Context: an optimization exercise on an open-source flow, tuned for small area and a short achievable clock period. The choices shown serve that exercise and are no tape-out recipe.
Function was checked by simulation only, so behaviour that the tests miss may differ from the original.
Some runs may be left out. An edit can pass the tests and still lose a function that they never use.

==> run_1/detail.png <==
Region (298, 298) to (338, 338) µm. Cells in grey, sequential cells in the stronger grey; small squares are vias.
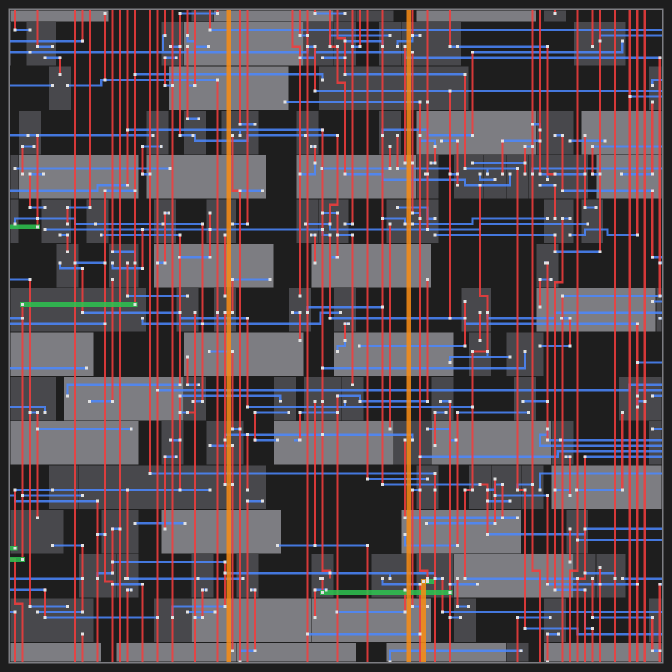
==> run_1/placement_by_type.png <==
Bar = 100 µm. Fill, decap, tap and diode cells in grey.
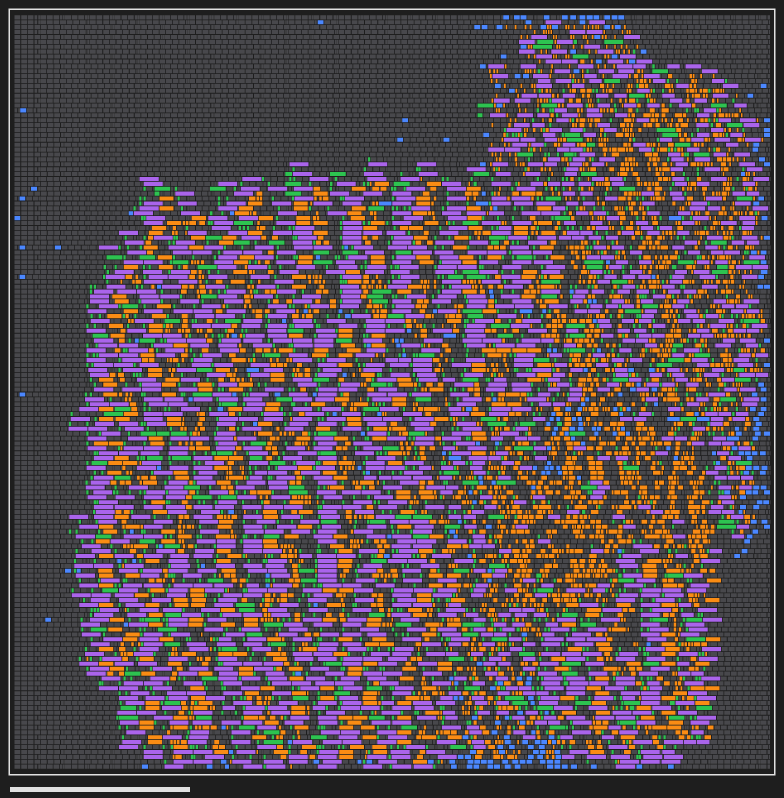
==> run_1/congestion.png <==
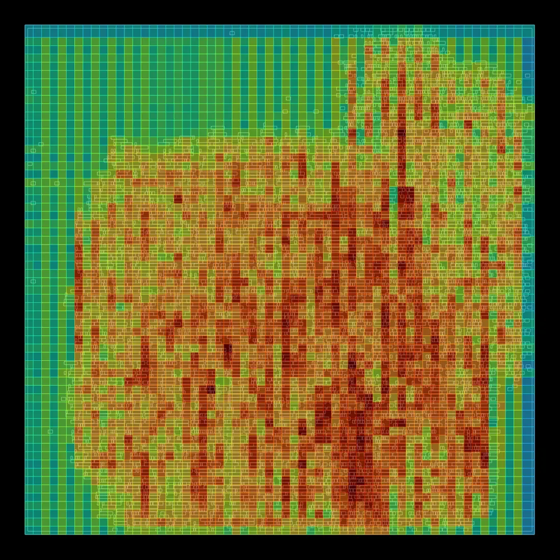
==> run_1/metal_density.png <==
21 x 21 tiles, from black (low) to pale yellow (high), scaled to the fullest tile. Values are wire area over tile area, all layers added.
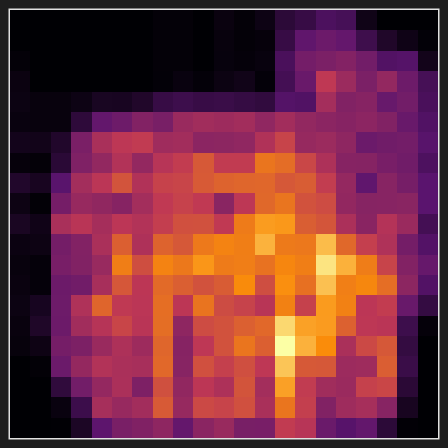
==> flow/design.v <==
`timescale 1ns / 1ps
module FA (
  input  X,   
  input  Y,   
  input  C,   
  output F,   
  output G,   
  output P    
);
  assign F = X ^ Y ^ C;
  assign G = X & Y;
  assign P = X + Y;
endmodule
`timescale 1ns / 1ps
module CLA4 (
  input  G3,   
  input  G2,   
  input  G1,   
  input  G0,   
  input  P3,   
  input  P2,   
  input  P1,   
  input  P0,   
  output C3,   
  output C2,   
  output C1,   
  output C0,   
  input  Cin   
);
  assign C0 = G0 + (P0 & Cin);
  assign C1 = G1 + (P1 & G0) + (P1 & P0 & Cin);
  assign C2 = G2 + (P2 & G1) + (P2 & P1 & G0) + (P2 & P1 & P0 & Cin);
  assign C3 = G3 + (P3 & G2) + (P3 & P2 & G1) + (P3 & P2 & P1 & G0) + (P3 & P3 & P1 & P0 & Cin);
endmodule
`timescale 1ns / 1ps
module Adder4 (
  input  [3:0] X,      
  input  [3:0] Y,      
  input        Cin,    
  output       Cout,   
  output [3:0] F,      
  output       Gm,
  output       Pm,
  output       C2
);
  wire [3:0] G, P, C;
  FA L3 (
    .X(X[3]),
    .Y(Y[3]),
    .C(C[2]),
    .F(F[3]),
    .G(G[3]),
    .P(P[3])
  );
  FA L2 (
    .X(X[2]),
    .Y(Y[2]),
    .C(C[1]),
    .F(F[2]),
    .G(G[2]),
    .P(P[2])
  );
  FA L1 (
    .X(X[1]),
    .Y(Y[1]),
    .C(C[0]),
    .F(F[1]),
    .G(G[1]),
    .P(P[1])
  );
  FA L0 (
    .X(X[0]),
    .Y(Y[0]),
    .C(Cin),
    .F(F[0]),
    .G(G[0]),
    .P(P[0])
  );
  CLA4 CLA (
    .G3(G[3]),
    .G2(G[2]),
    .G1(G[1]),
    .G0(G[0]),
    .P3(P[3]),
    .P2(P[2]),
    .P1(P[1]),
    .P0(P[0]),
    .C3(C[3]),
    .C2(C[2]),
    .C1(C[1]),
    .C0(C[0]),
    .Cin(Cin)
  );
  assign Cout = C[3];
  assign C2   = C[2];
  assign Gm   = G[3] + (P[3] & G[2]) + (P[3] & P[2] & G[1]) + (P[3] & P[2] & P[1] & G[0]);
  assign Pm   = P[3] & P[2] & P[1] & P[0];
endmodule
`timescale 1ns / 1ps
module Adder16 (
  input  [15:0] A,
  input  [15:0] B,
  input         Cin,
  output [15:0] F,
  output        Px,
  output        Gx,
  output        C14
);
  wire C15, C11, C7, C3;
  wire Pm3, Pm2, Pm1, Pm0;
  wire Gm3, Gm2, Gm1, Gm0;
  Adder4 U3 (
    .X(A[15:12]),
    .Y(B[15:12]),
    .Cin(C11),
    .Cout(),
    .F(F[15:12]),
    .Gm(Gm3),
    .Pm(Pm3),
    .C2(C14)
  );
  Adder4 U2 (
    .X(A[11:8]),
    .Y(B[11:8]),
    .Cin(C7),
    .Cout(),
    .F(F[11:8]),
    .Gm(Gm2),
    .Pm(Pm2),
    .C2()
  );
  Adder4 U1 (
    .X(A[7:4]),
    .Y(B[7:4]),
    .Cin(C3),
    .Cout(),
    .F(F[7:4]),
    .Gm(Gm1),
    .Pm(Pm1),
    .C2()
  );
  Adder4 U0 (
    .X(A[3:0]),
    .Y(B[3:0]),
    .Cin(Cin),
    .Cout(),
    .F(F[3:0]),
    .Gm(Gm0),
    .Pm(Pm0),
    .C2()
  );
  assign C3  = Gm0 + (Pm0 & Cin);
  assign C7  = Gm1 + (Pm1 & Gm0) + (Pm1 & Pm0 & Cin);
  assign C11 = Gm2 + (Pm2 & Gm1) + (Pm2 & Pm1 & Gm0) + (Pm2 & Pm1 & Pm0 & Cin);
  assign Px  = Pm3 & Pm2 & Pm1 & Pm0;
  assign Gx  = Gm3 + (Pm3 & Gm2) + (Pm3 & Pm2 & Gm1) + (Pm3 & Pm2 & Pm1 & Gm0);
endmodule
`timescale 1ns / 1ps
module Adder32 (
  input  [31:0] A,      
  input  [31:0] B,      
  output [31:0] F,      
  input         Cin,    
  output        Cout,   
  output        OF,     
  output        SF,     
  output        ZF,     
  output        CF      
);
  wire Gx1, Gx0, Px1, Px0;
  wire C15, C31, C30;
  Adder16 LW (
    .A(A[15:0]),
    .B(B[15:0]),
    .Cin(Cin),
    .F(F[15:0]),
    .Px(Px0),
    .Gx(Gx0),
    .C14()
  );
  Adder16 HW (
    .A(A[31:16]),
    .B(B[31:16]),
    .Cin(C15),
    .F(F[31:16]),
    .Px(Px1),
    .Gx(Gx1),
    .C14(C30)
  );
  assign C15  = Gx0 + (Px0 & Cin);
  assign C31  = Gx1 + (Px1 & Gx0) + (Px1 & Px0 & Cin);
  assign Cout = C31;
  assign OF   = C31 ^ C30;
  assign SF   = F[31];
  assign ZF   = ~|F;
  assign CF   = Cout ^ Cin;
endmodule
`timescale 1ns / 1ps
module BEXT (
  input         datain,     
  output [31:0] dataout     
);
  assign dataout = {32{datain}};
endmodule
`timescale 1ns / 1ps
module MUX1X2 (
    input X1, X0,
    input S,
    output wire Y
);
    assign Y = S ? X1 : X0;
endmodule
`timescale 1ns / 1ps
module MUX32X2 (
    input [31: 0] X1, X0,
    input S,
    output wire [31: 0] Y
);
    assign Y = S ? X1 : X0;
endmodule
`timescale 1ns / 1ps
module MUX32X4 (
    input [31: 0] X3, X2, X1, X0,
    input [1: 0] S,
    output wire [31: 0] Y
);
    assign Y = S == 2'b11 ? X3 :
               S == 2'b10 ? X2 :
               S == 2'b01 ? X1 :
                            X0;
endmodule
`timescale 1ns / 1ps
module MUX3X2 (
    input [2:0] X1, X0,
    input S,
    output wire [2:0] Y
);
    assign Y = S ? X1 : X0;
endmodule
`timescale 1ns / 1ps
module ALUCTR (
  input  [2:0] ALUctr,  
  output       SUBctr,  
  output [1:0] OPctr,   
  output       OVctr,   
  output       SIGctr   
);
  assign SUBctr  = ALUctr[2];
  assign OVctr   = !ALUctr[1] & ALUctr[0];
  assign SIGctr  = ALUctr[0];
  assign OPctr[1] = ALUctr[2] & ALUctr[1];
  assign OPctr[0] = !ALUctr[2] & ALUctr[1] & !ALUctr[0];
endmodule
`timescale 1ns / 1ps
module ALU (
    input [31: 0] A, B,
    input [2: 0] ALUctr,
    output wire [31: 0] Result,
    output wire Overflow, Z
);
    wire SUBctr, OVctr, SIGctr;
    wire [1: 0] OPctr;
    ALUCTR aluctr (
        .ALUctr(ALUctr),
        .SUBctr(SUBctr),
        .OVctr(OVctr),
        .SIGctr(SIGctr),
        .OPctr(OPctr)
    );
    wire [31: 0] ext_SUBctr;
    BEXT bext1 (
        .datain(SUBctr),
        .dataout(ext_SUBctr)
    );
    wire [31: 0] realB;
    assign realB = B ^ ext_SUBctr;
    wire [31: 0] F;
    wire OF, SF, CF;
    wire __ignore_for_adder__;
    Adder32 adder (
        .A(A),
        .B(realB),
        .F(F),
        .Cin(SUBctr),
        .Cout(__ignore_for_adder__),
        .ZF(Z),
        .OF(OF),
        .SF(SF),
        .CF(CF)
    );
    assign Overflow = OVctr & OF;
    wire [31: 0] orresult;
    assign orresult = A | B;
    wire SFxorOF;
    assign SFxorOF = SF ^ OF;
    wire x1;
    MUX1X2 mux1 (
        .X1(SFxorOF),
        .X0(CF),
        .S(SIGctr),
        .Y(x1)
    );
    wire [31: 0] _32h0, _32h1;
    assign _32h0 = 32'h0;
    assign _32h1 = 32'h1;
    wire [31: 0] out2;
    MUX32X2 mux2 (
        .X1(_32h1),
        .X0(_32h0),
        .S(x1),
        .Y(out2)
    );
    wire [31: 0] __ignore_for_mux3__;
    MUX32X4 mux3 (
        .X3(__ignore_for_mux3__),
        .X2(out2),
        .X1(orresult),
        .X0(F),
        .S(OPctr),
        .Y(Result)
    );
endmodule
`timescale 1ns / 1ps
module PC (
  input         Clk,    
  input         Clrn,   
  input  [31:0] PCin,   
  output [31:0] PCout   
);
  reg [31:0] PC;
  always @(negedge Clk) begin
    if (!Clrn) PC <= 32'h00000000;
    else PC <= PCin;
  end
  assign PCout = PC;
endmodule
`timescale 1ns / 1ps
module Ext (
  input  [15:0] imm16,   
  input         ExtOp,   
  output [31:0] Extout   
);
  assign Extout = ExtOp ? {{16{imm16[15]}}, imm16} : {16'h0000, imm16};
endmodule
`timescale 1ns / 1ps
module ControlUnit_main (
  input  [5:0] OP,      
  output       RegWr,   
  output       ALUSrc,  
  output       RegDst,  
  output       MemtoReg,  
  output       MemWr,   
  output       Branch,  
  output       Jump,    
  output       ExtOp,   
  output [2:0] ALUop,   
  output       R_type   
);
  wire ori   = !OP[5] & !OP[4] & OP[3] & OP[2] & !OP[1] & OP[0];    
  wire addiu = !OP[5] & !OP[4] & OP[3] & !OP[2] & !OP[1] & OP[0];   
  wire lw    = OP[5] & !OP[4] & !OP[3] & !OP[2] & OP[1] & OP[0];    
  wire sw    = OP[5] & !OP[4] & OP[3] & !OP[2] & OP[1] & OP[0];     
  wire beq   = !OP[5] & !OP[4] & !OP[3] & OP[2] & !OP[1] & !OP[0];  
  wire jump  = !OP[5] & !OP[4] & !OP[3] & !OP[2] & OP[1] & !OP[0];  
  assign RegWr    = R_type | ori | addiu | lw;
  assign ALUSrc   = ori | addiu | lw | sw;
  assign RegDst   = R_type;
  assign MemtoReg = lw;
  assign MemWr    = sw;
  assign Branch   = beq;
  assign Jump     = jump;
  assign ExtOp    = addiu | lw | sw;
  assign ALUop[0] = R_type;
  assign ALUop[1] = ori;
  assign ALUop[2] = beq;
  assign R_type   = !OP[5] & !OP[4] & !OP[3] & !OP[2] & !OP[1] & !OP[0];
endmodule
`timescale 1ns / 1ps
module ControlUnit_ALU (
  input  [5:0] func,    
  output [2:0] ALUctr   
);
  assign ALUctr[2] = !func[2] & func[1];
  assign ALUctr[1] = func[3] & !func[2] & func[1];
  assign ALUctr[0] = !func[3] & !func[2] & !func[0] | !func[2] & func[1] & !func[0];
endmodule
`timescale 1ns / 1ps
module ControlUnit (
  input  [5:0] OP,     
  input  [5:0] func,   
  output       RegWr,  
  output       ALUSrc,  
  output       RegDst,  
  output       MemtoReg,  
  output       MemWr,  
  output       Branch,  
  output       Jump,   
  output       ExtOp,  
  output [2:0] ALUctr  
);
  wire [2:0] ALUop;    
  wire [2:0] ALUop_R;  
  wire R_type;         
  ControlUnit_main U1 (  
    .OP(OP),
    .RegWr(RegWr),
    .ALUSrc(ALUSrc),
    .RegDst(RegDst),
    .MemtoReg(MemtoReg),
    .MemWr(MemWr),
    .Branch(Branch),
    .Jump(Jump),
    .ExtOp(ExtOp),
    .ALUop(ALUop),
    .R_type(R_type)
  );
  ControlUnit_ALU U2 (  
    .func(func),
    .ALUctr(ALUop_R)
  );
  MUX3X2 U3 (  
    .X1(ALUop_R),
    .X0(ALUop),
    .S(R_type),
    .Y(ALUctr)
  );
endmodule
`timescale 1ns / 1ps
module RegFiles (
  input        CLK,     
  input  [31:0] busW,   
  input        WE,      
  input  [4:0]  Rw,     
  input  [4:0]  Ra,     
  input  [4:0]  Rb,     
  output [31:0] busA,   
  output [31:0] busB    
);
  reg [31:0] RegFiles[31:0];  
  always @(negedge CLK) begin
    if (WE && Rw != 5'b00000) RegFiles[Rw] <= busW;  
  end
  assign busA = (Ra == 5'b00000) ? 32'h00000000 : RegFiles[Ra];
  assign busB = (Rb == 5'b00000) ? 32'h00000000 : RegFiles[Rb];
endmodule
`timescale 1ns / 1ps
module DetUnit (
    input  [4:0] E_Rs,      
    input  [4:0] E_Rt,      
    input        E_ALUSrc,  
    input  [4:0] M_Rw,      
    input  [4:0] W_Rw,      
    input        M_RegWr,   
    input        W_RegWr,   
    output [1:0] ALUSrcA,   
    output [1:0] ALUSrcB    
);
    wire C1A = M_RegWr && (M_Rw == E_Rs);
    wire C1B = M_RegWr && (M_Rw == E_Rt);
    wire C2A = W_RegWr && (W_Rw == E_Rs);
    wire C2B = W_RegWr && (W_Rw == E_Rt);
    assign ALUSrcA = C1A ? 2'b01 : C2A ? 2'b10 : 2'b00;
    assign ALUSrcB = E_ALUSrc ? 2'b11 : C1B ? 2'b01 : C2B ? 2'b10 : 2'b00;
endmodule
`timescale 1ns / 1ps
module DetUnit_load (
    input       E_MemtoReg,  
    input [4:0] Rs,          
    input [4:0] Rt,          
    input [4:0] E_Rt,        
    output      load_use     
);
    assign load_use = E_MemtoReg && ((E_Rt == Rs) || (E_Rt == Rt));
endmodule
`timescale 1ns / 1ps
module DetUnit_MEM (
    input  [4:0] M_Rt,      
    input  [4:0] W_Rw,      
    input        W_RegWr,   
    input        M_MemWr,   
    output       forward_busB  
);
    assign forward_busB = M_MemWr && W_RegWr && (W_Rw == M_Rt) && (W_Rw != 5'd0);
endmodule
`timescale 1ns / 1ps
module STAGE_IF (
    input              Clk,                     
    input              Clrn,                    
    input              stall,                   
    input              MEM_PCSrc,               
    input      [31:0]  MEM_Btarg_or_Jtarg,      
    input      [31:0]  IF_imem_data,            
    output reg [31:0]  IFout_PC,                
    output reg [31:0]  IFout_PC4,               
    output reg [31:0]  IFout_Inst               
);
    wire [31:0] pcin;
    wire [31:0] next_pc;
    MUX32X2 mux_pcin (
        .X1(MEM_Btarg_or_Jtarg),
        .X0(IFout_PC4),
        .S(MEM_PCSrc),
        .Y(next_pc)
    );
    assign pcin = stall ? IFout_PC : next_pc;
    wire [31:0] pc_wire;
    PC pc (
        .Clk(Clk),
        .Clrn(Clrn),
        .PCin(pcin),
        .PCout(pc_wire)
    );
    wire [31:0] inst_data;
    assign inst_data = IF_imem_data;
    always @(posedge Clk or negedge Clrn) begin
        if (!Clrn) begin
            IFout_PC  <= 32'd0;
            IFout_PC4 <= 32'd4;
            IFout_Inst<= 32'd0;
        end else if (!stall) begin
            IFout_PC  <= pc_wire;
            IFout_PC4 <= pc_wire + 32'd4;
            IFout_Inst<= inst_data;
        end
    end
endmodule
`timescale 1ns / 1ps
module REG_IF_ID (
    input Clk,                         
    input Clrn,                        
    input stall,                       
    input MEM_PCSrc,                   
    input [31:0] IF_PC4,               
    input [31:0] IF_PC,                
    input [31:0] IF_Inst,              
    output reg [31:0] ID_PC4,          
    output reg [31:0] ID_PC,           
    output reg [31:0] ID_Inst          
);
    always @(negedge Clk) begin
        if (!Clrn || MEM_PCSrc) begin
            ID_PC4  <= 32'h0;
            ID_PC   <= 32'h0;
            ID_Inst <= 32'h0;
        end
        else if (!stall) begin
            ID_PC4  <= IF_PC4;
            ID_PC   <= IF_PC;
            ID_Inst <= IF_Inst;
        end
    end
endmodule
`timescale 1ns / 1ps
module STAGE_ID (
    input              Clk,                     
    input      [31:0]  IDin_PC4,                
    input      [31:0]  IDin_PC,                 
    input      [31:0]  IDin_Inst,               
    input              WR_RegWE,                
    input      [4:0]   WR_Rw,                   
    input      [31:0]  WR_RegDin,               
    output     [31:0]  IDout_PC4,               
    output     [31:0]  IDout_Jtarg,             
    output     [31:0]  IDout_busA,              
    output     [31:0]  IDout_busB,              
    output     [4:0]   IDout_Rs,                
    output     [4:0]   IDout_Rt,                
    output     [4:0]   IDout_Rd,                
    output     [5:0]   IDout_func,              
    output     [15:0]  IDout_immd,              
    output             IDout_RegWr,             
    output             IDout_ALUSrc,            
    output             IDout_RegDst,            
    output             IDout_MemtoReg,          
    output             IDout_MemWr,             
    output             IDout_Branch,            
    output             IDout_Jump,              
    output             IDout_ExtOp,             
    output             IDout_R_type,            
    output     [2:0]   IDout_ALUop              
);
    wire [4:0]  ID_Rt     = IDin_Inst[20:16];
    wire [4:0]  ID_Rd     = IDin_Inst[15:11];
    wire [15:0] ID_imm16  = IDin_Inst[15:0];
    wire [5:0]  ID_func   = IDin_Inst[5:0];
    wire [5:0]  id_op     = IDin_Inst[31:26];
    wire [4:0]  id_rs     = IDin_Inst[25:21];
    ControlUnit cu (
        .OP(id_op),
        .func(ID_func),
        .RegWr(IDout_RegWr),
        .ALUSrc(IDout_ALUSrc),
        .RegDst(IDout_RegDst),
        .MemtoReg(IDout_MemtoReg),
        .MemWr(IDout_MemWr),
        .Branch(IDout_Branch),
        .Jump(IDout_Jump),
        .ExtOp(IDout_ExtOp),
        .ALUctr(IDout_ALUop)
    );
    assign IDout_R_type = id_op == 6'b000000;
    RegFiles regfiles (
        .CLK(Clk),
        .busW(WR_RegDin),
        .WE(WR_RegWE),
        .Rw(WR_Rw),
        .Ra(id_rs),
        .Rb(ID_Rt),
        .busA(IDout_busA),
        .busB(IDout_busB)
    );
    assign IDout_PC4   = IDin_PC4;
    assign IDout_Rs    = id_rs;
    assign IDout_Rt    = ID_Rt;
    assign IDout_Rd    = ID_Rd;
    assign IDout_func  = ID_func;
    assign IDout_immd  = ID_imm16;
    assign IDout_Jtarg = { IDin_PC4[31:28], IDin_Inst[25:0], 2'b00 };
endmodule
`timescale 1ns / 1ps
module REG_ID_EX (
    input Clk,                                     
    input Clrn,                                    
    input bubble,                                  
    input MEM_PCSrc,                               
    input [31:0] ID_PC4,                          
    input [31:0] ID_Jtarg,                        
    input [31:0] ID_busA,                         
    input [31:0] ID_busB,                         
    input [4:0] ID_Rs,                            
    input [4:0] ID_Rt,                            
    input [4:0] ID_Rd,                            
    input [5:0] ID_func,                          
    input [15:0] ID_immd,                         
    input ID_RegWr,                               
    input ID_ALUSrc,                              
    input ID_RegDst,                              
    input ID_MemtoReg,                            
    input ID_MemWr,                               
    input ID_Branch,                              
    input ID_Jump,                                
    input ID_ExtOp,                               
    input [2:0] ID_ALUop,                         
    input ID_R_type,                              
    output reg [31:0] EX_PC4,                     
    output reg [31:0] EX_Jtarg,                   
    output reg [31:0] EX_busA,                    
    output reg [31:0] EX_busB,                    
    output reg [4:0] EX_Rs,                       
    output reg [4:0] EX_Rt,                       
    output reg [4:0] EX_Rd,                       
    output reg [5:0] EX_func,                     
    output reg [15:0] EX_immd,                    
    output reg EX_RegWr,                          
    output reg EX_ALUSrc,                         
    output reg EX_RegDst,                         
    output reg EX_MemtoReg,                       
    output reg EX_MemWr,                          
    output reg EX_Branch,                         
    output reg EX_Jump,                           
    output reg EX_ExtOp,                          
    output reg [2:0] EX_ALUop,                    
    output reg EX_R_type                          
);
    always @(negedge Clk) begin
        if (!Clrn || MEM_PCSrc) begin
            EX_PC4     <= 32'h0;
            EX_Jtarg   <= 32'h0;
            EX_busA    <= 32'h0;
            EX_busB    <= 32'h0;
            EX_Rs      <= 5'h0;
            EX_Rt      <= 5'h0;
            EX_Rd      <= 5'h0;
            EX_func    <= 6'h0;
            EX_immd    <= 16'h0;
            EX_ALUop   <= 3'h0;
            EX_RegWr   <= 1'b0;
            EX_ALUSrc  <= 1'b0;
            EX_RegDst  <= 1'b0;
            EX_MemtoReg <= 1'b0;
            EX_MemWr   <= 1'b0;
            EX_Branch  <= 1'b0;
            EX_Jump    <= 1'b0;
            EX_ExtOp   <= 1'b0;
            EX_R_type  <= 1'b0;
        end
        else if (bubble) begin
            EX_PC4     <= ID_PC4;
            EX_Jtarg   <= ID_Jtarg;
            EX_busA    <= ID_busA;
            EX_busB    <= ID_busB;
            EX_Rs      <= ID_Rs;
            EX_Rt      <= ID_Rt;
            EX_Rd      <= ID_Rd;
            EX_func    <= ID_func;
            EX_immd    <= ID_immd;
            EX_ALUop   <= ID_ALUop;
            EX_RegWr   <= 1'b0;   
            EX_ALUSrc  <= ID_ALUSrc;
            EX_RegDst  <= ID_RegDst;
            EX_MemtoReg <= 1'b0;
            EX_MemWr   <= 1'b0;
            EX_Branch  <= 1'b0;
            EX_Jump    <= 1'b0;
            EX_ExtOp   <= ID_ExtOp;
            EX_R_type  <= ID_R_type;
        end
        else begin
            EX_PC4     <= ID_PC4;
            EX_Jtarg   <= ID_Jtarg;
            EX_busA    <= ID_busA;
            EX_busB    <= ID_busB;
            EX_Rs      <= ID_Rs;
            EX_Rt      <= ID_Rt;
            EX_Rd      <= ID_Rd;
            EX_func    <= ID_func;
            EX_immd    <= ID_immd;
            EX_ALUop   <= ID_ALUop;
            EX_RegWr   <= ID_RegWr;
            EX_ALUSrc  <= ID_ALUSrc;
            EX_RegDst  <= ID_RegDst;
            EX_MemtoReg <= ID_MemtoReg;
            EX_MemWr   <= ID_MemWr;
            EX_Branch  <= ID_Branch;
            EX_Jump    <= ID_Jump;
            EX_ExtOp   <= ID_ExtOp;
            EX_R_type  <= ID_R_type;
        end
    end
endmodule
`timescale 1ns / 1ps
module STAGE_EX (
    input              Clk,                     
    input      [31:0]  EXin_PC4,                
    input      [31:0]  EXin_Jtarg,              
    input      [31:0]  EXin_busA,               
    input      [31:0]  EXin_busB,               
    input      [4:0]   EXin_Rs,                 
    input      [4:0]   EXin_Rt,                 
    input      [4:0]   EXin_Rd,                 
    input      [5:0]   EXin_func,                
    input      [15:0]  EXin_immd,                
    input              EXin_RegWr,               
    input              EXin_ALUSrc,             
    input              EXin_RegDst,             
    input              EXin_MemtoReg,           
    input              EXin_MemWr,              
    input              EXin_Branch,             
    input              EXin_Jump,               
    input              EXin_ExtOp,              
    input              EXin_R_type,             
    input      [2:0]   EXin_ALUop,               
    input      [31:0]  MEM_ALUout,              
    input      [4:0]   MEM_Rw,                  
    input              MEM_RegWr,               
    input      [31:0]  WR_RegDin,               
    input      [4:0]   WR_Rw,                   
    input              WR_RegWr,                
    output     [31:0]  EXout_Btarg,              
    output     [31:0]  EXout_Jtarg,              
    output     [31:0]  EXout_busB,               
    output     [31:0]  EXout_ALUout,            
    output     [4:0]   EXout_Rw,                 
    output             EXout_Zero,               
    output             EXout_Overflow,           
    output             EXout_RegWr,              
    output             EXout_MemtoReg,           
    output             EXout_MemWr,              
    output             EXout_Branch,             
    output             EXout_Jump                
);
    wire [31:0] EX_ext_immd;
    Ext ext_inst (
        .imm16(EXin_immd),
        .ExtOp(EXin_ExtOp),
        .Extout(EX_ext_immd)
    );
    wire [1:0] ALUSrcA_ctrl, ALUSrcB_ctrl;
    DetUnit forward_unit (
        .E_Rs(EXin_Rs),
        .E_Rt(EXin_Rt),
        .E_ALUSrc(EXin_ALUSrc),
        .M_Rw(MEM_Rw),
        .W_Rw(WR_Rw),
        .M_RegWr(MEM_RegWr),
        .W_RegWr(WR_RegWr),
        .ALUSrcA(ALUSrcA_ctrl),
        .ALUSrcB(ALUSrcB_ctrl)
    );
    wire [31:0] ALU_A;
    assign ALU_A = (ALUSrcA_ctrl == 2'b01) ? MEM_ALUout :
                   (ALUSrcA_ctrl == 2'b10) ? WR_RegDin :
                   EXin_busA;
    wire [31:0] forwarded_busB;
    assign forwarded_busB = (ALUSrcB_ctrl == 2'b01) ? MEM_ALUout :
                            (ALUSrcB_ctrl == 2'b10) ? WR_RegDin :
                            EXin_busB;
    wire [31:0] ALU_B;
    assign ALU_B = EXin_ALUSrc ? EX_ext_immd : forwarded_busB;
    wire [31:0] ALU_result;
    wire ALU_overflow, ALU_zero;
    ALU alu_inst (
        .A(ALU_A),
        .B(ALU_B),
        .ALUctr(EXin_ALUop),
        .Result(ALU_result),
        .Overflow(ALU_overflow),
        .Z(ALU_zero)
    );
    wire [31:0] EX_shifted_immd = EX_ext_immd << 2;
    assign EXout_Btarg = EXin_PC4 + EX_shifted_immd;
    assign EXout_Jtarg    = EXin_Jtarg;
    assign EXout_busB     = forwarded_busB;   
    assign EXout_ALUout   = ALU_result;
    assign EXout_Rw       = EXin_RegDst ? EXin_Rd : EXin_Rt;
    assign EXout_Zero     = ALU_zero;
    assign EXout_Overflow = ALU_overflow;
    assign EXout_RegWr    = EXin_RegWr;
    assign EXout_MemtoReg = EXin_MemtoReg;
    assign EXout_MemWr    = EXin_MemWr;
    assign EXout_Branch   = EXin_Branch;
    assign EXout_Jump     = EXin_Jump;
endmodule
`timescale 1ns / 1ps
module REG_EX_MEM (
    input Clk,                           
    input Clrn,                          
    input MEM_PCSrc,                     
    input [31:0] EX_Btarg,               
    input [31:0] EX_Jtarg,               
    input [31:0] EX_busB,                
    input [31:0] EX_ALUout,              
    input [4:0] EX_Rw,                   
    input [4:0] EX_Rt,                   
    input EX_Zero,                       
    input EX_Overflow,                   
    input EX_RegWr,                      
    input EX_MemtoReg,                   
    input EX_MemWr,                      
    input EX_Branch,                     
    input EX_Jump,                       
    output reg [31:0] MEM_Btarg,         
    output reg [31:0] MEM_Jtarg,         
    output reg [31:0] MEM_busB,          
    output reg [31:0] MEM_ALUout,        
    output reg [4:0] MEM_Rw,             
    output reg [4:0] MEM_Rt,             
    output reg MEM_Zero,                 
    output reg MEM_Overflow,             
    output reg MEM_RegWr,                
    output reg MEM_MemtoReg,             
    output reg MEM_MemWr,                
    output reg MEM_Branch,               
    output reg MEM_Jump                  
);
    always @(negedge Clk) begin
        if (!Clrn || MEM_PCSrc) begin
            MEM_Btarg   <= 32'h0;
            MEM_Jtarg   <= 32'h0;
            MEM_busB    <= 32'h0;
            MEM_ALUout  <= 32'h0;
            MEM_Rw      <= 5'h0;
            MEM_Rt      <= 5'h0;
            MEM_Zero    <= 1'b0;
            MEM_Overflow <= 1'b0;
            MEM_RegWr   <= 1'b0;
            MEM_MemtoReg <= 1'b0;
            MEM_MemWr   <= 1'b0;
            MEM_Branch  <= 1'b0;
            MEM_Jump    <= 1'b0;
        end
        else begin
            MEM_Btarg   <= EX_Btarg;
            MEM_Jtarg   <= EX_Jtarg;
            MEM_busB    <= EX_busB;
            MEM_ALUout  <= EX_ALUout;
            MEM_Rw      <= EX_Rw;
            MEM_Rt      <= EX_Rt;
            MEM_Zero    <= EX_Zero;
            MEM_Overflow <= EX_Overflow;
            MEM_RegWr   <= EX_RegWr;
            MEM_MemtoReg <= EX_MemtoReg;
            MEM_MemWr   <= EX_MemWr;
            MEM_Branch  <= EX_Branch;
            MEM_Jump    <= EX_Jump;
        end
    end
endmodule
`timescale 1ns / 1ps
module STAGE_MEM (
    input              Clk,                     
    input      [31:0]  MEMin_Btarg,             
    input      [31:0]  MEMin_Jtarg,             
    input      [31:0]  MEMin_busB,              
    input      [31:0]  MEMin_ALUout,            
    input      [4:0]   MEMin_Rw,                
    input      [4:0]   MEMin_Rt,                
    input              MEMin_Zero,               
    input              MEMin_Overflow,          
    input              MEMin_RegWr,             
    input              MEMin_MemtoReg,          
    input              MEMin_MemWr,             
    input              MEMin_Branch,            
    input              MEMin_Jump,               
    input      [31:0]  WR_RegDin,               
    input      [4:0]   WR_Rw,                   
    input              WR_RegWr,                
    output     [31:0]  MEMout_Dout,             
    output     [31:0]  MEMout_ALUout,           
    output     [31:0]  MEMout_Btarg_or_Jtarg,   
    output     [4:0]   MEMout_Rw,               
    output             MEMout_Overflow,         
    output             MEMout_MemtoReg,         
    output             MEMout_RegWr,            
    output             MEMout_PCSrc,            
    output             MEM_dmem_we,             
    output             MEM_dmem_re,             
    output     [31:0]  MEM_dmem_addr,           
    output     [31:0]  MEM_dmem_wdata,          
    input      [31:0]  MEM_dmem_rdata           
);
    wire mem_forward_busB;
    DetUnit_MEM det_mem (
        .M_Rt(MEMin_Rt),
        .W_Rw(WR_Rw),
        .W_RegWr(WR_RegWr),
        .M_MemWr(MEMin_MemWr),
        .forward_busB(mem_forward_busB)
    );
    wire [31:0] DataIn_forward;
    assign DataIn_forward = mem_forward_busB ? WR_RegDin : MEMin_busB;
    wire [31:0] mem_dout;
    assign MEM_dmem_we    = MEMin_MemWr;
    assign MEM_dmem_re    = MEMin_MemtoReg;
    assign MEM_dmem_addr  = MEMin_ALUout;
    assign MEM_dmem_wdata = DataIn_forward;
    assign mem_dout       = MEM_dmem_rdata;
    assign MEMout_Dout       = mem_dout;
    assign MEMout_ALUout     = MEMin_ALUout;
    assign MEMout_Btarg_or_Jtarg = MEMin_Jump ? MEMin_Jtarg : MEMin_Btarg;
    assign MEMout_Rw         = MEMin_Rw;
    assign MEMout_Overflow   = MEMin_Overflow;
    assign MEMout_MemtoReg   = MEMin_MemtoReg;
    assign MEMout_RegWr      = MEMin_RegWr;
    assign MEMout_PCSrc      = MEMin_Jump | (MEMin_Branch & MEMin_Zero);
endmodule
`timescale 1ns / 1ps
module REG_MEM_WR (
    input Clk,                           
    input Clrn,                          
    input [31:0] MEM_Dout,               
    input [31:0] MEM_ALUout,             
    input [4:0] MEM_Rw,                  
    input MEM_Overflow,                  
    input MEM_MemtoReg,                  
    input MEM_RegWr,                     
    output reg [31:0] WR_Dout,           
    output reg [31:0] WR_ALUout,         
    output reg [4:0] WR_Rw,              
    output reg WR_Overflow,              
    output reg WR_MemtoReg,              
    output reg WR_RegWr                  
);
    always @(negedge Clk) begin
        if (!Clrn) begin
            WR_Dout     <= 32'h0;
            WR_ALUout   <= 32'h0;
            WR_Rw       <= 5'h0;
            WR_Overflow <= 1'b0;
            WR_MemtoReg <= 1'b0;
            WR_RegWr    <= 1'b0;
        end
        else begin
            WR_Dout     <= MEM_Dout;
            WR_ALUout   <= MEM_ALUout;
            WR_Rw       <= MEM_Rw;
            WR_Overflow <= MEM_Overflow;
            WR_MemtoReg <= MEM_MemtoReg;
            WR_RegWr    <= MEM_RegWr;
        end
    end
endmodule
`timescale 1ns / 1ps
module STAGE_WR (
    input      [31:0]  WRin_Dout,               
    input      [31:0]  WRin_ALUout,             
    input      [4:0]   WRin_Rw,                 
    input              WRin_Overflow,           
    input              WRin_MemtoReg,           
    input              WRin_RegWr,             
    output     [31:0]  WRout_RegDin,            
    output     [4:0]   WRout_Rw,                
    output             WRout_RegWE              
);
    assign WRout_RegDin = WRin_MemtoReg ? WRin_Dout : WRin_ALUout;
    assign WRout_Rw = WRin_Rw;
    assign WRout_RegWE = WRin_RegWr & (~WRin_Overflow);
endmodule
`timescale 1ns / 1ps
module PPCPU (
    input Clk,
    input Clrn,
    output [31:0] imem_addr,   
    input  [31:0] imem_data,   
    output        dmem_we,   
    output        dmem_re,   
    output [31:0] dmem_addr,   
    output [31:0] dmem_wdata,   
    input  [31:0] dmem_rdata,   
    output        wb_we,   
    output [ 4:0] wb_rw,   
    output [31:0] wb_data   
);
  wire [31:0] IFout_PC;   
  wire [31:0] IFout_PC4;   
  wire [31:0] IFout_Inst;   
  wire [31:0] ID_PC4;   
  wire [31:0] ID_PC;   
  wire [31:0] ID_Inst;   
  wire [31:0] IDout_PC4;   
  wire [31:0] IDout_Jtarg;   
  wire [31:0] IDout_busA;   
  wire [31:0] IDout_busB;   
  wire [ 4:0] IDout_Rs;   
  wire [ 4:0] IDout_Rt;   
  wire [ 4:0] IDout_Rd;   
  wire [ 5:0] IDout_func;   
  wire [15:0] IDout_immd;   
  wire        IDout_RegWr;   
  wire        IDout_ALUSrc;   
  wire        IDout_RegDst;   
  wire        IDout_MemtoReg;   
  wire        IDout_MemWr;   
  wire        IDout_Branch;   
  wire        IDout_Jump;   
  wire        IDout_ExtOp;   
  wire        IDout_R_type;   
  wire [ 2:0] IDout_ALUop;   
  wire [31:0] EX_PC4;   
  wire [31:0] EX_Jtarg;   
  wire [31:0] EX_busA;   
  wire [31:0] EX_busB;   
  wire [ 4:0] EX_Rs;   
  wire [ 4:0] EX_Rt;   
  wire [ 4:0] EX_Rd;   
  wire [ 5:0] EX_func;   
  wire [15:0] EX_immd;   
  wire        EX_RegWr;   
  wire        EX_ALUSrc;   
  wire        EX_RegDst;   
  wire        EX_MemtoReg;   
  wire        EX_MemWr;   
  wire        EX_Branch;   
  wire        EX_Jump;   
  wire        EX_ExtOp;   
  wire        EX_R_type;   
  wire [ 2:0] EX_ALUop;   
  wire [31:0] EXout_Btarg;   
  wire [31:0] EXout_Jtarg;   
  wire [31:0] EXout_busB;   
  wire [31:0] EXout_ALUout;   
  wire [ 4:0] EXout_Rw;   
  wire        EXout_Zero;   
  wire        EXout_Overflow;   
  wire        EXout_RegWr;   
  wire        EXout_MemtoReg;   
  wire        EXout_MemWr;   
  wire        EXout_Branch;   
  wire        EXout_Jump;   
  wire [31:0] MEM_Btarg;   
  wire [31:0] MEM_Jtarg;   
  wire [31:0] MEM_busB;   
  wire [31:0] MEM_ALUout;   
  wire [ 4:0] MEM_Rw;   
  wire [ 4:0] MEM_Rt;   
  wire        MEM_Overflow;   
  wire        MEM_Zero;   
  wire        MEM_RegWr;   
  wire        MEM_MemtoReg;   
  wire        MEM_MemWr;   
  wire        MEM_Branch;   
  wire        MEM_Jump;   
  wire [31:0] MEMout_Dout;   
  wire [31:0] MEMout_ALUout;   
  wire [31:0] MEMout_Btarg_or_Jtarg;   
  wire [ 4:0] MEMout_Rw;   
  wire        MEMout_Overflow;   
  wire        MEMout_MemtoReg;   
  wire        MEMout_RegWr;   
  wire        MEMout_PCSrc;   
  wire [31:0] WR_Dout;   
  wire [31:0] WR_ALUout;   
  wire [ 4:0] WR_Rw;   
  wire        WR_Overflow;   
  wire        WR_MemtoReg;   
  wire        WR_RegWr;   
  wire [31:0] WRout_RegDin;   
  wire [ 4:0] WRout_Rw;   
  wire        WRout_RegWE;   
  wire load_use_stall;   
  DetUnit_load load_hazard_detector (
      .E_MemtoReg(EX_MemtoReg),
      .Rs(ID_Inst[25:21]),
      .Rt(ID_Inst[20:16]),
      .E_Rt(EX_Rt),
      .load_use(load_use_stall)
  );
  STAGE_IF IF_Stage (
      .Clk(Clk),
      .Clrn(Clrn),
      .stall(load_use_stall),
      .MEM_PCSrc(MEMout_PCSrc),
      .MEM_Btarg_or_Jtarg(MEMout_Btarg_or_Jtarg),
      .IF_imem_data(imem_data),
      .IFout_PC(IFout_PC),
      .IFout_PC4(IFout_PC4),
      .IFout_Inst(IFout_Inst)
  );
  REG_IF_ID IF_ID_Reg (
      .Clk(Clk),
      .Clrn(Clrn),
      .stall(load_use_stall),
      .MEM_PCSrc(MEMout_PCSrc),
      .IF_PC4(IFout_PC4),
      .IF_PC(IFout_PC),
      .IF_Inst(IFout_Inst),
      .ID_PC4(ID_PC4),
      .ID_PC(ID_PC),
      .ID_Inst(ID_Inst)
  );
  STAGE_ID ID_Stage (
      .Clk(Clk),
      .IDin_PC4(ID_PC4),
      .IDin_PC(ID_PC),
      .IDin_Inst(ID_Inst),
      .WR_RegWE(WRout_RegWE),
      .WR_Rw(WRout_Rw),
      .WR_RegDin(WRout_RegDin),
      .IDout_PC4(IDout_PC4),
      .IDout_Jtarg(IDout_Jtarg),
      .IDout_busA(IDout_busA),
      .IDout_busB(IDout_busB),
      .IDout_Rs(IDout_Rs),
      .IDout_Rt(IDout_Rt),
      .IDout_Rd(IDout_Rd),
      .IDout_func(IDout_func),
      .IDout_immd(IDout_immd),
      .IDout_RegWr(IDout_RegWr),
      .IDout_ALUSrc(IDout_ALUSrc),
      .IDout_RegDst(IDout_RegDst),
      .IDout_MemtoReg(IDout_MemtoReg),
      .IDout_MemWr(IDout_MemWr),
      .IDout_Branch(IDout_Branch),
      .IDout_Jump(IDout_Jump),
      .IDout_ExtOp(IDout_ExtOp),
      .IDout_R_type(IDout_R_type),
      .IDout_ALUop(IDout_ALUop)
  );
  REG_ID_EX ID_EX_Reg (
      .Clk(Clk),
      .Clrn(Clrn),
      .bubble(load_use_stall),
      .MEM_PCSrc(MEMout_PCSrc),
      .ID_PC4(IDout_PC4),
      .ID_Jtarg(IDout_Jtarg),
      .ID_busA(IDout_busA),
      .ID_busB(IDout_busB),
      .ID_Rs(IDout_Rs),
      .ID_Rt(IDout_Rt),
      .ID_Rd(IDout_Rd),
      .ID_func(IDout_func),
      .ID_immd(IDout_immd),
      .ID_RegWr(IDout_RegWr),
      .ID_ALUSrc(IDout_ALUSrc),
      .ID_RegDst(IDout_RegDst),
      .ID_MemtoReg(IDout_MemtoReg),
      .ID_MemWr(IDout_MemWr),
      .ID_Branch(IDout_Branch),
      .ID_Jump(IDout_Jump),
      .ID_ExtOp(IDout_ExtOp),
      .ID_ALUop(IDout_ALUop),
      .ID_R_type(IDout_R_type),
      .EX_PC4(EX_PC4),
      .EX_Jtarg(EX_Jtarg),
      .EX_Rs(EX_Rs),
      .EX_Rt(EX_Rt),
      .EX_Rd(EX_Rd),
      .EX_func(EX_func),
      .EX_immd(EX_immd),
      .EX_busA(EX_busA),
      .EX_busB(EX_busB),
      .EX_RegWr(EX_RegWr),
      .EX_ALUSrc(EX_ALUSrc),
      .EX_RegDst(EX_RegDst),
      .EX_MemtoReg(EX_MemtoReg),
      .EX_MemWr(EX_MemWr),
      .EX_Branch(EX_Branch),
      .EX_Jump(EX_Jump),
      .EX_ExtOp(EX_ExtOp),
      .EX_ALUop(EX_ALUop),
      .EX_R_type(EX_R_type)
  );
  STAGE_EX EX_Stage (
      .Clk(Clk),
      .EXin_PC4(EX_PC4),
      .EXin_Jtarg(EX_Jtarg),
      .EXin_busA(EX_busA),
      .EXin_busB(EX_busB),
      .EXin_Rs(EX_Rs),
      .EXin_Rt(EX_Rt),
      .EXin_Rd(EX_Rd),
      .EXin_func(EX_func),
      .EXin_immd(EX_immd),
      .EXin_RegWr(EX_RegWr),
      .EXin_ALUSrc(EX_ALUSrc),
      .EXin_RegDst(EX_RegDst),
      .EXin_MemtoReg(EX_MemtoReg),
      .EXin_MemWr(EX_MemWr),
      .EXin_Branch(EX_Branch),
      .EXin_Jump(EX_Jump),
      .EXin_ExtOp(EX_ExtOp),
      .EXin_R_type(EX_R_type),
      .EXin_ALUop(EX_ALUop),
      .MEM_ALUout(MEM_ALUout),
      .MEM_Rw(MEM_Rw),
      .MEM_RegWr(MEM_RegWr),
      .WR_RegDin(WRout_RegDin),
      .WR_Rw(WRout_Rw),
      .WR_RegWr(WRout_RegWE),
      .EXout_Btarg(EXout_Btarg),
      .EXout_Jtarg(EXout_Jtarg),
      .EXout_busB(EXout_busB),
      .EXout_ALUout(EXout_ALUout),
      .EXout_Rw(EXout_Rw),
      .EXout_Zero(EXout_Zero),
      .EXout_Overflow(EXout_Overflow),
      .EXout_RegWr(EXout_RegWr),
      .EXout_MemtoReg(EXout_MemtoReg),
      .EXout_MemWr(EXout_MemWr),
      .EXout_Branch(EXout_Branch),
      .EXout_Jump(EXout_Jump)
  );
  REG_EX_MEM EX_MEM_Reg (
      .Clk(Clk),
      .Clrn(Clrn),
      .MEM_PCSrc(MEMout_PCSrc),
      .EX_Btarg(EXout_Btarg),
      .EX_Jtarg(EXout_Jtarg),
      .EX_busB(EXout_busB),
      .EX_ALUout(EXout_ALUout),
      .EX_Rw(EXout_Rw),
      .EX_Rt(EX_Rt),   
      .EX_Zero(EXout_Zero),
      .EX_Overflow(EXout_Overflow),
      .EX_RegWr(EXout_RegWr),
      .EX_MemtoReg(EXout_MemtoReg),
      .EX_MemWr(EXout_MemWr),
      .EX_Branch(EXout_Branch),
      .EX_Jump(EXout_Jump),
      .MEM_Btarg(MEM_Btarg),
      .MEM_Jtarg(MEM_Jtarg),
      .MEM_busB(MEM_busB),
      .MEM_ALUout(MEM_ALUout),
      .MEM_Rw(MEM_Rw),
      .MEM_Rt(MEM_Rt),   
      .MEM_Zero(MEM_Zero),
      .MEM_Overflow(MEM_Overflow),
      .MEM_RegWr(MEM_RegWr),
      .MEM_MemtoReg(MEM_MemtoReg),
      .MEM_MemWr(MEM_MemWr),
      .MEM_Branch(MEM_Branch),
      .MEM_Jump(MEM_Jump)
  );
  STAGE_MEM MEM_Stage (
      .Clk(Clk),
      .MEMin_Btarg(MEM_Btarg),
      .MEMin_Jtarg(MEM_Jtarg),
      .MEMin_busB(MEM_busB),
      .MEMin_ALUout(MEM_ALUout),
      .MEMin_Rw(MEM_Rw),
      .MEMin_Rt(MEM_Rt),   
      .MEMin_Zero(MEM_Zero),
      .MEMin_Overflow(MEM_Overflow),
      .MEMin_RegWr(MEM_RegWr),
      .MEMin_MemtoReg(MEM_MemtoReg),
      .MEMin_MemWr(MEM_MemWr),
      .MEMin_Branch(MEM_Branch),
      .MEMin_Jump(MEM_Jump),
      .WR_RegDin(WRout_RegDin),
      .WR_Rw(WRout_Rw),
      .WR_RegWr(WRout_RegWE),
      .MEMout_Dout(MEMout_Dout),
      .MEMout_ALUout(MEMout_ALUout),
      .MEMout_Btarg_or_Jtarg(MEMout_Btarg_or_Jtarg),
      .MEMout_Rw(MEMout_Rw),
      .MEMout_Overflow(MEMout_Overflow),
      .MEMout_MemtoReg(MEMout_MemtoReg),
      .MEMout_RegWr(MEMout_RegWr),
      .MEMout_PCSrc(MEMout_PCSrc),
      .MEM_dmem_we(dmem_we),
      .MEM_dmem_re(dmem_re),
      .MEM_dmem_addr(dmem_addr),
      .MEM_dmem_wdata(dmem_wdata),
      .MEM_dmem_rdata(dmem_rdata)
  );
  REG_MEM_WR MEM_WR_Reg (
      .Clk(Clk),
      .Clrn(Clrn),
      .MEM_Dout(MEMout_Dout),
      .MEM_ALUout(MEMout_ALUout),
      .MEM_Rw(MEMout_Rw),
      .MEM_Overflow(MEMout_Overflow),
      .MEM_MemtoReg(MEMout_MemtoReg),
      .MEM_RegWr(MEMout_RegWr),
      .WR_Dout(WR_Dout),
      .WR_ALUout(WR_ALUout),
      .WR_Rw(WR_Rw),
      .WR_Overflow(WR_Overflow),
      .WR_MemtoReg(WR_MemtoReg),
      .WR_RegWr(WR_RegWr)
  );
  STAGE_WR WR_Stage (
      .WRin_Dout(WR_Dout),
      .WRin_ALUout(WR_ALUout),
      .WRin_Rw(WR_Rw),
      .WRin_Overflow(WR_Overflow),
      .WRin_MemtoReg(WR_MemtoReg),
      .WRin_RegWr(WR_RegWr),
      .WRout_RegDin(WRout_RegDin),
      .WRout_Rw(WRout_Rw),
      .WRout_RegWE(WRout_RegWE)
  );
  assign imem_addr = IFout_PC;
  assign wb_we = WRout_RegWE;
  assign wb_rw = WRout_Rw;
  assign wb_data = WRout_RegDin;
endmodule
==> flow/run.sh <==
#!/bin/bash
# synth_recipe.tcl (not shown) runs the flow's synth.tcl, then flattens the netlist and writes it again
# the make line also repeats each setting of config.mk as NAME=value (left out here)
make -C /OpenROAD-flow-scripts/flow DESIGN_CONFIG=/design/flow/config.mk WORK_HOME=/design/flow/orfs CLKGATE_MAP_FILE= SYNTH_SCRIPT=/design/flow/synth_recipe.tcl finish
==> flow/config.mk <==
export PLATFORM = sky130hd
export DESIGN_NAME = PPCPU
export DESIGN_NICKNAME = PPCPU
export VERILOG_FILES = /design/flow/design.v
export SDC_FILE = /design/flow/constraint.sdc
export NUM_CORES = 4
export LEC_CHECK = 0
export CAP_MARGIN = 20
export CORE_MARGIN = 2
export CORE_UTILIZATION = 40
export SLEW_MARGIN = 20
==> flow/constraint.sdc <==
create_clock -name core_clock -period 13.0 [get_ports {Clk}]
set_input_delay 2.6000 -clock core_clock [delete_from_list [all_inputs] [get_ports {Clk}]]
set_output_delay 2.6000 -clock core_clock [all_outputs]
set_load 0.01 [all_outputs]
==> Flow_metrics.wiki, run 1 <==
{| class="wikitable"
! Metric !! Value
|-
| Status || no timing/DRC/antenna violations
|-
| CTS sink cnt || roughly 1600
|-
| Area of the mapped netlist || 70700 µm²
|-
| Clock transition at path regs || approximately 40 ps
|-
| Signed area change from the synthesized netlist to the final layout || 23.5%
|-
| Initial standard-cell utilization of the core || 40.2%
|-
| Top cells by area in the synthesized netlist || sky130_fd_sc_hd__edfxtp_1 44%, sky130_fd_sc_hd__mux4_2 13%, sky130_fd_sc_hd__dfxtp_1 12%
|-
| Fraction of layout instances using a drive strength above 1 || 14.1%
|-
| Worst Path Required || 10400 ps
|-
| EDFF count, synth || 1024
|-
| Number of placement rows || 154
|-
| Hold_ws || around 420 ps
|-
| Cell class contributing the biggest share of worst-path delay || simple AND/OR/NAND/NOR gates
|-
| Setup ws final || ~300 ps
|-
| Count of buffering cells on the critical path with inverters included || 2
|-
| Dominant cell type by area after synthesis || sky130_fd_sc_hd__edfxtp_1
|-
| Latest clock arrival within the worst-skew pair || ~840 ps
|-
| Kind of path behind the tightest hold check || reg2reg
|-
| Post-route DRC violation count || 0
|-
| Post-cts gate resize count || 0
|-
| Reg2Reg Capture Point || EX_MEM_Reg.MEM_Zero
|-
| Hold path startpoint || ID_EX_Reg.EX_PC4[1]
|-
| Worst path depth || 8
|-
| Area inside the core boundary || 176000 µm²
|-
| Number of port buffers || 201
|-
| Simple-Gate Fraction of Synth Area || under 10%
|-
| Area fraction in compound gates after synthesis || 7.49%
|-
| Largest buffer count on any clock path || 3
|-
| Stage delay of the slowest cell on the critical path || 530 ps
|-
| Hold depth || 1
|-
| Count of boundary I/O pins || 202
|-
| Slew at the pin closest to its max-slew limit || 1170 ps
|-
| Fraction of synthesized cell area in xor and xnor cells || 2.16%
|-
| Area share of the largest cell type after synthesis || 43.5%
|-
| Worst setup path startpoint || MEM_WR_Reg.WR_Rw[2]
|-
| Cells after synthesis || 5208
|-
| Vias per std cell || roughly 5.7
|-
| Multi-input logic area || 27600 µm²
|-
| Flop-to-flop setup slack || 2640 ps
|-
| Kind of end point of the critical path || output pin
|-
| Placed Instance Area || 75800 µm²
|-
| H-tree Lvls || 4
|-
| Number of distinct library cells after synthesis || 74
|-
| Instance count after placement with tap cells included || 7553
|-
| TritonCTS buffer count || 173
|-
| Max-capacitance violation count || 0
|-
| Path depth of the worst reg2reg path || 31
|-
| Final Instance Area || 87300 µm²
|}
About detail.png:
layer	colour
metal 2	red
metal 1	blue
metal 3	green
metal 4	orange
sequential cells in the window	23
cells with their middle in the window	99
most frequent	inv_1 (24), dfxtp_1 (22), nand2_1 (17)
netlist names of flops here include	EX_MEM_Reg.MEM_Jtarg (4), IF_ID_Reg.ID_Inst (4), EX_MEM_Reg.MEM_Btarg (3)

About placement_by_type.png:
class	colour	cells
remaining buffers and delay cells	blue	340
sequential cells	purple	1557
clock drivers and dummy loads	green	1774
combinational and other logic	orange	3315

About congestion.png:
GRT Resource Usage Total: 26.7%
global-route track usage on met2: 41.2%
global routing met1 resource utilization: 33.9%

About metal_density.png:
mean over tiles	0.23
emptiest ninth of the die	north-west
densest ninth of the die	centre
fullest tile	0.66
vias post-DR: 53000
WL/cell: 26.2 µm
final WL: 245 mm

run 1: sequential cells by signal, indices dropped and copies added (netlist names), 32 cells and up:
signal and cells:
MEM_WR_Reg.WR_Dout 32, EX_MEM_Reg.MEM_busB 32, ID_Stage.regfiles.RegFiles 1024, EX_MEM_Reg.MEM_ALUout 32
IF_Stage.IFout_PC4 32, IF_ID_Reg.ID_PC4 32, IF_ID_Reg.ID_Inst 32, IF_Stage.IFout_Inst 32
IF_Stage.pc.PC 32, ID_EX_Reg.EX_busA 32, MEM_WR_Reg.WR_ALUout 32, ID_EX_Reg.EX_busB 32
EX_MEM_Reg.MEM_Btarg 32
run 1: cell type report:
type	count	area share, %
Multi-Input combinational cell	3257	31.6
Clock inverter	1591	8.05
Tap cell	2340	3.36
Antenna cell	2	0.00574
Clock buffer	183	5.03
Timing Repair Buffer	340	3.65
Inverter	58	0.252
Sequential cell	1557	48.0
## Run 2: what changed since run 1
--- a/flow/design.v
+++ b/flow/design.v
@@ -1000,338 +1000,148 @@
 module PPCPU (
     input Clk,
     input Clrn,
-    output [31:0] imem_addr,   
-    input  [31:0] imem_data,   
-    output        dmem_we,   
-    output        dmem_re,   
-    output [31:0] dmem_addr,   
-    output [31:0] dmem_wdata,   
-    input  [31:0] dmem_rdata,   
-    output        wb_we,   
-    output [ 4:0] wb_rw,   
-    output [31:0] wb_data   
+    output [31:0] imem_addr,
+    input  [31:0] imem_data,
+    output        dmem_we,
+    output        dmem_re,
+    output [31:0] dmem_addr,
+    output [31:0] dmem_wdata,
+    input  [31:0] dmem_rdata,
+    output        wb_we,
+    output [ 4:0] wb_rw,
+    output [31:0] wb_data
 );
-  wire [31:0] IFout_PC;   
-  wire [31:0] IFout_PC4;   
-  wire [31:0] IFout_Inst;   
-  wire [31:0] ID_PC4;   
-  wire [31:0] ID_PC;   
-  wire [31:0] ID_Inst;   
-  wire [31:0] IDout_PC4;   
-  wire [31:0] IDout_Jtarg;   
-  wire [31:0] IDout_busA;   
-  wire [31:0] IDout_busB;   
-  wire [ 4:0] IDout_Rs;   
-  wire [ 4:0] IDout_Rt;   
-  wire [ 4:0] IDout_Rd;   
-  wire [ 5:0] IDout_func;   
-  wire [15:0] IDout_immd;   
-  wire        IDout_RegWr;   
-  wire        IDout_ALUSrc;   
-  wire        IDout_RegDst;   
-  wire        IDout_MemtoReg;   
-  wire        IDout_MemWr;   
-  wire        IDout_Branch;   
-  wire        IDout_Jump;   
-  wire        IDout_ExtOp;   
-  wire        IDout_R_type;   
-  wire [ 2:0] IDout_ALUop;   
-  wire [31:0] EX_PC4;   
-  wire [31:0] EX_Jtarg;   
-  wire [31:0] EX_busA;   
-  wire [31:0] EX_busB;   
-  wire [ 4:0] EX_Rs;   
-  wire [ 4:0] EX_Rt;   
-  wire [ 4:0] EX_Rd;   
-  wire [ 5:0] EX_func;   
-  wire [15:0] EX_immd;   
-  wire        EX_RegWr;   
-  wire        EX_ALUSrc;   
-  wire        EX_RegDst;   
-  wire        EX_MemtoReg;   
-  wire        EX_MemWr;   
-  wire        EX_Branch;   
-  wire        EX_Jump;   
-  wire        EX_ExtOp;   
-  wire        EX_R_type;   
-  wire [ 2:0] EX_ALUop;   
-  wire [31:0] EXout_Btarg;   
-  wire [31:0] EXout_Jtarg;   
-  wire [31:0] EXout_busB;   
-  wire [31:0] EXout_ALUout;   
-  wire [ 4:0] EXout_Rw;   
-  wire        EXout_Zero;   
-  wire        EXout_Overflow;   
-  wire        EXout_RegWr;   
-  wire        EXout_MemtoReg;   
-  wire        EXout_MemWr;   
-  wire        EXout_Branch;   
-  wire        EXout_Jump;   
-  wire [31:0] MEM_Btarg;   
-  wire [31:0] MEM_Jtarg;   
-  wire [31:0] MEM_busB;   
-  wire [31:0] MEM_ALUout;   
-  wire [ 4:0] MEM_Rw;   
-  wire [ 4:0] MEM_Rt;   
-  wire        MEM_Overflow;   
-  wire        MEM_Zero;   
-  wire        MEM_RegWr;   
-  wire        MEM_MemtoReg;   
-  wire        MEM_MemWr;   
-  wire        MEM_Branch;   
-  wire        MEM_Jump;   
-  wire [31:0] MEMout_Dout;   
-  wire [31:0] MEMout_ALUout;   
-  wire [31:0] MEMout_Btarg_or_Jtarg;   
-  wire [ 4:0] MEMout_Rw;   
-  wire        MEMout_Overflow;   
-  wire        MEMout_MemtoReg;   
-  wire        MEMout_RegWr;   
-  wire        MEMout_PCSrc;   
-  wire [31:0] WR_Dout;   
-  wire [31:0] WR_ALUout;   
-  wire [ 4:0] WR_Rw;   
-  wire        WR_Overflow;   
-  wire        WR_MemtoReg;   
-  wire        WR_RegWr;   
-  wire [31:0] WRout_RegDin;   
-  wire [ 4:0] WRout_Rw;   
-  wire        WRout_RegWE;   
-  wire load_use_stall;   
-  DetUnit_load load_hazard_detector (
-      .E_MemtoReg(EX_MemtoReg),
-      .Rs(ID_Inst[25:21]),
-      .Rt(ID_Inst[20:16]),
-      .E_Rt(EX_Rt),
-      .load_use(load_use_stall)
-  );
-  STAGE_IF IF_Stage (
-      .Clk(Clk),
-      .Clrn(Clrn),
-      .stall(load_use_stall),
-      .MEM_PCSrc(MEMout_PCSrc),
-      .MEM_Btarg_or_Jtarg(MEMout_Btarg_or_Jtarg),
-      .IF_imem_data(imem_data),
-      .IFout_PC(IFout_PC),
-      .IFout_PC4(IFout_PC4),
-      .IFout_Inst(IFout_Inst)
-  );
-  REG_IF_ID IF_ID_Reg (
-      .Clk(Clk),
-      .Clrn(Clrn),
-      .stall(load_use_stall),
-      .MEM_PCSrc(MEMout_PCSrc),
-      .IF_PC4(IFout_PC4),
-      .IF_PC(IFout_PC),
-      .IF_Inst(IFout_Inst),
-      .ID_PC4(ID_PC4),
-      .ID_PC(ID_PC),
-      .ID_Inst(ID_Inst)
-  );
-  STAGE_ID ID_Stage (
-      .Clk(Clk),
-      .IDin_PC4(ID_PC4),
-      .IDin_PC(ID_PC),
-      .IDin_Inst(ID_Inst),
-      .WR_RegWE(WRout_RegWE),
-      .WR_Rw(WRout_Rw),
-      .WR_RegDin(WRout_RegDin),
-      .IDout_PC4(IDout_PC4),
-      .IDout_Jtarg(IDout_Jtarg),
-      .IDout_busA(IDout_busA),
-      .IDout_busB(IDout_busB),
-      .IDout_Rs(IDout_Rs),
-      .IDout_Rt(IDout_Rt),
-      .IDout_Rd(IDout_Rd),
-      .IDout_func(IDout_func),
-      .IDout_immd(IDout_immd),
-      .IDout_RegWr(IDout_RegWr),
-      .IDout_ALUSrc(IDout_ALUSrc),
-      .IDout_RegDst(IDout_RegDst),
-      .IDout_MemtoReg(IDout_MemtoReg),
-      .IDout_MemWr(IDout_MemWr),
-      .IDout_Branch(IDout_Branch),
-      .IDout_Jump(IDout_Jump),
-      .IDout_ExtOp(IDout_ExtOp),
-      .IDout_R_type(IDout_R_type),
-      .IDout_ALUop(IDout_ALUop)
-  );
-  REG_ID_EX ID_EX_Reg (
-      .Clk(Clk),
-      .Clrn(Clrn),
-      .bubble(load_use_stall),
-      .MEM_PCSrc(MEMout_PCSrc),
-      .ID_PC4(IDout_PC4),
-      .ID_Jtarg(IDout_Jtarg),
-      .ID_busA(IDout_busA),
-      .ID_busB(IDout_busB),
-      .ID_Rs(IDout_Rs),
-      .ID_Rt(IDout_Rt),
-      .ID_Rd(IDout_Rd),
-      .ID_func(IDout_func),
-      .ID_immd(IDout_immd),
-      .ID_RegWr(IDout_RegWr),
-      .ID_ALUSrc(IDout_ALUSrc),
-      .ID_RegDst(IDout_RegDst),
-      .ID_MemtoReg(IDout_MemtoReg),
-      .ID_MemWr(IDout_MemWr),
-      .ID_Branch(IDout_Branch),
-      .ID_Jump(IDout_Jump),
-      .ID_ExtOp(IDout_ExtOp),
-      .ID_ALUop(IDout_ALUop),
-      .ID_R_type(IDout_R_type),
-      .EX_PC4(EX_PC4),
-      .EX_Jtarg(EX_Jtarg),
-      .EX_Rs(EX_Rs),
-      .EX_Rt(EX_Rt),
-      .EX_Rd(EX_Rd),
-      .EX_func(EX_func),
-      .EX_immd(EX_immd),
-      .EX_busA(EX_busA),
-      .EX_busB(EX_busB),
-      .EX_RegWr(EX_RegWr),
-      .EX_ALUSrc(EX_ALUSrc),
-      .EX_RegDst(EX_RegDst),
-      .EX_MemtoReg(EX_MemtoReg),
-      .EX_MemWr(EX_MemWr),
-      .EX_Branch(EX_Branch),
-      .EX_Jump(EX_Jump),
-      .EX_ExtOp(EX_ExtOp),
-      .EX_ALUop(EX_ALUop),
-      .EX_R_type(EX_R_type)
-  );
-  STAGE_EX EX_Stage (
-      .Clk(Clk),
-      .EXin_PC4(EX_PC4),
-      .EXin_Jtarg(EX_Jtarg),
-      .EXin_busA(EX_busA),
-      .EXin_busB(EX_busB),
-      .EXin_Rs(EX_Rs),
-      .EXin_Rt(EX_Rt),
-      .EXin_Rd(EX_Rd),
-      .EXin_func(EX_func),
-      .EXin_immd(EX_immd),
-      .EXin_RegWr(EX_RegWr),
-      .EXin_ALUSrc(EX_ALUSrc),
-      .EXin_RegDst(EX_RegDst),
-      .EXin_MemtoReg(EX_MemtoReg),
-      .EXin_MemWr(EX_MemWr),
-      .EXin_Branch(EX_Branch),
-      .EXin_Jump(EX_Jump),
-      .EXin_ExtOp(EX_ExtOp),
-      .EXin_R_type(EX_R_type),
-      .EXin_ALUop(EX_ALUop),
-      .MEM_ALUout(MEM_ALUout),
-      .MEM_Rw(MEM_Rw),
-      .MEM_RegWr(MEM_RegWr),
-      .WR_RegDin(WRout_RegDin),
-      .WR_Rw(WRout_Rw),
-      .WR_RegWr(WRout_RegWE),
-      .EXout_Btarg(EXout_Btarg),
-      .EXout_Jtarg(EXout_Jtarg),
-      .EXout_busB(EXout_busB),
-      .EXout_ALUout(EXout_ALUout),
-      .EXout_Rw(EXout_Rw),
-      .EXout_Zero(EXout_Zero),
-      .EXout_Overflow(EXout_Overflow),
-      .EXout_RegWr(EXout_RegWr),
-      .EXout_MemtoReg(EXout_MemtoReg),
-      .EXout_MemWr(EXout_MemWr),
-      .EXout_Branch(EXout_Branch),
-      .EXout_Jump(EXout_Jump)
-  );
-  REG_EX_MEM EX_MEM_Reg (
-      .Clk(Clk),
-      .Clrn(Clrn),
-      .MEM_PCSrc(MEMout_PCSrc),
-      .EX_Btarg(EXout_Btarg),
-      .EX_Jtarg(EXout_Jtarg),
-      .EX_busB(EXout_busB),
-      .EX_ALUout(EXout_ALUout),
-      .EX_Rw(EXout_Rw),
-      .EX_Rt(EX_Rt),   
-      .EX_Zero(EXout_Zero),
-      .EX_Overflow(EXout_Overflow),
-      .EX_RegWr(EXout_RegWr),
-      .EX_MemtoReg(EXout_MemtoReg),
-      .EX_MemWr(EXout_MemWr),
-      .EX_Branch(EXout_Branch),
-      .EX_Jump(EXout_Jump),
-      .MEM_Btarg(MEM_Btarg),
-      .MEM_Jtarg(MEM_Jtarg),
-      .MEM_busB(MEM_busB),
-      .MEM_ALUout(MEM_ALUout),
-      .MEM_Rw(MEM_Rw),
-      .MEM_Rt(MEM_Rt),   
-      .MEM_Zero(MEM_Zero),
-      .MEM_Overflow(MEM_Overflow),
-      .MEM_RegWr(MEM_RegWr),
-      .MEM_MemtoReg(MEM_MemtoReg),
-      .MEM_MemWr(MEM_MemWr),
-      .MEM_Branch(MEM_Branch),
-      .MEM_Jump(MEM_Jump)
-  );
-  STAGE_MEM MEM_Stage (
-      .Clk(Clk),
-      .MEMin_Btarg(MEM_Btarg),
-      .MEMin_Jtarg(MEM_Jtarg),
-      .MEMin_busB(MEM_busB),
-      .MEMin_ALUout(MEM_ALUout),
-      .MEMin_Rw(MEM_Rw),
-      .MEMin_Rt(MEM_Rt),   
-      .MEMin_Zero(MEM_Zero),
-      .MEMin_Overflow(MEM_Overflow),
-      .MEMin_RegWr(MEM_RegWr),
-      .MEMin_MemtoReg(MEM_MemtoReg),
-      .MEMin_MemWr(MEM_MemWr),
-      .MEMin_Branch(MEM_Branch),
-      .MEMin_Jump(MEM_Jump),
-      .WR_RegDin(WRout_RegDin),
-      .WR_Rw(WRout_Rw),
-      .WR_RegWr(WRout_RegWE),
-      .MEMout_Dout(MEMout_Dout),
-      .MEMout_ALUout(MEMout_ALUout),
-      .MEMout_Btarg_or_Jtarg(MEMout_Btarg_or_Jtarg),
-      .MEMout_Rw(MEMout_Rw),
-      .MEMout_Overflow(MEMout_Overflow),
-      .MEMout_MemtoReg(MEMout_MemtoReg),
-      .MEMout_RegWr(MEMout_RegWr),
-      .MEMout_PCSrc(MEMout_PCSrc),
-      .MEM_dmem_we(dmem_we),
-      .MEM_dmem_re(dmem_re),
-      .MEM_dmem_addr(dmem_addr),
-      .MEM_dmem_wdata(dmem_wdata),
-      .MEM_dmem_rdata(dmem_rdata)
-  );
-  REG_MEM_WR MEM_WR_Reg (
-      .Clk(Clk),
-      .Clrn(Clrn),
-      .MEM_Dout(MEMout_Dout),
-      .MEM_ALUout(MEMout_ALUout),
-      .MEM_Rw(MEMout_Rw),
-      .MEM_Overflow(MEMout_Overflow),
-      .MEM_MemtoReg(MEMout_MemtoReg),
-      .MEM_RegWr(MEMout_RegWr),
-      .WR_Dout(WR_Dout),
-      .WR_ALUout(WR_ALUout),
-      .WR_Rw(WR_Rw),
-      .WR_Overflow(WR_Overflow),
-      .WR_MemtoReg(WR_MemtoReg),
-      .WR_RegWr(WR_RegWr)
-  );
-  STAGE_WR WR_Stage (
-      .WRin_Dout(WR_Dout),
-      .WRin_ALUout(WR_ALUout),
-      .WRin_Rw(WR_Rw),
-      .WRin_Overflow(WR_Overflow),
-      .WRin_MemtoReg(WR_MemtoReg),
-      .WRin_RegWr(WR_RegWr),
-      .WRout_RegDin(WRout_RegDin),
-      .WRout_Rw(WRout_Rw),
-      .WRout_RegWE(WRout_RegWE)
-  );
-  assign imem_addr = IFout_PC;
-  assign wb_we = WRout_RegWE;
-  assign wb_rw = WRout_Rw;
-  assign wb_data = WRout_RegDin;
+  reg  [31:2] if_pc;
+  reg  [31:0] if_inst;
+  reg  [31:0] id_inst;
+  reg  [31:2] id_pc4;
+  reg         stall_r;   
+  reg  [31:0] ex_a, ex_b;
+  reg  [15:0] ex_imm;
+  reg         ex_immhi;
+  reg  [31:2] ex_tgt;
+  reg  [ 4:0] ex_rw;
+  reg ex_regwr, ex_lw, ex_sw, ex_br, ex_j;
+  reg ex_alusrc, ex_fma, ex_fmb;
+  reg ex_sub, ex_or, ex_slt, ex_sig, ex_ovc;
+  reg  [31:0] mem_alu, mem_sd;
+  reg  [31:2] mem_tgt;
+  reg  [ 4:0] mem_rw;
+  reg mem_regwr, mem_lw, mem_sw, mem_pcsrc, mem_ov;
+  reg  [31:0] wr_data;
+  reg  [ 4:0] wr_rw;
+  reg         wr_we;
+  reg  [31:0] rf [1:31];
+  wire flush = !Clrn | mem_pcsrc;
+  wire [31:0] wrdata_n = mem_lw ? dmem_rdata : mem_alu;
+  wire        mem_we_eff = mem_regwr & ~mem_ov;
+  wire [5:0] op = id_inst[31:26];
+  wire [5:0] fn = id_inst[5:0];
+  wire [4:0] id_rs = id_inst[25:21];
+  wire [4:0] id_rt = id_inst[20:16];
+  wire [4:0] id_rd = id_inst[15:11];
+  wire d_r     = op == 6'b000000;
+  wire d_ori   = op == 6'b001101;
+  wire d_addiu = op == 6'b001001;
+  wire d_lw    = op == 6'b100011;
+  wire d_sw    = op == 6'b101011;
+  wire d_beq   = op == 6'b000100;
+  wire d_j     = op == 6'b000010;
+  wire d_regwr  = d_r | d_ori | d_addiu | d_lw;
+  wire d_alusrc = d_ori | d_addiu | d_lw | d_sw;
+  wire d_extop  = d_addiu | d_lw | d_sw;
+  wire [2:0] aluctr_r = {!fn[2] & fn[1],
+                         fn[3] & !fn[2] & fn[1],
+                         !fn[3] & !fn[2] & !fn[0] | !fn[2] & fn[1] & !fn[0]};
+  wire [2:0] aluctr = d_r ? aluctr_r : {d_beq, d_ori, 1'b0};
+  wire [31:0] rf_a = (id_rs == 5'd0) ? 32'd0 : rf[id_rs];
+  wire [31:0] rf_b = (id_rt == 5'd0) ? 32'd0 : rf[id_rt];
+  wire fm_a = ex_regwr & (ex_rw == id_rs);
+  wire fm_b = ex_regwr & (ex_rw == id_rt);
+  wire fw_a = mem_we_eff & (mem_rw == id_rs);
+  wire fw_b = mem_we_eff & (mem_rw == id_rt);
+  wire [31:2] id_btgt = id_pc4 + {14'd0, id_inst[15:0]};
+  wire [31:2] id_tgt  = d_j ? {id_pc4[31:28], id_inst[25:0]} : id_btgt;
+  wire stall_n = !flush & !stall_r & d_lw &
+                 ((id_rt == if_inst[25:21]) | (id_rt == if_inst[20:16]));
+  wire [31:0] alu_a = ex_fma ? mem_alu : ex_a;
+  wire [31:0] alu_b = ex_alusrc ? {{16{ex_immhi}}, ex_imm} : ex_fmb ? mem_alu : ex_b;
+  wire [31:0] alu_bx = alu_b ^ {32{ex_sub}};
+  wire [32:0] sum_x = {alu_a, 1'b1} + {alu_bx, ex_sub};
+  wire [31:0] sum = sum_x[32:1];
+  wire        cout = (alu_a[31] & alu_bx[31]) | ((alu_a[31] ^ alu_bx[31]) & ~sum[31]);
+  wire        of = (alu_a[31] == alu_bx[31]) & (sum[31] != alu_a[31]);
+  wire        lt = ex_sig ? (sum[31] ^ of) : (cout ^ ex_sub);
+  wire [31:0] result = ex_slt ? {31'd0, lt} : ex_or ? (alu_a | alu_b) : sum;
+  wire        eq = alu_a == alu_b;
+  always @(posedge Clk or negedge Clrn) begin
+    if (!Clrn) begin
+      if_pc   <= 30'd0;
+      if_inst <= 32'd0;
+    end else begin
+      if (!(stall_n | stall_r)) if_pc <= mem_pcsrc ? mem_tgt : if_pc + 30'd1;
+      if (!stall_n) if_inst <= imem_data;
+    end
+  end
+  always @(posedge Clk) begin
+    stall_r <= stall_n;
+    if (flush) id_inst <= 32'd0;
+    else if (!stall_r) id_inst <= if_inst;
+    if (!stall_r) id_pc4 <= if_pc + 30'd1;
+    if (flush | stall_r) begin
+      ex_regwr <= 1'b0;
+      ex_lw    <= 1'b0;
+      ex_sw    <= 1'b0;
+      ex_br    <= 1'b0;
+      ex_j     <= 1'b0;
+    end else begin
+      ex_regwr <= d_regwr;
+      ex_lw    <= d_lw;
+      ex_sw    <= d_sw;
+      ex_br    <= d_beq;
+      ex_j     <= d_j;
+    end
+    ex_a      <= fw_a ? wrdata_n : rf_a;
+    ex_b      <= (fw_b & !d_alusrc) ? wrdata_n : rf_b;
+    ex_fma    <= fm_a;
+    ex_fmb    <= fm_b & !d_alusrc;
+    ex_alusrc <= d_alusrc;
+    ex_imm    <= id_inst[15:0];
+    ex_immhi  <= d_extop & id_inst[15];
+    ex_tgt    <= id_tgt;
+    ex_rw     <= d_r ? id_rd : id_rt;
+    ex_sub    <= aluctr[2];
+    ex_ovc    <= !aluctr[1] & aluctr[0];
+    ex_sig    <= aluctr[0];
+    ex_slt    <= aluctr[2] & aluctr[1];
+    ex_or     <= !aluctr[2] & aluctr[1] & !aluctr[0];
+    if (flush) begin
+      mem_regwr <= 1'b0;
+      mem_lw    <= 1'b0;
+      mem_sw    <= 1'b0;
+      mem_pcsrc <= 1'b0;
+    end else begin
+      mem_regwr <= ex_regwr;
+      mem_lw    <= ex_lw;
+      mem_sw    <= ex_sw;
+      mem_pcsrc <= ex_j | (ex_br & eq);
+    end
+    mem_alu <= result;
+    mem_ov  <= ex_ovc & of;
+    mem_tgt <= ex_tgt;
+    mem_rw  <= ex_rw;
+    mem_sd  <= (mem_we_eff & (mem_rw == ex_rw) & (mem_rw != 5'd0)) ? wrdata_n : ex_b;
+    wr_we   <= Clrn & mem_we_eff;
+    wr_rw   <= mem_rw;
+    wr_data <= wrdata_n;
+    if (wr_we && wr_rw != 5'd0) rf[wr_rw] <= wr_data;
+  end
+  assign imem_addr  = {if_pc, 2'b00};
+  assign dmem_we    = mem_sw;
+  assign dmem_re    = mem_lw;
+  assign dmem_addr  = mem_alu;
+  assign dmem_wdata = mem_sd;
+  assign wb_we      = wr_we;
+  assign wb_rw      = wr_rw;
+  assign wb_data    = wr_data;
 endmodule
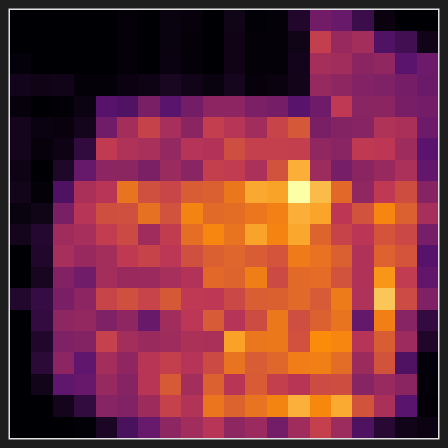
(run_2/metal_density.png)
20 x 20 tiles, from black (low) to pale yellow (high), scaled to the fullest tile. Values are wire area over tile area, all layers added.
nearly empty tiles	15%
emptiest ninth of the die	north-west
densest ninth of the die	centre
fullest tile	0.54
tiles over half the peak	33%

==> run 2 against run 1 <==
Compared with the run above: still clean on timing, DRC and antenna; register-to-register slack improved by 5600 ps; critical path depth decreased by 7; core utilization fell by 3.3 points; die area is 9.9% lower; first-iteration DRC count down 27%; non-clock buffer count decreased by 44; routed wire length down 22%; synthesized area is 10% lower; via count is 28% lower.
==> Flow_metrics.wiki, run 2 <==
{| class="wikitable"
! Metric !! Value
|-
| Net count, final || 4277
|-
| Well Taps || 2072 (-11%)
|-
| Buffers outside the clock class || 296 (-13%)
|-
| Global-route track usage on met2 || 36.7% (-4.6 points)
|-
| Global routing met1 resource utilization || 31.7% (-2.2 points)
|-
| Reg area || ~39000 µm²
|-
| Inverters excl. clock || 90 (+55%)
|-
| Slew at the pin closest to its max-slew limit || 1230 ps (+58.6 ps)
|-
| Die width || 403 µm
|-
| Area inside the core boundary || 158000 µm² (-10%)
|-
| Number of clock buffers in the layout || 196 (+7.1%)
|-
| TritonCTS buffer count || 148 (-14%)
|-
| Number of hold-repair buffers added at the cts stage || 0
|-
| Vias per std cell || 6.01 (+5.8%)
|-
| Status || no timing/DRC/antenna violations
|-
| Post-route DRC violation count || 0 (unchanged)
|-
| Number of multi-input combinational cells in the layout || 2194 (-33%)
|-
| Clock transition at path regs || 60 ps (+20 ps)
|-
| Area share of the largest cell type after synthesis || 48.2% (+4.7 points)
|-
| Final setup violating endpoints || 0
|-
| Reg2Reg Capture Point || mem_alu[0]
|-
| GRT Resource Usage Total || 23.3% (-3.4 points)
|-
| Number of sequential cells in the layout || 1398 (-10%)
|-
| Initial standard-cell utilization of the core || 40.2% (+0.045 points)
|-
| Worst path depth || 1 (-7)
|-
| Latest clock arrival within the worst-skew pair || 810 ps (-30 ps)
|-
| Dominant cell type by area after synthesis || sky130_fd_sc_hd__edfxtp_1
|-
| Simple-Gate Fraction of Synth Area || 4.13% (-4.2 points)
|-
| Vias post-DR || 38100 (-28%)
|-
| Number of placement rows || 146 (-5.2%)
|-
| Kind of path behind the tightest hold check || reg2reg
|-
| CTS sink cnt || 1398 (-10%)
|-
| Fraction of area in multi-input gates || 32.7% (+1.1 points)
|-
| Worst Path Required || 10400 ps (about the same)
|-
| WL/cell || 30.2 µm (+15%)
|-
| Worst setup path startpoint || wr_data[0]
|-
| Stage delay of the slowest cell on the critical path || 980 ps (+450 ps)
|-
| Number of port buffers || 199 (-1.0%)
|-
| Area fraction in compound gates after synthesis || 4.87% (-2.6 points)
|-
| NonClk Buf Share || 3.86% (+0.22 points)
|-
| Kind of end point of the critical path || output pin
|-
| Final Instance Area || 73200 µm² (-16%)
|-
| Largest reg by FF count || rf
|-
| Path depth of the worst reg2reg path || 16 (-48%)
|-
| Count of boundary I/O pins || 202 (unchanged)
|-
| Flop-to-flop setup slack || 8290 ps (+5650 ps)
|-
| Fraction of layout instances using a drive strength above 1 || 23.5% (+9.4 points)
|-
| Cells after synthesis || 3949 (-24%)
|-
| Largest buffer count on any clock path || 3 (unchanged)
|-
| Dominant kind of cell by area || sequential cells
|-
| Final clock-cell share || 6.74% (-6.3 points)
|-
| Top routing layer in use || met5
|-
| Multi-input logic area || 24000 µm² (-13%)
|-
| EDFF count, synth || 1022 (-0.20%)
|-
| Placed Instance Area || 68300 µm² (-10%)
|-
| Largest register FFs || 992 (-3.1%)
|-
| Count of buffering cells on the critical path with inverters included || 1 (-1)
|-
| Signed area change from the synthesized netlist to the final layout || 15.1%
|-
| Met3 usage in global routing || 6.21%
|-
| Post-synthesis sequential area ratio || around three fifths
|-
| Commonest non-fill, non-tap cell in the layout || sky130_fd_sc_hd__edfxtp_1
|-
| # diodes || 2 (unchanged)
|-
| H-tree Lvls || 4 (unchanged)
|-
| Fraction of synthesized cell area in xor and xnor cells || 2.05% (-0.11 points)
|-
| Largest family of logic cells by synthesized area || multiplexers
|-
| Top cells by area in the synthesized netlist || sky130_fd_sc_hd__edfxtp_1 48%, sky130_fd_sc_hd__mux4_2 19%, sky130_fd_sc_hd__dfxtp_1 9.9%
|-
| Post-cts gate resize count || 0 (unchanged)
|-
| Cell class contributing the biggest share of worst-path delay || flip-flops
|-
| Number of distinct library cells after synthesis || 76 (+2.7%)
|-
| Top cells by count, synth || 1022 x sky130_fd_sc_hd__edfxtp_1, 550 x sky130_fd_sc_hd__mux4_2, 314 x sky130_fd_sc_hd__dfxtp_1, 261 x sky130_fd_sc_hd__mux2i_1, 247 x sky130_fd_sc_hd__nor2_1
|-
| Final WL || 191 mm (-22%)
|}
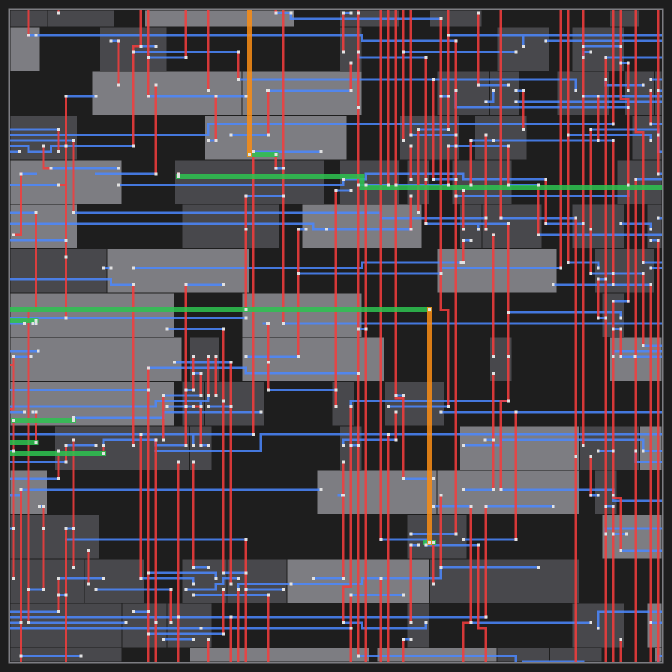
(run_2/detail.png)
Region (282, 282) to (322, 322) µm. Cells in grey, sequential cells in the stronger grey; small squares are vias.
layer	colour
metal 3	green
metal 2	red
metal 4	orange
metal 1	blue
netlist names of flops here include	id_inst (6), rf (3), if_inst (2)
cells with their middle in the window	63
sequential cells in the window	16
most frequent	mux2i_1 (11), nor2_1 (11), dfxtp_1 (6)

run 2: cell types whose count changed after synthesis, sizes merged, moves of 38 or more:
cell and change:
a21oi -187, o21ai -124, clkbuf -112, and2 -187, nand2 -377, mux4 +137
nor3 -68, dfxtp -125, a211oi +45, o221ai -76, mux2 -38, mux2i -65
run 2: worst min path at each step:
stage                           from     endpoint  slack (ps)  depth (start not counted)
after floorplan           ex_tgt[10]  mem_tgt[10]         310                          0
after global placement    ex_tgt[31]  mem_tgt[31]         310                          0
after detailed placement  ex_tgt[24]  mem_tgt[24]         310                          0
after CTS                  ex_tgt[2]   mem_tgt[2]         320                          0
after global routing      ex_tgt[24]  mem_tgt[24]         330                          0
final                      ex_tgt[2]   mem_tgt[2]         320                          0
run 2: per-stage QoR:
| stage | cells | hold slack (ps) | setup slack, ps |
|---|---|---|---|
| 6_report | 6330 | 321 | 7800 |
| 5_1_grt | 6328 | 327 | 7670 |
| 4_1_cts | 6327 | 323 | 7710 |
| 3_5_place_dp | 6049 | 312 | 8280 |
| 3_3_place_gp | 6047 | 310 | 8270 |
| 2_1_floorplan | 3950 | 310 | 8780 |
==> run_2/congestion.png <==
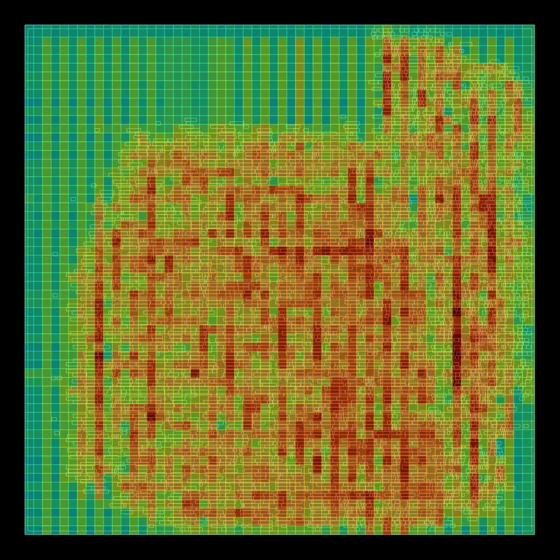

## Run 3: what changed since run 2
--- a/flow/design.v
+++ b/flow/design.v
@@ -1014,8 +1014,8 @@
   reg  [31:2] if_pc;
   reg  [31:0] if_inst;
   reg  [31:0] id_inst;
-  reg  [31:2] id_pc4;
   reg         stall_r;   
+  reg         stall_rr;  
   reg  [31:0] ex_a, ex_b;
   reg  [15:0] ex_imm;
   reg         ex_immhi;
@@ -1023,9 +1023,9 @@
   reg  [ 4:0] ex_rw;
   reg ex_regwr, ex_lw, ex_sw, ex_br, ex_j;
   reg ex_alusrc, ex_fma, ex_fmb;
-  reg ex_sub, ex_or, ex_slt, ex_sig, ex_ovc;
+  reg ex_alusrc_h, ex_fma_h, ex_fmb_h, ex_sub_h, ex_sum_h, ex_or_h, ex_tsel_h;
+  reg ex_sub, ex_or, ex_slt, ex_sig, ex_ovc, ex_sum, ex_tsel;
   reg  [31:0] mem_alu, mem_sd;
-  reg  [31:2] mem_tgt;
   reg  [ 4:0] mem_rw;
   reg mem_regwr, mem_lw, mem_sw, mem_pcsrc, mem_ov;
   reg  [31:0] wr_data;
@@ -1054,40 +1054,65 @@
                          fn[3] & !fn[2] & fn[1],
                          !fn[3] & !fn[2] & !fn[0] | !fn[2] & fn[1] & !fn[0]};
   wire [2:0] aluctr = d_r ? aluctr_r : {d_beq, d_ori, 1'b0};
-  wire [31:0] rf_a = (id_rs == 5'd0) ? 32'd0 : rf[id_rs];
-  wire [31:0] rf_b = (id_rt == 5'd0) ? 32'd0 : rf[id_rt];
+  wire [31:1] sel_a, sel_b;
+  wire [31:0] rf_a, rf_b;
+  genvar gr, gb;
+  generate
+    for (gr = 1; gr < 32; gr = gr + 1) begin : g_dec
+      assign sel_a[gr] = id_rs == gr;
+      assign sel_b[gr] = id_rt == gr;
+    end
+    for (gb = 0; gb < 32; gb = gb + 1) begin : g_rd
+      wire [31:1] col;
+      for (gr = 1; gr < 32; gr = gr + 1) begin : g_col
+        assign col[gr] = rf[gr][gb];
+      end
+      pp_rdmux u_a (.s(sel_a), .d(col), .y(rf_a[gb]));
+      pp_rdmux u_b (.s(sel_b), .d(col), .y(rf_b[gb]));
+    end
+  endgenerate
   wire fm_a = ex_regwr & (ex_rw == id_rs);
   wire fm_b = ex_regwr & (ex_rw == id_rt);
   wire fw_a = mem_we_eff & (mem_rw == id_rs);
   wire fw_b = mem_we_eff & (mem_rw == id_rt);
-  wire [31:2] id_btgt = id_pc4 + {14'd0, id_inst[15:0]};
-  wire [31:2] id_tgt  = d_j ? {id_pc4[31:28], id_inst[25:0]} : id_btgt;
+  wire        held = stall_r | stall_rr;
+  wire [32:2] id_btgt_x = {if_pc, held} + {14'd0, id_inst[15:0], held};
+  wire [31:2] id_btgt = id_btgt_x[32:3];
+  wire [31:28] id_pc4_hi = if_pc[31:28] + {3'd0, held & (&if_pc[27:2])};
+  wire [31:2] id_tgt  = d_j ? {id_pc4_hi, id_inst[25:0]} : id_btgt;
   wire stall_n = !flush & !stall_r & d_lw &
                  ((id_rt == if_inst[25:21]) | (id_rt == if_inst[20:16]));
-  wire [31:0] alu_a = ex_fma ? mem_alu : ex_a;
-  wire [31:0] alu_b = ex_alusrc ? {{16{ex_immhi}}, ex_imm} : ex_fmb ? mem_alu : ex_b;
-  wire [31:0] alu_bx = alu_b ^ {32{ex_sub}};
+  wire [31:0] alu_a;
+  wire [31:0] alu_bx;
+  assign alu_a[15:0]  = ex_fma ? mem_alu[15:0] : ex_a[15:0];
+  assign alu_a[31:16] = ex_fma_h ? mem_alu[31:16] : ex_a[31:16];
+  assign alu_bx[15:0]  = ex_alusrc ? ex_imm :
+                         ex_fmb ? (mem_alu[15:0] ^ {16{ex_sub}}) : ex_b[15:0];
+  assign alu_bx[31:16] = ex_alusrc_h ? {16{ex_immhi}} :
+                         ex_fmb_h ? (mem_alu[31:16] ^ {16{ex_sub_h}}) : ex_b[31:16];
   wire [32:0] sum_x = {alu_a, 1'b1} + {alu_bx, ex_sub};
   wire [31:0] sum = sum_x[32:1];
-  wire        cout = (alu_a[31] & alu_bx[31]) | ((alu_a[31] ^ alu_bx[31]) & ~sum[31]);
   wire        of = (alu_a[31] == alu_bx[31]) & (sum[31] != alu_a[31]);
-  wire        lt = ex_sig ? (sum[31] ^ of) : (cout ^ ex_sub);
-  wire [31:0] result = ex_slt ? {31'd0, lt} : ex_or ? (alu_a | alu_b) : sum;
-  wire        eq = alu_a == alu_b;
+  wire        lt = (alu_a[31] ^ ~alu_bx[31]) ? (ex_sig ? alu_a[31] : ~alu_bx[31]) : sum[31];
+  wire [31:0] sel_sum = {{16{ex_sum_h}}, {16{ex_sum}}};
+  wire [31:0] sel_or  = {{16{ex_or_h}}, {16{ex_or}}};
+  wire [31:0] sel_tgt = {{16{ex_tsel_h}}, {16{ex_tsel}}};
+  wire [31:0] result = (sel_sum & sum) | (sel_or & (alu_a | alu_bx)) |
+                       {31'd0, ex_slt & lt} | (sel_tgt & {ex_tgt, 2'b00});
+  wire        eq = &(alu_a ^ alu_bx);   
   always @(posedge Clk or negedge Clrn) begin
     if (!Clrn) begin
       if_pc   <= 30'd0;
       if_inst <= 32'd0;
     end else begin
-      if (!(stall_n | stall_r)) if_pc <= mem_pcsrc ? mem_tgt : if_pc + 30'd1;
+      if (!(stall_n | stall_r)) if_pc <= mem_pcsrc ? mem_alu[31:2] : if_pc + 30'd1;
       if (!stall_n) if_inst <= imem_data;
     end
   end
   always @(posedge Clk) begin
     stall_r <= stall_n;
-    if (flush) id_inst <= 32'd0;
-    else if (!stall_r) id_inst <= if_inst;
-    if (!stall_r) id_pc4 <= if_pc + 30'd1;
+    id_inst <= flush ? 32'd0 : if_inst;
+    stall_rr <= stall_r;
     if (flush | stall_r) begin
       ex_regwr <= 1'b0;
       ex_lw    <= 1'b0;
@@ -1102,10 +1127,17 @@
       ex_j     <= d_j;
     end
     ex_a      <= fw_a ? wrdata_n : rf_a;
-    ex_b      <= (fw_b & !d_alusrc) ? wrdata_n : rf_b;
+    ex_b      <= ((fw_b & !d_alusrc) ? wrdata_n : rf_b) ^ {32{aluctr[2]}};
     ex_fma    <= fm_a;
     ex_fmb    <= fm_b & !d_alusrc;
     ex_alusrc <= d_alusrc;
+    ex_fma_h    <= fm_a & !stall_r;
+    ex_fmb_h    <= fm_b & !d_alusrc & !stall_r;
+    ex_alusrc_h <= d_alusrc & !stall_r;
+    ex_sub_h    <= aluctr[2] & !stall_r;
+    ex_or_h     <= !aluctr[2] & aluctr[1] & !aluctr[0] & !stall_r;
+    ex_tsel_h   <= (d_beq | d_j) & !stall_r;
+    ex_sum_h    <= !(aluctr[1] | d_beq | d_j) & !stall_r;
     ex_imm    <= id_inst[15:0];
     ex_immhi  <= d_extop & id_inst[15];
     ex_tgt    <= id_tgt;
@@ -1115,6 +1147,8 @@
     ex_sig    <= aluctr[0];
     ex_slt    <= aluctr[2] & aluctr[1];
     ex_or     <= !aluctr[2] & aluctr[1] & !aluctr[0];
+    ex_tsel   <= d_beq | d_j;
+    ex_sum    <= !(aluctr[1] | d_beq | d_j);
     if (flush) begin
       mem_regwr <= 1'b0;
       mem_lw    <= 1'b0;
@@ -1128,7 +1162,6 @@
     end
     mem_alu <= result;
     mem_ov  <= ex_ovc & of;
-    mem_tgt <= ex_tgt;
     mem_rw  <= ex_rw;
     mem_sd  <= (mem_we_eff & (mem_rw == ex_rw) & (mem_rw != 5'd0)) ? wrdata_n : ex_b;
     wr_we   <= Clrn & mem_we_eff;
@@ -1145,3 +1178,38 @@
   assign wb_rw      = wr_rw;
   assign wb_data    = wr_data;
 endmodule
+module pp_rdmux (
+    input  [31:1] s,
+    input  [31:1] d,
+    output        y
+);
+  wire [10:0] t;
+  wire [ 2:0] p;
+  genvar g;
+  generate
+    for (g = 0; g < 10; g = g + 1) begin : g_aoi
+      pp_aoi222 u (.a1(s[3*g+1]), .b1(d[3*g+1]), .a2(s[3*g+2]), .b2(d[3*g+2]),
+                   .a3(s[3*g+3]), .b3(d[3*g+3]), .y(t[g]));
+    end
+  endgenerate
+  pp_nand2 u_t10 (.a(s[31]), .b(d[31]), .y(t[10]));
+  pp_nand4 u_p0 (.a(t[0]), .b(t[1]), .c(t[2]), .d(t[3]), .y(p[0]));
+  pp_nand4 u_p1 (.a(t[4]), .b(t[5]), .c(t[6]), .d(t[7]), .y(p[1]));
+  pp_nand3 u_p2 (.a(t[8]), .b(t[9]), .c(t[10]), .y(p[2]));
+  pp_or3   u_y  (.a(p[0]), .b(p[1]), .c(p[2]), .y(y));
+endmodule
+module pp_aoi222 (input a1, b1, a2, b2, a3, b3, output y);
+  assign y = ~((a1 & b1) | (a2 & b2) | (a3 & b3));
+endmodule
+module pp_nand2 (input a, b, output y);
+  assign y = ~(a & b);
+endmodule
+module pp_nand3 (input a, b, c, output y);
+  assign y = ~(a & b & c);
+endmodule
+module pp_nand4 (input a, b, c, d, output y);
+  assign y = ~(a & b & c & d);
+endmodule
+module pp_or3 (input a, b, c, output y);
+  assign y = a | b | c;
+endmodule
==> flow/flow/run.sh (new file) <==
#!/bin/bash
# Layout flow: the standard ORFS flow (standard.sh, synthesis unchanged)
# with a setup-slack margin so that timing repair aims below the clock
# period, and plain buf_2 cells as the port buffers. The clock period and
# all constraints are the standard flow's own.
export SETUP_SLACK_MARGIN=9
export BUFFER_PORTS_ARGS="-buffer_cell sky130_fd_sc_hd__buf_2"
bash standard.sh > standard.log 2>&1
==> flow/standard.sh (new file) <==
#!/bin/bash
# synth_recipe.tcl (not shown) runs the flow's synth.tcl, then flattens the netlist and writes it again
# the make line also repeats each setting of config.mk as NAME=value (left out here)
make -C /OpenROAD-flow-scripts/flow DESIGN_CONFIG=/design/flow/config.mk WORK_HOME=/design/flow/orfs CLKGATE_MAP_FILE= SYNTH_SCRIPT=/design/flow/synth_recipe.tcl "${@:-finish}"
--- a/flow/config.mk
+++ b/flow/config.mk
@@ -7,5 +7,9 @@
 export LEC_CHECK = 0
 export CAP_MARGIN = 20
 export CORE_MARGIN = 2
-export CORE_UTILIZATION = 40
+export CORE_UTILIZATION = 45
+export CTS_BUF_LIST = sky130_fd_sc_hd__clkbuf_16
+export CTS_CLUSTER_DIAMETER = 100
+export CTS_CLUSTER_SIZE = 24
 export SLEW_MARGIN = 20
+export SYNTH_HIERARCHICAL = 1
removed: flow/run.sh
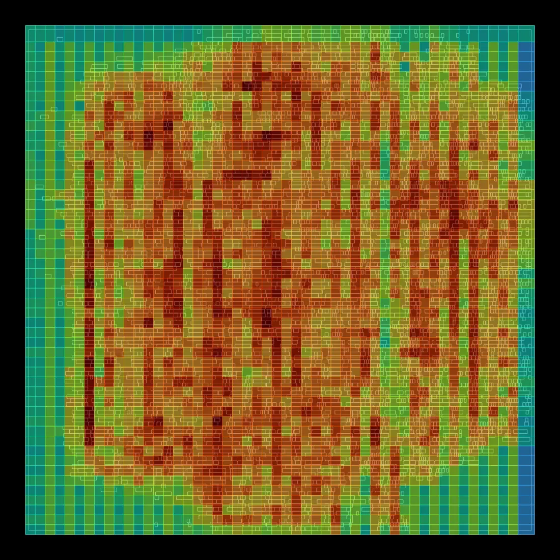
(run_3/congestion.png)
global routing met1 resource utilization: 42.4%
GRT Resource Usage Total: 32.1%
end-of-flow core utilization: 51.8%
met3 usage in global routing: 8.81%

==> run 3 against run 2 <==
Compared with the run above: fmax grew 31%; core utilization grew 5.5 points; worst setup slack gained 1200 ps; via count grew 14%; clock-buffer cell count shrank 133; final cell count shrank 2.0%; first-iteration DRC count grew 100%.
==> Flow_metrics.wiki, run 3 <==
{| class="wikitable"
! Metric !! Value
|-
| Most frequent cells in the layout || 992 x sky130_fd_sc_hd__edfxtp_1, 640 x sky130_fd_sc_hd__a222oi_1, 325 x sky130_fd_sc_hd__nand2_1, 212 x sky130_fd_sc_hd__dfxtp_1, 202 x sky130_fd_sc_hd__buf_4
|-
| Vias per std cell || 7.00 (+16%)
|-
| TritonCTS buffer count || 61 (-59%)
|-
| Stage delay of the slowest cell on the critical path || 370 ps (-610 ps)
|-
| Worst Path Required || 10400 ps (about the same)
|-
| Multi-input logic area || 18400 µm² (-23%)
|-
| Top cells by count, synth || 992 x sky130_fd_sc_hd__edfxtp_1, 640 x sky130_fd_sc_hd__a222oi_1, 327 x sky130_fd_sc_hd__nand2_1, 284 x sky130_fd_sc_hd__dfxtp_1, 219 x sky130_fd_sc_hd__nor2_1
|-
| Layout fillers || 10500
|-
| Status || no timing/DRC/antenna violations
|-
| Post-synthesis sequential area ratio || 66.2% (+5.7 points)
|-
| Number of hold-repair buffers added at the cts stage || 0 (unchanged)
|-
| CTS sink cnt || 1338 (-4.3%)
|-
| Slew HR || 30.2%
|-
| Cell class contributing the biggest share of worst-path delay || flip-flops
|-
| Latest clock arrival within the worst-skew pair || 740 ps (-70 ps)
|-
| Area inside the core boundary || 123000 µm² (-22%)
|-
| Post-placement worst setup slack || 8140 ps (-135 ps)
|-
| Most frequently used flop master after synthesis || sky130_fd_sc_hd__edfxtp_1
|-
| Clock transition at path regs || 100 ps (+40 ps)
|-
| Kind of path behind the tightest hold check || reg2reg
|-
| Max-capacitance violation count || 0
|-
| Dominant cell type by area after synthesis || sky130_fd_sc_hd__edfxtp_1
|-
| Hold_ws || 441 ps (+120 ps)
|-
| Count of boundary I/O pins || 202 (unchanged)
|-
| Area share of the largest cell type after synthesis || 53.3% (+5.0 points)
|-
| Slew at the pin closest to its max-slew limit || 1050 ps (-180 ps)
|-
| Post-route DRC violation count || 0 (unchanged)
|-
| Final setup skew || about 23 ps
|-
| Final non-filler cell total || 6203 (-2.0%)
|-
| Instance count after placement with tap cells included || 5986 (-1.0%)
|-
| Reg area || 37200 µm² (-3.4%)
|-
| Number of distinct library cells after synthesis || 82 (+7.9%)
|-
| Commonest non-fill, non-tap cell in the layout || sky130_fd_sc_hd__edfxtp_1
|-
| Setup ws final || 9020 ps (+1220 ps)
|-
| Path depth of the worst reg2reg path || 9 (-7)
|-
| Largest buffer count on any clock path || 3 (unchanged)
|-
| CTS tree || yes
|-
| H-tree Lvls || 2 (-2)
|-
| Hold depth || 0 (unchanged)
|-
| Flop-to-flop setup slack || 9180 ps (+890 ps)
|-
| Worst min-delay path endpoint || mem_rw[3]
|-
| Worst path depth || 2 (+1)
|-
| Reg2Reg Capture Point || ex_b[17]
|-
| Net count, final || 4670 (+9.2%)
|-
| Global-route track usage on met2 || 49.7% (+13 points)
|-
| Yosys warning count || 7
|-
| Signed area change from the synthesized netlist to the final layout || 14.3%
|-
| Final Instance Area || 63900 µm² (-13%)
|-
| Initial standard-cell utilization of the core || 45.3% (+5.1 points)
|-
| Die width || 356 µm (-12%)
|-
| Termination of the worst setup path || wb_data[21]
|-
| Starting DRT DRC Count || 9182
|-
| Top routing layer in use || met5
|-
| Cells after synthesis || 4136 (+4.7%)
|-
| Final setup violating endpoints || 0 (unchanged)
|-
| Placed Instance Area || 60000 µm² (-12%)
|-
| GR Overflow Total || 0
|-
| Top cells by area in the synthesized netlist || sky130_fd_sc_hd__edfxtp_1 53%, sky130_fd_sc_hd__a222oi_1 11%, sky130_fd_sc_hd__dfxtp_1 10%
|-
| EDFF count, synth || 992 (-2.9%)
|-
| Kind of end point of the critical path || output pin
|-
| Largest reg by FF count || rf
|-
| Met2 wirelength from detailed routing || roughly 94 mm
|-
| Number of port buffers || 199 (unchanged)
|-
| Number of placement rows || 129 (-12%)
|-
| Hold path startpoint || ex_rw[3]
|-
| Count of buffering cells on the critical path with inverters included || 2 (+1)
|-
| Worst setup path startpoint || wr_data[21]
|-
| Post-cts gate resize count || 246 (+246)
|-
| Largest register FFs || 992 (unchanged)
|-
| Number of slew-limit violations in the final report || 0
|-
| Fraction of layout instances using a drive strength above 1 || 17.1% (-6.5 points)
|}
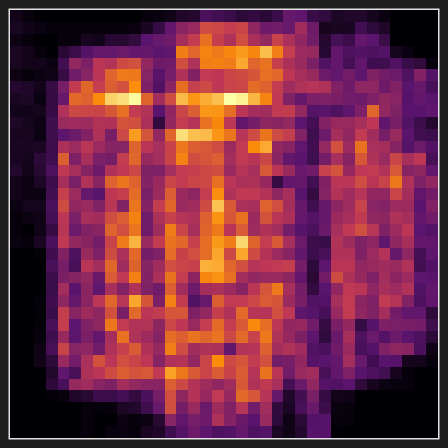
(run_3/metal_density.png)
36 x 36 tiles, from black (low) to pale yellow (high), scaled to the fullest tile. Values are wire area over tile area, all layers added.
emptiest ninth of the die	south-east
nearly empty tiles	11%
mean over tiles	0.30
tiles over half the peak	25%
WL/cell: 34.0 µm
vias post-DR: 43400
final WL: 211 mm

==> run 3: worst reg2reg max path, cell delays in order (launching register included) <==
cell and delay, ps:
sky130_fd_sc_hd__dfxtp_1 720, sky130_fd_sc_hd__nand2b_1 710, sky130_fd_sc_hd__nor2_2 60, sky130_fd_sc_hd__buf_4 360, sky130_fd_sc_hd__a222oi_1 520, sky130_fd_sc_hd__nand4_1 450, sky130_fd_sc_hd__or3_1 540, sky130_fd_sc_hd__nor2_1 120
sky130_fd_sc_hd__a21oi_1 70, sky130_fd_sc_hd__xor2_1 170
==> run 3: cell type report <==
type | count | area share [%]
clock buffer | 63 | 2.47
timing repair buffer | 452 | 6.24
timing repair inverter | 1 | 0.00783
antenna | 6 | 0.0235
multi-input combinational | 2529 | 28.7
tap | 1637 | 3.20
clock inverter | 40 | 0.245
sequential | 1338 | 58.3
inverter | 137 | 0.810
==> run 3: logic make-up after synthesis <==
logic type	after synthesis	share of synthesized area (%)
multiplexers	81	1.54
flip-flops	1338	66.2
adder cells (fa/ha/maj)	84	1.91
XOR/XNOR	140	2.19
AND/OR/NAND/NOR	1060	9.24
buffers and inverters	270	1.91
other	1	0.00671
AO/OA/AOI/OAI	1162	17.0
==> run_3/placement_by_type.png <==
Bar = 100 µm. Fill, decap, tap and diode cells in grey.
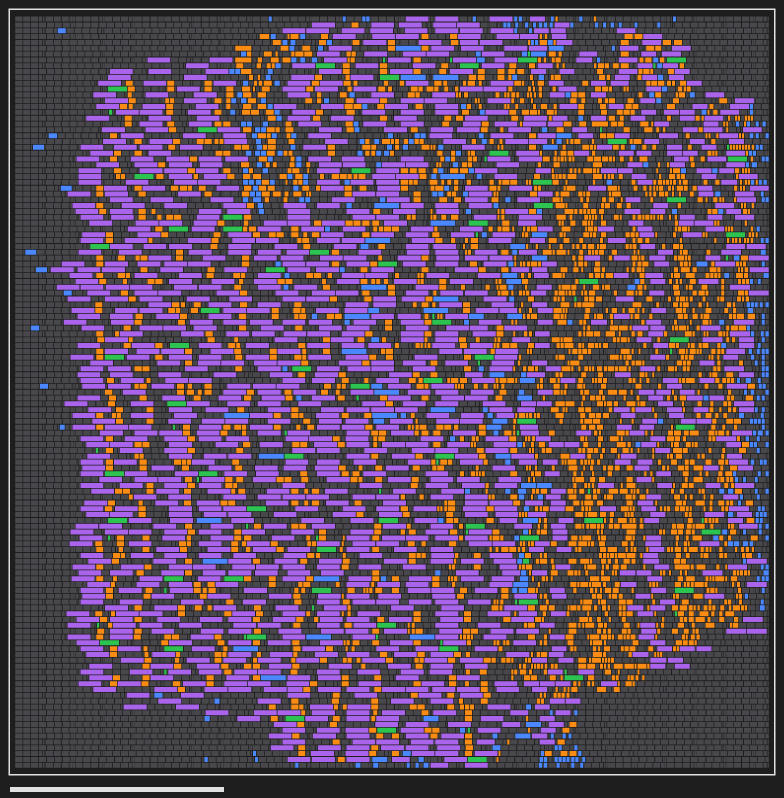

## Run 4: what changed since run 3
--- a/flow/design.v
+++ b/flow/design.v
@@ -1014,6 +1014,8 @@
   reg  [31:2] if_pc;
   reg  [31:0] if_inst;
   reg  [31:0] id_inst;
+  reg  [3:0]  id_rsh, id_rth;
+  reg  [7:0]  id_rsl, id_rtl;
   reg         stall_r;   
   reg         stall_rr;  
   reg  [31:0] ex_a, ex_b;
@@ -1059,8 +1061,8 @@
   genvar gr, gb;
   generate
     for (gr = 1; gr < 32; gr = gr + 1) begin : g_dec
-      assign sel_a[gr] = id_rs == gr;
-      assign sel_b[gr] = id_rt == gr;
+      assign sel_a[gr] = id_rsh[gr / 8] & id_rsl[gr % 8];
+      assign sel_b[gr] = id_rth[gr / 8] & id_rtl[gr % 8];
     end
     for (gb = 0; gb < 32; gb = gb + 1) begin : g_rd
       wire [31:1] col;
@@ -1112,6 +1114,10 @@
   always @(posedge Clk) begin
     stall_r <= stall_n;
     id_inst <= flush ? 32'd0 : if_inst;
+    id_rsh  <= flush ? 4'd1 : (4'd1 << if_inst[25:24]);
+    id_rsl  <= flush ? 8'd1 : (8'd1 << if_inst[23:21]);
+    id_rth  <= flush ? 4'd1 : (4'd1 << if_inst[20:19]);
+    id_rtl  <= flush ? 8'd1 : (8'd1 << if_inst[18:16]);
     stall_rr <= stall_r;
     if (flush | stall_r) begin
       ex_regwr <= 1'b0;
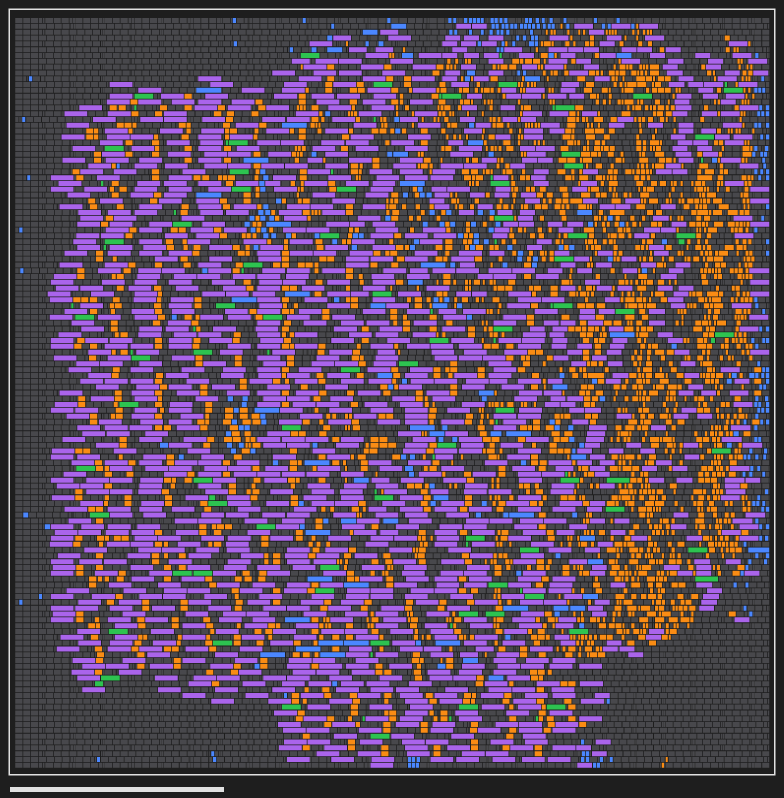
(run_4/placement_by_type.png)
Bar = 100 µm. Fill, decap, tap and diode cells in grey.
class	colour	cells
combinational and other logic	orange	2619
remaining buffers and delay cells	blue	394
clock drivers and dummy loads	green	110
sequential cells	purple	1362

==> run 4 against run 3 <==
Compared with the run above: final cell count decreased by 1.2%; worst setup slack got worse by 19 ps; register-to-register slack got worse by 160 ps; clock-buffer cell count increased by 8; sequential share of layout area increased by 0.88 points; cell area decreased by 0.30%; die area increased by 0.39%; routed wire length increased by 3.6%.
==> Flow_metrics.wiki, run 4 <==
{| class="wikitable"
! Metric !! Value
|-
| Count of boundary I/O pins || 202 (unchanged)
|-
| Slew at the pin closest to its max-slew limit || 1190 ps (+140 ps)
|-
| Commonest non-fill, non-tap cell in the layout || sky130_fd_sc_hd__edfxtp_1
|-
| Post-route DRC violation count || 0 (unchanged)
|-
| Starting DRT DRC Count || 9451 (+2.9%)
|-
| Worst min-delay path endpoint || ex_imm[6]
|-
| Adder-cell area share of the yosys netlist || 1.90% (-0.0074 points)
|-
| Hold depth || 0 (unchanged)
|-
| Number of distinct library cells after synthesis || 80 (-2.4%)
|-
| Die width || 357 µm (+0.19%)
|-
| Clock transition at path regs || 90 ps (about the same)
|-
| Dominant cell type by area after synthesis || sky130_fd_sc_hd__edfxtp_1
|-
| Final setup skew || 34.0 ps (+10.9 ps)
|-
| Number of port buffers || 199 (unchanged)
|-
| Status || no timing/DRC/antenna violations
|-
| Largest family of logic cells by synthesized area || compound AO/OA/AOI/OAI gates
|-
| Kind of path behind the tightest hold check || reg2reg
|-
| Hold path startpoint || id_inst[6]
|-
| Kind of end point of the critical path || output pin
|-
| Post-synthesis sequential area ratio || 66.8% (+0.60 points)
|-
| TritonCTS buffer count || 67 (+9.8%)
|-
| Most frequently used flop master after synthesis || sky130_fd_sc_hd__edfxtp_1
|-
| Initial standard-cell utilization of the core || 45.3% (+0.059 points)
|-
| Termination of the worst setup path || dmem_addr[21]
|-
| Yosys warning count || 7 (unchanged)
|-
| Worst Path Required || 10400 ps (about the same)
|-
| Simple-Gate Fraction of Synth Area || 9.28% (+0.038 points)
|-
| Count of buffering cells on the critical path with inverters included || 1 (-1)
|-
| Slew HR || 20.6% (-9.6 points)
|-
| Cells after synthesis || 4095 (-0.99%)
|-
| Stage delay of the slowest cell on the critical path || 520 ps (+150 ps)
|-
| Max-capacitance violation count || 0 (unchanged)
|-
| Mux share of post-synthesis cell area || 1.35% (-0.19 points)
|-
| Met3 usage in global routing || 8.75% (-0.058 points)
|-
| EDFF count, synth || 992 (unchanged)
|-
| Area share of the largest cell type after synthesis || 53.1% (-0.21 points)
|-
| Largest reg by FF count || rf
|-
| Area inside the core boundary || 124000 µm² (+0.26%)
|-
| GR Overflow Total || 0 (unchanged)
|-
| H-tree Lvls || 3 (+1)
|-
| Met2 wirelength from detailed routing || 96.5 mm (+2.7%)
|-
| Worst setup path startpoint || mem_alu[21]
|-
| CTS sink cnt || 1362 (+1.8%)
|-
| Top cells by count, synth || 992 x sky130_fd_sc_hd__edfxtp_1, 641 x sky130_fd_sc_hd__a222oi_1, 347 x sky130_fd_sc_hd__nand2_1, 308 x sky130_fd_sc_hd__dfxtp_1, 174 x sky130_fd_sc_hd__o21ai_0
|-
| Number of hold-repair buffers added at the cts stage || 0 (unchanged)
|-
| WL/cell || 35.7 µm (+4.8%)
|-
| Number of placement rows || 129 (unchanged)
|-
| Area fraction in compound gates after synthesis || 16.5% (-0.46 points)
|-
| Fraction of layout instances using a drive strength above 1 || 14.5% (-2.6 points)
|-
| Flop-to-flop setup slack || 9020 ps (-160 ps)
|-
| Largest buffer count on any clock path || 3 (unchanged)
|-
| Largest register FFs || 992 (unchanged)
|-
| Vias per std cell || 7.09 (+1.2%)
|-
| Reg2Reg Capture Point || mem_alu[31]
|-
| Global-route track usage on met2 || 51.1% (+1.4 points)
|-
| Latest clock arrival within the worst-skew pair || 690 ps (-50 ps)
|}
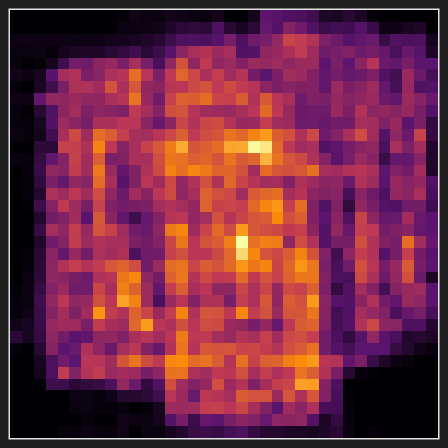
(run_4/metal_density.png)
36 x 36 tiles, from black (low) to pale yellow (high), scaled to the fullest tile. Values are wire area over tile area, all layers added.
nearly empty tiles	11%
mean over tiles	0.31
tiles over half the peak	24%
fullest tile	0.90
densest ninth of the die	centre

run 4: metrics by stage:
| stage | hold slack [ps] | util, % | worst slack, ps | cell area (µm²) |
|---|---|---|---|---|
| 2_1_floorplan | 355 | - | 8940 | 56200 |
| 3_3_place_gp | 418 | 48.5 | 7470 | 60000 |
| 3_5_place_dp | 413 | 48.5 | 7680 | 60000 |
| 4_1_cts | 431 | 51.4 | 8880 | 63600 |
| 5_1_grt | 435 | 51.5 | 8940 | 63700 |
| 6_report | 423 | 51.5 | 9000 | 63700 |
run 4: cell families (layout without fill, tap and decap cells):
logic type | Yosys count | after routing
xor gates and xnor gates | 153 | 153
other | 1 | 8
buffers and inverters | 248 | 635
and+or+nand+nor | 1053 | 1055
AOI/OAI and AO/OA | 1122 | 1122
adders and majority gates | 84 | 84
DFF | 1362 | 1362
muxes | 72 | 72
run 4: final cells by class:
type	instances	area, µm²
antenna	6	15.0
clock buffer	71	1780
clock inverter	39	219
fill	10500	60100
inverter	130	492
multi-input combinational	2488	18000
sequential	1362	37700
tap	1637	2050
timing repair buffer	394	3510
timing repair inverter	1	7.51
run 4: timing repair:
item,in CTS,in global routing
gates cloned,28,1
endpoints found under the setup margin,142,24
gates resized for setup,192,18
buffers inserted,28,2
==> run_4/congestion.png <==
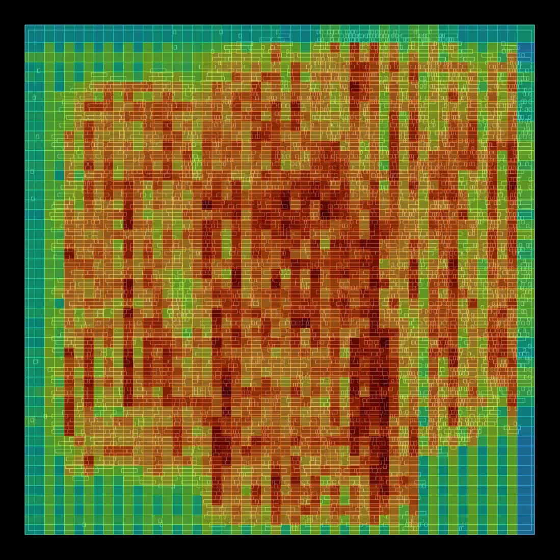

## Run 5: what changed since run 4
--- a/flow/design.v
+++ b/flow/design.v
@@ -1024,8 +1024,9 @@
   reg  [31:2] ex_tgt;
   reg  [ 4:0] ex_rw;
   reg ex_regwr, ex_lw, ex_sw, ex_br, ex_j;
-  reg ex_alusrc, ex_fma, ex_fmb;
-  reg ex_alusrc_h, ex_fma_h, ex_fmb_h, ex_sub_h, ex_sum_h, ex_or_h, ex_tsel_h;
+  reg ex_alusrc, ex_fma;
+  reg ex_alusrc_h, ex_fma_h, ex_sum_h, ex_or_h, ex_tsel_h;
+  reg ex_bm, ex_bmi, ex_bsr, ex_bm_h, ex_bmi_h, ex_br_h;
   reg ex_sub, ex_or, ex_slt, ex_sig, ex_ovc, ex_sum, ex_tsel;
   reg  [31:0] mem_alu, mem_sd;
   reg  [ 4:0] mem_rw;
@@ -1088,20 +1089,49 @@
   wire [31:0] alu_bx;
   assign alu_a[15:0]  = ex_fma ? mem_alu[15:0] : ex_a[15:0];
   assign alu_a[31:16] = ex_fma_h ? mem_alu[31:16] : ex_a[31:16];
-  assign alu_bx[15:0]  = ex_alusrc ? ex_imm :
-                         ex_fmb ? (mem_alu[15:0] ^ {16{ex_sub}}) : ex_b[15:0];
-  assign alu_bx[31:16] = ex_alusrc_h ? {16{ex_immhi}} :
-                         ex_fmb_h ? (mem_alu[31:16] ^ {16{ex_sub_h}}) : ex_b[31:16];
-  wire [32:0] sum_x = {alu_a, 1'b1} + {alu_bx, ex_sub};
-  wire [31:0] sum = sum_x[32:1];
-  wire        of = (alu_a[31] == alu_bx[31]) & (sum[31] != alu_a[31]);
-  wire        lt = (alu_a[31] ^ ~alu_bx[31]) ? (ex_sig ? alu_a[31] : ~alu_bx[31]) : sum[31];
+  wire [31:0] bs_imm = {{16{ex_alusrc_h}}, {16{ex_alusrc}}};
+  wire [31:0] bs_m   = {{16{ex_bm_h}}, {16{ex_bm}}};
+  wire [31:0] bs_mi  = {{16{ex_bmi_h}}, {16{ex_bmi}}};
+  wire [31:0] bs_r   = {{16{ex_br_h}}, {16{ex_bsr}}};
+  assign alu_bx = (bs_imm & {{16{ex_immhi}}, ex_imm}) | (bs_m & mem_alu) |
+                  (bs_mi & ~mem_alu) | (bs_r & ex_b);
+  wire [31:0] pr, gn, gn_n;
+  genvar ga;
+  generate
+    for (ga = 0; ga < 32; ga = ga + 1) begin : g_pg
+      pp_xor2 u_p (.a(alu_a[ga]), .b(alu_bx[ga]), .y(pr[ga]));
+      pp_nand2 u_g (.a(alu_a[ga]), .b(alu_bx[ga]), .y(gn_n[ga]));
+      assign gn[ga] = ~gn_n[ga];
+    end
+  endgenerate
+  wire [31:0] cg [0:5];
+  wire [31:0] cp [0:5];
+  assign cg[0] = {gn[31:1], gn[0] | (pr[0] & ex_sub)};
+  assign cp[0] = pr;
+  genvar gl, gi;
+  generate
+    for (gl = 0; gl < 5; gl = gl + 1) begin : g_lvl
+      for (gi = 0; gi < 32; gi = gi + 1) begin : g_bit
+        if (gi >= (1 << gl)) begin : g_op
+          assign cg[gl+1][gi] = cg[gl][gi] | (cp[gl][gi] & cg[gl][gi - (1 << gl)]);
+          assign cp[gl+1][gi] = cp[gl][gi] & cp[gl][gi - (1 << gl)];
+        end else begin : g_pass
+          assign cg[gl+1][gi] = cg[gl][gi];
+          assign cp[gl+1][gi] = cp[gl][gi];
+        end
+      end
+    end
+  endgenerate
+  wire [31:0] carry = {cg[5][30:0], ex_sub};
+  wire [31:0] sum = pr ^ carry;
+  wire        of = !pr[31] & (sum[31] ^ alu_a[31]);
+  wire        lt = !pr[31] ? (ex_sig ? alu_a[31] : ~alu_bx[31]) : sum[31];
   wire [31:0] sel_sum = {{16{ex_sum_h}}, {16{ex_sum}}};
   wire [31:0] sel_or  = {{16{ex_or_h}}, {16{ex_or}}};
   wire [31:0] sel_tgt = {{16{ex_tsel_h}}, {16{ex_tsel}}};
-  wire [31:0] result = (sel_sum & sum) | (sel_or & (alu_a | alu_bx)) |
+  wire [31:0] result = (sel_sum & sum) | (sel_or & (pr | gn)) |
                        {31'd0, ex_slt & lt} | (sel_tgt & {ex_tgt, 2'b00});
-  wire        eq = &(alu_a ^ alu_bx);   
+  wire        eq = &pr;   
   always @(posedge Clk or negedge Clrn) begin
     if (!Clrn) begin
       if_pc   <= 30'd0;
@@ -1135,12 +1165,15 @@
     ex_a      <= fw_a ? wrdata_n : rf_a;
     ex_b      <= ((fw_b & !d_alusrc) ? wrdata_n : rf_b) ^ {32{aluctr[2]}};
     ex_fma    <= fm_a;
-    ex_fmb    <= fm_b & !d_alusrc;
     ex_alusrc <= d_alusrc;
     ex_fma_h    <= fm_a & !stall_r;
-    ex_fmb_h    <= fm_b & !d_alusrc & !stall_r;
     ex_alusrc_h <= d_alusrc & !stall_r;
-    ex_sub_h    <= aluctr[2] & !stall_r;
+    ex_bm       <= fm_b & !d_alusrc & !aluctr[2];
+    ex_bmi      <= fm_b & !d_alusrc & aluctr[2];
+    ex_bsr      <= !fm_b & !d_alusrc;
+    ex_bm_h     <= fm_b & !d_alusrc & !aluctr[2] & !stall_r;
+    ex_bmi_h    <= fm_b & !d_alusrc & aluctr[2] & !stall_r;
+    ex_br_h     <= !fm_b & !d_alusrc & !stall_r;
     ex_or_h     <= !aluctr[2] & aluctr[1] & !aluctr[0] & !stall_r;
     ex_tsel_h   <= (d_beq | d_j) & !stall_r;
     ex_sum_h    <= !(aluctr[1] | d_beq | d_j) & !stall_r;
@@ -1219,3 +1252,6 @@
 module pp_or3 (input a, b, c, output y);
   assign y = a | b | c;
 endmodule
+module pp_xor2 (input a, b, output y);
+  assign y = a ^ b;
+endmodule
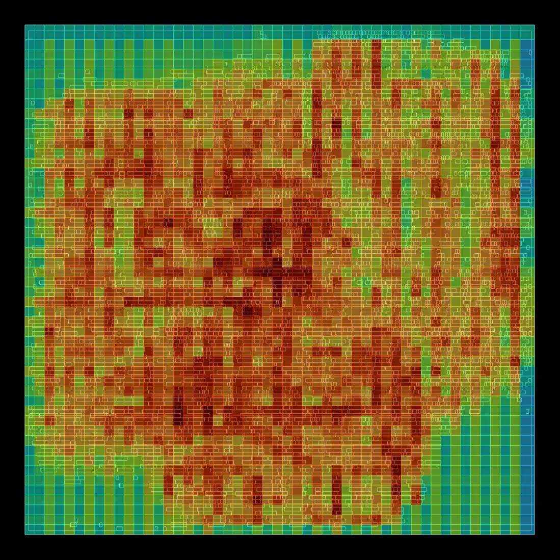
(run_5/congestion.png)
end-of-flow core utilization: 52.2%
GRT Resource Usage Total: 34.7%
global routing met1 resource utilization: 46.9%

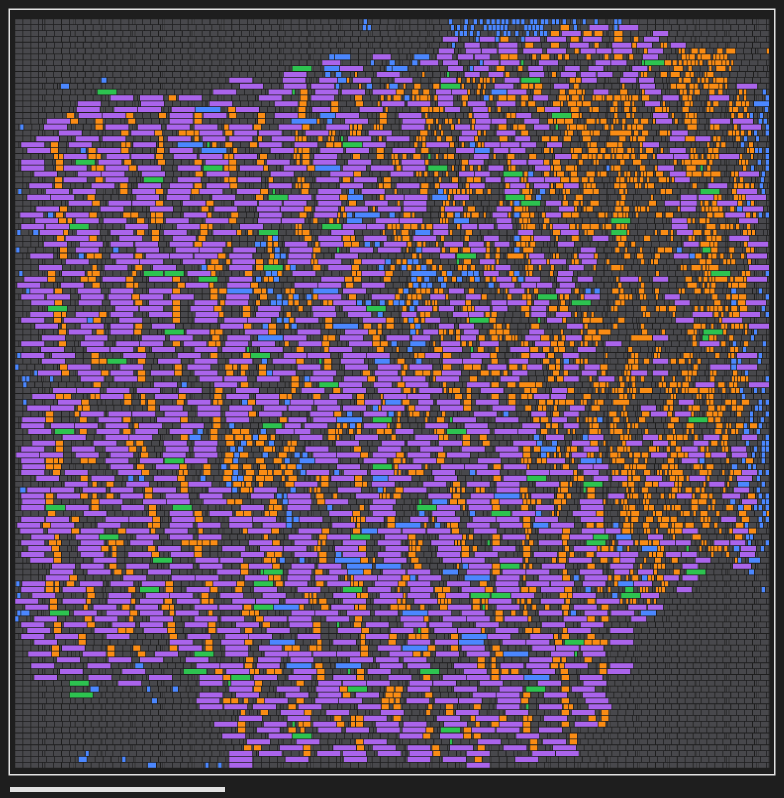
(run_5/placement_by_type.png)
Bar = 100 µm. Fill, decap, tap and diode cells in grey.
class	colour	cells
combinational and other logic	orange	2473
remaining buffers and delay cells	blue	436
sequential cells	purple	1365
clock drivers and dummy loads	green	111
Final Instance Area: 63700 µm²
area inside the core boundary: 122000 µm²
share of cell area taken by flip-flops and latches: 59.3%
number of placement rows: 128

==> run 5 against run 4 <==
Compared with the run above: hold slack got worse by 17 ps; sequential share of layout area increased by 0.16 points; cell area about the same; worst setup slack improved by 16 ps.
==> Flow_metrics.wiki, run 5 <==
{| class="wikitable"
! Metric !! Value
|-
| Largest net degree at the start of global routing || 65
|-
| CTS Root Buffer Type || sky130_fd_sc_hd__clkbuf_16
|-
| H-tree Lvls || 3 (unchanged)
|-
| Unrepaired setup endpoints after global routing || false
|-
| Hold path startpoint || id_inst[6]
|-
| Placed Instance Area || 59400 µm² (-0.97%)
|-
| Area of the mapped netlist || 55400 µm²
|-
| TritonCTS buffer count || 68 (+1.5%)
|-
| Crit path max fanout || 3
|-
| Count of buffering cells on the critical path with inverters included || 2 (+1)
|-
| Critical setup path kind || reg2out
|-
| Stage delay of the slowest cell on the critical path || 370 ps (-150 ps)
|-
| Largest reg by FF count || rf
|-
| Most frequent cells in the layout || 992 x sky130_fd_sc_hd__edfxtp_1, 657 x sky130_fd_sc_hd__a222oi_1, 276 x sky130_fd_sc_hd__nand2_1, 231 x sky130_fd_sc_hd__dfxtp_1, 185 x sky130_fd_sc_hd__buf_2
|-
| Commonest non-fill, non-tap cell in the layout || sky130_fd_sc_hd__edfxtp_1
|-
| Largest family of logic cells by synthesized area || compound AO/OA/AOI/OAI gates
|-
| Synthesis-stage register bit count || 1365
|-
| Post-synthesis sequential area ratio || 67.8% (+0.94 points)
|-
| Post-route DRC violation count || 0 (unchanged)
|-
| Starting DRT DRC Count || 9838 (+4.1%)
|-
| Number of global-route vias before repair || 40300
|-
| Buffers inserted during post-CTS setup optimization || 52 (+86%)
|-
| Fraction of layout instances using a drive strength above 1 || 17.6% (+3.1 points)
|-
| Net count, final || 4432
|-
| WL/cell || 37.6 µm (+5.4%)
|-
| Vias post-DR || approximately 43000
|-
| Final hold violation count || 0
|-
| Number of hold-repair buffers added at the cts stage || 0 (unchanged)
|-
| Signed area change from the synthesized netlist to the final layout || 15.0%
|-
| Post-placement worst setup slack || 7500 ps (-180 ps)
|-
| GR Overflow Total || 0 (unchanged)
|-
| Count of boundary I/O pins || 202 (unchanged)
|-
| Initial standard-cell utilization of the core || 45.4% (+0.086 points)
|-
| Final weighted congestion in routability-driven placement || 0.936
|-
| Top cells by area in the synthesized netlist || sky130_fd_sc_hd__edfxtp_1 54%, sky130_fd_sc_hd__a222oi_1 12%, sky130_fd_sc_hd__dfxtp_1 11%
|-
| CTS tree || yes
|-
| Remaining number of nets flagged by the antenna check after routing || 0
|-
| Worst path arrival time || between 1000 and 1500 ps
|-
| CP cell instances || buf_12 -> buf_2
|-
| Cell class contributing the biggest share of worst-path delay || flip-flops
|-
| Setup ws final || 9020 ps (+15.7 ps)
|-
| Layout fillers || 10400 (-1.2%)
|-
| Instance count after placement with tap cells included || between 5000 and 6000
|-
| Dominant cell type by area after synthesis || sky130_fd_sc_hd__edfxtp_1
|-
| Final setup violating endpoints || 0
|-
| CTS sink cnt || 1365 (+0.22%)
|-
| Status || no timing/DRC/antenna violations
|-
| Final setup skew || 31.2 ps (-2.78 ps)
|-
| Number of port buffers || 199 (unchanged)
|-
| Latest clock arrival within the worst-skew pair || 720 ps (+30 ps)
|-
| Worst Path Required || 10400 ps (about the same)
|-
| Fraction of synthesized cell area in xor and xnor cells || under 10%
|-
| Setup TNS Final || 0 ps
|-
| Vias per std cell || 7.22 (+1.8%)
|-
| Mux share of post-synthesis cell area || 2.63% (+1.3 points)
|-
| Largest register FFs || 992 (unchanged)
|-
| Most instantiated library cell after synthesis || sky130_fd_sc_hd__edfxtp_1
|-
| Fmax || around 0.25 GHz
|-
| Max-capacitance violation count || 0 (unchanged)
|-
| Multi-input logic area || 17500 µm² (-2.4%)
|-
| Final period demand of the worst path || 3980 ps
|-
| EDFF count, synth || 992 (unchanged)
|-
| Die footprint || 126000 µm²
|-
| Number of iterations in the first detailed-routing pass || 13
|-
| Slew HR || 26.1% (+5.4 points)
|-
| Cell type of the slowest stage on the worst timing path || sky130_fd_sc_hd__dfxtp_4
|-
| Slew at the pin closest to its max-slew limit || 1080 ps (-108 ps)
|-
| Area fraction in compound gates after synthesis || 16.3% (-0.22 points)
|-
| Number of distinct library cells after synthesis || 76 (-5.0%)
|-
| Kind of end point of the critical path || output pin
|-
| Kind of path behind the tightest hold check || reg2reg
|-
| Post-cts gate resize count || 235 (+22%)
|-
| Largest buffer count on any clock path || 3 (unchanged)
|-
| Adder-cell area share of the yosys netlist || 0.510% (-1.4 points)
|-
| Category of the worst setup path launch point || flip-flop
|-
| Cells after synthesis || 3933 (-4.0%)
|-
| Global-route wire length before repair || 310 mm
|-
| Worst setup path startpoint || wr_data[20]
|-
| Initial antenna violation count || 22
|-
| Die width || 355 µm (-0.61%)
|-
| Final WL || 226 mm
|-
| Top cells by count, synth || 992 x sky130_fd_sc_hd__edfxtp_1, 657 x sky130_fd_sc_hd__a222oi_1, 311 x sky130_fd_sc_hd__dfxtp_1, 280 x sky130_fd_sc_hd__nand2_1, 168 x sky130_fd_sc_hd__nor2_1
|-
| Hold_ws || 406 ps (-17.4 ps)
|-
| Final Cycle Share || 30.6%
|-
| Launch point of the worst reg-to-reg path || stall_r
|-
| Most frequently used flop master after synthesis || sky130_fd_sc_hd__edfxtp_1
|-
| Number of slew-limit violations in the final report || 0
|-
| Share of synthesized registers carrying an async set or reset || 4.54%
|-
| DP HPWL || approximately 130 mm
|-
| Area share of the largest cell type after synthesis || 53.7% (+0.66 points)
|-
| Yosys warning count || 7 (unchanged)
|-
| Die height || 355 µm
|-
| Simple-Gate Fraction of Synth Area || 9.13% (-0.15 points)
|-
| Final non-filler cell total || 6018
|-
| Reg area || 37800 µm² (+0.29%)
|-
| Clock transition at path regs || 100 ps (about the same)
|-
| Post-synthesis average cell area || 14.1 µm²
|}
-- run 5: layout make-up --
class | instances | share of cell area (%)
timing repair buffer | 436 | 6.16
clock inverter | 38 | 0.389
sequential | 1365 | 59.3
inverter | 91 | 0.536
tap | 1625 | 3.19
clock buffer | 73 | 2.87
antenna | 8 | 0.0314
multi-input combinational | 2382 | 27.5
-- run 5: worst paths after layout --
kind / cells after the start / slack (ps) / to
worst max-delay path: 2 / 9020 / wb_data[20]
max in group asynchronous: 2 / 10300 / if_pc[29]
min in group asynchronous: 1 / 1720 / if_pc[8]
worst max register to register: 12 / 9130 / ex_tgt[23]
worst min-delay path: 0 / 410 / ex_imm[6]
worst min register to register: 0 / 410 / ex_imm[6]
-- run 5: routing by layer --
metal / vias to the layer above / track usage, % / wire (µm)
met4: 18 / 14.9 / 11700
met1: 21600 / 46.9 / 83000
met5: - / 0.566 / 248
met2: 3662 / 50.6 / 96000
met3: 626 / 12.0 / 35200
li1: 17500 / - / -
==> run_5/detail.png <==
Region (246, 246) to (286, 286) µm. Cells in grey, sequential cells in the stronger grey; small squares are vias.
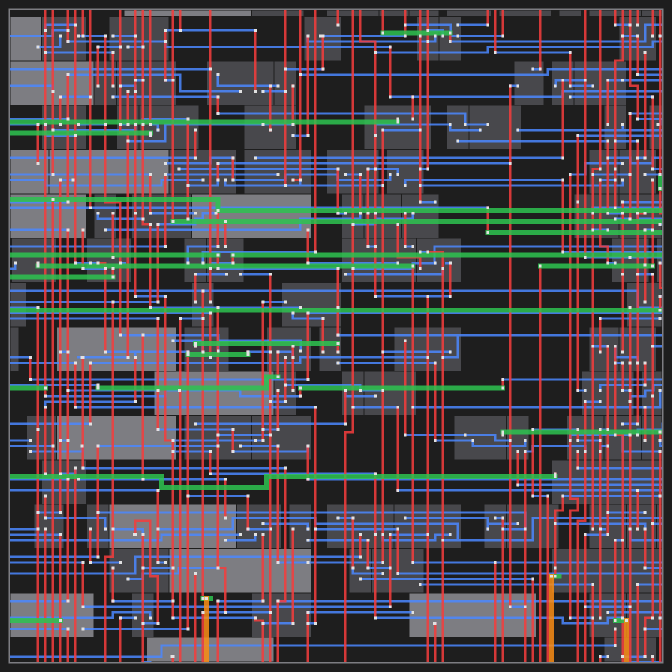

## Run 6: what changed since run 5
--- a/flow/design.v
+++ b/flow/design.v
@@ -1083,7 +1083,7 @@
   wire [31:2] id_btgt = id_btgt_x[32:3];
   wire [31:28] id_pc4_hi = if_pc[31:28] + {3'd0, held & (&if_pc[27:2])};
   wire [31:2] id_tgt  = d_j ? {id_pc4_hi, id_inst[25:0]} : id_btgt;
-  wire stall_n = !flush & !stall_r & d_lw &
+  wire stall_n = !mem_pcsrc & !stall_r & d_lw &
                  ((id_rt == if_inst[25:21]) | (id_rt == if_inst[20:16]));
   wire [31:0] alu_a;
   wire [31:0] alu_bx;
@@ -1142,7 +1142,7 @@
     end
   end
   always @(posedge Clk) begin
-    stall_r <= stall_n;
+    stall_r <= Clrn & stall_n;
     id_inst <= flush ? 32'd0 : if_inst;
     id_rsh  <= flush ? 4'd1 : (4'd1 << if_inst[25:24]);
     id_rsl  <= flush ? 8'd1 : (8'd1 << if_inst[23:21]);
==> flow/flow/run.sh (replaced) <==
#!/bin/bash
# Layout flow: the standard ORFS flow (standard.sh, synthesis unchanged)
# with a setup-slack margin so that timing repair aims below the clock
# period, and plain buf_2 cells as the port buffers. The clock period and
# all constraints are the standard flow's own.
export SETUP_SLACK_MARGIN=9.5
export BUFFER_PORTS_ARGS="-buffer_cell sky130_fd_sc_hd__buf_2"
bash standard.sh > standard.log 2>&1
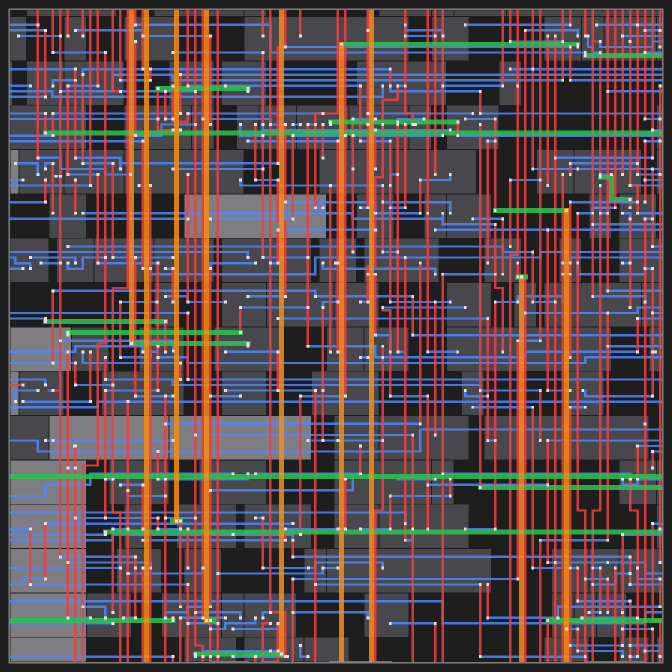
(run_6/detail.png)
Region (246, 246) to (286, 286) µm. Cells in grey, sequential cells in the stronger grey; small squares are vias.
layer	colour
metal 3	green
metal 2	red
metal 1	blue
metal 4	orange
sequential cells in the window	9
cells with their middle in the window	108
most frequent	nand2_1 (12), buf_4 (12)

==> run 6 against run 5 <==
Compared with the run above: critical path type unchanged; worst setup slack improved by 42 ps; sequential share of layout area decreased by 1.3 points; critical path depth unchanged; highest routed layer unchanged; still clean; first-iteration DRC count increased by 5.9%; synthesized area decreased by 0.25%; hold slack got worse by 7.6 ps; register-to-register slack improved by 300 ps; clock-buffer cell count decreased by 5.
==> Flow_metrics.wiki, run 6 <==
{| class="wikitable"
! Metric !! Value
|-
| Stage delay of the slowest cell on the critical path || 370 ps (about the same)
|-
| Multi-input logic area || 17800 µm² (+1.4%)
|-
| Metal1 wirelength || 82.5 mm (-0.58%)
|-
| Post-cts gate resize count || 439 (+87%)
|-
| Final Cycle Share || 30.3% (-0.32 points)
|-
| Post-route DRC violation count || 0 (unchanged)
|-
| Top routing layer in use || met5
|-
| Synthesis-stage register bit count || 1365 (unchanged)
|-
| TritonCTS buffer count || 67 (-1.5%)
|-
| Top cells by count, synth || 992 x sky130_fd_sc_hd__edfxtp_1, 653 x sky130_fd_sc_hd__a222oi_1, 311 x sky130_fd_sc_hd__dfxtp_1, 272 x sky130_fd_sc_hd__nand2_1, 167 x sky130_fd_sc_hd__nor2_1
|-
| Met3 usage in global routing || 11.7% (-0.29 points)
|-
| Final period demand of the worst path || 3940 ps (-41.7 ps)
|-
| Area inside the core boundary || 122000 µm² (-0.13%)
|-
| Kind of end point of the critical path || output pin
|-
| Status || no timing/DRC/antenna violations
|-
| DP HPWL || 133 mm (+0.56%)
|-
| Termination of the worst setup path || wb_data[0]
|-
| Number of distinct library cells after synthesis || 68 (-11%)
|-
| Number of iterations in the first detailed-routing pass || 13 (unchanged)
|-
| Buffers inserted during post-CTS setup optimization || 153 (+190%)
|-
| Initial antenna violation count || 18 (-18%)
|-
| GRT Resource Usage Total || 35.0% (+0.27 points)
|-
| Number of global-route vias before repair || 41000 (+1.8%)
|-
| Clock transition at path regs || 100 ps (about the same)
|-
| Worst min-delay path endpoint || ex_imm[5]
|-
| Crit path max fanout || 2 (-1)
|-
| Layout fillers || 10000 (-3.6%)
|-
| Worst path depth || 2 (unchanged)
|-
| Number of hold-repair buffers added at the cts stage || 0 (unchanged)
|-
| Remaining number of nets flagged by the antenna check after routing || 0 (unchanged)
|-
| Cell type of the slowest stage on the worst timing path || sky130_fd_sc_hd__dfxtp_4
|-
| Signed area change from the synthesized netlist to the final layout || 18.3%
|-
| Flop-to-flop setup slack || 9430 ps (+300 ps)
|-
| Starting DRT DRC Count || 10400 (+5.9%)
|-
| Category of the worst setup path launch point || flip-flop
|-
| Vias per std cell || 7.12 (-1.3%)
|-
| Count of buffering cells on the critical path with inverters included || 2 (unchanged)
|-
| Max-capacitance violation count || 0 (unchanged)
|-
| Initial standard-cell utilization of the core || 45.4% (-0.053 points)
|-
| Final setup violating endpoints || 0 (unchanged)
|-
| Largest reg by FF count || rf
|-
| GRT Max-Usage Layer || met2
|-
| Vias post-DR || 43500 (+0.14%)
|-
| WL/cell || 37.2 µm (-1.1%)
|-
| Global-route wire length before repair || 311 mm (+0.36%)
|-
| Global-route track usage on met2 || 52.1% (+1.4 points)
|-
| Worst setup path startpoint || wr_data[0]
|-
| Area share of the largest cell type after synthesis || 53.9% (+0.13 points)
|-
| Met3 wire len || 34.5 mm (-2.1%)
|-
| Net count, final || 4521 (+2.0%)
|-
| Met2 wirelength from detailed routing || 97.7 mm (+1.7%)
|-
| Worst Path Required || 10400 ps (about the same)
|-
| Latest clock arrival within the worst-skew pair || 690 ps (-30 ps)
|-
| Largest register FFs || 992 (unchanged)
|-
| Cell class contributing the biggest share of worst-path delay || flip-flops
|-
| Number of port buffers || 199 (unchanged)
|-
| Largest buffer count on any clock path || 3 (unchanged)
|-
| Hold depth || 0 (unchanged)
|-
| Fraction of layout instances using a drive strength above 1 || 20.8% (+3.2 points)
|-
| Post-synthesis sequential area ratio || 67.9% (+0.17 points)
|-
| Yosys warning count || 7 (unchanged)
|-
| Final setup skew || 28.6 ps (-2.63 ps)
|-
| Dominant cell type by area after synthesis || sky130_fd_sc_hd__edfxtp_1
|-
| Worst path arrival time || 1340 ps (-40 ps)
|-
| Reg2Reg Capture Point || mem_alu[28]
|-
| Critical setup path kind || reg2out
|-
| Share of synthesized registers carrying an async set or reset || 4.54% (unchanged)
|-
| CTS Root Buffer Type || sky130_fd_sc_hd__clkbuf_16
|-
| Fmax || 0.254 GHz (+1.1%)
|-
| Final WL || 227 mm (+0.31%)
|-
| Top cells by area in the synthesized netlist || sky130_fd_sc_hd__edfxtp_1 54%, sky130_fd_sc_hd__a222oi_1 12%, sky130_fd_sc_hd__dfxtp_1 11%
|-
| Hold path startpoint || id_inst[5]
|-
| Die height || 355 µm (-0.12%)
|-
| Path depth of the worst reg2reg path || 13 (+1)
|-
| Count of boundary I/O pins || 202 (unchanged)
|-
| Setup TNS Final || 0 ps (unchanged)
|-
| Number of slew-limit violations in the final report || 0 (unchanged)
|-
| GR Overflow Total || 0 (unchanged)
|-
| Post-synthesis average cell area || 14.1 µm² (+0.24%)
|-
| Unrepaired setup endpoints after global routing || true
|-
| Die width || 355 µm (-0.12%)
|-
| Final weighted congestion in routability-driven placement || 0.946 (+1.0%)
|-
| End-of-flow core utilization || 53.7% (+1.4 points)
|-
| CP cell instances || buf_12 -> buf_8
|-
| EDFF count, synth || 992 (unchanged)
|-
| Global routing met1 resource utilization || 46.4% (-0.48 points)
|-
| CTS sink cnt || 1365 (unchanged)
|-
| Most frequent cells in the layout || 992 x sky130_fd_sc_hd__edfxtp_1, 653 x sky130_fd_sc_hd__a222oi_1, 278 x sky130_fd_sc_hd__buf_4, 259 x sky130_fd_sc_hd__nand2_1, 208 x sky130_fd_sc_hd__dfxtp_1
|-
| Launch point of the worst reg-to-reg path || ex_fma
|-
| Post-placement worst setup slack || 8580 ps (+1070 ps)
|-
| Reg area || 37900 µm² (+0.33%)
|}
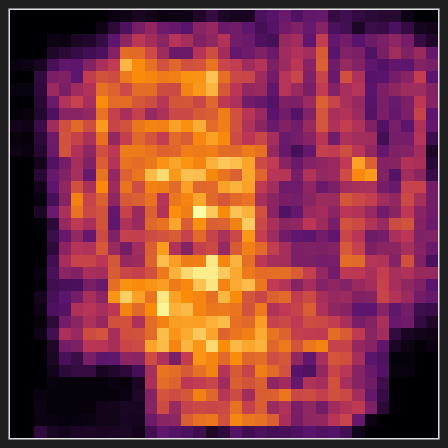
(run_6/metal_density.png)
35 x 35 tiles, from black (low) to pale yellow (high), scaled to the fullest tile. Values are wire area over tile area, all layers added.
fullest tile	0.81
nearly empty tiles	11%
densest ninth of the die	centre
emptiest ninth of the die	south-west
mean over tiles	0.32
tiles over half the peak	36%

run 6: cell type report:
| class | instances | area share, % |
|---|---|---|
| flip-flops and latches | 1365 | 58.0 |
| inverters | 90 | 0.517 |
| diodes | 6 | 0.0230 |
| clock buffers | 68 | 2.60 |
| repair buffers | 547 | 8.25 |
| clock inverters | 42 | 0.323 |
| multi-input cells | 2362 | 27.2 |
| well taps | 1625 | 3.11 |
run 6: per-stage QoR:
stage | instance area (µm²) | std cells | hold slack, ps
after floorplan | 55300 | 3915 | 355
after global placement | 59200 | 5774 | 382
after detailed placement | 59200 | 5774 | 384
after CTS | 64700 | 6061 | 398
after global routing | 65400 | 6099 | 415
final | 65400 | 6105 | 398
run 6: modules after synthesis (local to each module, per instance), a selection:
module     times used  cells
PPCPU               1   2890
pp_or3             64      1
pp_nand3           64      1
pp_xor2            32      1
pp_nand2           96      1
pp_aoi222         640      1
pp_nand4          128      1
run 6: cell families after synthesis:
logic type	after synthesis	synth area share, %
other	1	0.00678
multiplexers	139	2.67
flip-flops	1365	67.9
XOR/XNOR	148	2.34
AO/OA/AOI/OAI	1055	16.2
adder cells (fa/ha/maj)	22	0.511
AND/OR/NAND/NOR	996	9.02
buffers and inverters	188	1.29
==> run_6/placement_by_type.png <==
Bar = 100 µm. Fill, decap, tap and diode cells in grey.
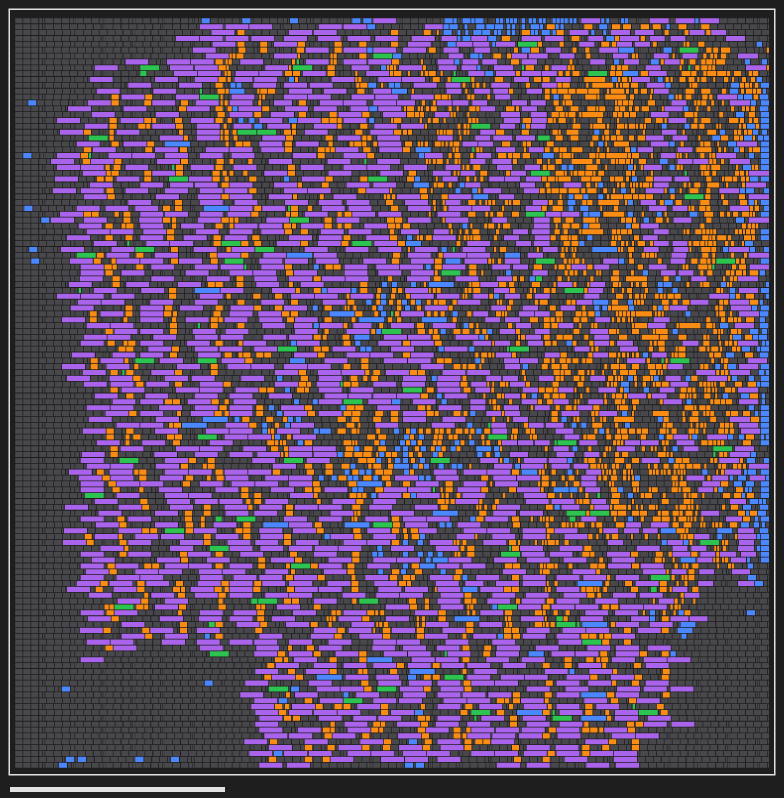

## Run 7: what changed since run 6
==> flow/flow/run.sh (replaced) <==
#!/bin/bash
# Layout flow: the standard ORFS flow (standard.sh, synthesis unchanged)
# with a setup-slack margin so that timing repair aims below the clock
# period, and plain buf_2 cells as the port buffers. The clock period and
# all constraints are the standard flow's own.
export SETUP_SLACK_MARGIN=9
export BUFFER_PORTS_ARGS="-buffer_cell sky130_fd_sc_hd__buf_2"
bash standard.sh > standard.log 2>&1
--- a/flow/config.mk
+++ b/flow/config.mk
@@ -5,11 +5,11 @@
 export SDC_FILE = /design/flow/constraint.sdc
 export NUM_CORES = 4
 export LEC_CHECK = 0
-export CAP_MARGIN = 20
+export CAP_MARGIN = 5
 export CORE_MARGIN = 2
 export CORE_UTILIZATION = 45
 export CTS_BUF_LIST = sky130_fd_sc_hd__clkbuf_16
 export CTS_CLUSTER_DIAMETER = 100
 export CTS_CLUSTER_SIZE = 24
-export SLEW_MARGIN = 20
+export SLEW_MARGIN = 5
 export SYNTH_HIERARCHICAL = 1
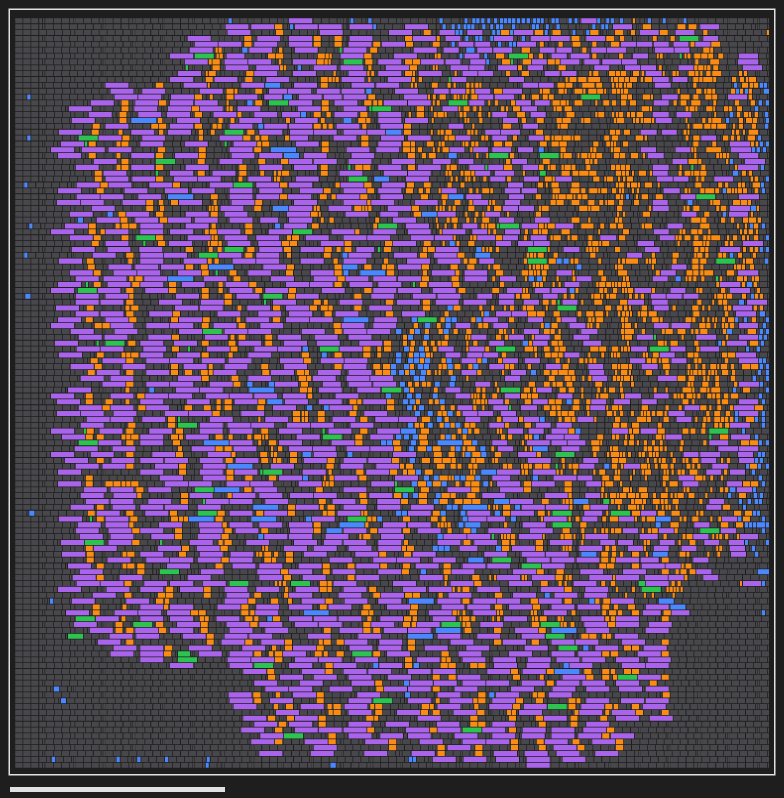
(run_7/placement_by_type.png)
Bar = 100 µm. Fill, decap, tap and diode cells in grey.
class	colour	cells
remaining buffers and delay cells	blue	415
combinational and other logic	orange	2452
clock drivers and dummy loads	green	112
sequential cells	purple	1365
area inside the core boundary: 122000 µm²
Final Instance Area: 63000 µm²
share of cell area taken by flip-flops and latches: 60.0%

==> run 7 against run 6 <==
Compared with the run above: still clean; die area did not move; core utilization down 2.0 points; final cell count down 2.1%; first-iteration DRC count decreased by 4.3%; critical path depth did not move; flip-flop and latch count is the same; register-to-register slack lost 250 ps; via count is 1.1% lower; fmax decreased by 1.2%; hold slack worse by 4.3 ps; non-clock buffer count is 132 lower; sequential share of layout area increased by 2.0 points; critical path type unchanged.
==> Flow_metrics.wiki, run 7 <==
{| class="wikitable"
! Metric !! Value
|-
| Latest clock arrival within the worst-skew pair || 690 ps (about the same)
|-
| Initial standard-cell utilization of the core || 45.4% (unchanged)
|-
| Remaining number of nets flagged by the antenna check after routing || 0 (unchanged)
|-
| Crit path max fanout || 2 (unchanged)
|-
| Unrepaired setup endpoints after global routing || true
|-
| Final setup skew || 44.3 ps (+15.7 ps)
|-
| CTS Root Buffer Type || sky130_fd_sc_hd__clkbuf_16
|-
| Worst Path Required || 10400 ps (about the same)
|-
| Number of multi-input combinational cells in the layout || 2362 (unchanged)
|-
| Post-route DRC violation count || 0 (unchanged)
|-
| Fraction of area in multi-input gates || 27.5% (+0.30 points)
|-
| Final Cycle Share || 30.7% (+0.36 points)
|-
| Mux share of post-synthesis cell area || 2.67% (unchanged)
|-
| Instance count after placement with tap cells included || 5791 (+0.29%)
|-
| Number of slew-limit violations in the final report || 0 (unchanged)
|-
| Number of sequential cells in the layout || 1365 (unchanged)
|-
| Final setup violating endpoints || 0 (unchanged)
|-
| Die height || 355 µm (unchanged)
|-
| GR Overflow Total || 0 (unchanged)
|-
| Number of port buffers || 199 (unchanged)
|-
| Worst path arrival time || 1390 ps (+50 ps)
|-
| Largest buffer count on any clock path || 3 (unchanged)
|-
| Share of synthesized registers carrying an async set or reset || 4.54% (unchanged)
|-
| Multi-input logic area || 17300 µm² (-2.6%)
|-
| Buffers outside the clock class || 415 (-24%)
|-
| Critical setup path kind || reg2out
|-
| Reg2Reg Capture Point || mem_alu[31]
|-
| GRT Resource Usage Total || 34.3% (-0.64 points)
|-
| Dominant kind of cell by area || sequential cells
|-
| Buffers inserted during post-CTS setup optimization || 35 (-77%)
|-
| Post-synthesis sequential area ratio || 67.9% (unchanged)
|-
| Hold depth || 0 (unchanged)
|-
| Fmax || 0.251 GHz (-1.2%)
|-
| Area share of the largest cell type after synthesis || 53.9% (unchanged)
|-
| Synthesis-stage register bit count || 1365 (unchanged)
|-
| Cell class contributing the biggest share of worst-path delay || flip-flops
|-
| Number of placement rows || approximately 130
|-
| Post-cts gate resize count || 199 (-55%)
|-
| Final WL || 223 mm (-1.7%)
|-
| Status || no timing/DRC/antenna violations
|-
| Top cells by count, synth || 992 x sky130_fd_sc_hd__edfxtp_1, 653 x sky130_fd_sc_hd__a222oi_1, 311 x sky130_fd_sc_hd__dfxtp_1, 272 x sky130_fd_sc_hd__nand2_1, 167 x sky130_fd_sc_hd__nor2_1
|-
| Well Taps || 1625 (unchanged)
|-
| Final clock-cell share || 3.13% (+0.21 points)
|-
| # diodes || 5 (-1)
|-
| Number of distinct library cells after synthesis || 68 (unchanged)
|-
| Largest register FFs || 992 (unchanged)
|-
| Worst min-delay path endpoint || ex_imm[4]
|-
| Final weighted congestion in routability-driven placement || 0.948 (+0.18%)
|-
| Fraction of synthesized cell area in xor and xnor cells || 2.34% (unchanged)
|-
| Signed area change from the synthesized netlist to the final layout || 13.9%
|-
| Number of hold-repair buffers added at the cts stage || 0 (unchanged)
|-
| Net count, final || 4390 (-2.9%)
|-
| End-of-flow core utilization || 51.7% (-2.0 points)
|-
| Final period demand of the worst path || 3990 ps (+47.2 ps)
|-
| Inverters excl. clock || 90 (unchanged)
|-
| Post-placement worst setup slack || 8600 ps (+18.7 ps)
|-
| Launch point of the worst reg-to-reg path || ex_fma
|-
| H-tree Lvls || 3
|-
| Reg area || 37800 µm² (-0.36%)
|-
| Max-capacitance violation count || 0 (unchanged)
|-
| Number of clock buffers in the layout || 71 (+4.4%)
|-
| WL/cell || 37.3 µm (+0.49%)
|-
| Final non-filler cell total || 5974 (-2.1%)
|-
| Fraction of layout instances using a drive strength above 1 || 16.5% (-4.3 points)
|-
| Flop-to-flop setup slack || 9180 ps (-250 ps)
|-
| Stage delay of the slowest cell on the critical path || 420 ps (+50 ps)
|-
| CTS sink cnt || 1365 (unchanged)
|-
| Count of boundary I/O pins || 202 (unchanged)
|-
| Vias post-DR || 43000 (-1.1%)
|-
| DP HPWL || 133 mm (-0.27%)
|-
| Worst path depth || 2 (unchanged)
|-
| Simple-Gate Fraction of Synth Area || 9.02% (unchanged)
|-
| Hold path startpoint || id_inst[4]
|-
| Starting DRT DRC Count || 9976 (-4.3%)
|-
| Top cells by area in the synthesized netlist || sky130_fd_sc_hd__edfxtp_1 54%, sky130_fd_sc_hd__a222oi_1 12%, sky130_fd_sc_hd__dfxtp_1 11%
|-
| Area fraction in compound gates after synthesis || 16.2% (unchanged)
|-
| CP cell instances || buf_12 -> buf_2
|-
| Category of the worst setup path launch point || flip-flop
|-
| Number of global-route vias before repair || 40500 (-1.2%)
|-
| Adder-cell area share of the yosys netlist || 0.511% (unchanged)
|-
| NonClk Buf Share || 5.61% (-2.6 points)
|-
| Hold_ws || 394 ps (-4.25 ps)
|-
| Dominant cell type by area after synthesis || sky130_fd_sc_hd__edfxtp_1
|-
| Placed Instance Area || 59300 µm² (+0.18%)
|-
| Number of iterations in the first detailed-routing pass || 14 (+1)
|-
| TritonCTS buffer count || 68 (+1.5%)
|-
| Initial antenna violation count || 20 (+2)
|-
| Yosys warning count || 7 (unchanged)
|-
| Post-synthesis average cell area || 14.1 µm² (unchanged)
|-
| Most frequent cells in the layout || 992 x sky130_fd_sc_hd__edfxtp_1, 653 x sky130_fd_sc_hd__a222oi_1, 270 x sky130_fd_sc_hd__nand2_1, 232 x sky130_fd_sc_hd__dfxtp_1, 190 x sky130_fd_sc_hd__buf_2
|-
| Largest family of logic cells by synthesized area || compound AO/OA/AOI/OAI gates
|-
| Count of buffering cells on the critical path with inverters included || 2 (unchanged)
|-
| Vias per std cell || 7.20 (+1.1%)
|-
| EDFF count, synth || 992 (unchanged)
|-
| Cell type of the slowest stage on the worst timing path || sky130_fd_sc_hd__dfxtp_4
|}
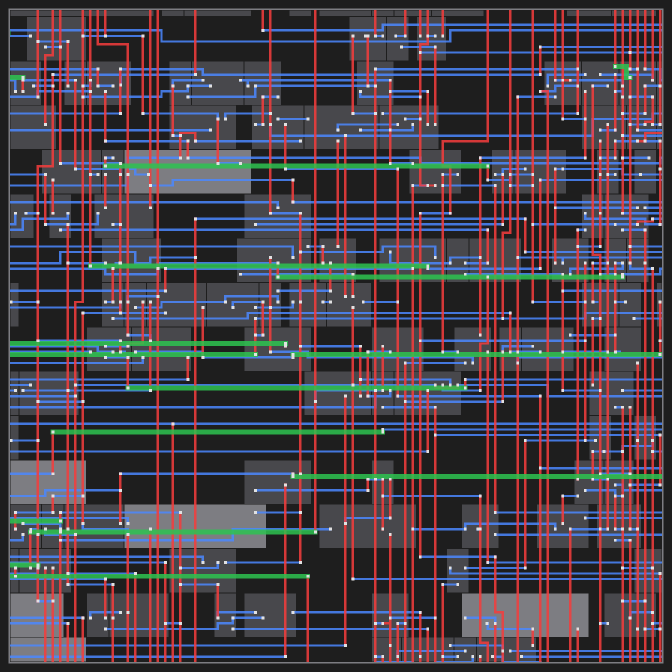
(run_7/detail.png)
Region (246, 246) to (286, 286) µm. Cells in grey, sequential cells in the stronger grey; small squares are vias.
layer	colour
metal 3	green
metal 1	blue
metal 2	red
netlist names of flops here include	mem_alu (2)
most frequent	nand2_1 (19), mux2i_1 (9), mux2_2 (8)
cells with their middle in the window	97
sequential cells in the window	5

==> run 7: cell count changes in the layout (fill, tap and decap cells not counted), sizes merged <==
cell	change
buf	-131
clkbuf	+3
clkinv	-3
inv	+2
bufbuf	-1
diode	-1
==> run 7: modules after synthesis, one instance, submodules excluded, a selection <==
module / cells / flip-flops and latches / cell area (µm²) / copies in the design
pp_aoi222: 1 / 0 / 10.0 / 640
pp_nand4: 1 / 0 / 6.26 / 128
PPCPU: 2890 / 1365 / 46700 / 1
pp_nand3: 1 / 0 / 5.00 / 64
pp_or3: 1 / 0 / 6.26 / 64
pp_xor2: 1 / 0 / 8.76 / 32
pp_nand2: 1 / 0 / 3.75 / 96
==> run 7: routing by layer <==
metal	track usage, %	vias to the layer above	wire length, µm
met5	0.981	-	398
li1	-	17400	-
met2	51.1	3757	96300
met4	16.1	18	11400
met1	45.4	21200	80400
met3	11.2	630	34600
==> run 7: worst max path at each step <==
stage / startpoint / to / slack (ps)
global route: ex_fma / mem_alu[31] / 8950
finish: wr_data[27] / wb_data[27] / 9010
floorplan: ex_fma / mem_alu[28] / 9260
detailed placement: Clrn / id_rtl[4] / 8600
global placement: Clrn / id_rtl[4] / 8680
CTS: wr_data[30] / wb_data[30] / 8940
==> run_7/metal_density.png <==
35 x 35 tiles, from black (low) to pale yellow (high), scaled to the fullest tile. Values are wire area over tile area, all layers added.
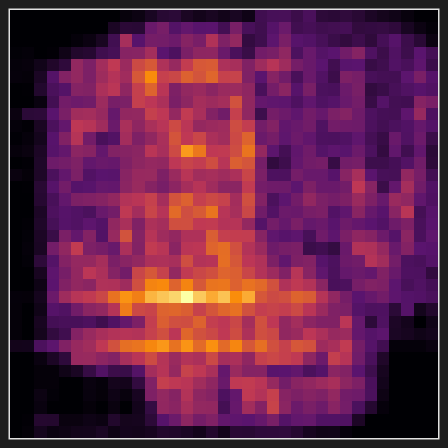

## Run 8: what changed since run 7
--- a/flow/design.v
+++ b/flow/design.v
@@ -1034,7 +1034,7 @@
   reg  [31:0] wr_data;
   reg  [ 4:0] wr_rw;
   reg         wr_we;
-  reg  [31:0] rf [1:31];
+  wire [31:0] rf [1:31];
   wire flush = !Clrn | mem_pcsrc;
   wire [31:0] wrdata_n = mem_lw ? dmem_rdata : mem_alu;
   wire        mem_we_eff = mem_regwr & ~mem_ov;
@@ -1206,8 +1206,21 @@
     wr_we   <= Clrn & mem_we_eff;
     wr_rw   <= mem_rw;
     wr_data <= wrdata_n;
-    if (wr_we && wr_rw != 5'd0) rf[wr_rw] <= wr_data;
   end
+  genvar gw, gwb;
+  generate
+    for (gw = 1; gw < 32; gw = gw + 1) begin : g_rf
+      reg  [31:0] row;
+      wire [31:0] row_n;
+      wire        we   = wr_we & (wr_rw == gw);
+      wire        we_n = ~we;
+      for (gwb = 0; gwb < 32; gwb = gwb + 1) begin : g_bit
+        pp_a22o u (.a1(we), .b1(wr_data[gwb]), .a2(we_n), .b2(row[gwb]), .y(row_n[gwb]));
+      end
+      always @(posedge Clk) row <= row_n;
+      assign rf[gw] = row;
+    end
+  endgenerate
   assign imem_addr  = {if_pc, 2'b00};
   assign dmem_we    = mem_sw;
   assign dmem_re    = mem_lw;
@@ -1255,3 +1268,6 @@
 module pp_xor2 (input a, b, output y);
   assign y = a ^ b;
 endmodule
+module pp_a22o (input a1, b1, a2, b2, output y);
+  assign y = (a1 & b1) | (a2 & b2);
+endmodule
--- a/flow/config.mk
+++ b/flow/config.mk
@@ -5,11 +5,11 @@
 export SDC_FILE = /design/flow/constraint.sdc
 export NUM_CORES = 4
 export LEC_CHECK = 0
-export CAP_MARGIN = 5
+export CAP_MARGIN = 20
 export CORE_MARGIN = 2
 export CORE_UTILIZATION = 45
 export CTS_BUF_LIST = sky130_fd_sc_hd__clkbuf_16
 export CTS_CLUSTER_DIAMETER = 100
 export CTS_CLUSTER_SIZE = 24
-export SLEW_MARGIN = 5
+export SLEW_MARGIN = 20
 export SYNTH_HIERARCHICAL = 1
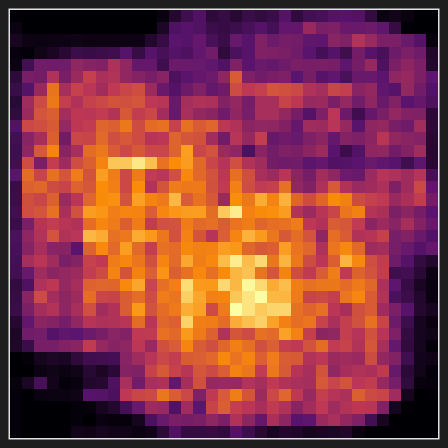
(run_8/metal_density.png)
35 x 35 tiles, from black (low) to pale yellow (high), scaled to the fullest tile. Values are wire area over tile area, all layers added.
fullest tile	0.94
nearly empty tiles	6.3%
tiles over half the peak	38%

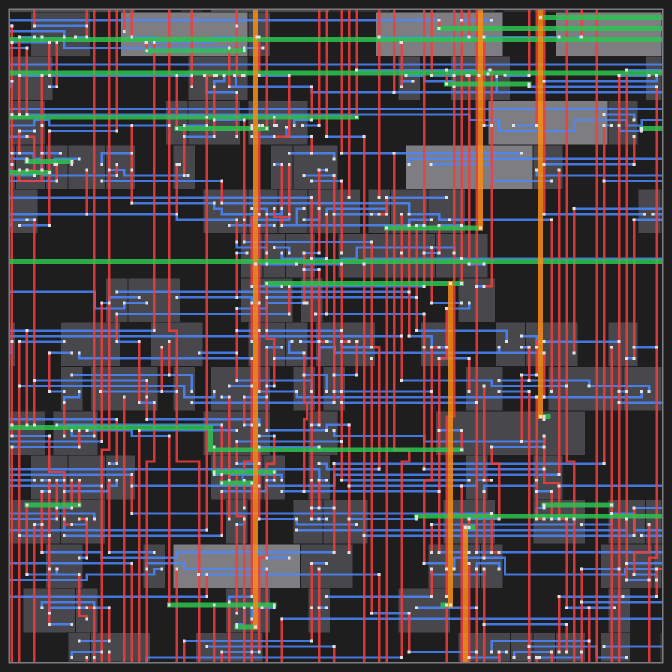
(run_8/detail.png)
Region (243, 243) to (283, 283) µm. Cells in grey, sequential cells in the stronger grey; small squares are vias.
layer	colour
metal 2	red
metal 4	orange
metal 1	blue
metal 3	green
sequential cells in the window	6
netlist names of flops here include	mem_alu (3)
cells with their middle in the window	102
most frequent	nand2_1 (19), inv_1 (10), o21ai_0 (10)

==> run 8 against run 7 <==
Compared with the run above: core utilization decreased by 0.11 points; register-to-register slack got worse by 30 ps; die area decreased by 1.8%; sequential share of layout area decreased by 15 points; first-iteration DRC count increased by 9.2%.
==> Flow_metrics.wiki, run 8 <==
{| class="wikitable"
! Metric !! Value
|-
| Status || no timing/DRC/antenna violations
|-
| Final Instance Area || 61800 µm² (-1.9%)
|-
| Well Taps || 1612 (-0.80%)
|-
| NonClk Buf Share || 6.09% (+0.49 points)
|-
| CP cell instances || buf_12 -> buf_2
|-
| Net count, final || 5448 (+24%)
|-
| Worst setup path startpoint || wr_data[11]
|-
| Mux share of post-synthesis cell area || 2.67% (about the same)
|-
| Number of hold-repair buffers added at the cts stage || 0 (unchanged)
|-
| Number of multi-input combinational cells in the layout || 3359 (+42%)
|-
| Post-cts gate resize count || 179 (-10%)
|-
| Buffers outside the clock class || 442 (+6.5%)
|-
| Dominant kind of cell by area || sequential cells
|-
| Termination of the worst setup path || wb_data[11]
|-
| Count of buffering cells on the critical path with inverters included || 2 (unchanged)
|-
| EDFF count, synth || 0 (-100%)
|-
| Stage delay of the slowest cell on the critical path || 420 ps (about the same)
|-
| Vias post-DR || 52100 (+21%)
|-
| TritonCTS buffer count || 68 (unchanged)
|-
| Reg area || 27800 µm² (-26%)
|-
| Reg2Reg Capture Point || mem_alu[30]
|-
| Max-capacitance violation count || 0 (unchanged)
|-
| Inverters excl. clock || 124 (+38%)
|-
| Launch point of the worst reg-to-reg path || ex_alusrc
|-
| Post-route DRC violation count || 0 (unchanged)
|-
| DP HPWL || 149 mm (+12%)
|-
| WL/cell || 37.1 µm (-0.72%)
|-
| Slew HR || 24.9%
|-
| Crit path max fanout || 2 (unchanged)
|-
| Buffers inserted during post-CTS setup optimization || 33 (-5.7%)
|-
| Final clock-cell share || 3.11% (-0.024 points)
|-
| Latest clock arrival within the worst-skew pair || 710 ps (+20 ps)
|-
| # diodes || 16 (+11)
|-
| Most frequent cells in the layout || 1235 x sky130_fd_sc_hd__dfxtp_1, 994 x sky130_fd_sc_hd__a22o_1, 651 x sky130_fd_sc_hd__a222oi_1, 303 x sky130_fd_sc_hd__nand2_1, 196 x sky130_fd_sc_hd__buf_2
|-
| Share of cell area taken by flip-flops and latches || 45.0% (-15 points)
|-
| Number of port buffers || 199 (unchanged)
|-
| Number of slew-limit violations in the final report || 0 (unchanged)
|-
| Worst min-delay path endpoint || mem_rw[1]
|-
| Most instantiated library cell after synthesis || sky130_fd_sc_hd__dfxtp_1
|-
| Area inside the core boundary || 120000 µm² (-1.7%)
|-
| Largest buffer count on any clock path || 3 (unchanged)
|-
| Final non-filler cell total || 7006 (+17%)
|-
| Area of the mapped netlist || 54300 µm²
|-
| Fraction of area in multi-input gates || 41.7% (+14 points)
|-
| Final setup skew || 49.5 ps (+5.22 ps)
|-
| Starting DRT DRC Count || 10900 (+9.2%)
|-
| Yosys warning count || 7 (unchanged)
|-
| Multi-input logic area || 25800 µm² (+49%)
|-
| Area share of the largest cell type after synthesis || 48.1% (-5.8 points)
|-
| Adder-cell area share of the yosys netlist || 0.521% (+0.0097 points)
|-
| Initial standard-cell utilization of the core || 45.3% (-0.073 points)
|-
| Hold depth || 0 (unchanged)
|-
| Placed Instance Area || 58200 µm² (-2.0%)
|-
| Hold_ws || 428 ps (+33.6 ps)
|-
| Simple-Gate Fraction of Synth Area || 9.10% (+0.085 points)
|-
| Final Cycle Share || 30.7% (about the same)
|-
| Fraction of synthesized cell area in xor and xnor cells || 2.36% (+0.012 points)
|-
| Instance count after placement with tap cells included || 6828 (+18%)
|-
| CTS sink cnt || 1365 (unchanged)
|-
| Signed area change from the synthesized netlist to the final layout || 13.9% (about the same)
|-
| Hold path startpoint || ex_rw[1]
|-
| Number of iterations in the first detailed-routing pass || 15 (+1)
|-
| Initial antenna violation count || 43 (+110%)
|-
| Number of placement rows || 127 (-0.78%)
|-
| Number of sequential cells in the layout || 1365 (unchanged)
|-
| Fraction of layout instances using a drive strength above 1 || 13.1% (-3.4 points)
|-
| CTS Root Buffer Type || sky130_fd_sc_hd__clkbuf_16
|-
| End-of-flow core utilization || 51.6% (-0.11 points)
|-
| Worst Path Required || 10400 ps (about the same)
|-
| Top cells by area in the synthesized netlist || sky130_fd_sc_hd__dfxtp_1 48%, sky130_fd_sc_hd__a22o_1 16%, sky130_fd_sc_hd__a222oi_1 12%
|-
| Post-placement worst setup slack || 8820 ps (+221 ps)
|-
| Synthesis-stage register bit count || 1365 (unchanged)
|-
| Post-synthesis sequential area ratio || 50.9% (-17 points)
|-
| GRT Resource Usage Total || 40.3% (+6.0 points)
|-
| H-tree Lvls || 3 (unchanged)
|-
| Die height || 351 µm (-0.92%)
|-
| Flop-to-flop setup slack || 9150 ps (-30 ps)
|-
| Category of the worst setup path launch point || flip-flop
|-
| Final period demand of the worst path || 3990 ps (+0.410 ps)
|-
| Largest register FFs || 992 (unchanged)
|-
| Area fraction in compound gates after synthesis || 32.8% (+17 points)
|-
| Share of synthesized registers carrying an async set or reset || 4.54% (unchanged)
|-
| Final WL || 260 mm (+16%)
|-
| Number of distinct library cells after synthesis || 76 (+12%)
|-
| Critical setup path kind || reg2out
|-
| Unrepaired setup endpoints after global routing || true
|-
| Number of global-route vias before repair || 47000 (+16%)
|-
| GR Overflow Total || 0 (unchanged)
|-
| Top cells by count, synth || 1303 x sky130_fd_sc_hd__dfxtp_1, 994 x sky130_fd_sc_hd__a22o_1, 651 x sky130_fd_sc_hd__a222oi_1, 303 x sky130_fd_sc_hd__nand2_1, 142 x sky130_fd_sc_hd__nand4_1
|-
| Dominant cell type by area after synthesis || sky130_fd_sc_hd__dfxtp_1
|-
| Final setup violating endpoints || 0 (unchanged)
|-
| Remaining number of nets flagged by the antenna check after routing || 0 (unchanged)
|-
| Cell type of the slowest stage on the worst timing path || sky130_fd_sc_hd__dfxtp_4
|-
| Largest family of logic cells by synthesized area || compound AO/OA/AOI/OAI gates
|-
| Worst path depth || 2 (unchanged)
|-
| Number of clock buffers in the layout || 70 (-1.4%)
|-
| Count of boundary I/O pins || 202 (unchanged)
|-
| Vias per std cell || 7.44 (+3.3%)
|-
| Fmax || 0.251 GHz (about the same)
|-
| Post-synthesis average cell area || 11.0 µm² (-22%)
|-
| Final weighted congestion in routability-driven placement || 0.979 (+3.3%)
|-
| Worst path arrival time || 1390 ps (about the same)
|}
## run 8: cell count changes in the layout (fill, tap and decap cells not counted), moves of 13 or more
| cell | change |
|---|---|
| sky130_fd_sc_hd__dfxtp_1 | +1003 |
| sky130_fd_sc_hd__a22o_1 | +993 |
| sky130_fd_sc_hd__edfxtp_1 | -992 |
| sky130_fd_sc_hd__and2_1 | +33 |
| sky130_fd_sc_hd__and3_1 | -33 |
| sky130_fd_sc_hd__nand2_1 | +33 |
| sky130_fd_sc_hd__nor2_4 | -31 |
| sky130_fd_sc_hd__xnor2_1 | +26 |
| sky130_fd_sc_hd__xor2_1 | -25 |
| sky130_fd_sc_hd__buf_4 | +21 |
| sky130_fd_sc_hd__o21ai_0 | +15 |
| sky130_fd_sc_hd__nor2_1 | -13 |
## run 8: routing by layer
layer  routed length (µm)  track usage, %  vias to the layer above
li1                     -               -                    21500
met1                95200            51.1                    25300
met2               106000            58.0                     4336
met3                41500            17.5                      855
met4                16200            19.7                       52
met5                  514            1.02                        -
## Run 9: what changed since run 8
--- a/flow/config.mk
+++ b/flow/config.mk
@@ -5,11 +5,11 @@
 export SDC_FILE = /design/flow/constraint.sdc
 export NUM_CORES = 4
 export LEC_CHECK = 0
-export CAP_MARGIN = 20
+export CAP_MARGIN = 5
 export CORE_MARGIN = 2
 export CORE_UTILIZATION = 45
 export CTS_BUF_LIST = sky130_fd_sc_hd__clkbuf_16
 export CTS_CLUSTER_DIAMETER = 100
 export CTS_CLUSTER_SIZE = 24
-export SLEW_MARGIN = 20
+export SLEW_MARGIN = 5
 export SYNTH_HIERARCHICAL = 1
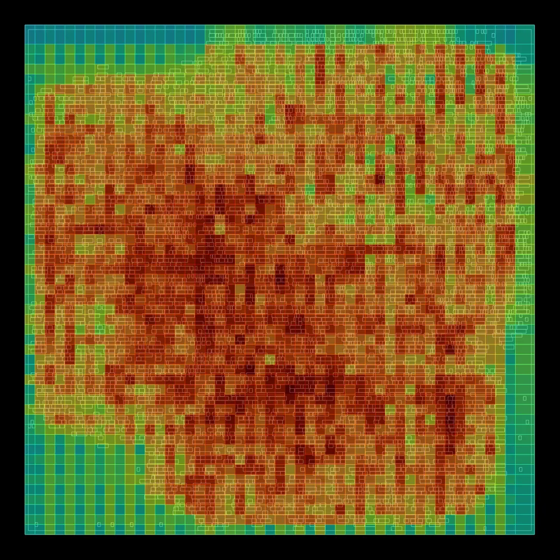
(run_9/congestion.png)
met3 usage in global routing: 17.5%
GRT Max-Usage Layer: met2

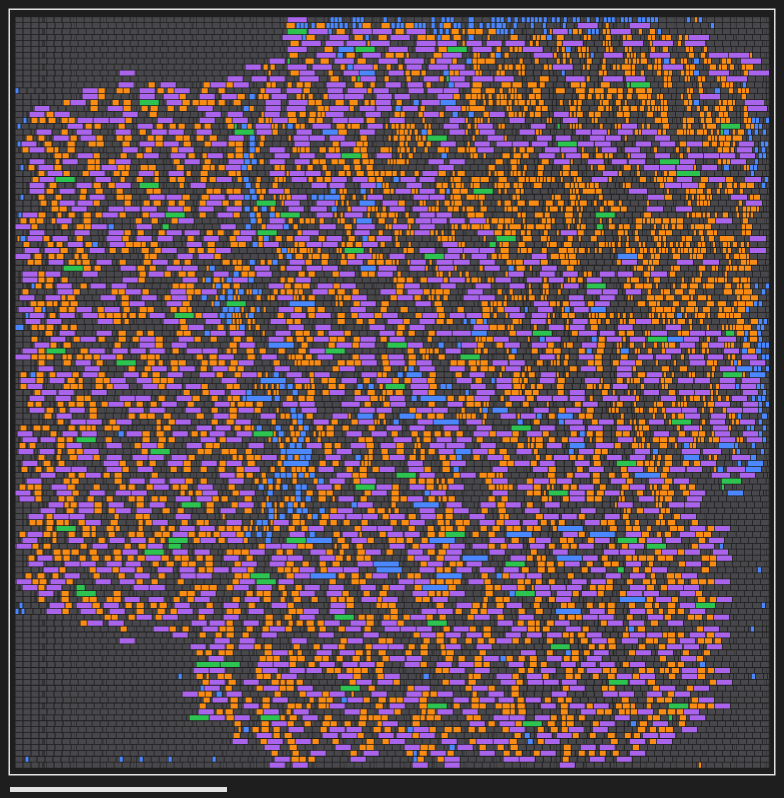
(run_9/placement_by_type.png)
Bar = 100 µm. Fill, decap, tap and diode cells in grey.
class	colour	cells
remaining buffers and delay cells	blue	442
clock drivers and dummy loads	green	88
combinational and other logic	orange	3483
sequential cells	purple	1365
share of cell area taken by flip-flops and latches: 45.0%
number of placement rows: 127
area inside the core boundary: 120000 µm²
end-of-flow core utilization: 51.6%
Final Instance Area: 61800 µm²

==> run 9 against run 8 <==
Compared with the run above: synthesized cell count stayed put; synthesized area stayed put; fmax unchanged; register-to-register slack is essentially flat; routed wire length unchanged; clock-buffer cell count is the same; non-clock buffer count is the same; sequential share of layout area unchanged; cell area unchanged; critical path type unchanged; critical endpoint unchanged; largest cell class unchanged.
==> Flow_metrics.wiki, run 9 <==
{| class="wikitable"
! Metric !! Value
|-
| Status || no timing/DRC/antenna violations
|-
| Worst setup path startpoint || wr_data[11]
|-
| Share of synthesized registers carrying an async set or reset || 4.54% (unchanged)
|-
| Placed Instance Area || 58200 µm² (unchanged)
|-
| GRT Resource Usage Total || 40.3% (unchanged)
|-
| Number of port buffers || 199 (unchanged)
|-
| GR Overflow Total || 0 (unchanged)
|-
| EDFF count, synth || 0 (unchanged)
|-
| Termination of the worst setup path || wb_data[11]
|-
| Worst min-delay path endpoint || mem_rw[1]
|-
| Post-cts gate resize count || 179 (unchanged)
|-
| Post-synthesis average cell area || 11.0 µm² (unchanged)
|-
| WL/cell || 37.1 µm (unchanged)
|-
| Final setup violating endpoints || 0 (unchanged)
|-
| Top cells by area in the synthesized netlist || sky130_fd_sc_hd__dfxtp_1 48%, sky130_fd_sc_hd__a22o_1 16%, sky130_fd_sc_hd__a222oi_1 12%
|-
| Hold path startpoint || ex_rw[1]
|-
| CTS Root Buffer Type || sky130_fd_sc_hd__clkbuf_16
|-
| Crit path max fanout || 2 (unchanged)
|-
| Number of iterations in the first detailed-routing pass || 15 (unchanged)
|-
| Most frequent cells in the layout || 1235 x sky130_fd_sc_hd__dfxtp_1, 994 x sky130_fd_sc_hd__a22o_1, 651 x sky130_fd_sc_hd__a222oi_1, 303 x sky130_fd_sc_hd__nand2_1, 196 x sky130_fd_sc_hd__buf_2
|-
| Area of the mapped netlist || 54300 µm² (unchanged)
|-
| Starting DRT DRC Count || 10900 (unchanged)
|-
| Vias per std cell || 7.44 (unchanged)
|-
| Yosys warning count || 7 (unchanged)
|-
| Buffers inserted during post-CTS setup optimization || 33 (unchanged)
|-
| Category of the worst setup path launch point || flip-flop
|-
| Initial standard-cell utilization of the core || 45.3% (unchanged)
|-
| Dominant cell type by area after synthesis || sky130_fd_sc_hd__dfxtp_1
|-
| Slew HR || 24.9% (unchanged)
|-
| Fmax || 0.251 GHz (unchanged)
|-
| Number of global-route vias before repair || 47000 (unchanged)
|-
| DP HPWL || 149 mm (unchanged)
|-
| Worst path arrival time || 1390 ps (about the same)
|-
| Number of distinct library cells after synthesis || 76 (unchanged)
|-
| Most instantiated library cell after synthesis || sky130_fd_sc_hd__dfxtp_1
|-
| Final WL || 260 mm (unchanged)
|-
| Hold_ws || 428 ps (unchanged)
|-
| Latest clock arrival within the worst-skew pair || 710 ps (about the same)
|-
| Final setup skew || 49.5 ps (unchanged)
|-
| Count of boundary I/O pins || 202 (unchanged)
|-
| Post-route DRC violation count || 0 (unchanged)
|-
| Final Cycle Share || 30.7% (unchanged)
|-
| Area share of the largest cell type after synthesis || 48.1% (unchanged)
|-
| Final non-filler cell total || 7006 (unchanged)
|-
| Top cells by count, synth || 1303 x sky130_fd_sc_hd__dfxtp_1, 994 x sky130_fd_sc_hd__a22o_1, 651 x sky130_fd_sc_hd__a222oi_1, 303 x sky130_fd_sc_hd__nand2_1, 142 x sky130_fd_sc_hd__nand4_1
|-
| Reg2Reg Capture Point || mem_alu[30]
|-
| Hold depth || 0 (unchanged)
|-
| Instance count after placement with tap cells included || 6828 (unchanged)
|-
| Final period demand of the worst path || 3990 ps (unchanged)
|-
| Largest register FFs || 992 (unchanged)
|-
| Die height || 351 µm (unchanged)
|-
| Synthesis-stage register bit count || 1365 (unchanged)
|-
| Launch point of the worst reg-to-reg path || ex_alusrc
|-
| Signed area change from the synthesized netlist to the final layout || 13.9% (unchanged)
|-
| Worst Path Required || 10400 ps (about the same)
|-
| Flop-to-flop setup slack || 9150 ps (about the same)
|-
| Vias post-DR || 52100 (unchanged)
|-
| Fraction of layout instances using a drive strength above 1 || 13.1% (unchanged)
|}
-- run 9: cell type report --
class / count / area, µm²
antenna: 16 / 40.0
clock buffer: 70 / 1750
clock inverter: 18 / 170
fill: 10900 / 58000
inverter: 124 / 465
multi-input combinational: 3359 / 25800
sequential: 1365 / 27800
tap: 1612 / 2020
timing repair buffer: 442 / 3770
-- run 9: worst max-delay path: stages (launching register included) --
cell	delay, ps
sky130_fd_sc_hd__dfxtp_4	420
sky130_fd_sc_hd__buf_12	150
sky130_fd_sc_hd__buf_2	130
-- run 9: per-layer routing --
layer / GRT usage [%] / vias to the layer above / routed length (µm)
met5: 1.02 / - / 514
met4: 19.7 / 52 / 16200
met3: 17.5 / 855 / 41500
met2: 58.0 / 4336 / 106000
met1: 51.1 / 25300 / 95200
li1: - / 21500 / -
-- run 9: cells by family (layout without fill, tap and decap cells) --
logic type	count (synthesis)	after routing	share of synthesized area, %
AOI/OAI and AO/OA	2064	2064	32.8
xor gates and xnor gates	146	146	2.36
adders and majority gates	22	22	0.521
buffers and inverters	230	654	1.63
DFF	1365	1365	50.9
muxes	136	136	2.67
other	1	18	0.00691
and+or+nand+nor	989	989	9.10
## Run 10: what changed since run 9
--- a/flow/config.mk
+++ b/flow/config.mk
@@ -7,7 +7,7 @@
 export LEC_CHECK = 0
 export CAP_MARGIN = 5
 export CORE_MARGIN = 2
-export CORE_UTILIZATION = 45
+export CORE_UTILIZATION = 55
 export CTS_BUF_LIST = sky130_fd_sc_hd__clkbuf_16
 export CTS_CLUSTER_DIAMETER = 100
 export CTS_CLUSTER_SIZE = 24
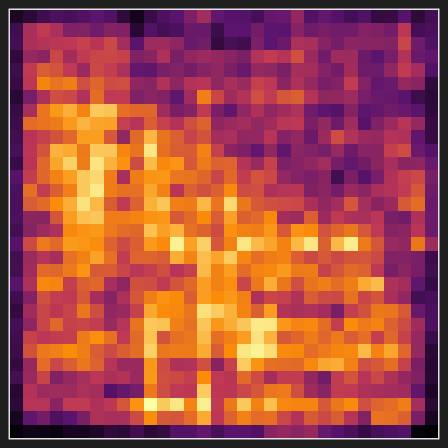
(run_10/metal_density.png)
32 x 32 tiles, from black (low) to pale yellow (high), scaled to the fullest tile. Values are wire area over tile area, all layers added.
fullest tile	0.91
nearly empty tiles	0.30%
emptiest ninth of the die	north-east
mean over tiles	0.46
GRT Resource Usage Total: 46.6%
vias post-DR: 52100

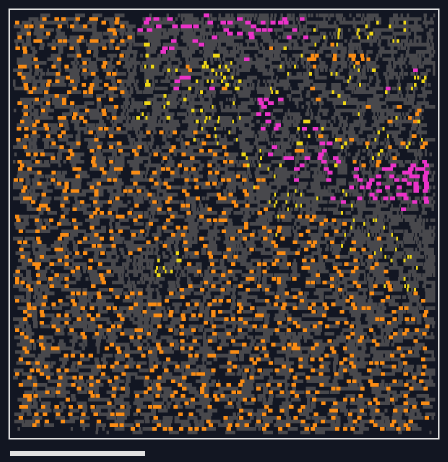
(run_10/logic_types.png)
Bar = 100 µm.
family	colour	cells	most used
nor cells	yellow	202	nor2_1
non-inverting ao/oa cells	orange	1036	a22o_1
mux cells	magenta	136	mux2_2
fraction of area in multi-input gates: 42.3%
commonest non-fill, non-tap cell in the layout: sky130_fd_sc_hd__dfxtp_1

==> run 10 against run 9 <==
Compared with the run above: via count barely moved; fmax down 0.61%; critical path depth fell by 1; synthesized cell count unchanged; die area shrank 18%; clock-buffer cell count down 2; flip-flop and latch count did not move.
==> Flow_metrics.wiki, run 10 <==
{| class="wikitable"
! Metric !! Value
|-
| Status || no timing/DRC/antenna violations
|-
| Die height || 318 µm (-9.4%)
|-
| CP cell instances || buf_2
|-
| Number of port buffers || 199 (unchanged)
|-
| CTS Root Buffer Type || sky130_fd_sc_hd__clkbuf_16
|-
| Signed area change from the synthesized netlist to the final layout || 12.4%
|-
| Post-cts gate resize count || 160 (-11%)
|-
| Met2 wirelength from detailed routing || 100 mm (-5.7%)
|-
| Worst path arrival time || 1410 ps (+20 ps)
|-
| Cell type of the slowest stage on the worst timing path || sky130_fd_sc_hd__dfxtp_2
|-
| Latest clock arrival within the worst-skew pair || 690 ps (-20 ps)
|-
| Final setup violating endpoints || 0 (unchanged)
|-
| Layout fillers || 8205 (-25%)
|-
| Area of the mapped netlist || 54300 µm² (unchanged)
|-
| Crit path max fanout || 3 (+1)
|-
| Worst Path Required || 10400 ps (about the same)
|-
| Met3 usage in global routing || 18.4% (+0.84 points)
|-
| Global routing met1 resource utilization || 59.7% (+8.6 points)
|-
| Most frequent cells in the layout || 1235 x sky130_fd_sc_hd__dfxtp_1, 994 x sky130_fd_sc_hd__a22o_1, 651 x sky130_fd_sc_hd__a222oi_1, 303 x sky130_fd_sc_hd__nand2_1, 196 x sky130_fd_sc_hd__buf_2
|-
| End-of-flow core utilization || 62.2% (+11 points)
|-
| EDFF count, synth || 0 (unchanged)
|-
| Hold path startpoint || id_inst[7]
|-
| Post-route DRC violation count || 0 (unchanged)
|-
| Final Instance Area || 61000 µm² (-1.3%)
|-
| Top routing layer in use || met5
|-
| Reg2Reg Capture Point || mem_alu[30]
|-
| Worst path depth || 1 (-1)
|-
| Count of buffering cells on the critical path with inverters included || 1 (-1)
|-
| Slew HR || 35.3% (+10 points)
|-
| Launch point of the worst reg-to-reg path || ex_fma
|-
| Met3 wire len || 39.9 mm (-3.9%)
|-
| Final Cycle Share || 30.9% (+0.19 points)
|-
| DP HPWL || 146 mm (-1.8%)
|-
| Count of boundary I/O pins || 202 (unchanged)
|-
| Instance count after placement with tap cells included || 6507 (-4.7%)
|-
| Flop-to-flop setup slack || 9220 ps (+70 ps)
|-
| Share of synthesized registers carrying an async set or reset || 4.54% (unchanged)
|-
| Stage delay of the slowest cell on the critical path || 530 ps (+110 ps)
|-
| Final non-filler cell total || 6650 (-5.1%)
|-
| Fmax || 0.249 GHz (-0.61%)
|-
| Number of placement rows || 115 (-9.4%)
|-
| Cell class contributing the biggest share of worst-path delay || flip-flops
|-
| Metal1 wirelength || 89.4 mm (-6.1%)
|-
| Number of iterations in the first detailed-routing pass || 11 (-4)
|-
| Category of the worst setup path launch point || flip-flop
|-
| GR Overflow Total || 0 (unchanged)
|}
[run 10: changes by cell type in the layout (fill, tap and decap cells not counted), sizes merged]
| cell | delta |
|---|---|
| inv | -4 |
| diode | -5 |
| bufinv | -1 |
| clkbuf | -3 |
| buf | -13 |
| clkinv | -3 |
| bufbuf | -2 |
[run 10: final cells by class]
cell class	count	area (µm²)	share of cell area (%)
clock buffers	68	1700	2.79
multi-input cells	3359	25800	42.3
well taps	1287	1610	2.64
flip-flops and latches	1365	27800	45.6
inverters	124	465	0.763
repair buffers	426	3570	5.85
clock inverters	10	55.1	0.0902
diodes	11	27.5	0.0451
[run 10: kinds of logic after synthesis]
group | after synthesis | share of synthesized area [%]
flops | 1365 | 50.9
mux | 136 | 2.67
fa+ha+maj | 22 | 0.521
other cells | 1 | 0.00691
compound gates | 2064 | 32.8
xor+xnor | 146 | 2.36
simple gates | 989 | 9.10
buf+inv | 230 | 1.63
==> run_10/congestion.png <==
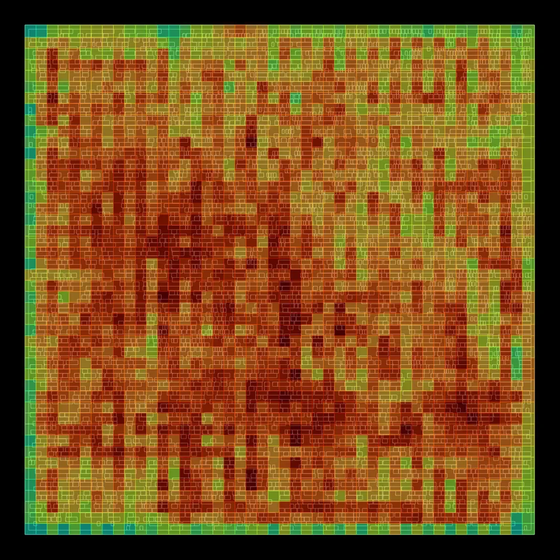

## Run 11: what changed since run 10
==> flow/config.mk (replaced) <==
export PLATFORM = sky130hd
export DESIGN_NAME = PPCPU
export DESIGN_NICKNAME = PPCPU
export VERILOG_FILES = /design/flow/design.v
export SDC_FILE = /design/flow/constraint.sdc
export NUM_CORES = 4
export LEC_CHECK = 0
export CAP_MARGIN = 20
export CORE_MARGIN = 2
export CORE_UTILIZATION = 45
export CTS_BUF_LIST = sky130_fd_sc_hd__clkbuf_16
export CTS_CLUSTER_DIAMETER = 100
export CTS_CLUSTER_SIZE = 24
export GPL_TIMING_DRIVEN = 0
export SLEW_MARGIN = 20
export SYNTH_HIERARCHICAL = 1
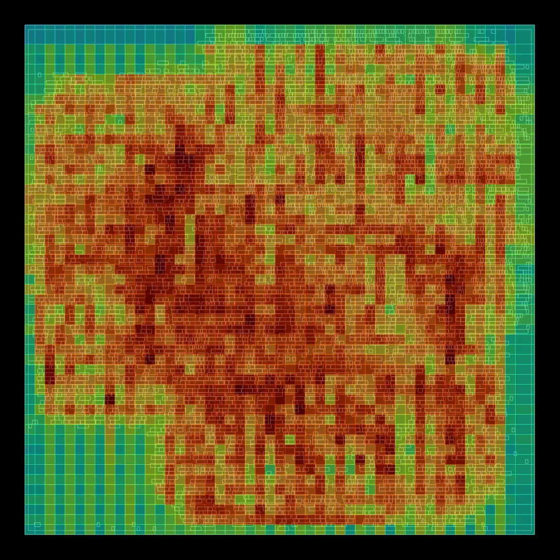
(run_11/congestion.png)
end-of-flow core utilization: 53.2%
met3 usage in global routing: 15.5%
GRT Resource Usage Total: 39.0%
WL/cell: 35.4 µm

==> run 11 against run 10 <==
Compared with the run above: still clean; register-to-register slack better by 50 ps; worst setup slack better by 34 ps; critical endpoint is now wb_data[23]; non-clock buffer count up 85; routed wire length up 0.83%.
==> Flow_metrics.wiki, run 11 <==
{| class="wikitable"
! Metric !! Value
|-
| Worst setup path startpoint || wr_data[23]
|-
| Share of synthesized registers carrying an async set or reset || 4.54% (unchanged)
|-
| Worst min-delay path endpoint || ex_imm[1]
|-
| Metal1 wirelength || 94.2 mm (+5.4%)
|-
| Count of boundary I/O pins || 202 (unchanged)
|-
| Final non-filler cell total || 7078 (+6.4%)
|-
| Count of buffering cells on the critical path with inverters included || 2 (+1)
|-
| Slew HR || 25.4% (-9.9 points)
|-
| Area of the mapped netlist || 54300 µm² (unchanged)
|-
| Met3 wire len || 38.0 mm (-4.7%)
|-
| Hold_ws || 424 ps
|-
| Area share of the largest cell type after synthesis || about half
|-
| Stage delay of the slowest cell on the critical path || 380 ps (-150 ps)
|-
| Die width || approximately 350 µm
|-
| Fraction of synthesized cell area in xor and xnor cells || 2.36% (unchanged)
|-
| Worst path arrival time || 1380 ps (-30 ps)
|-
| Hold depth || 0
|-
| Vias per std cell || roughly 7.4
|-
| Category of the worst setup path launch point || flip-flop
|-
| Number of placement rows || 127 (+10%)
|-
| Commonest non-fill, non-tap cell in the layout || sky130_fd_sc_hd__dfxtp_1
|-
| Final WL || between 200 and 300 mm
|-
| Top routing layer in use || met5
|-
| Met2 wirelength from detailed routing || 101 mm (+1.0%)
|-
| Hold path startpoint || id_inst[1]
|-
| GRT Max-Usage Layer || met2
|-
| Most frequently used flop master after synthesis || sky130_fd_sc_hd__dfxtp_1
|-
| Critical setup path kind || reg2out
|-
| Post-placement worst setup slack || 8290 ps
|-
| Cell type of the slowest stage on the worst timing path || sky130_fd_sc_hd__dfxtp_4
|-
| Final period demand of the worst path || 3980 ps
|-
| Worst path depth || 2 (+1)
|-
| Most frequent cells in the layout || 1233 x sky130_fd_sc_hd__dfxtp_1, 994 x sky130_fd_sc_hd__a22o_1, 651 x sky130_fd_sc_hd__a222oi_1, 272 x sky130_fd_sc_hd__nand2_1, 202 x sky130_fd_sc_hd__buf_2
|-
| Final hold violation count || 0
|-
| Post-route DRC violation count || 0 (unchanged)
|-
| Fmax || 0.251 GHz (+0.85%)
|-
| Post-cts gate resize count || 86 (-46%)
|-
| Global routing met1 resource utilization || 50.6% (-9.1 points)
|-
| Dominant cell type by area after synthesis || sky130_fd_sc_hd__dfxtp_1
|-
| EDFF count, synth || 0 (unchanged)
|-
| Area inside the core boundary || between 100000 and 150000 µm²
|-
| Initial standard-cell utilization of the core || between 40% and 50%
|-
| Buffers inserted during post-CTS setup optimization || 44
|-
| Crit path max fanout || 2 (-1)
|-
| Termination of the worst setup path || wb_data[23]
|-
| Status || no timing/DRC/antenna violations
|-
| GR Overflow Total || 0 (unchanged)
|-
| Reg2Reg Capture Point || mem_ov
|-
| Worst Path Required || 10400 ps (about the same)
|-
| Post-synthesis sequential area ratio || 50.9%
|-
| Number of iterations in the first detailed-routing pass || 13 (+2)
|-
| Largest family of logic cells by synthesized area || compound AO/OA/AOI/OAI gates
|-
| Die footprint || 123000 µm²
|-
| Setup ws final || 9020 ps
|-
| Vias post-DR || 52200 (+0.18%)
|-
| Mux share of post-synthesis cell area || 2.67% (unchanged)
|-
| Starting DRT DRC Count || 10900
|-
| Number of slew-limit violations in the final report || 0
|-
| Final Instance Area || 63700 µm² (+4.4%)
|-
| Signed area change from the synthesized netlist to the final layout || 17.3%
|-
| H-tree Lvls || 3
|-
| Instance count after placement with tap cells included || 6920 (+6.3%)
|-
| Simple-Gate Fraction of Synth Area || 9.10% (unchanged)
|-
| Global-route track usage on met2 || 54.7%
|-
| Cell class contributing the biggest share of worst-path delay || flip-flops
|-
| Kind of end point of the critical path || output pin
|-
| Final setup skew || 49.1 ps
|-
| Clock transition at path regs || 100 ps
|-
| Launch point of the worst reg-to-reg path || ex_fma
|-
| Flop-to-flop setup slack || 9270 ps (+50 ps)
|-
| TritonCTS buffer count || 67
|-
| Kind of path behind the tightest hold check || reg2reg
|-
| Number of port buffers || 199 (unchanged)
|-
| Largest buffer count on any clock path || 3
|-
| CTS tree || yes
|-
| Post-synthesis average cell area || 11.0 µm²
|-
| Global-route wire length before repair || 351 mm
|-
| Final weighted congestion in routability-driven placement || between 1 and 1.5
|-
| Number of global-route vias before repair || about 48000
|-
| Slew at the pin closest to its max-slew limit || between 1000 and 1500 ps
|-
| Final Cycle Share || 30.6% (-0.26 points)
|-
| Most instantiated library cell after synthesis || sky130_fd_sc_hd__dfxtp_1
|-
| Remaining number of nets flagged by the antenna check after routing || 0
|-
| Top cells by count, synth || 1303 x sky130_fd_sc_hd__dfxtp_1, 994 x sky130_fd_sc_hd__a22o_1, 651 x sky130_fd_sc_hd__a222oi_1, 303 x sky130_fd_sc_hd__nand2_1, 142 x sky130_fd_sc_hd__nand4_1
|-
| CTS Root Buffer Type || sky130_fd_sc_hd__clkbuf_16
|-
| Adder-cell area share of the yosys netlist || 0.521% (unchanged)
|-
| Placed Instance Area || slightly above 60000 µm²
|-
| Largest register FFs || 992
|-
| Number of hold-repair buffers added at the cts stage || 0
|-
| Latest clock arrival within the worst-skew pair || 710 ps (+20 ps)
|-
| Area fraction in compound gates after synthesis || 32.8% (unchanged)
|-
| CP cell instances || buf_16 -> buf_2
|-
| Die height || 351 µm (+10%)
|-
| Setup TNS Final || 0 ps
|-
| Final setup violating endpoints || 0 (unchanged)
|-
| Path depth of the worst reg2reg path || 13
|-
| DP HPWL || 168 mm (+14%)
|}
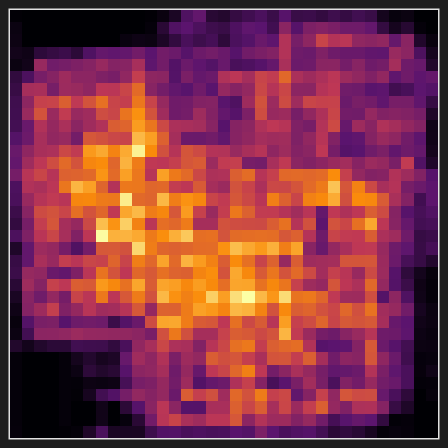
(run_11/metal_density.png)
35 x 35 tiles, from black (low) to pale yellow (high), scaled to the fullest tile. Values are wire area over tile area, all layers added.
fullest tile	0.95
emptiest ninth of the die	south-west
mean over tiles	0.37
tiles over half the peak	33%

-- run 11: cell types whose count changed in the layout (fill, tap and decap cells not counted), moves of 12 or more --
cell,previous run,this run
sky130_fd_sc_hd__bufbuf_16,22,4
sky130_fd_sc_hd__dfxtp_4,23,37
sky130_fd_sc_hd__clkbuf_1,0,79
sky130_fd_sc_hd__nand2_2,0,31
sky130_fd_sc_hd__nand2_1,303,272
sky130_fd_sc_hd__dfxtp_2,45,33
sky130_fd_sc_hd__inv_1,129,99
sky130_fd_sc_hd__and2_2,0,62
sky130_fd_sc_hd__and2_1,104,42
sky130_fd_sc_hd__buf_4,183,51
sky130_fd_sc_hd__buf_16,0,60
sky130_fd_sc_hd__inv_2,1,32
sky130_fd_sc_hd__buf_12,23,95
-- run 11: layout make-up --
type / count / area, µm²
clock inverters: 19 / 148
inverters: 124 / 465
well taps: 1612 / 2020
flip-flops and latches: 1365 / 27800
diodes: 19 / 47.5
fillers: 10600 / 56100
multi-input cells: 3359 / 26000
repair buffers: 405 / 5050
clock buffers: 69 / 1730
plain buffers: 106 / 428
==> run_11/detail.png <==
Region (243, 243) to (283, 283) µm. Cells in grey, sequential cells in the stronger grey; small squares are vias.
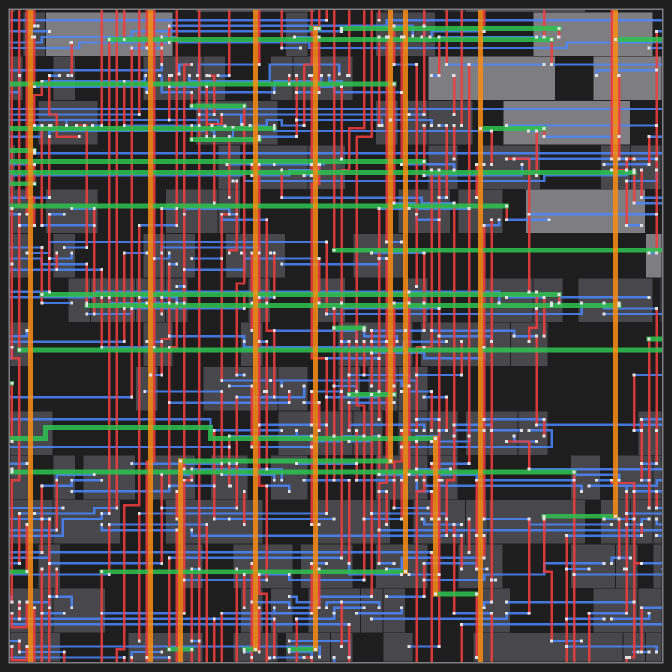

## Run 12: what changed since run 11
--- a/flow/design.v
+++ b/flow/design.v
@@ -1014,8 +1014,6 @@
   reg  [31:2] if_pc;
   reg  [31:0] if_inst;
   reg  [31:0] id_inst;
-  reg  [3:0]  id_rsh, id_rth;
-  reg  [7:0]  id_rsl, id_rtl;
   reg         stall_r;   
   reg         stall_rr;  
   reg  [31:0] ex_a, ex_b;
@@ -1062,8 +1060,8 @@
   genvar gr, gb;
   generate
     for (gr = 1; gr < 32; gr = gr + 1) begin : g_dec
-      assign sel_a[gr] = id_rsh[gr / 8] & id_rsl[gr % 8];
-      assign sel_b[gr] = id_rth[gr / 8] & id_rtl[gr % 8];
+      assign sel_a[gr] = id_rs == gr;
+      assign sel_b[gr] = id_rt == gr;
     end
     for (gb = 0; gb < 32; gb = gb + 1) begin : g_rd
       wire [31:1] col;
@@ -1144,10 +1142,6 @@
   always @(posedge Clk) begin
     stall_r <= Clrn & stall_n;
     id_inst <= flush ? 32'd0 : if_inst;
-    id_rsh  <= flush ? 4'd1 : (4'd1 << if_inst[25:24]);
-    id_rsl  <= flush ? 8'd1 : (8'd1 << if_inst[23:21]);
-    id_rth  <= flush ? 4'd1 : (4'd1 << if_inst[20:19]);
-    id_rtl  <= flush ? 8'd1 : (8'd1 << if_inst[18:16]);
     stall_rr <= stall_r;
     if (flush | stall_r) begin
       ex_regwr <= 1'b0;
==> flow/config.mk (replaced) <==
export PLATFORM = sky130hd
export DESIGN_NAME = PPCPU
export DESIGN_NICKNAME = PPCPU
export VERILOG_FILES = /design/flow/design.v
export SDC_FILE = /design/flow/constraint.sdc
export NUM_CORES = 4
export LEC_CHECK = 0
export CAP_MARGIN = 5
export CORE_MARGIN = 2
export CORE_UTILIZATION = 45
export CTS_BUF_LIST = sky130_fd_sc_hd__clkbuf_16
export CTS_CLUSTER_DIAMETER = 100
export CTS_CLUSTER_SIZE = 24
export SLEW_MARGIN = 5
export SYNTH_HIERARCHICAL = 1
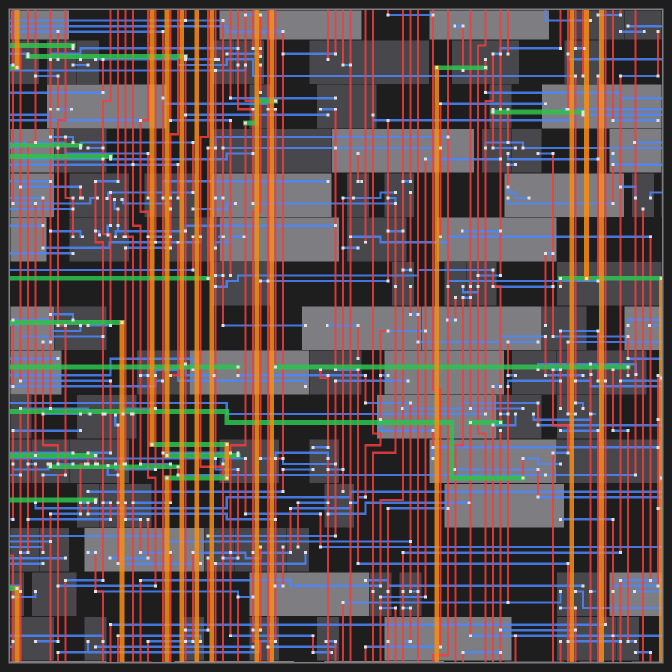
(run_12/detail.png)
Region (242, 242) to (282, 282) µm. Cells in grey, sequential cells in the stronger grey; small squares are vias.
layer	colour
metal 3	green
metal 4	orange
metal 1	blue
metal 2	red
netlist names of flops here include	g_rf.row (4), ex_b (3), ex_a (2)
most frequent	dfxtp_1 (15), nand2_1 (8), nor2_1 (7)
cells with their middle in the window	85
sequential cells in the window	19

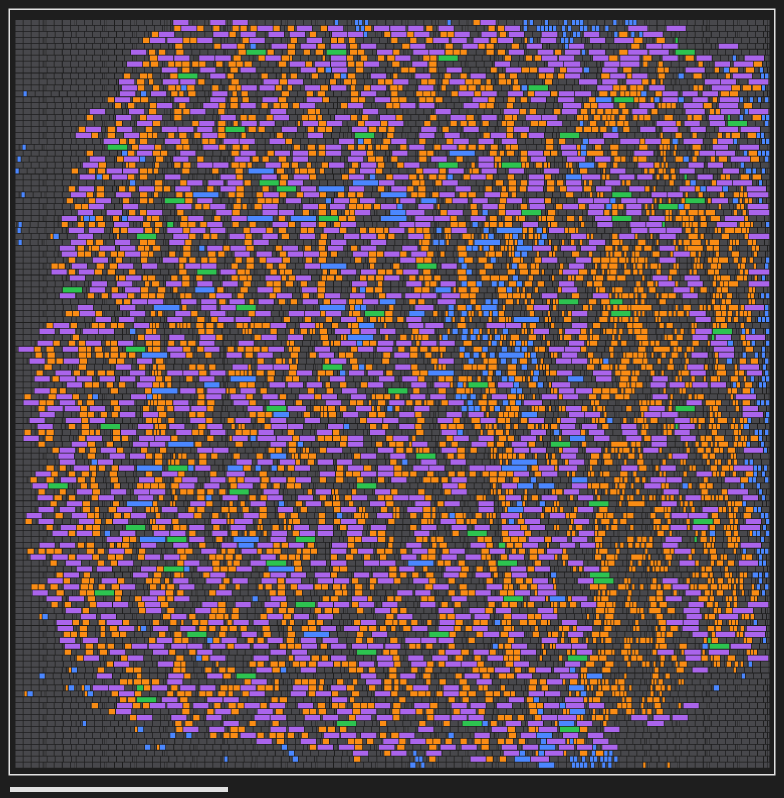
(run_12/placement_by_type.png)
Bar = 100 µm. Fill, decap, tap and diode cells in grey.
class	colour	cells
combinational and other logic	orange	3501
remaining buffers and delay cells	blue	457
clock drivers and dummy loads	green	81
sequential cells	purple	1341

==> run 12 against run 11 <==
Compared with the run above: still clean; hold slack better by 7.4 ps; critical path depth up 7.
==> Flow_metrics.wiki, run 12 <==
{| class="wikitable"
! Metric !! Value
|-
| Status || no timing/DRC/antenna violations
|-
| Hold_ws || 431 ps (+7.37 ps)
|-
| Hold depth || 0 (unchanged)
|-
| Largest family of logic cells by synthesized area || compound AO/OA/AOI/OAI gates
|-
| Top routing layer in use || met5
|-
| H-tree Lvls || 3 (unchanged)
|-
| Worst path arrival time || 4610 ps (+3230 ps)
|-
| Count of buffering cells on the critical path with inverters included || 1 (-1)
|-
| Slew at the pin closest to its max-slew limit || 1440 ps (+354 ps)
|-
| Launch point of the worst reg-to-reg path || id_inst[20]
|-
| Final WL || 260 mm (+3.9%)
|-
| Share of synthesized registers carrying an async set or reset || 4.62% (+0.081 points)
|-
| Global-route wire length before repair || 361 mm (+2.9%)
|-
| Dominant cell type by area after synthesis || sky130_fd_sc_hd__dfxtp_1
|-
| Metal1 wirelength || 95.6 mm (+1.5%)
|-
| CTS tree || yes
|-
| Kind of path behind the tightest hold check || reg2reg
|-
| DP HPWL || 149 mm (-11%)
|-
| Area share of the largest cell type after synthesis || 47.6% (-0.48 points)
|-
| Area fraction in compound gates after synthesis || 33.0% (+0.21 points)
|-
| Post-synthesis average cell area || 10.9 µm² (-0.93%)
|-
| CTS Root Buffer Type || sky130_fd_sc_hd__clkbuf_16
|-
| Critical setup path kind || reg2reg
|-
| Vias per std cell || 7.44 (+0.95%)
|-
| Met2 wirelength from detailed routing || 108 mm (+6.6%)
|-
| Kind of end point of the critical path || flip-flop
|-
| CP cell instances || nand3b_1 -> nor2_4 -> buf_4 -> a222oi_1 -> nand4_1 -> or3_1 -> nor2_1 -> a21oi_1 -> xor2_1
|-
| Global-route track usage on met2 || 59.5% (+4.8 points)
|-
| EDFF count, synth || 0 (unchanged)
|-
| Most frequent cells in the layout || 1206 x sky130_fd_sc_hd__dfxtp_1, 995 x sky130_fd_sc_hd__a22o_1, 652 x sky130_fd_sc_hd__a222oi_1, 313 x sky130_fd_sc_hd__nand2_1, 199 x sky130_fd_sc_hd__buf_4
|-
| Die width || 350 µm (-0.42%)
|-
| Hold path startpoint || mem_rw[2]
|-
| Largest buffer count on any clock path || 3 (unchanged)
|-
| Final setup violating endpoints || 0 (unchanged)
|-
| Buffers inserted during post-CTS setup optimization || 43 (-2.3%)
|-
| Number of port buffers || 199 (unchanged)
|-
| GRT Resource Usage Total || 40.7% (+1.7 points)
|-
| Flop-to-flop setup slack || 8940 ps (-330 ps)
|-
| Reg2Reg Capture Point || ex_b[11]
|-
| Post-synthesis sequential area ratio || 50.5% (-0.46 points)
|-
| Post-placement worst setup slack || 8810 ps (+524 ps)
|-
| Remaining number of nets flagged by the antenna check after routing || 0 (unchanged)
|-
| Adder-cell area share of the yosys netlist || 0.525% (+0.0045 points)
|-
| Count of boundary I/O pins || 202 (unchanged)
|-
| Number of global-route vias before repair || 48000 (-0.35%)
|-
| Area inside the core boundary || 118000 µm² (-1.2%)
|-
| Latest clock arrival within the worst-skew pair || 710 ps (about the same)
|-
| Simple-Gate Fraction of Synth Area || 9.20% (+0.092 points)
|-
| GR Overflow Total || 0 (unchanged)
|-
| Die height || 350 µm (-0.42%)
|-
| Cell class contributing the biggest share of worst-path delay || simple AND/OR/NAND/NOR gates
|-
| Path depth of the worst reg2reg path || 9 (-4)
|}
[run 12: changes by cell type in the layout (fill, tap and decap cells not counted), sizes merged, moves of 14 or more]
cell	previous run	this run
nor2	124	205
xnor2	74	57
and2	105	41
a21oi	135	149
inv	136	121
dfxtp	1303	1279
bufbuf	4	31
xor2	72	92
clkbuf	159	70
nand3	122	108
[run 12: area by class of cell]
class | instances | area (µm²)
multi-input cells | 3386 | 26200
well taps | 1600 | 2000
fillers | 10600 | 56400
clock buffers | 69 | 1730
repair buffers | 457 | 4140
diodes | 13 | 32.5
flip-flops and latches | 1341 | 27400
clock inverters | 12 | 73.8
inverters | 115 | 432
[run 12: how the worst max path moves through the flow]
stage          depth (start not counted)             to         from  slack (ps)
4_1_cts                                2     wb_data[8]   wr_data[8]        8880
6_report                               9       ex_b[11]  id_inst[20]        8940
2_1_floorplan                          0     wb_data[0]   wr_data[0]        9580
3_3_place_gp                          13    mem_alu[28]       ex_fma        8900
5_1_grt                                1  imem_addr[11]    if_pc[11]        9000
3_5_place_dp                          13    mem_alu[20]       ex_fma        8810

## port drivers added, routing unchanged
How much do the figures lean on ideal ports? The routed layouts below were timed once more, with nothing changed but the port constraints. Step 1: set_driving_cell puts a clkbuf_16 on Clk and a buf_2 on each other input, an assumption about the parent block. Step 2 adds t to the input delays and takes it off the output delays; t is the mean of the earliest and latest rising clock arrival at the registers after step 1. Input paths then give back, and output paths get back, about the clock's delay inside the block. Three values: ideal, step 1, step 2; two values: the first two.
| run | t, ns | setup WS [ns] | slew at the worst register clock pin (ns) | worst slew at a driven data input, ns |
|---|---|---|---|---|
| run 2 | 0.878 | 7.799 / 7.707 / 8.274 | 0.07 / 0.07 | 0.06 |
| run 3 | 0.803 | 9.022 / 8.944 / 8.422 | 0.11 / 0.11 | 0.05 |
| run 4 | 0.742 | 9.003 / 8.928 / 8.344 | 0.10 / 0.10 | 0.09 |
| run 5 | 0.778 | 9.019 / 8.948 / 8.349 | 0.11 / 0.11 | 0.06 |
| run 6 | 0.758 | 9.060 / 8.983 / 8.999 | 0.11 / 0.11 | 0.06 |
| run 7 | 0.746 | 9.013 / 8.941 / 8.627 | 0.11 / 0.11 | 0.05 |
| run 8 | 0.762 | 9.013 / 8.939 / 8.806 | 0.11 / 0.11 | 0.05 |
| run 9 | 0.762 | 9.013 / 8.939 / 8.806 | 0.11 / 0.11 | 0.05 |
| run 10 | 0.754 | 8.988 / 8.907 / 8.566 | 0.10 / 0.10 | 0.07 |
| run 11 | 0.761 | 9.022 / 8.943 / 8.464 | 0.11 / 0.11 | 0.06 |
| run 12 | 0.764 | 8.938 / 8.938 / 8.931 | 0.11 / 0.11 | 0.04 |
After both steps every run listed still meets setup and hold. For run 5, which loses most, drivers alone change the setup slack by -0.071 ns; drivers and shift together by -0.670 ns.
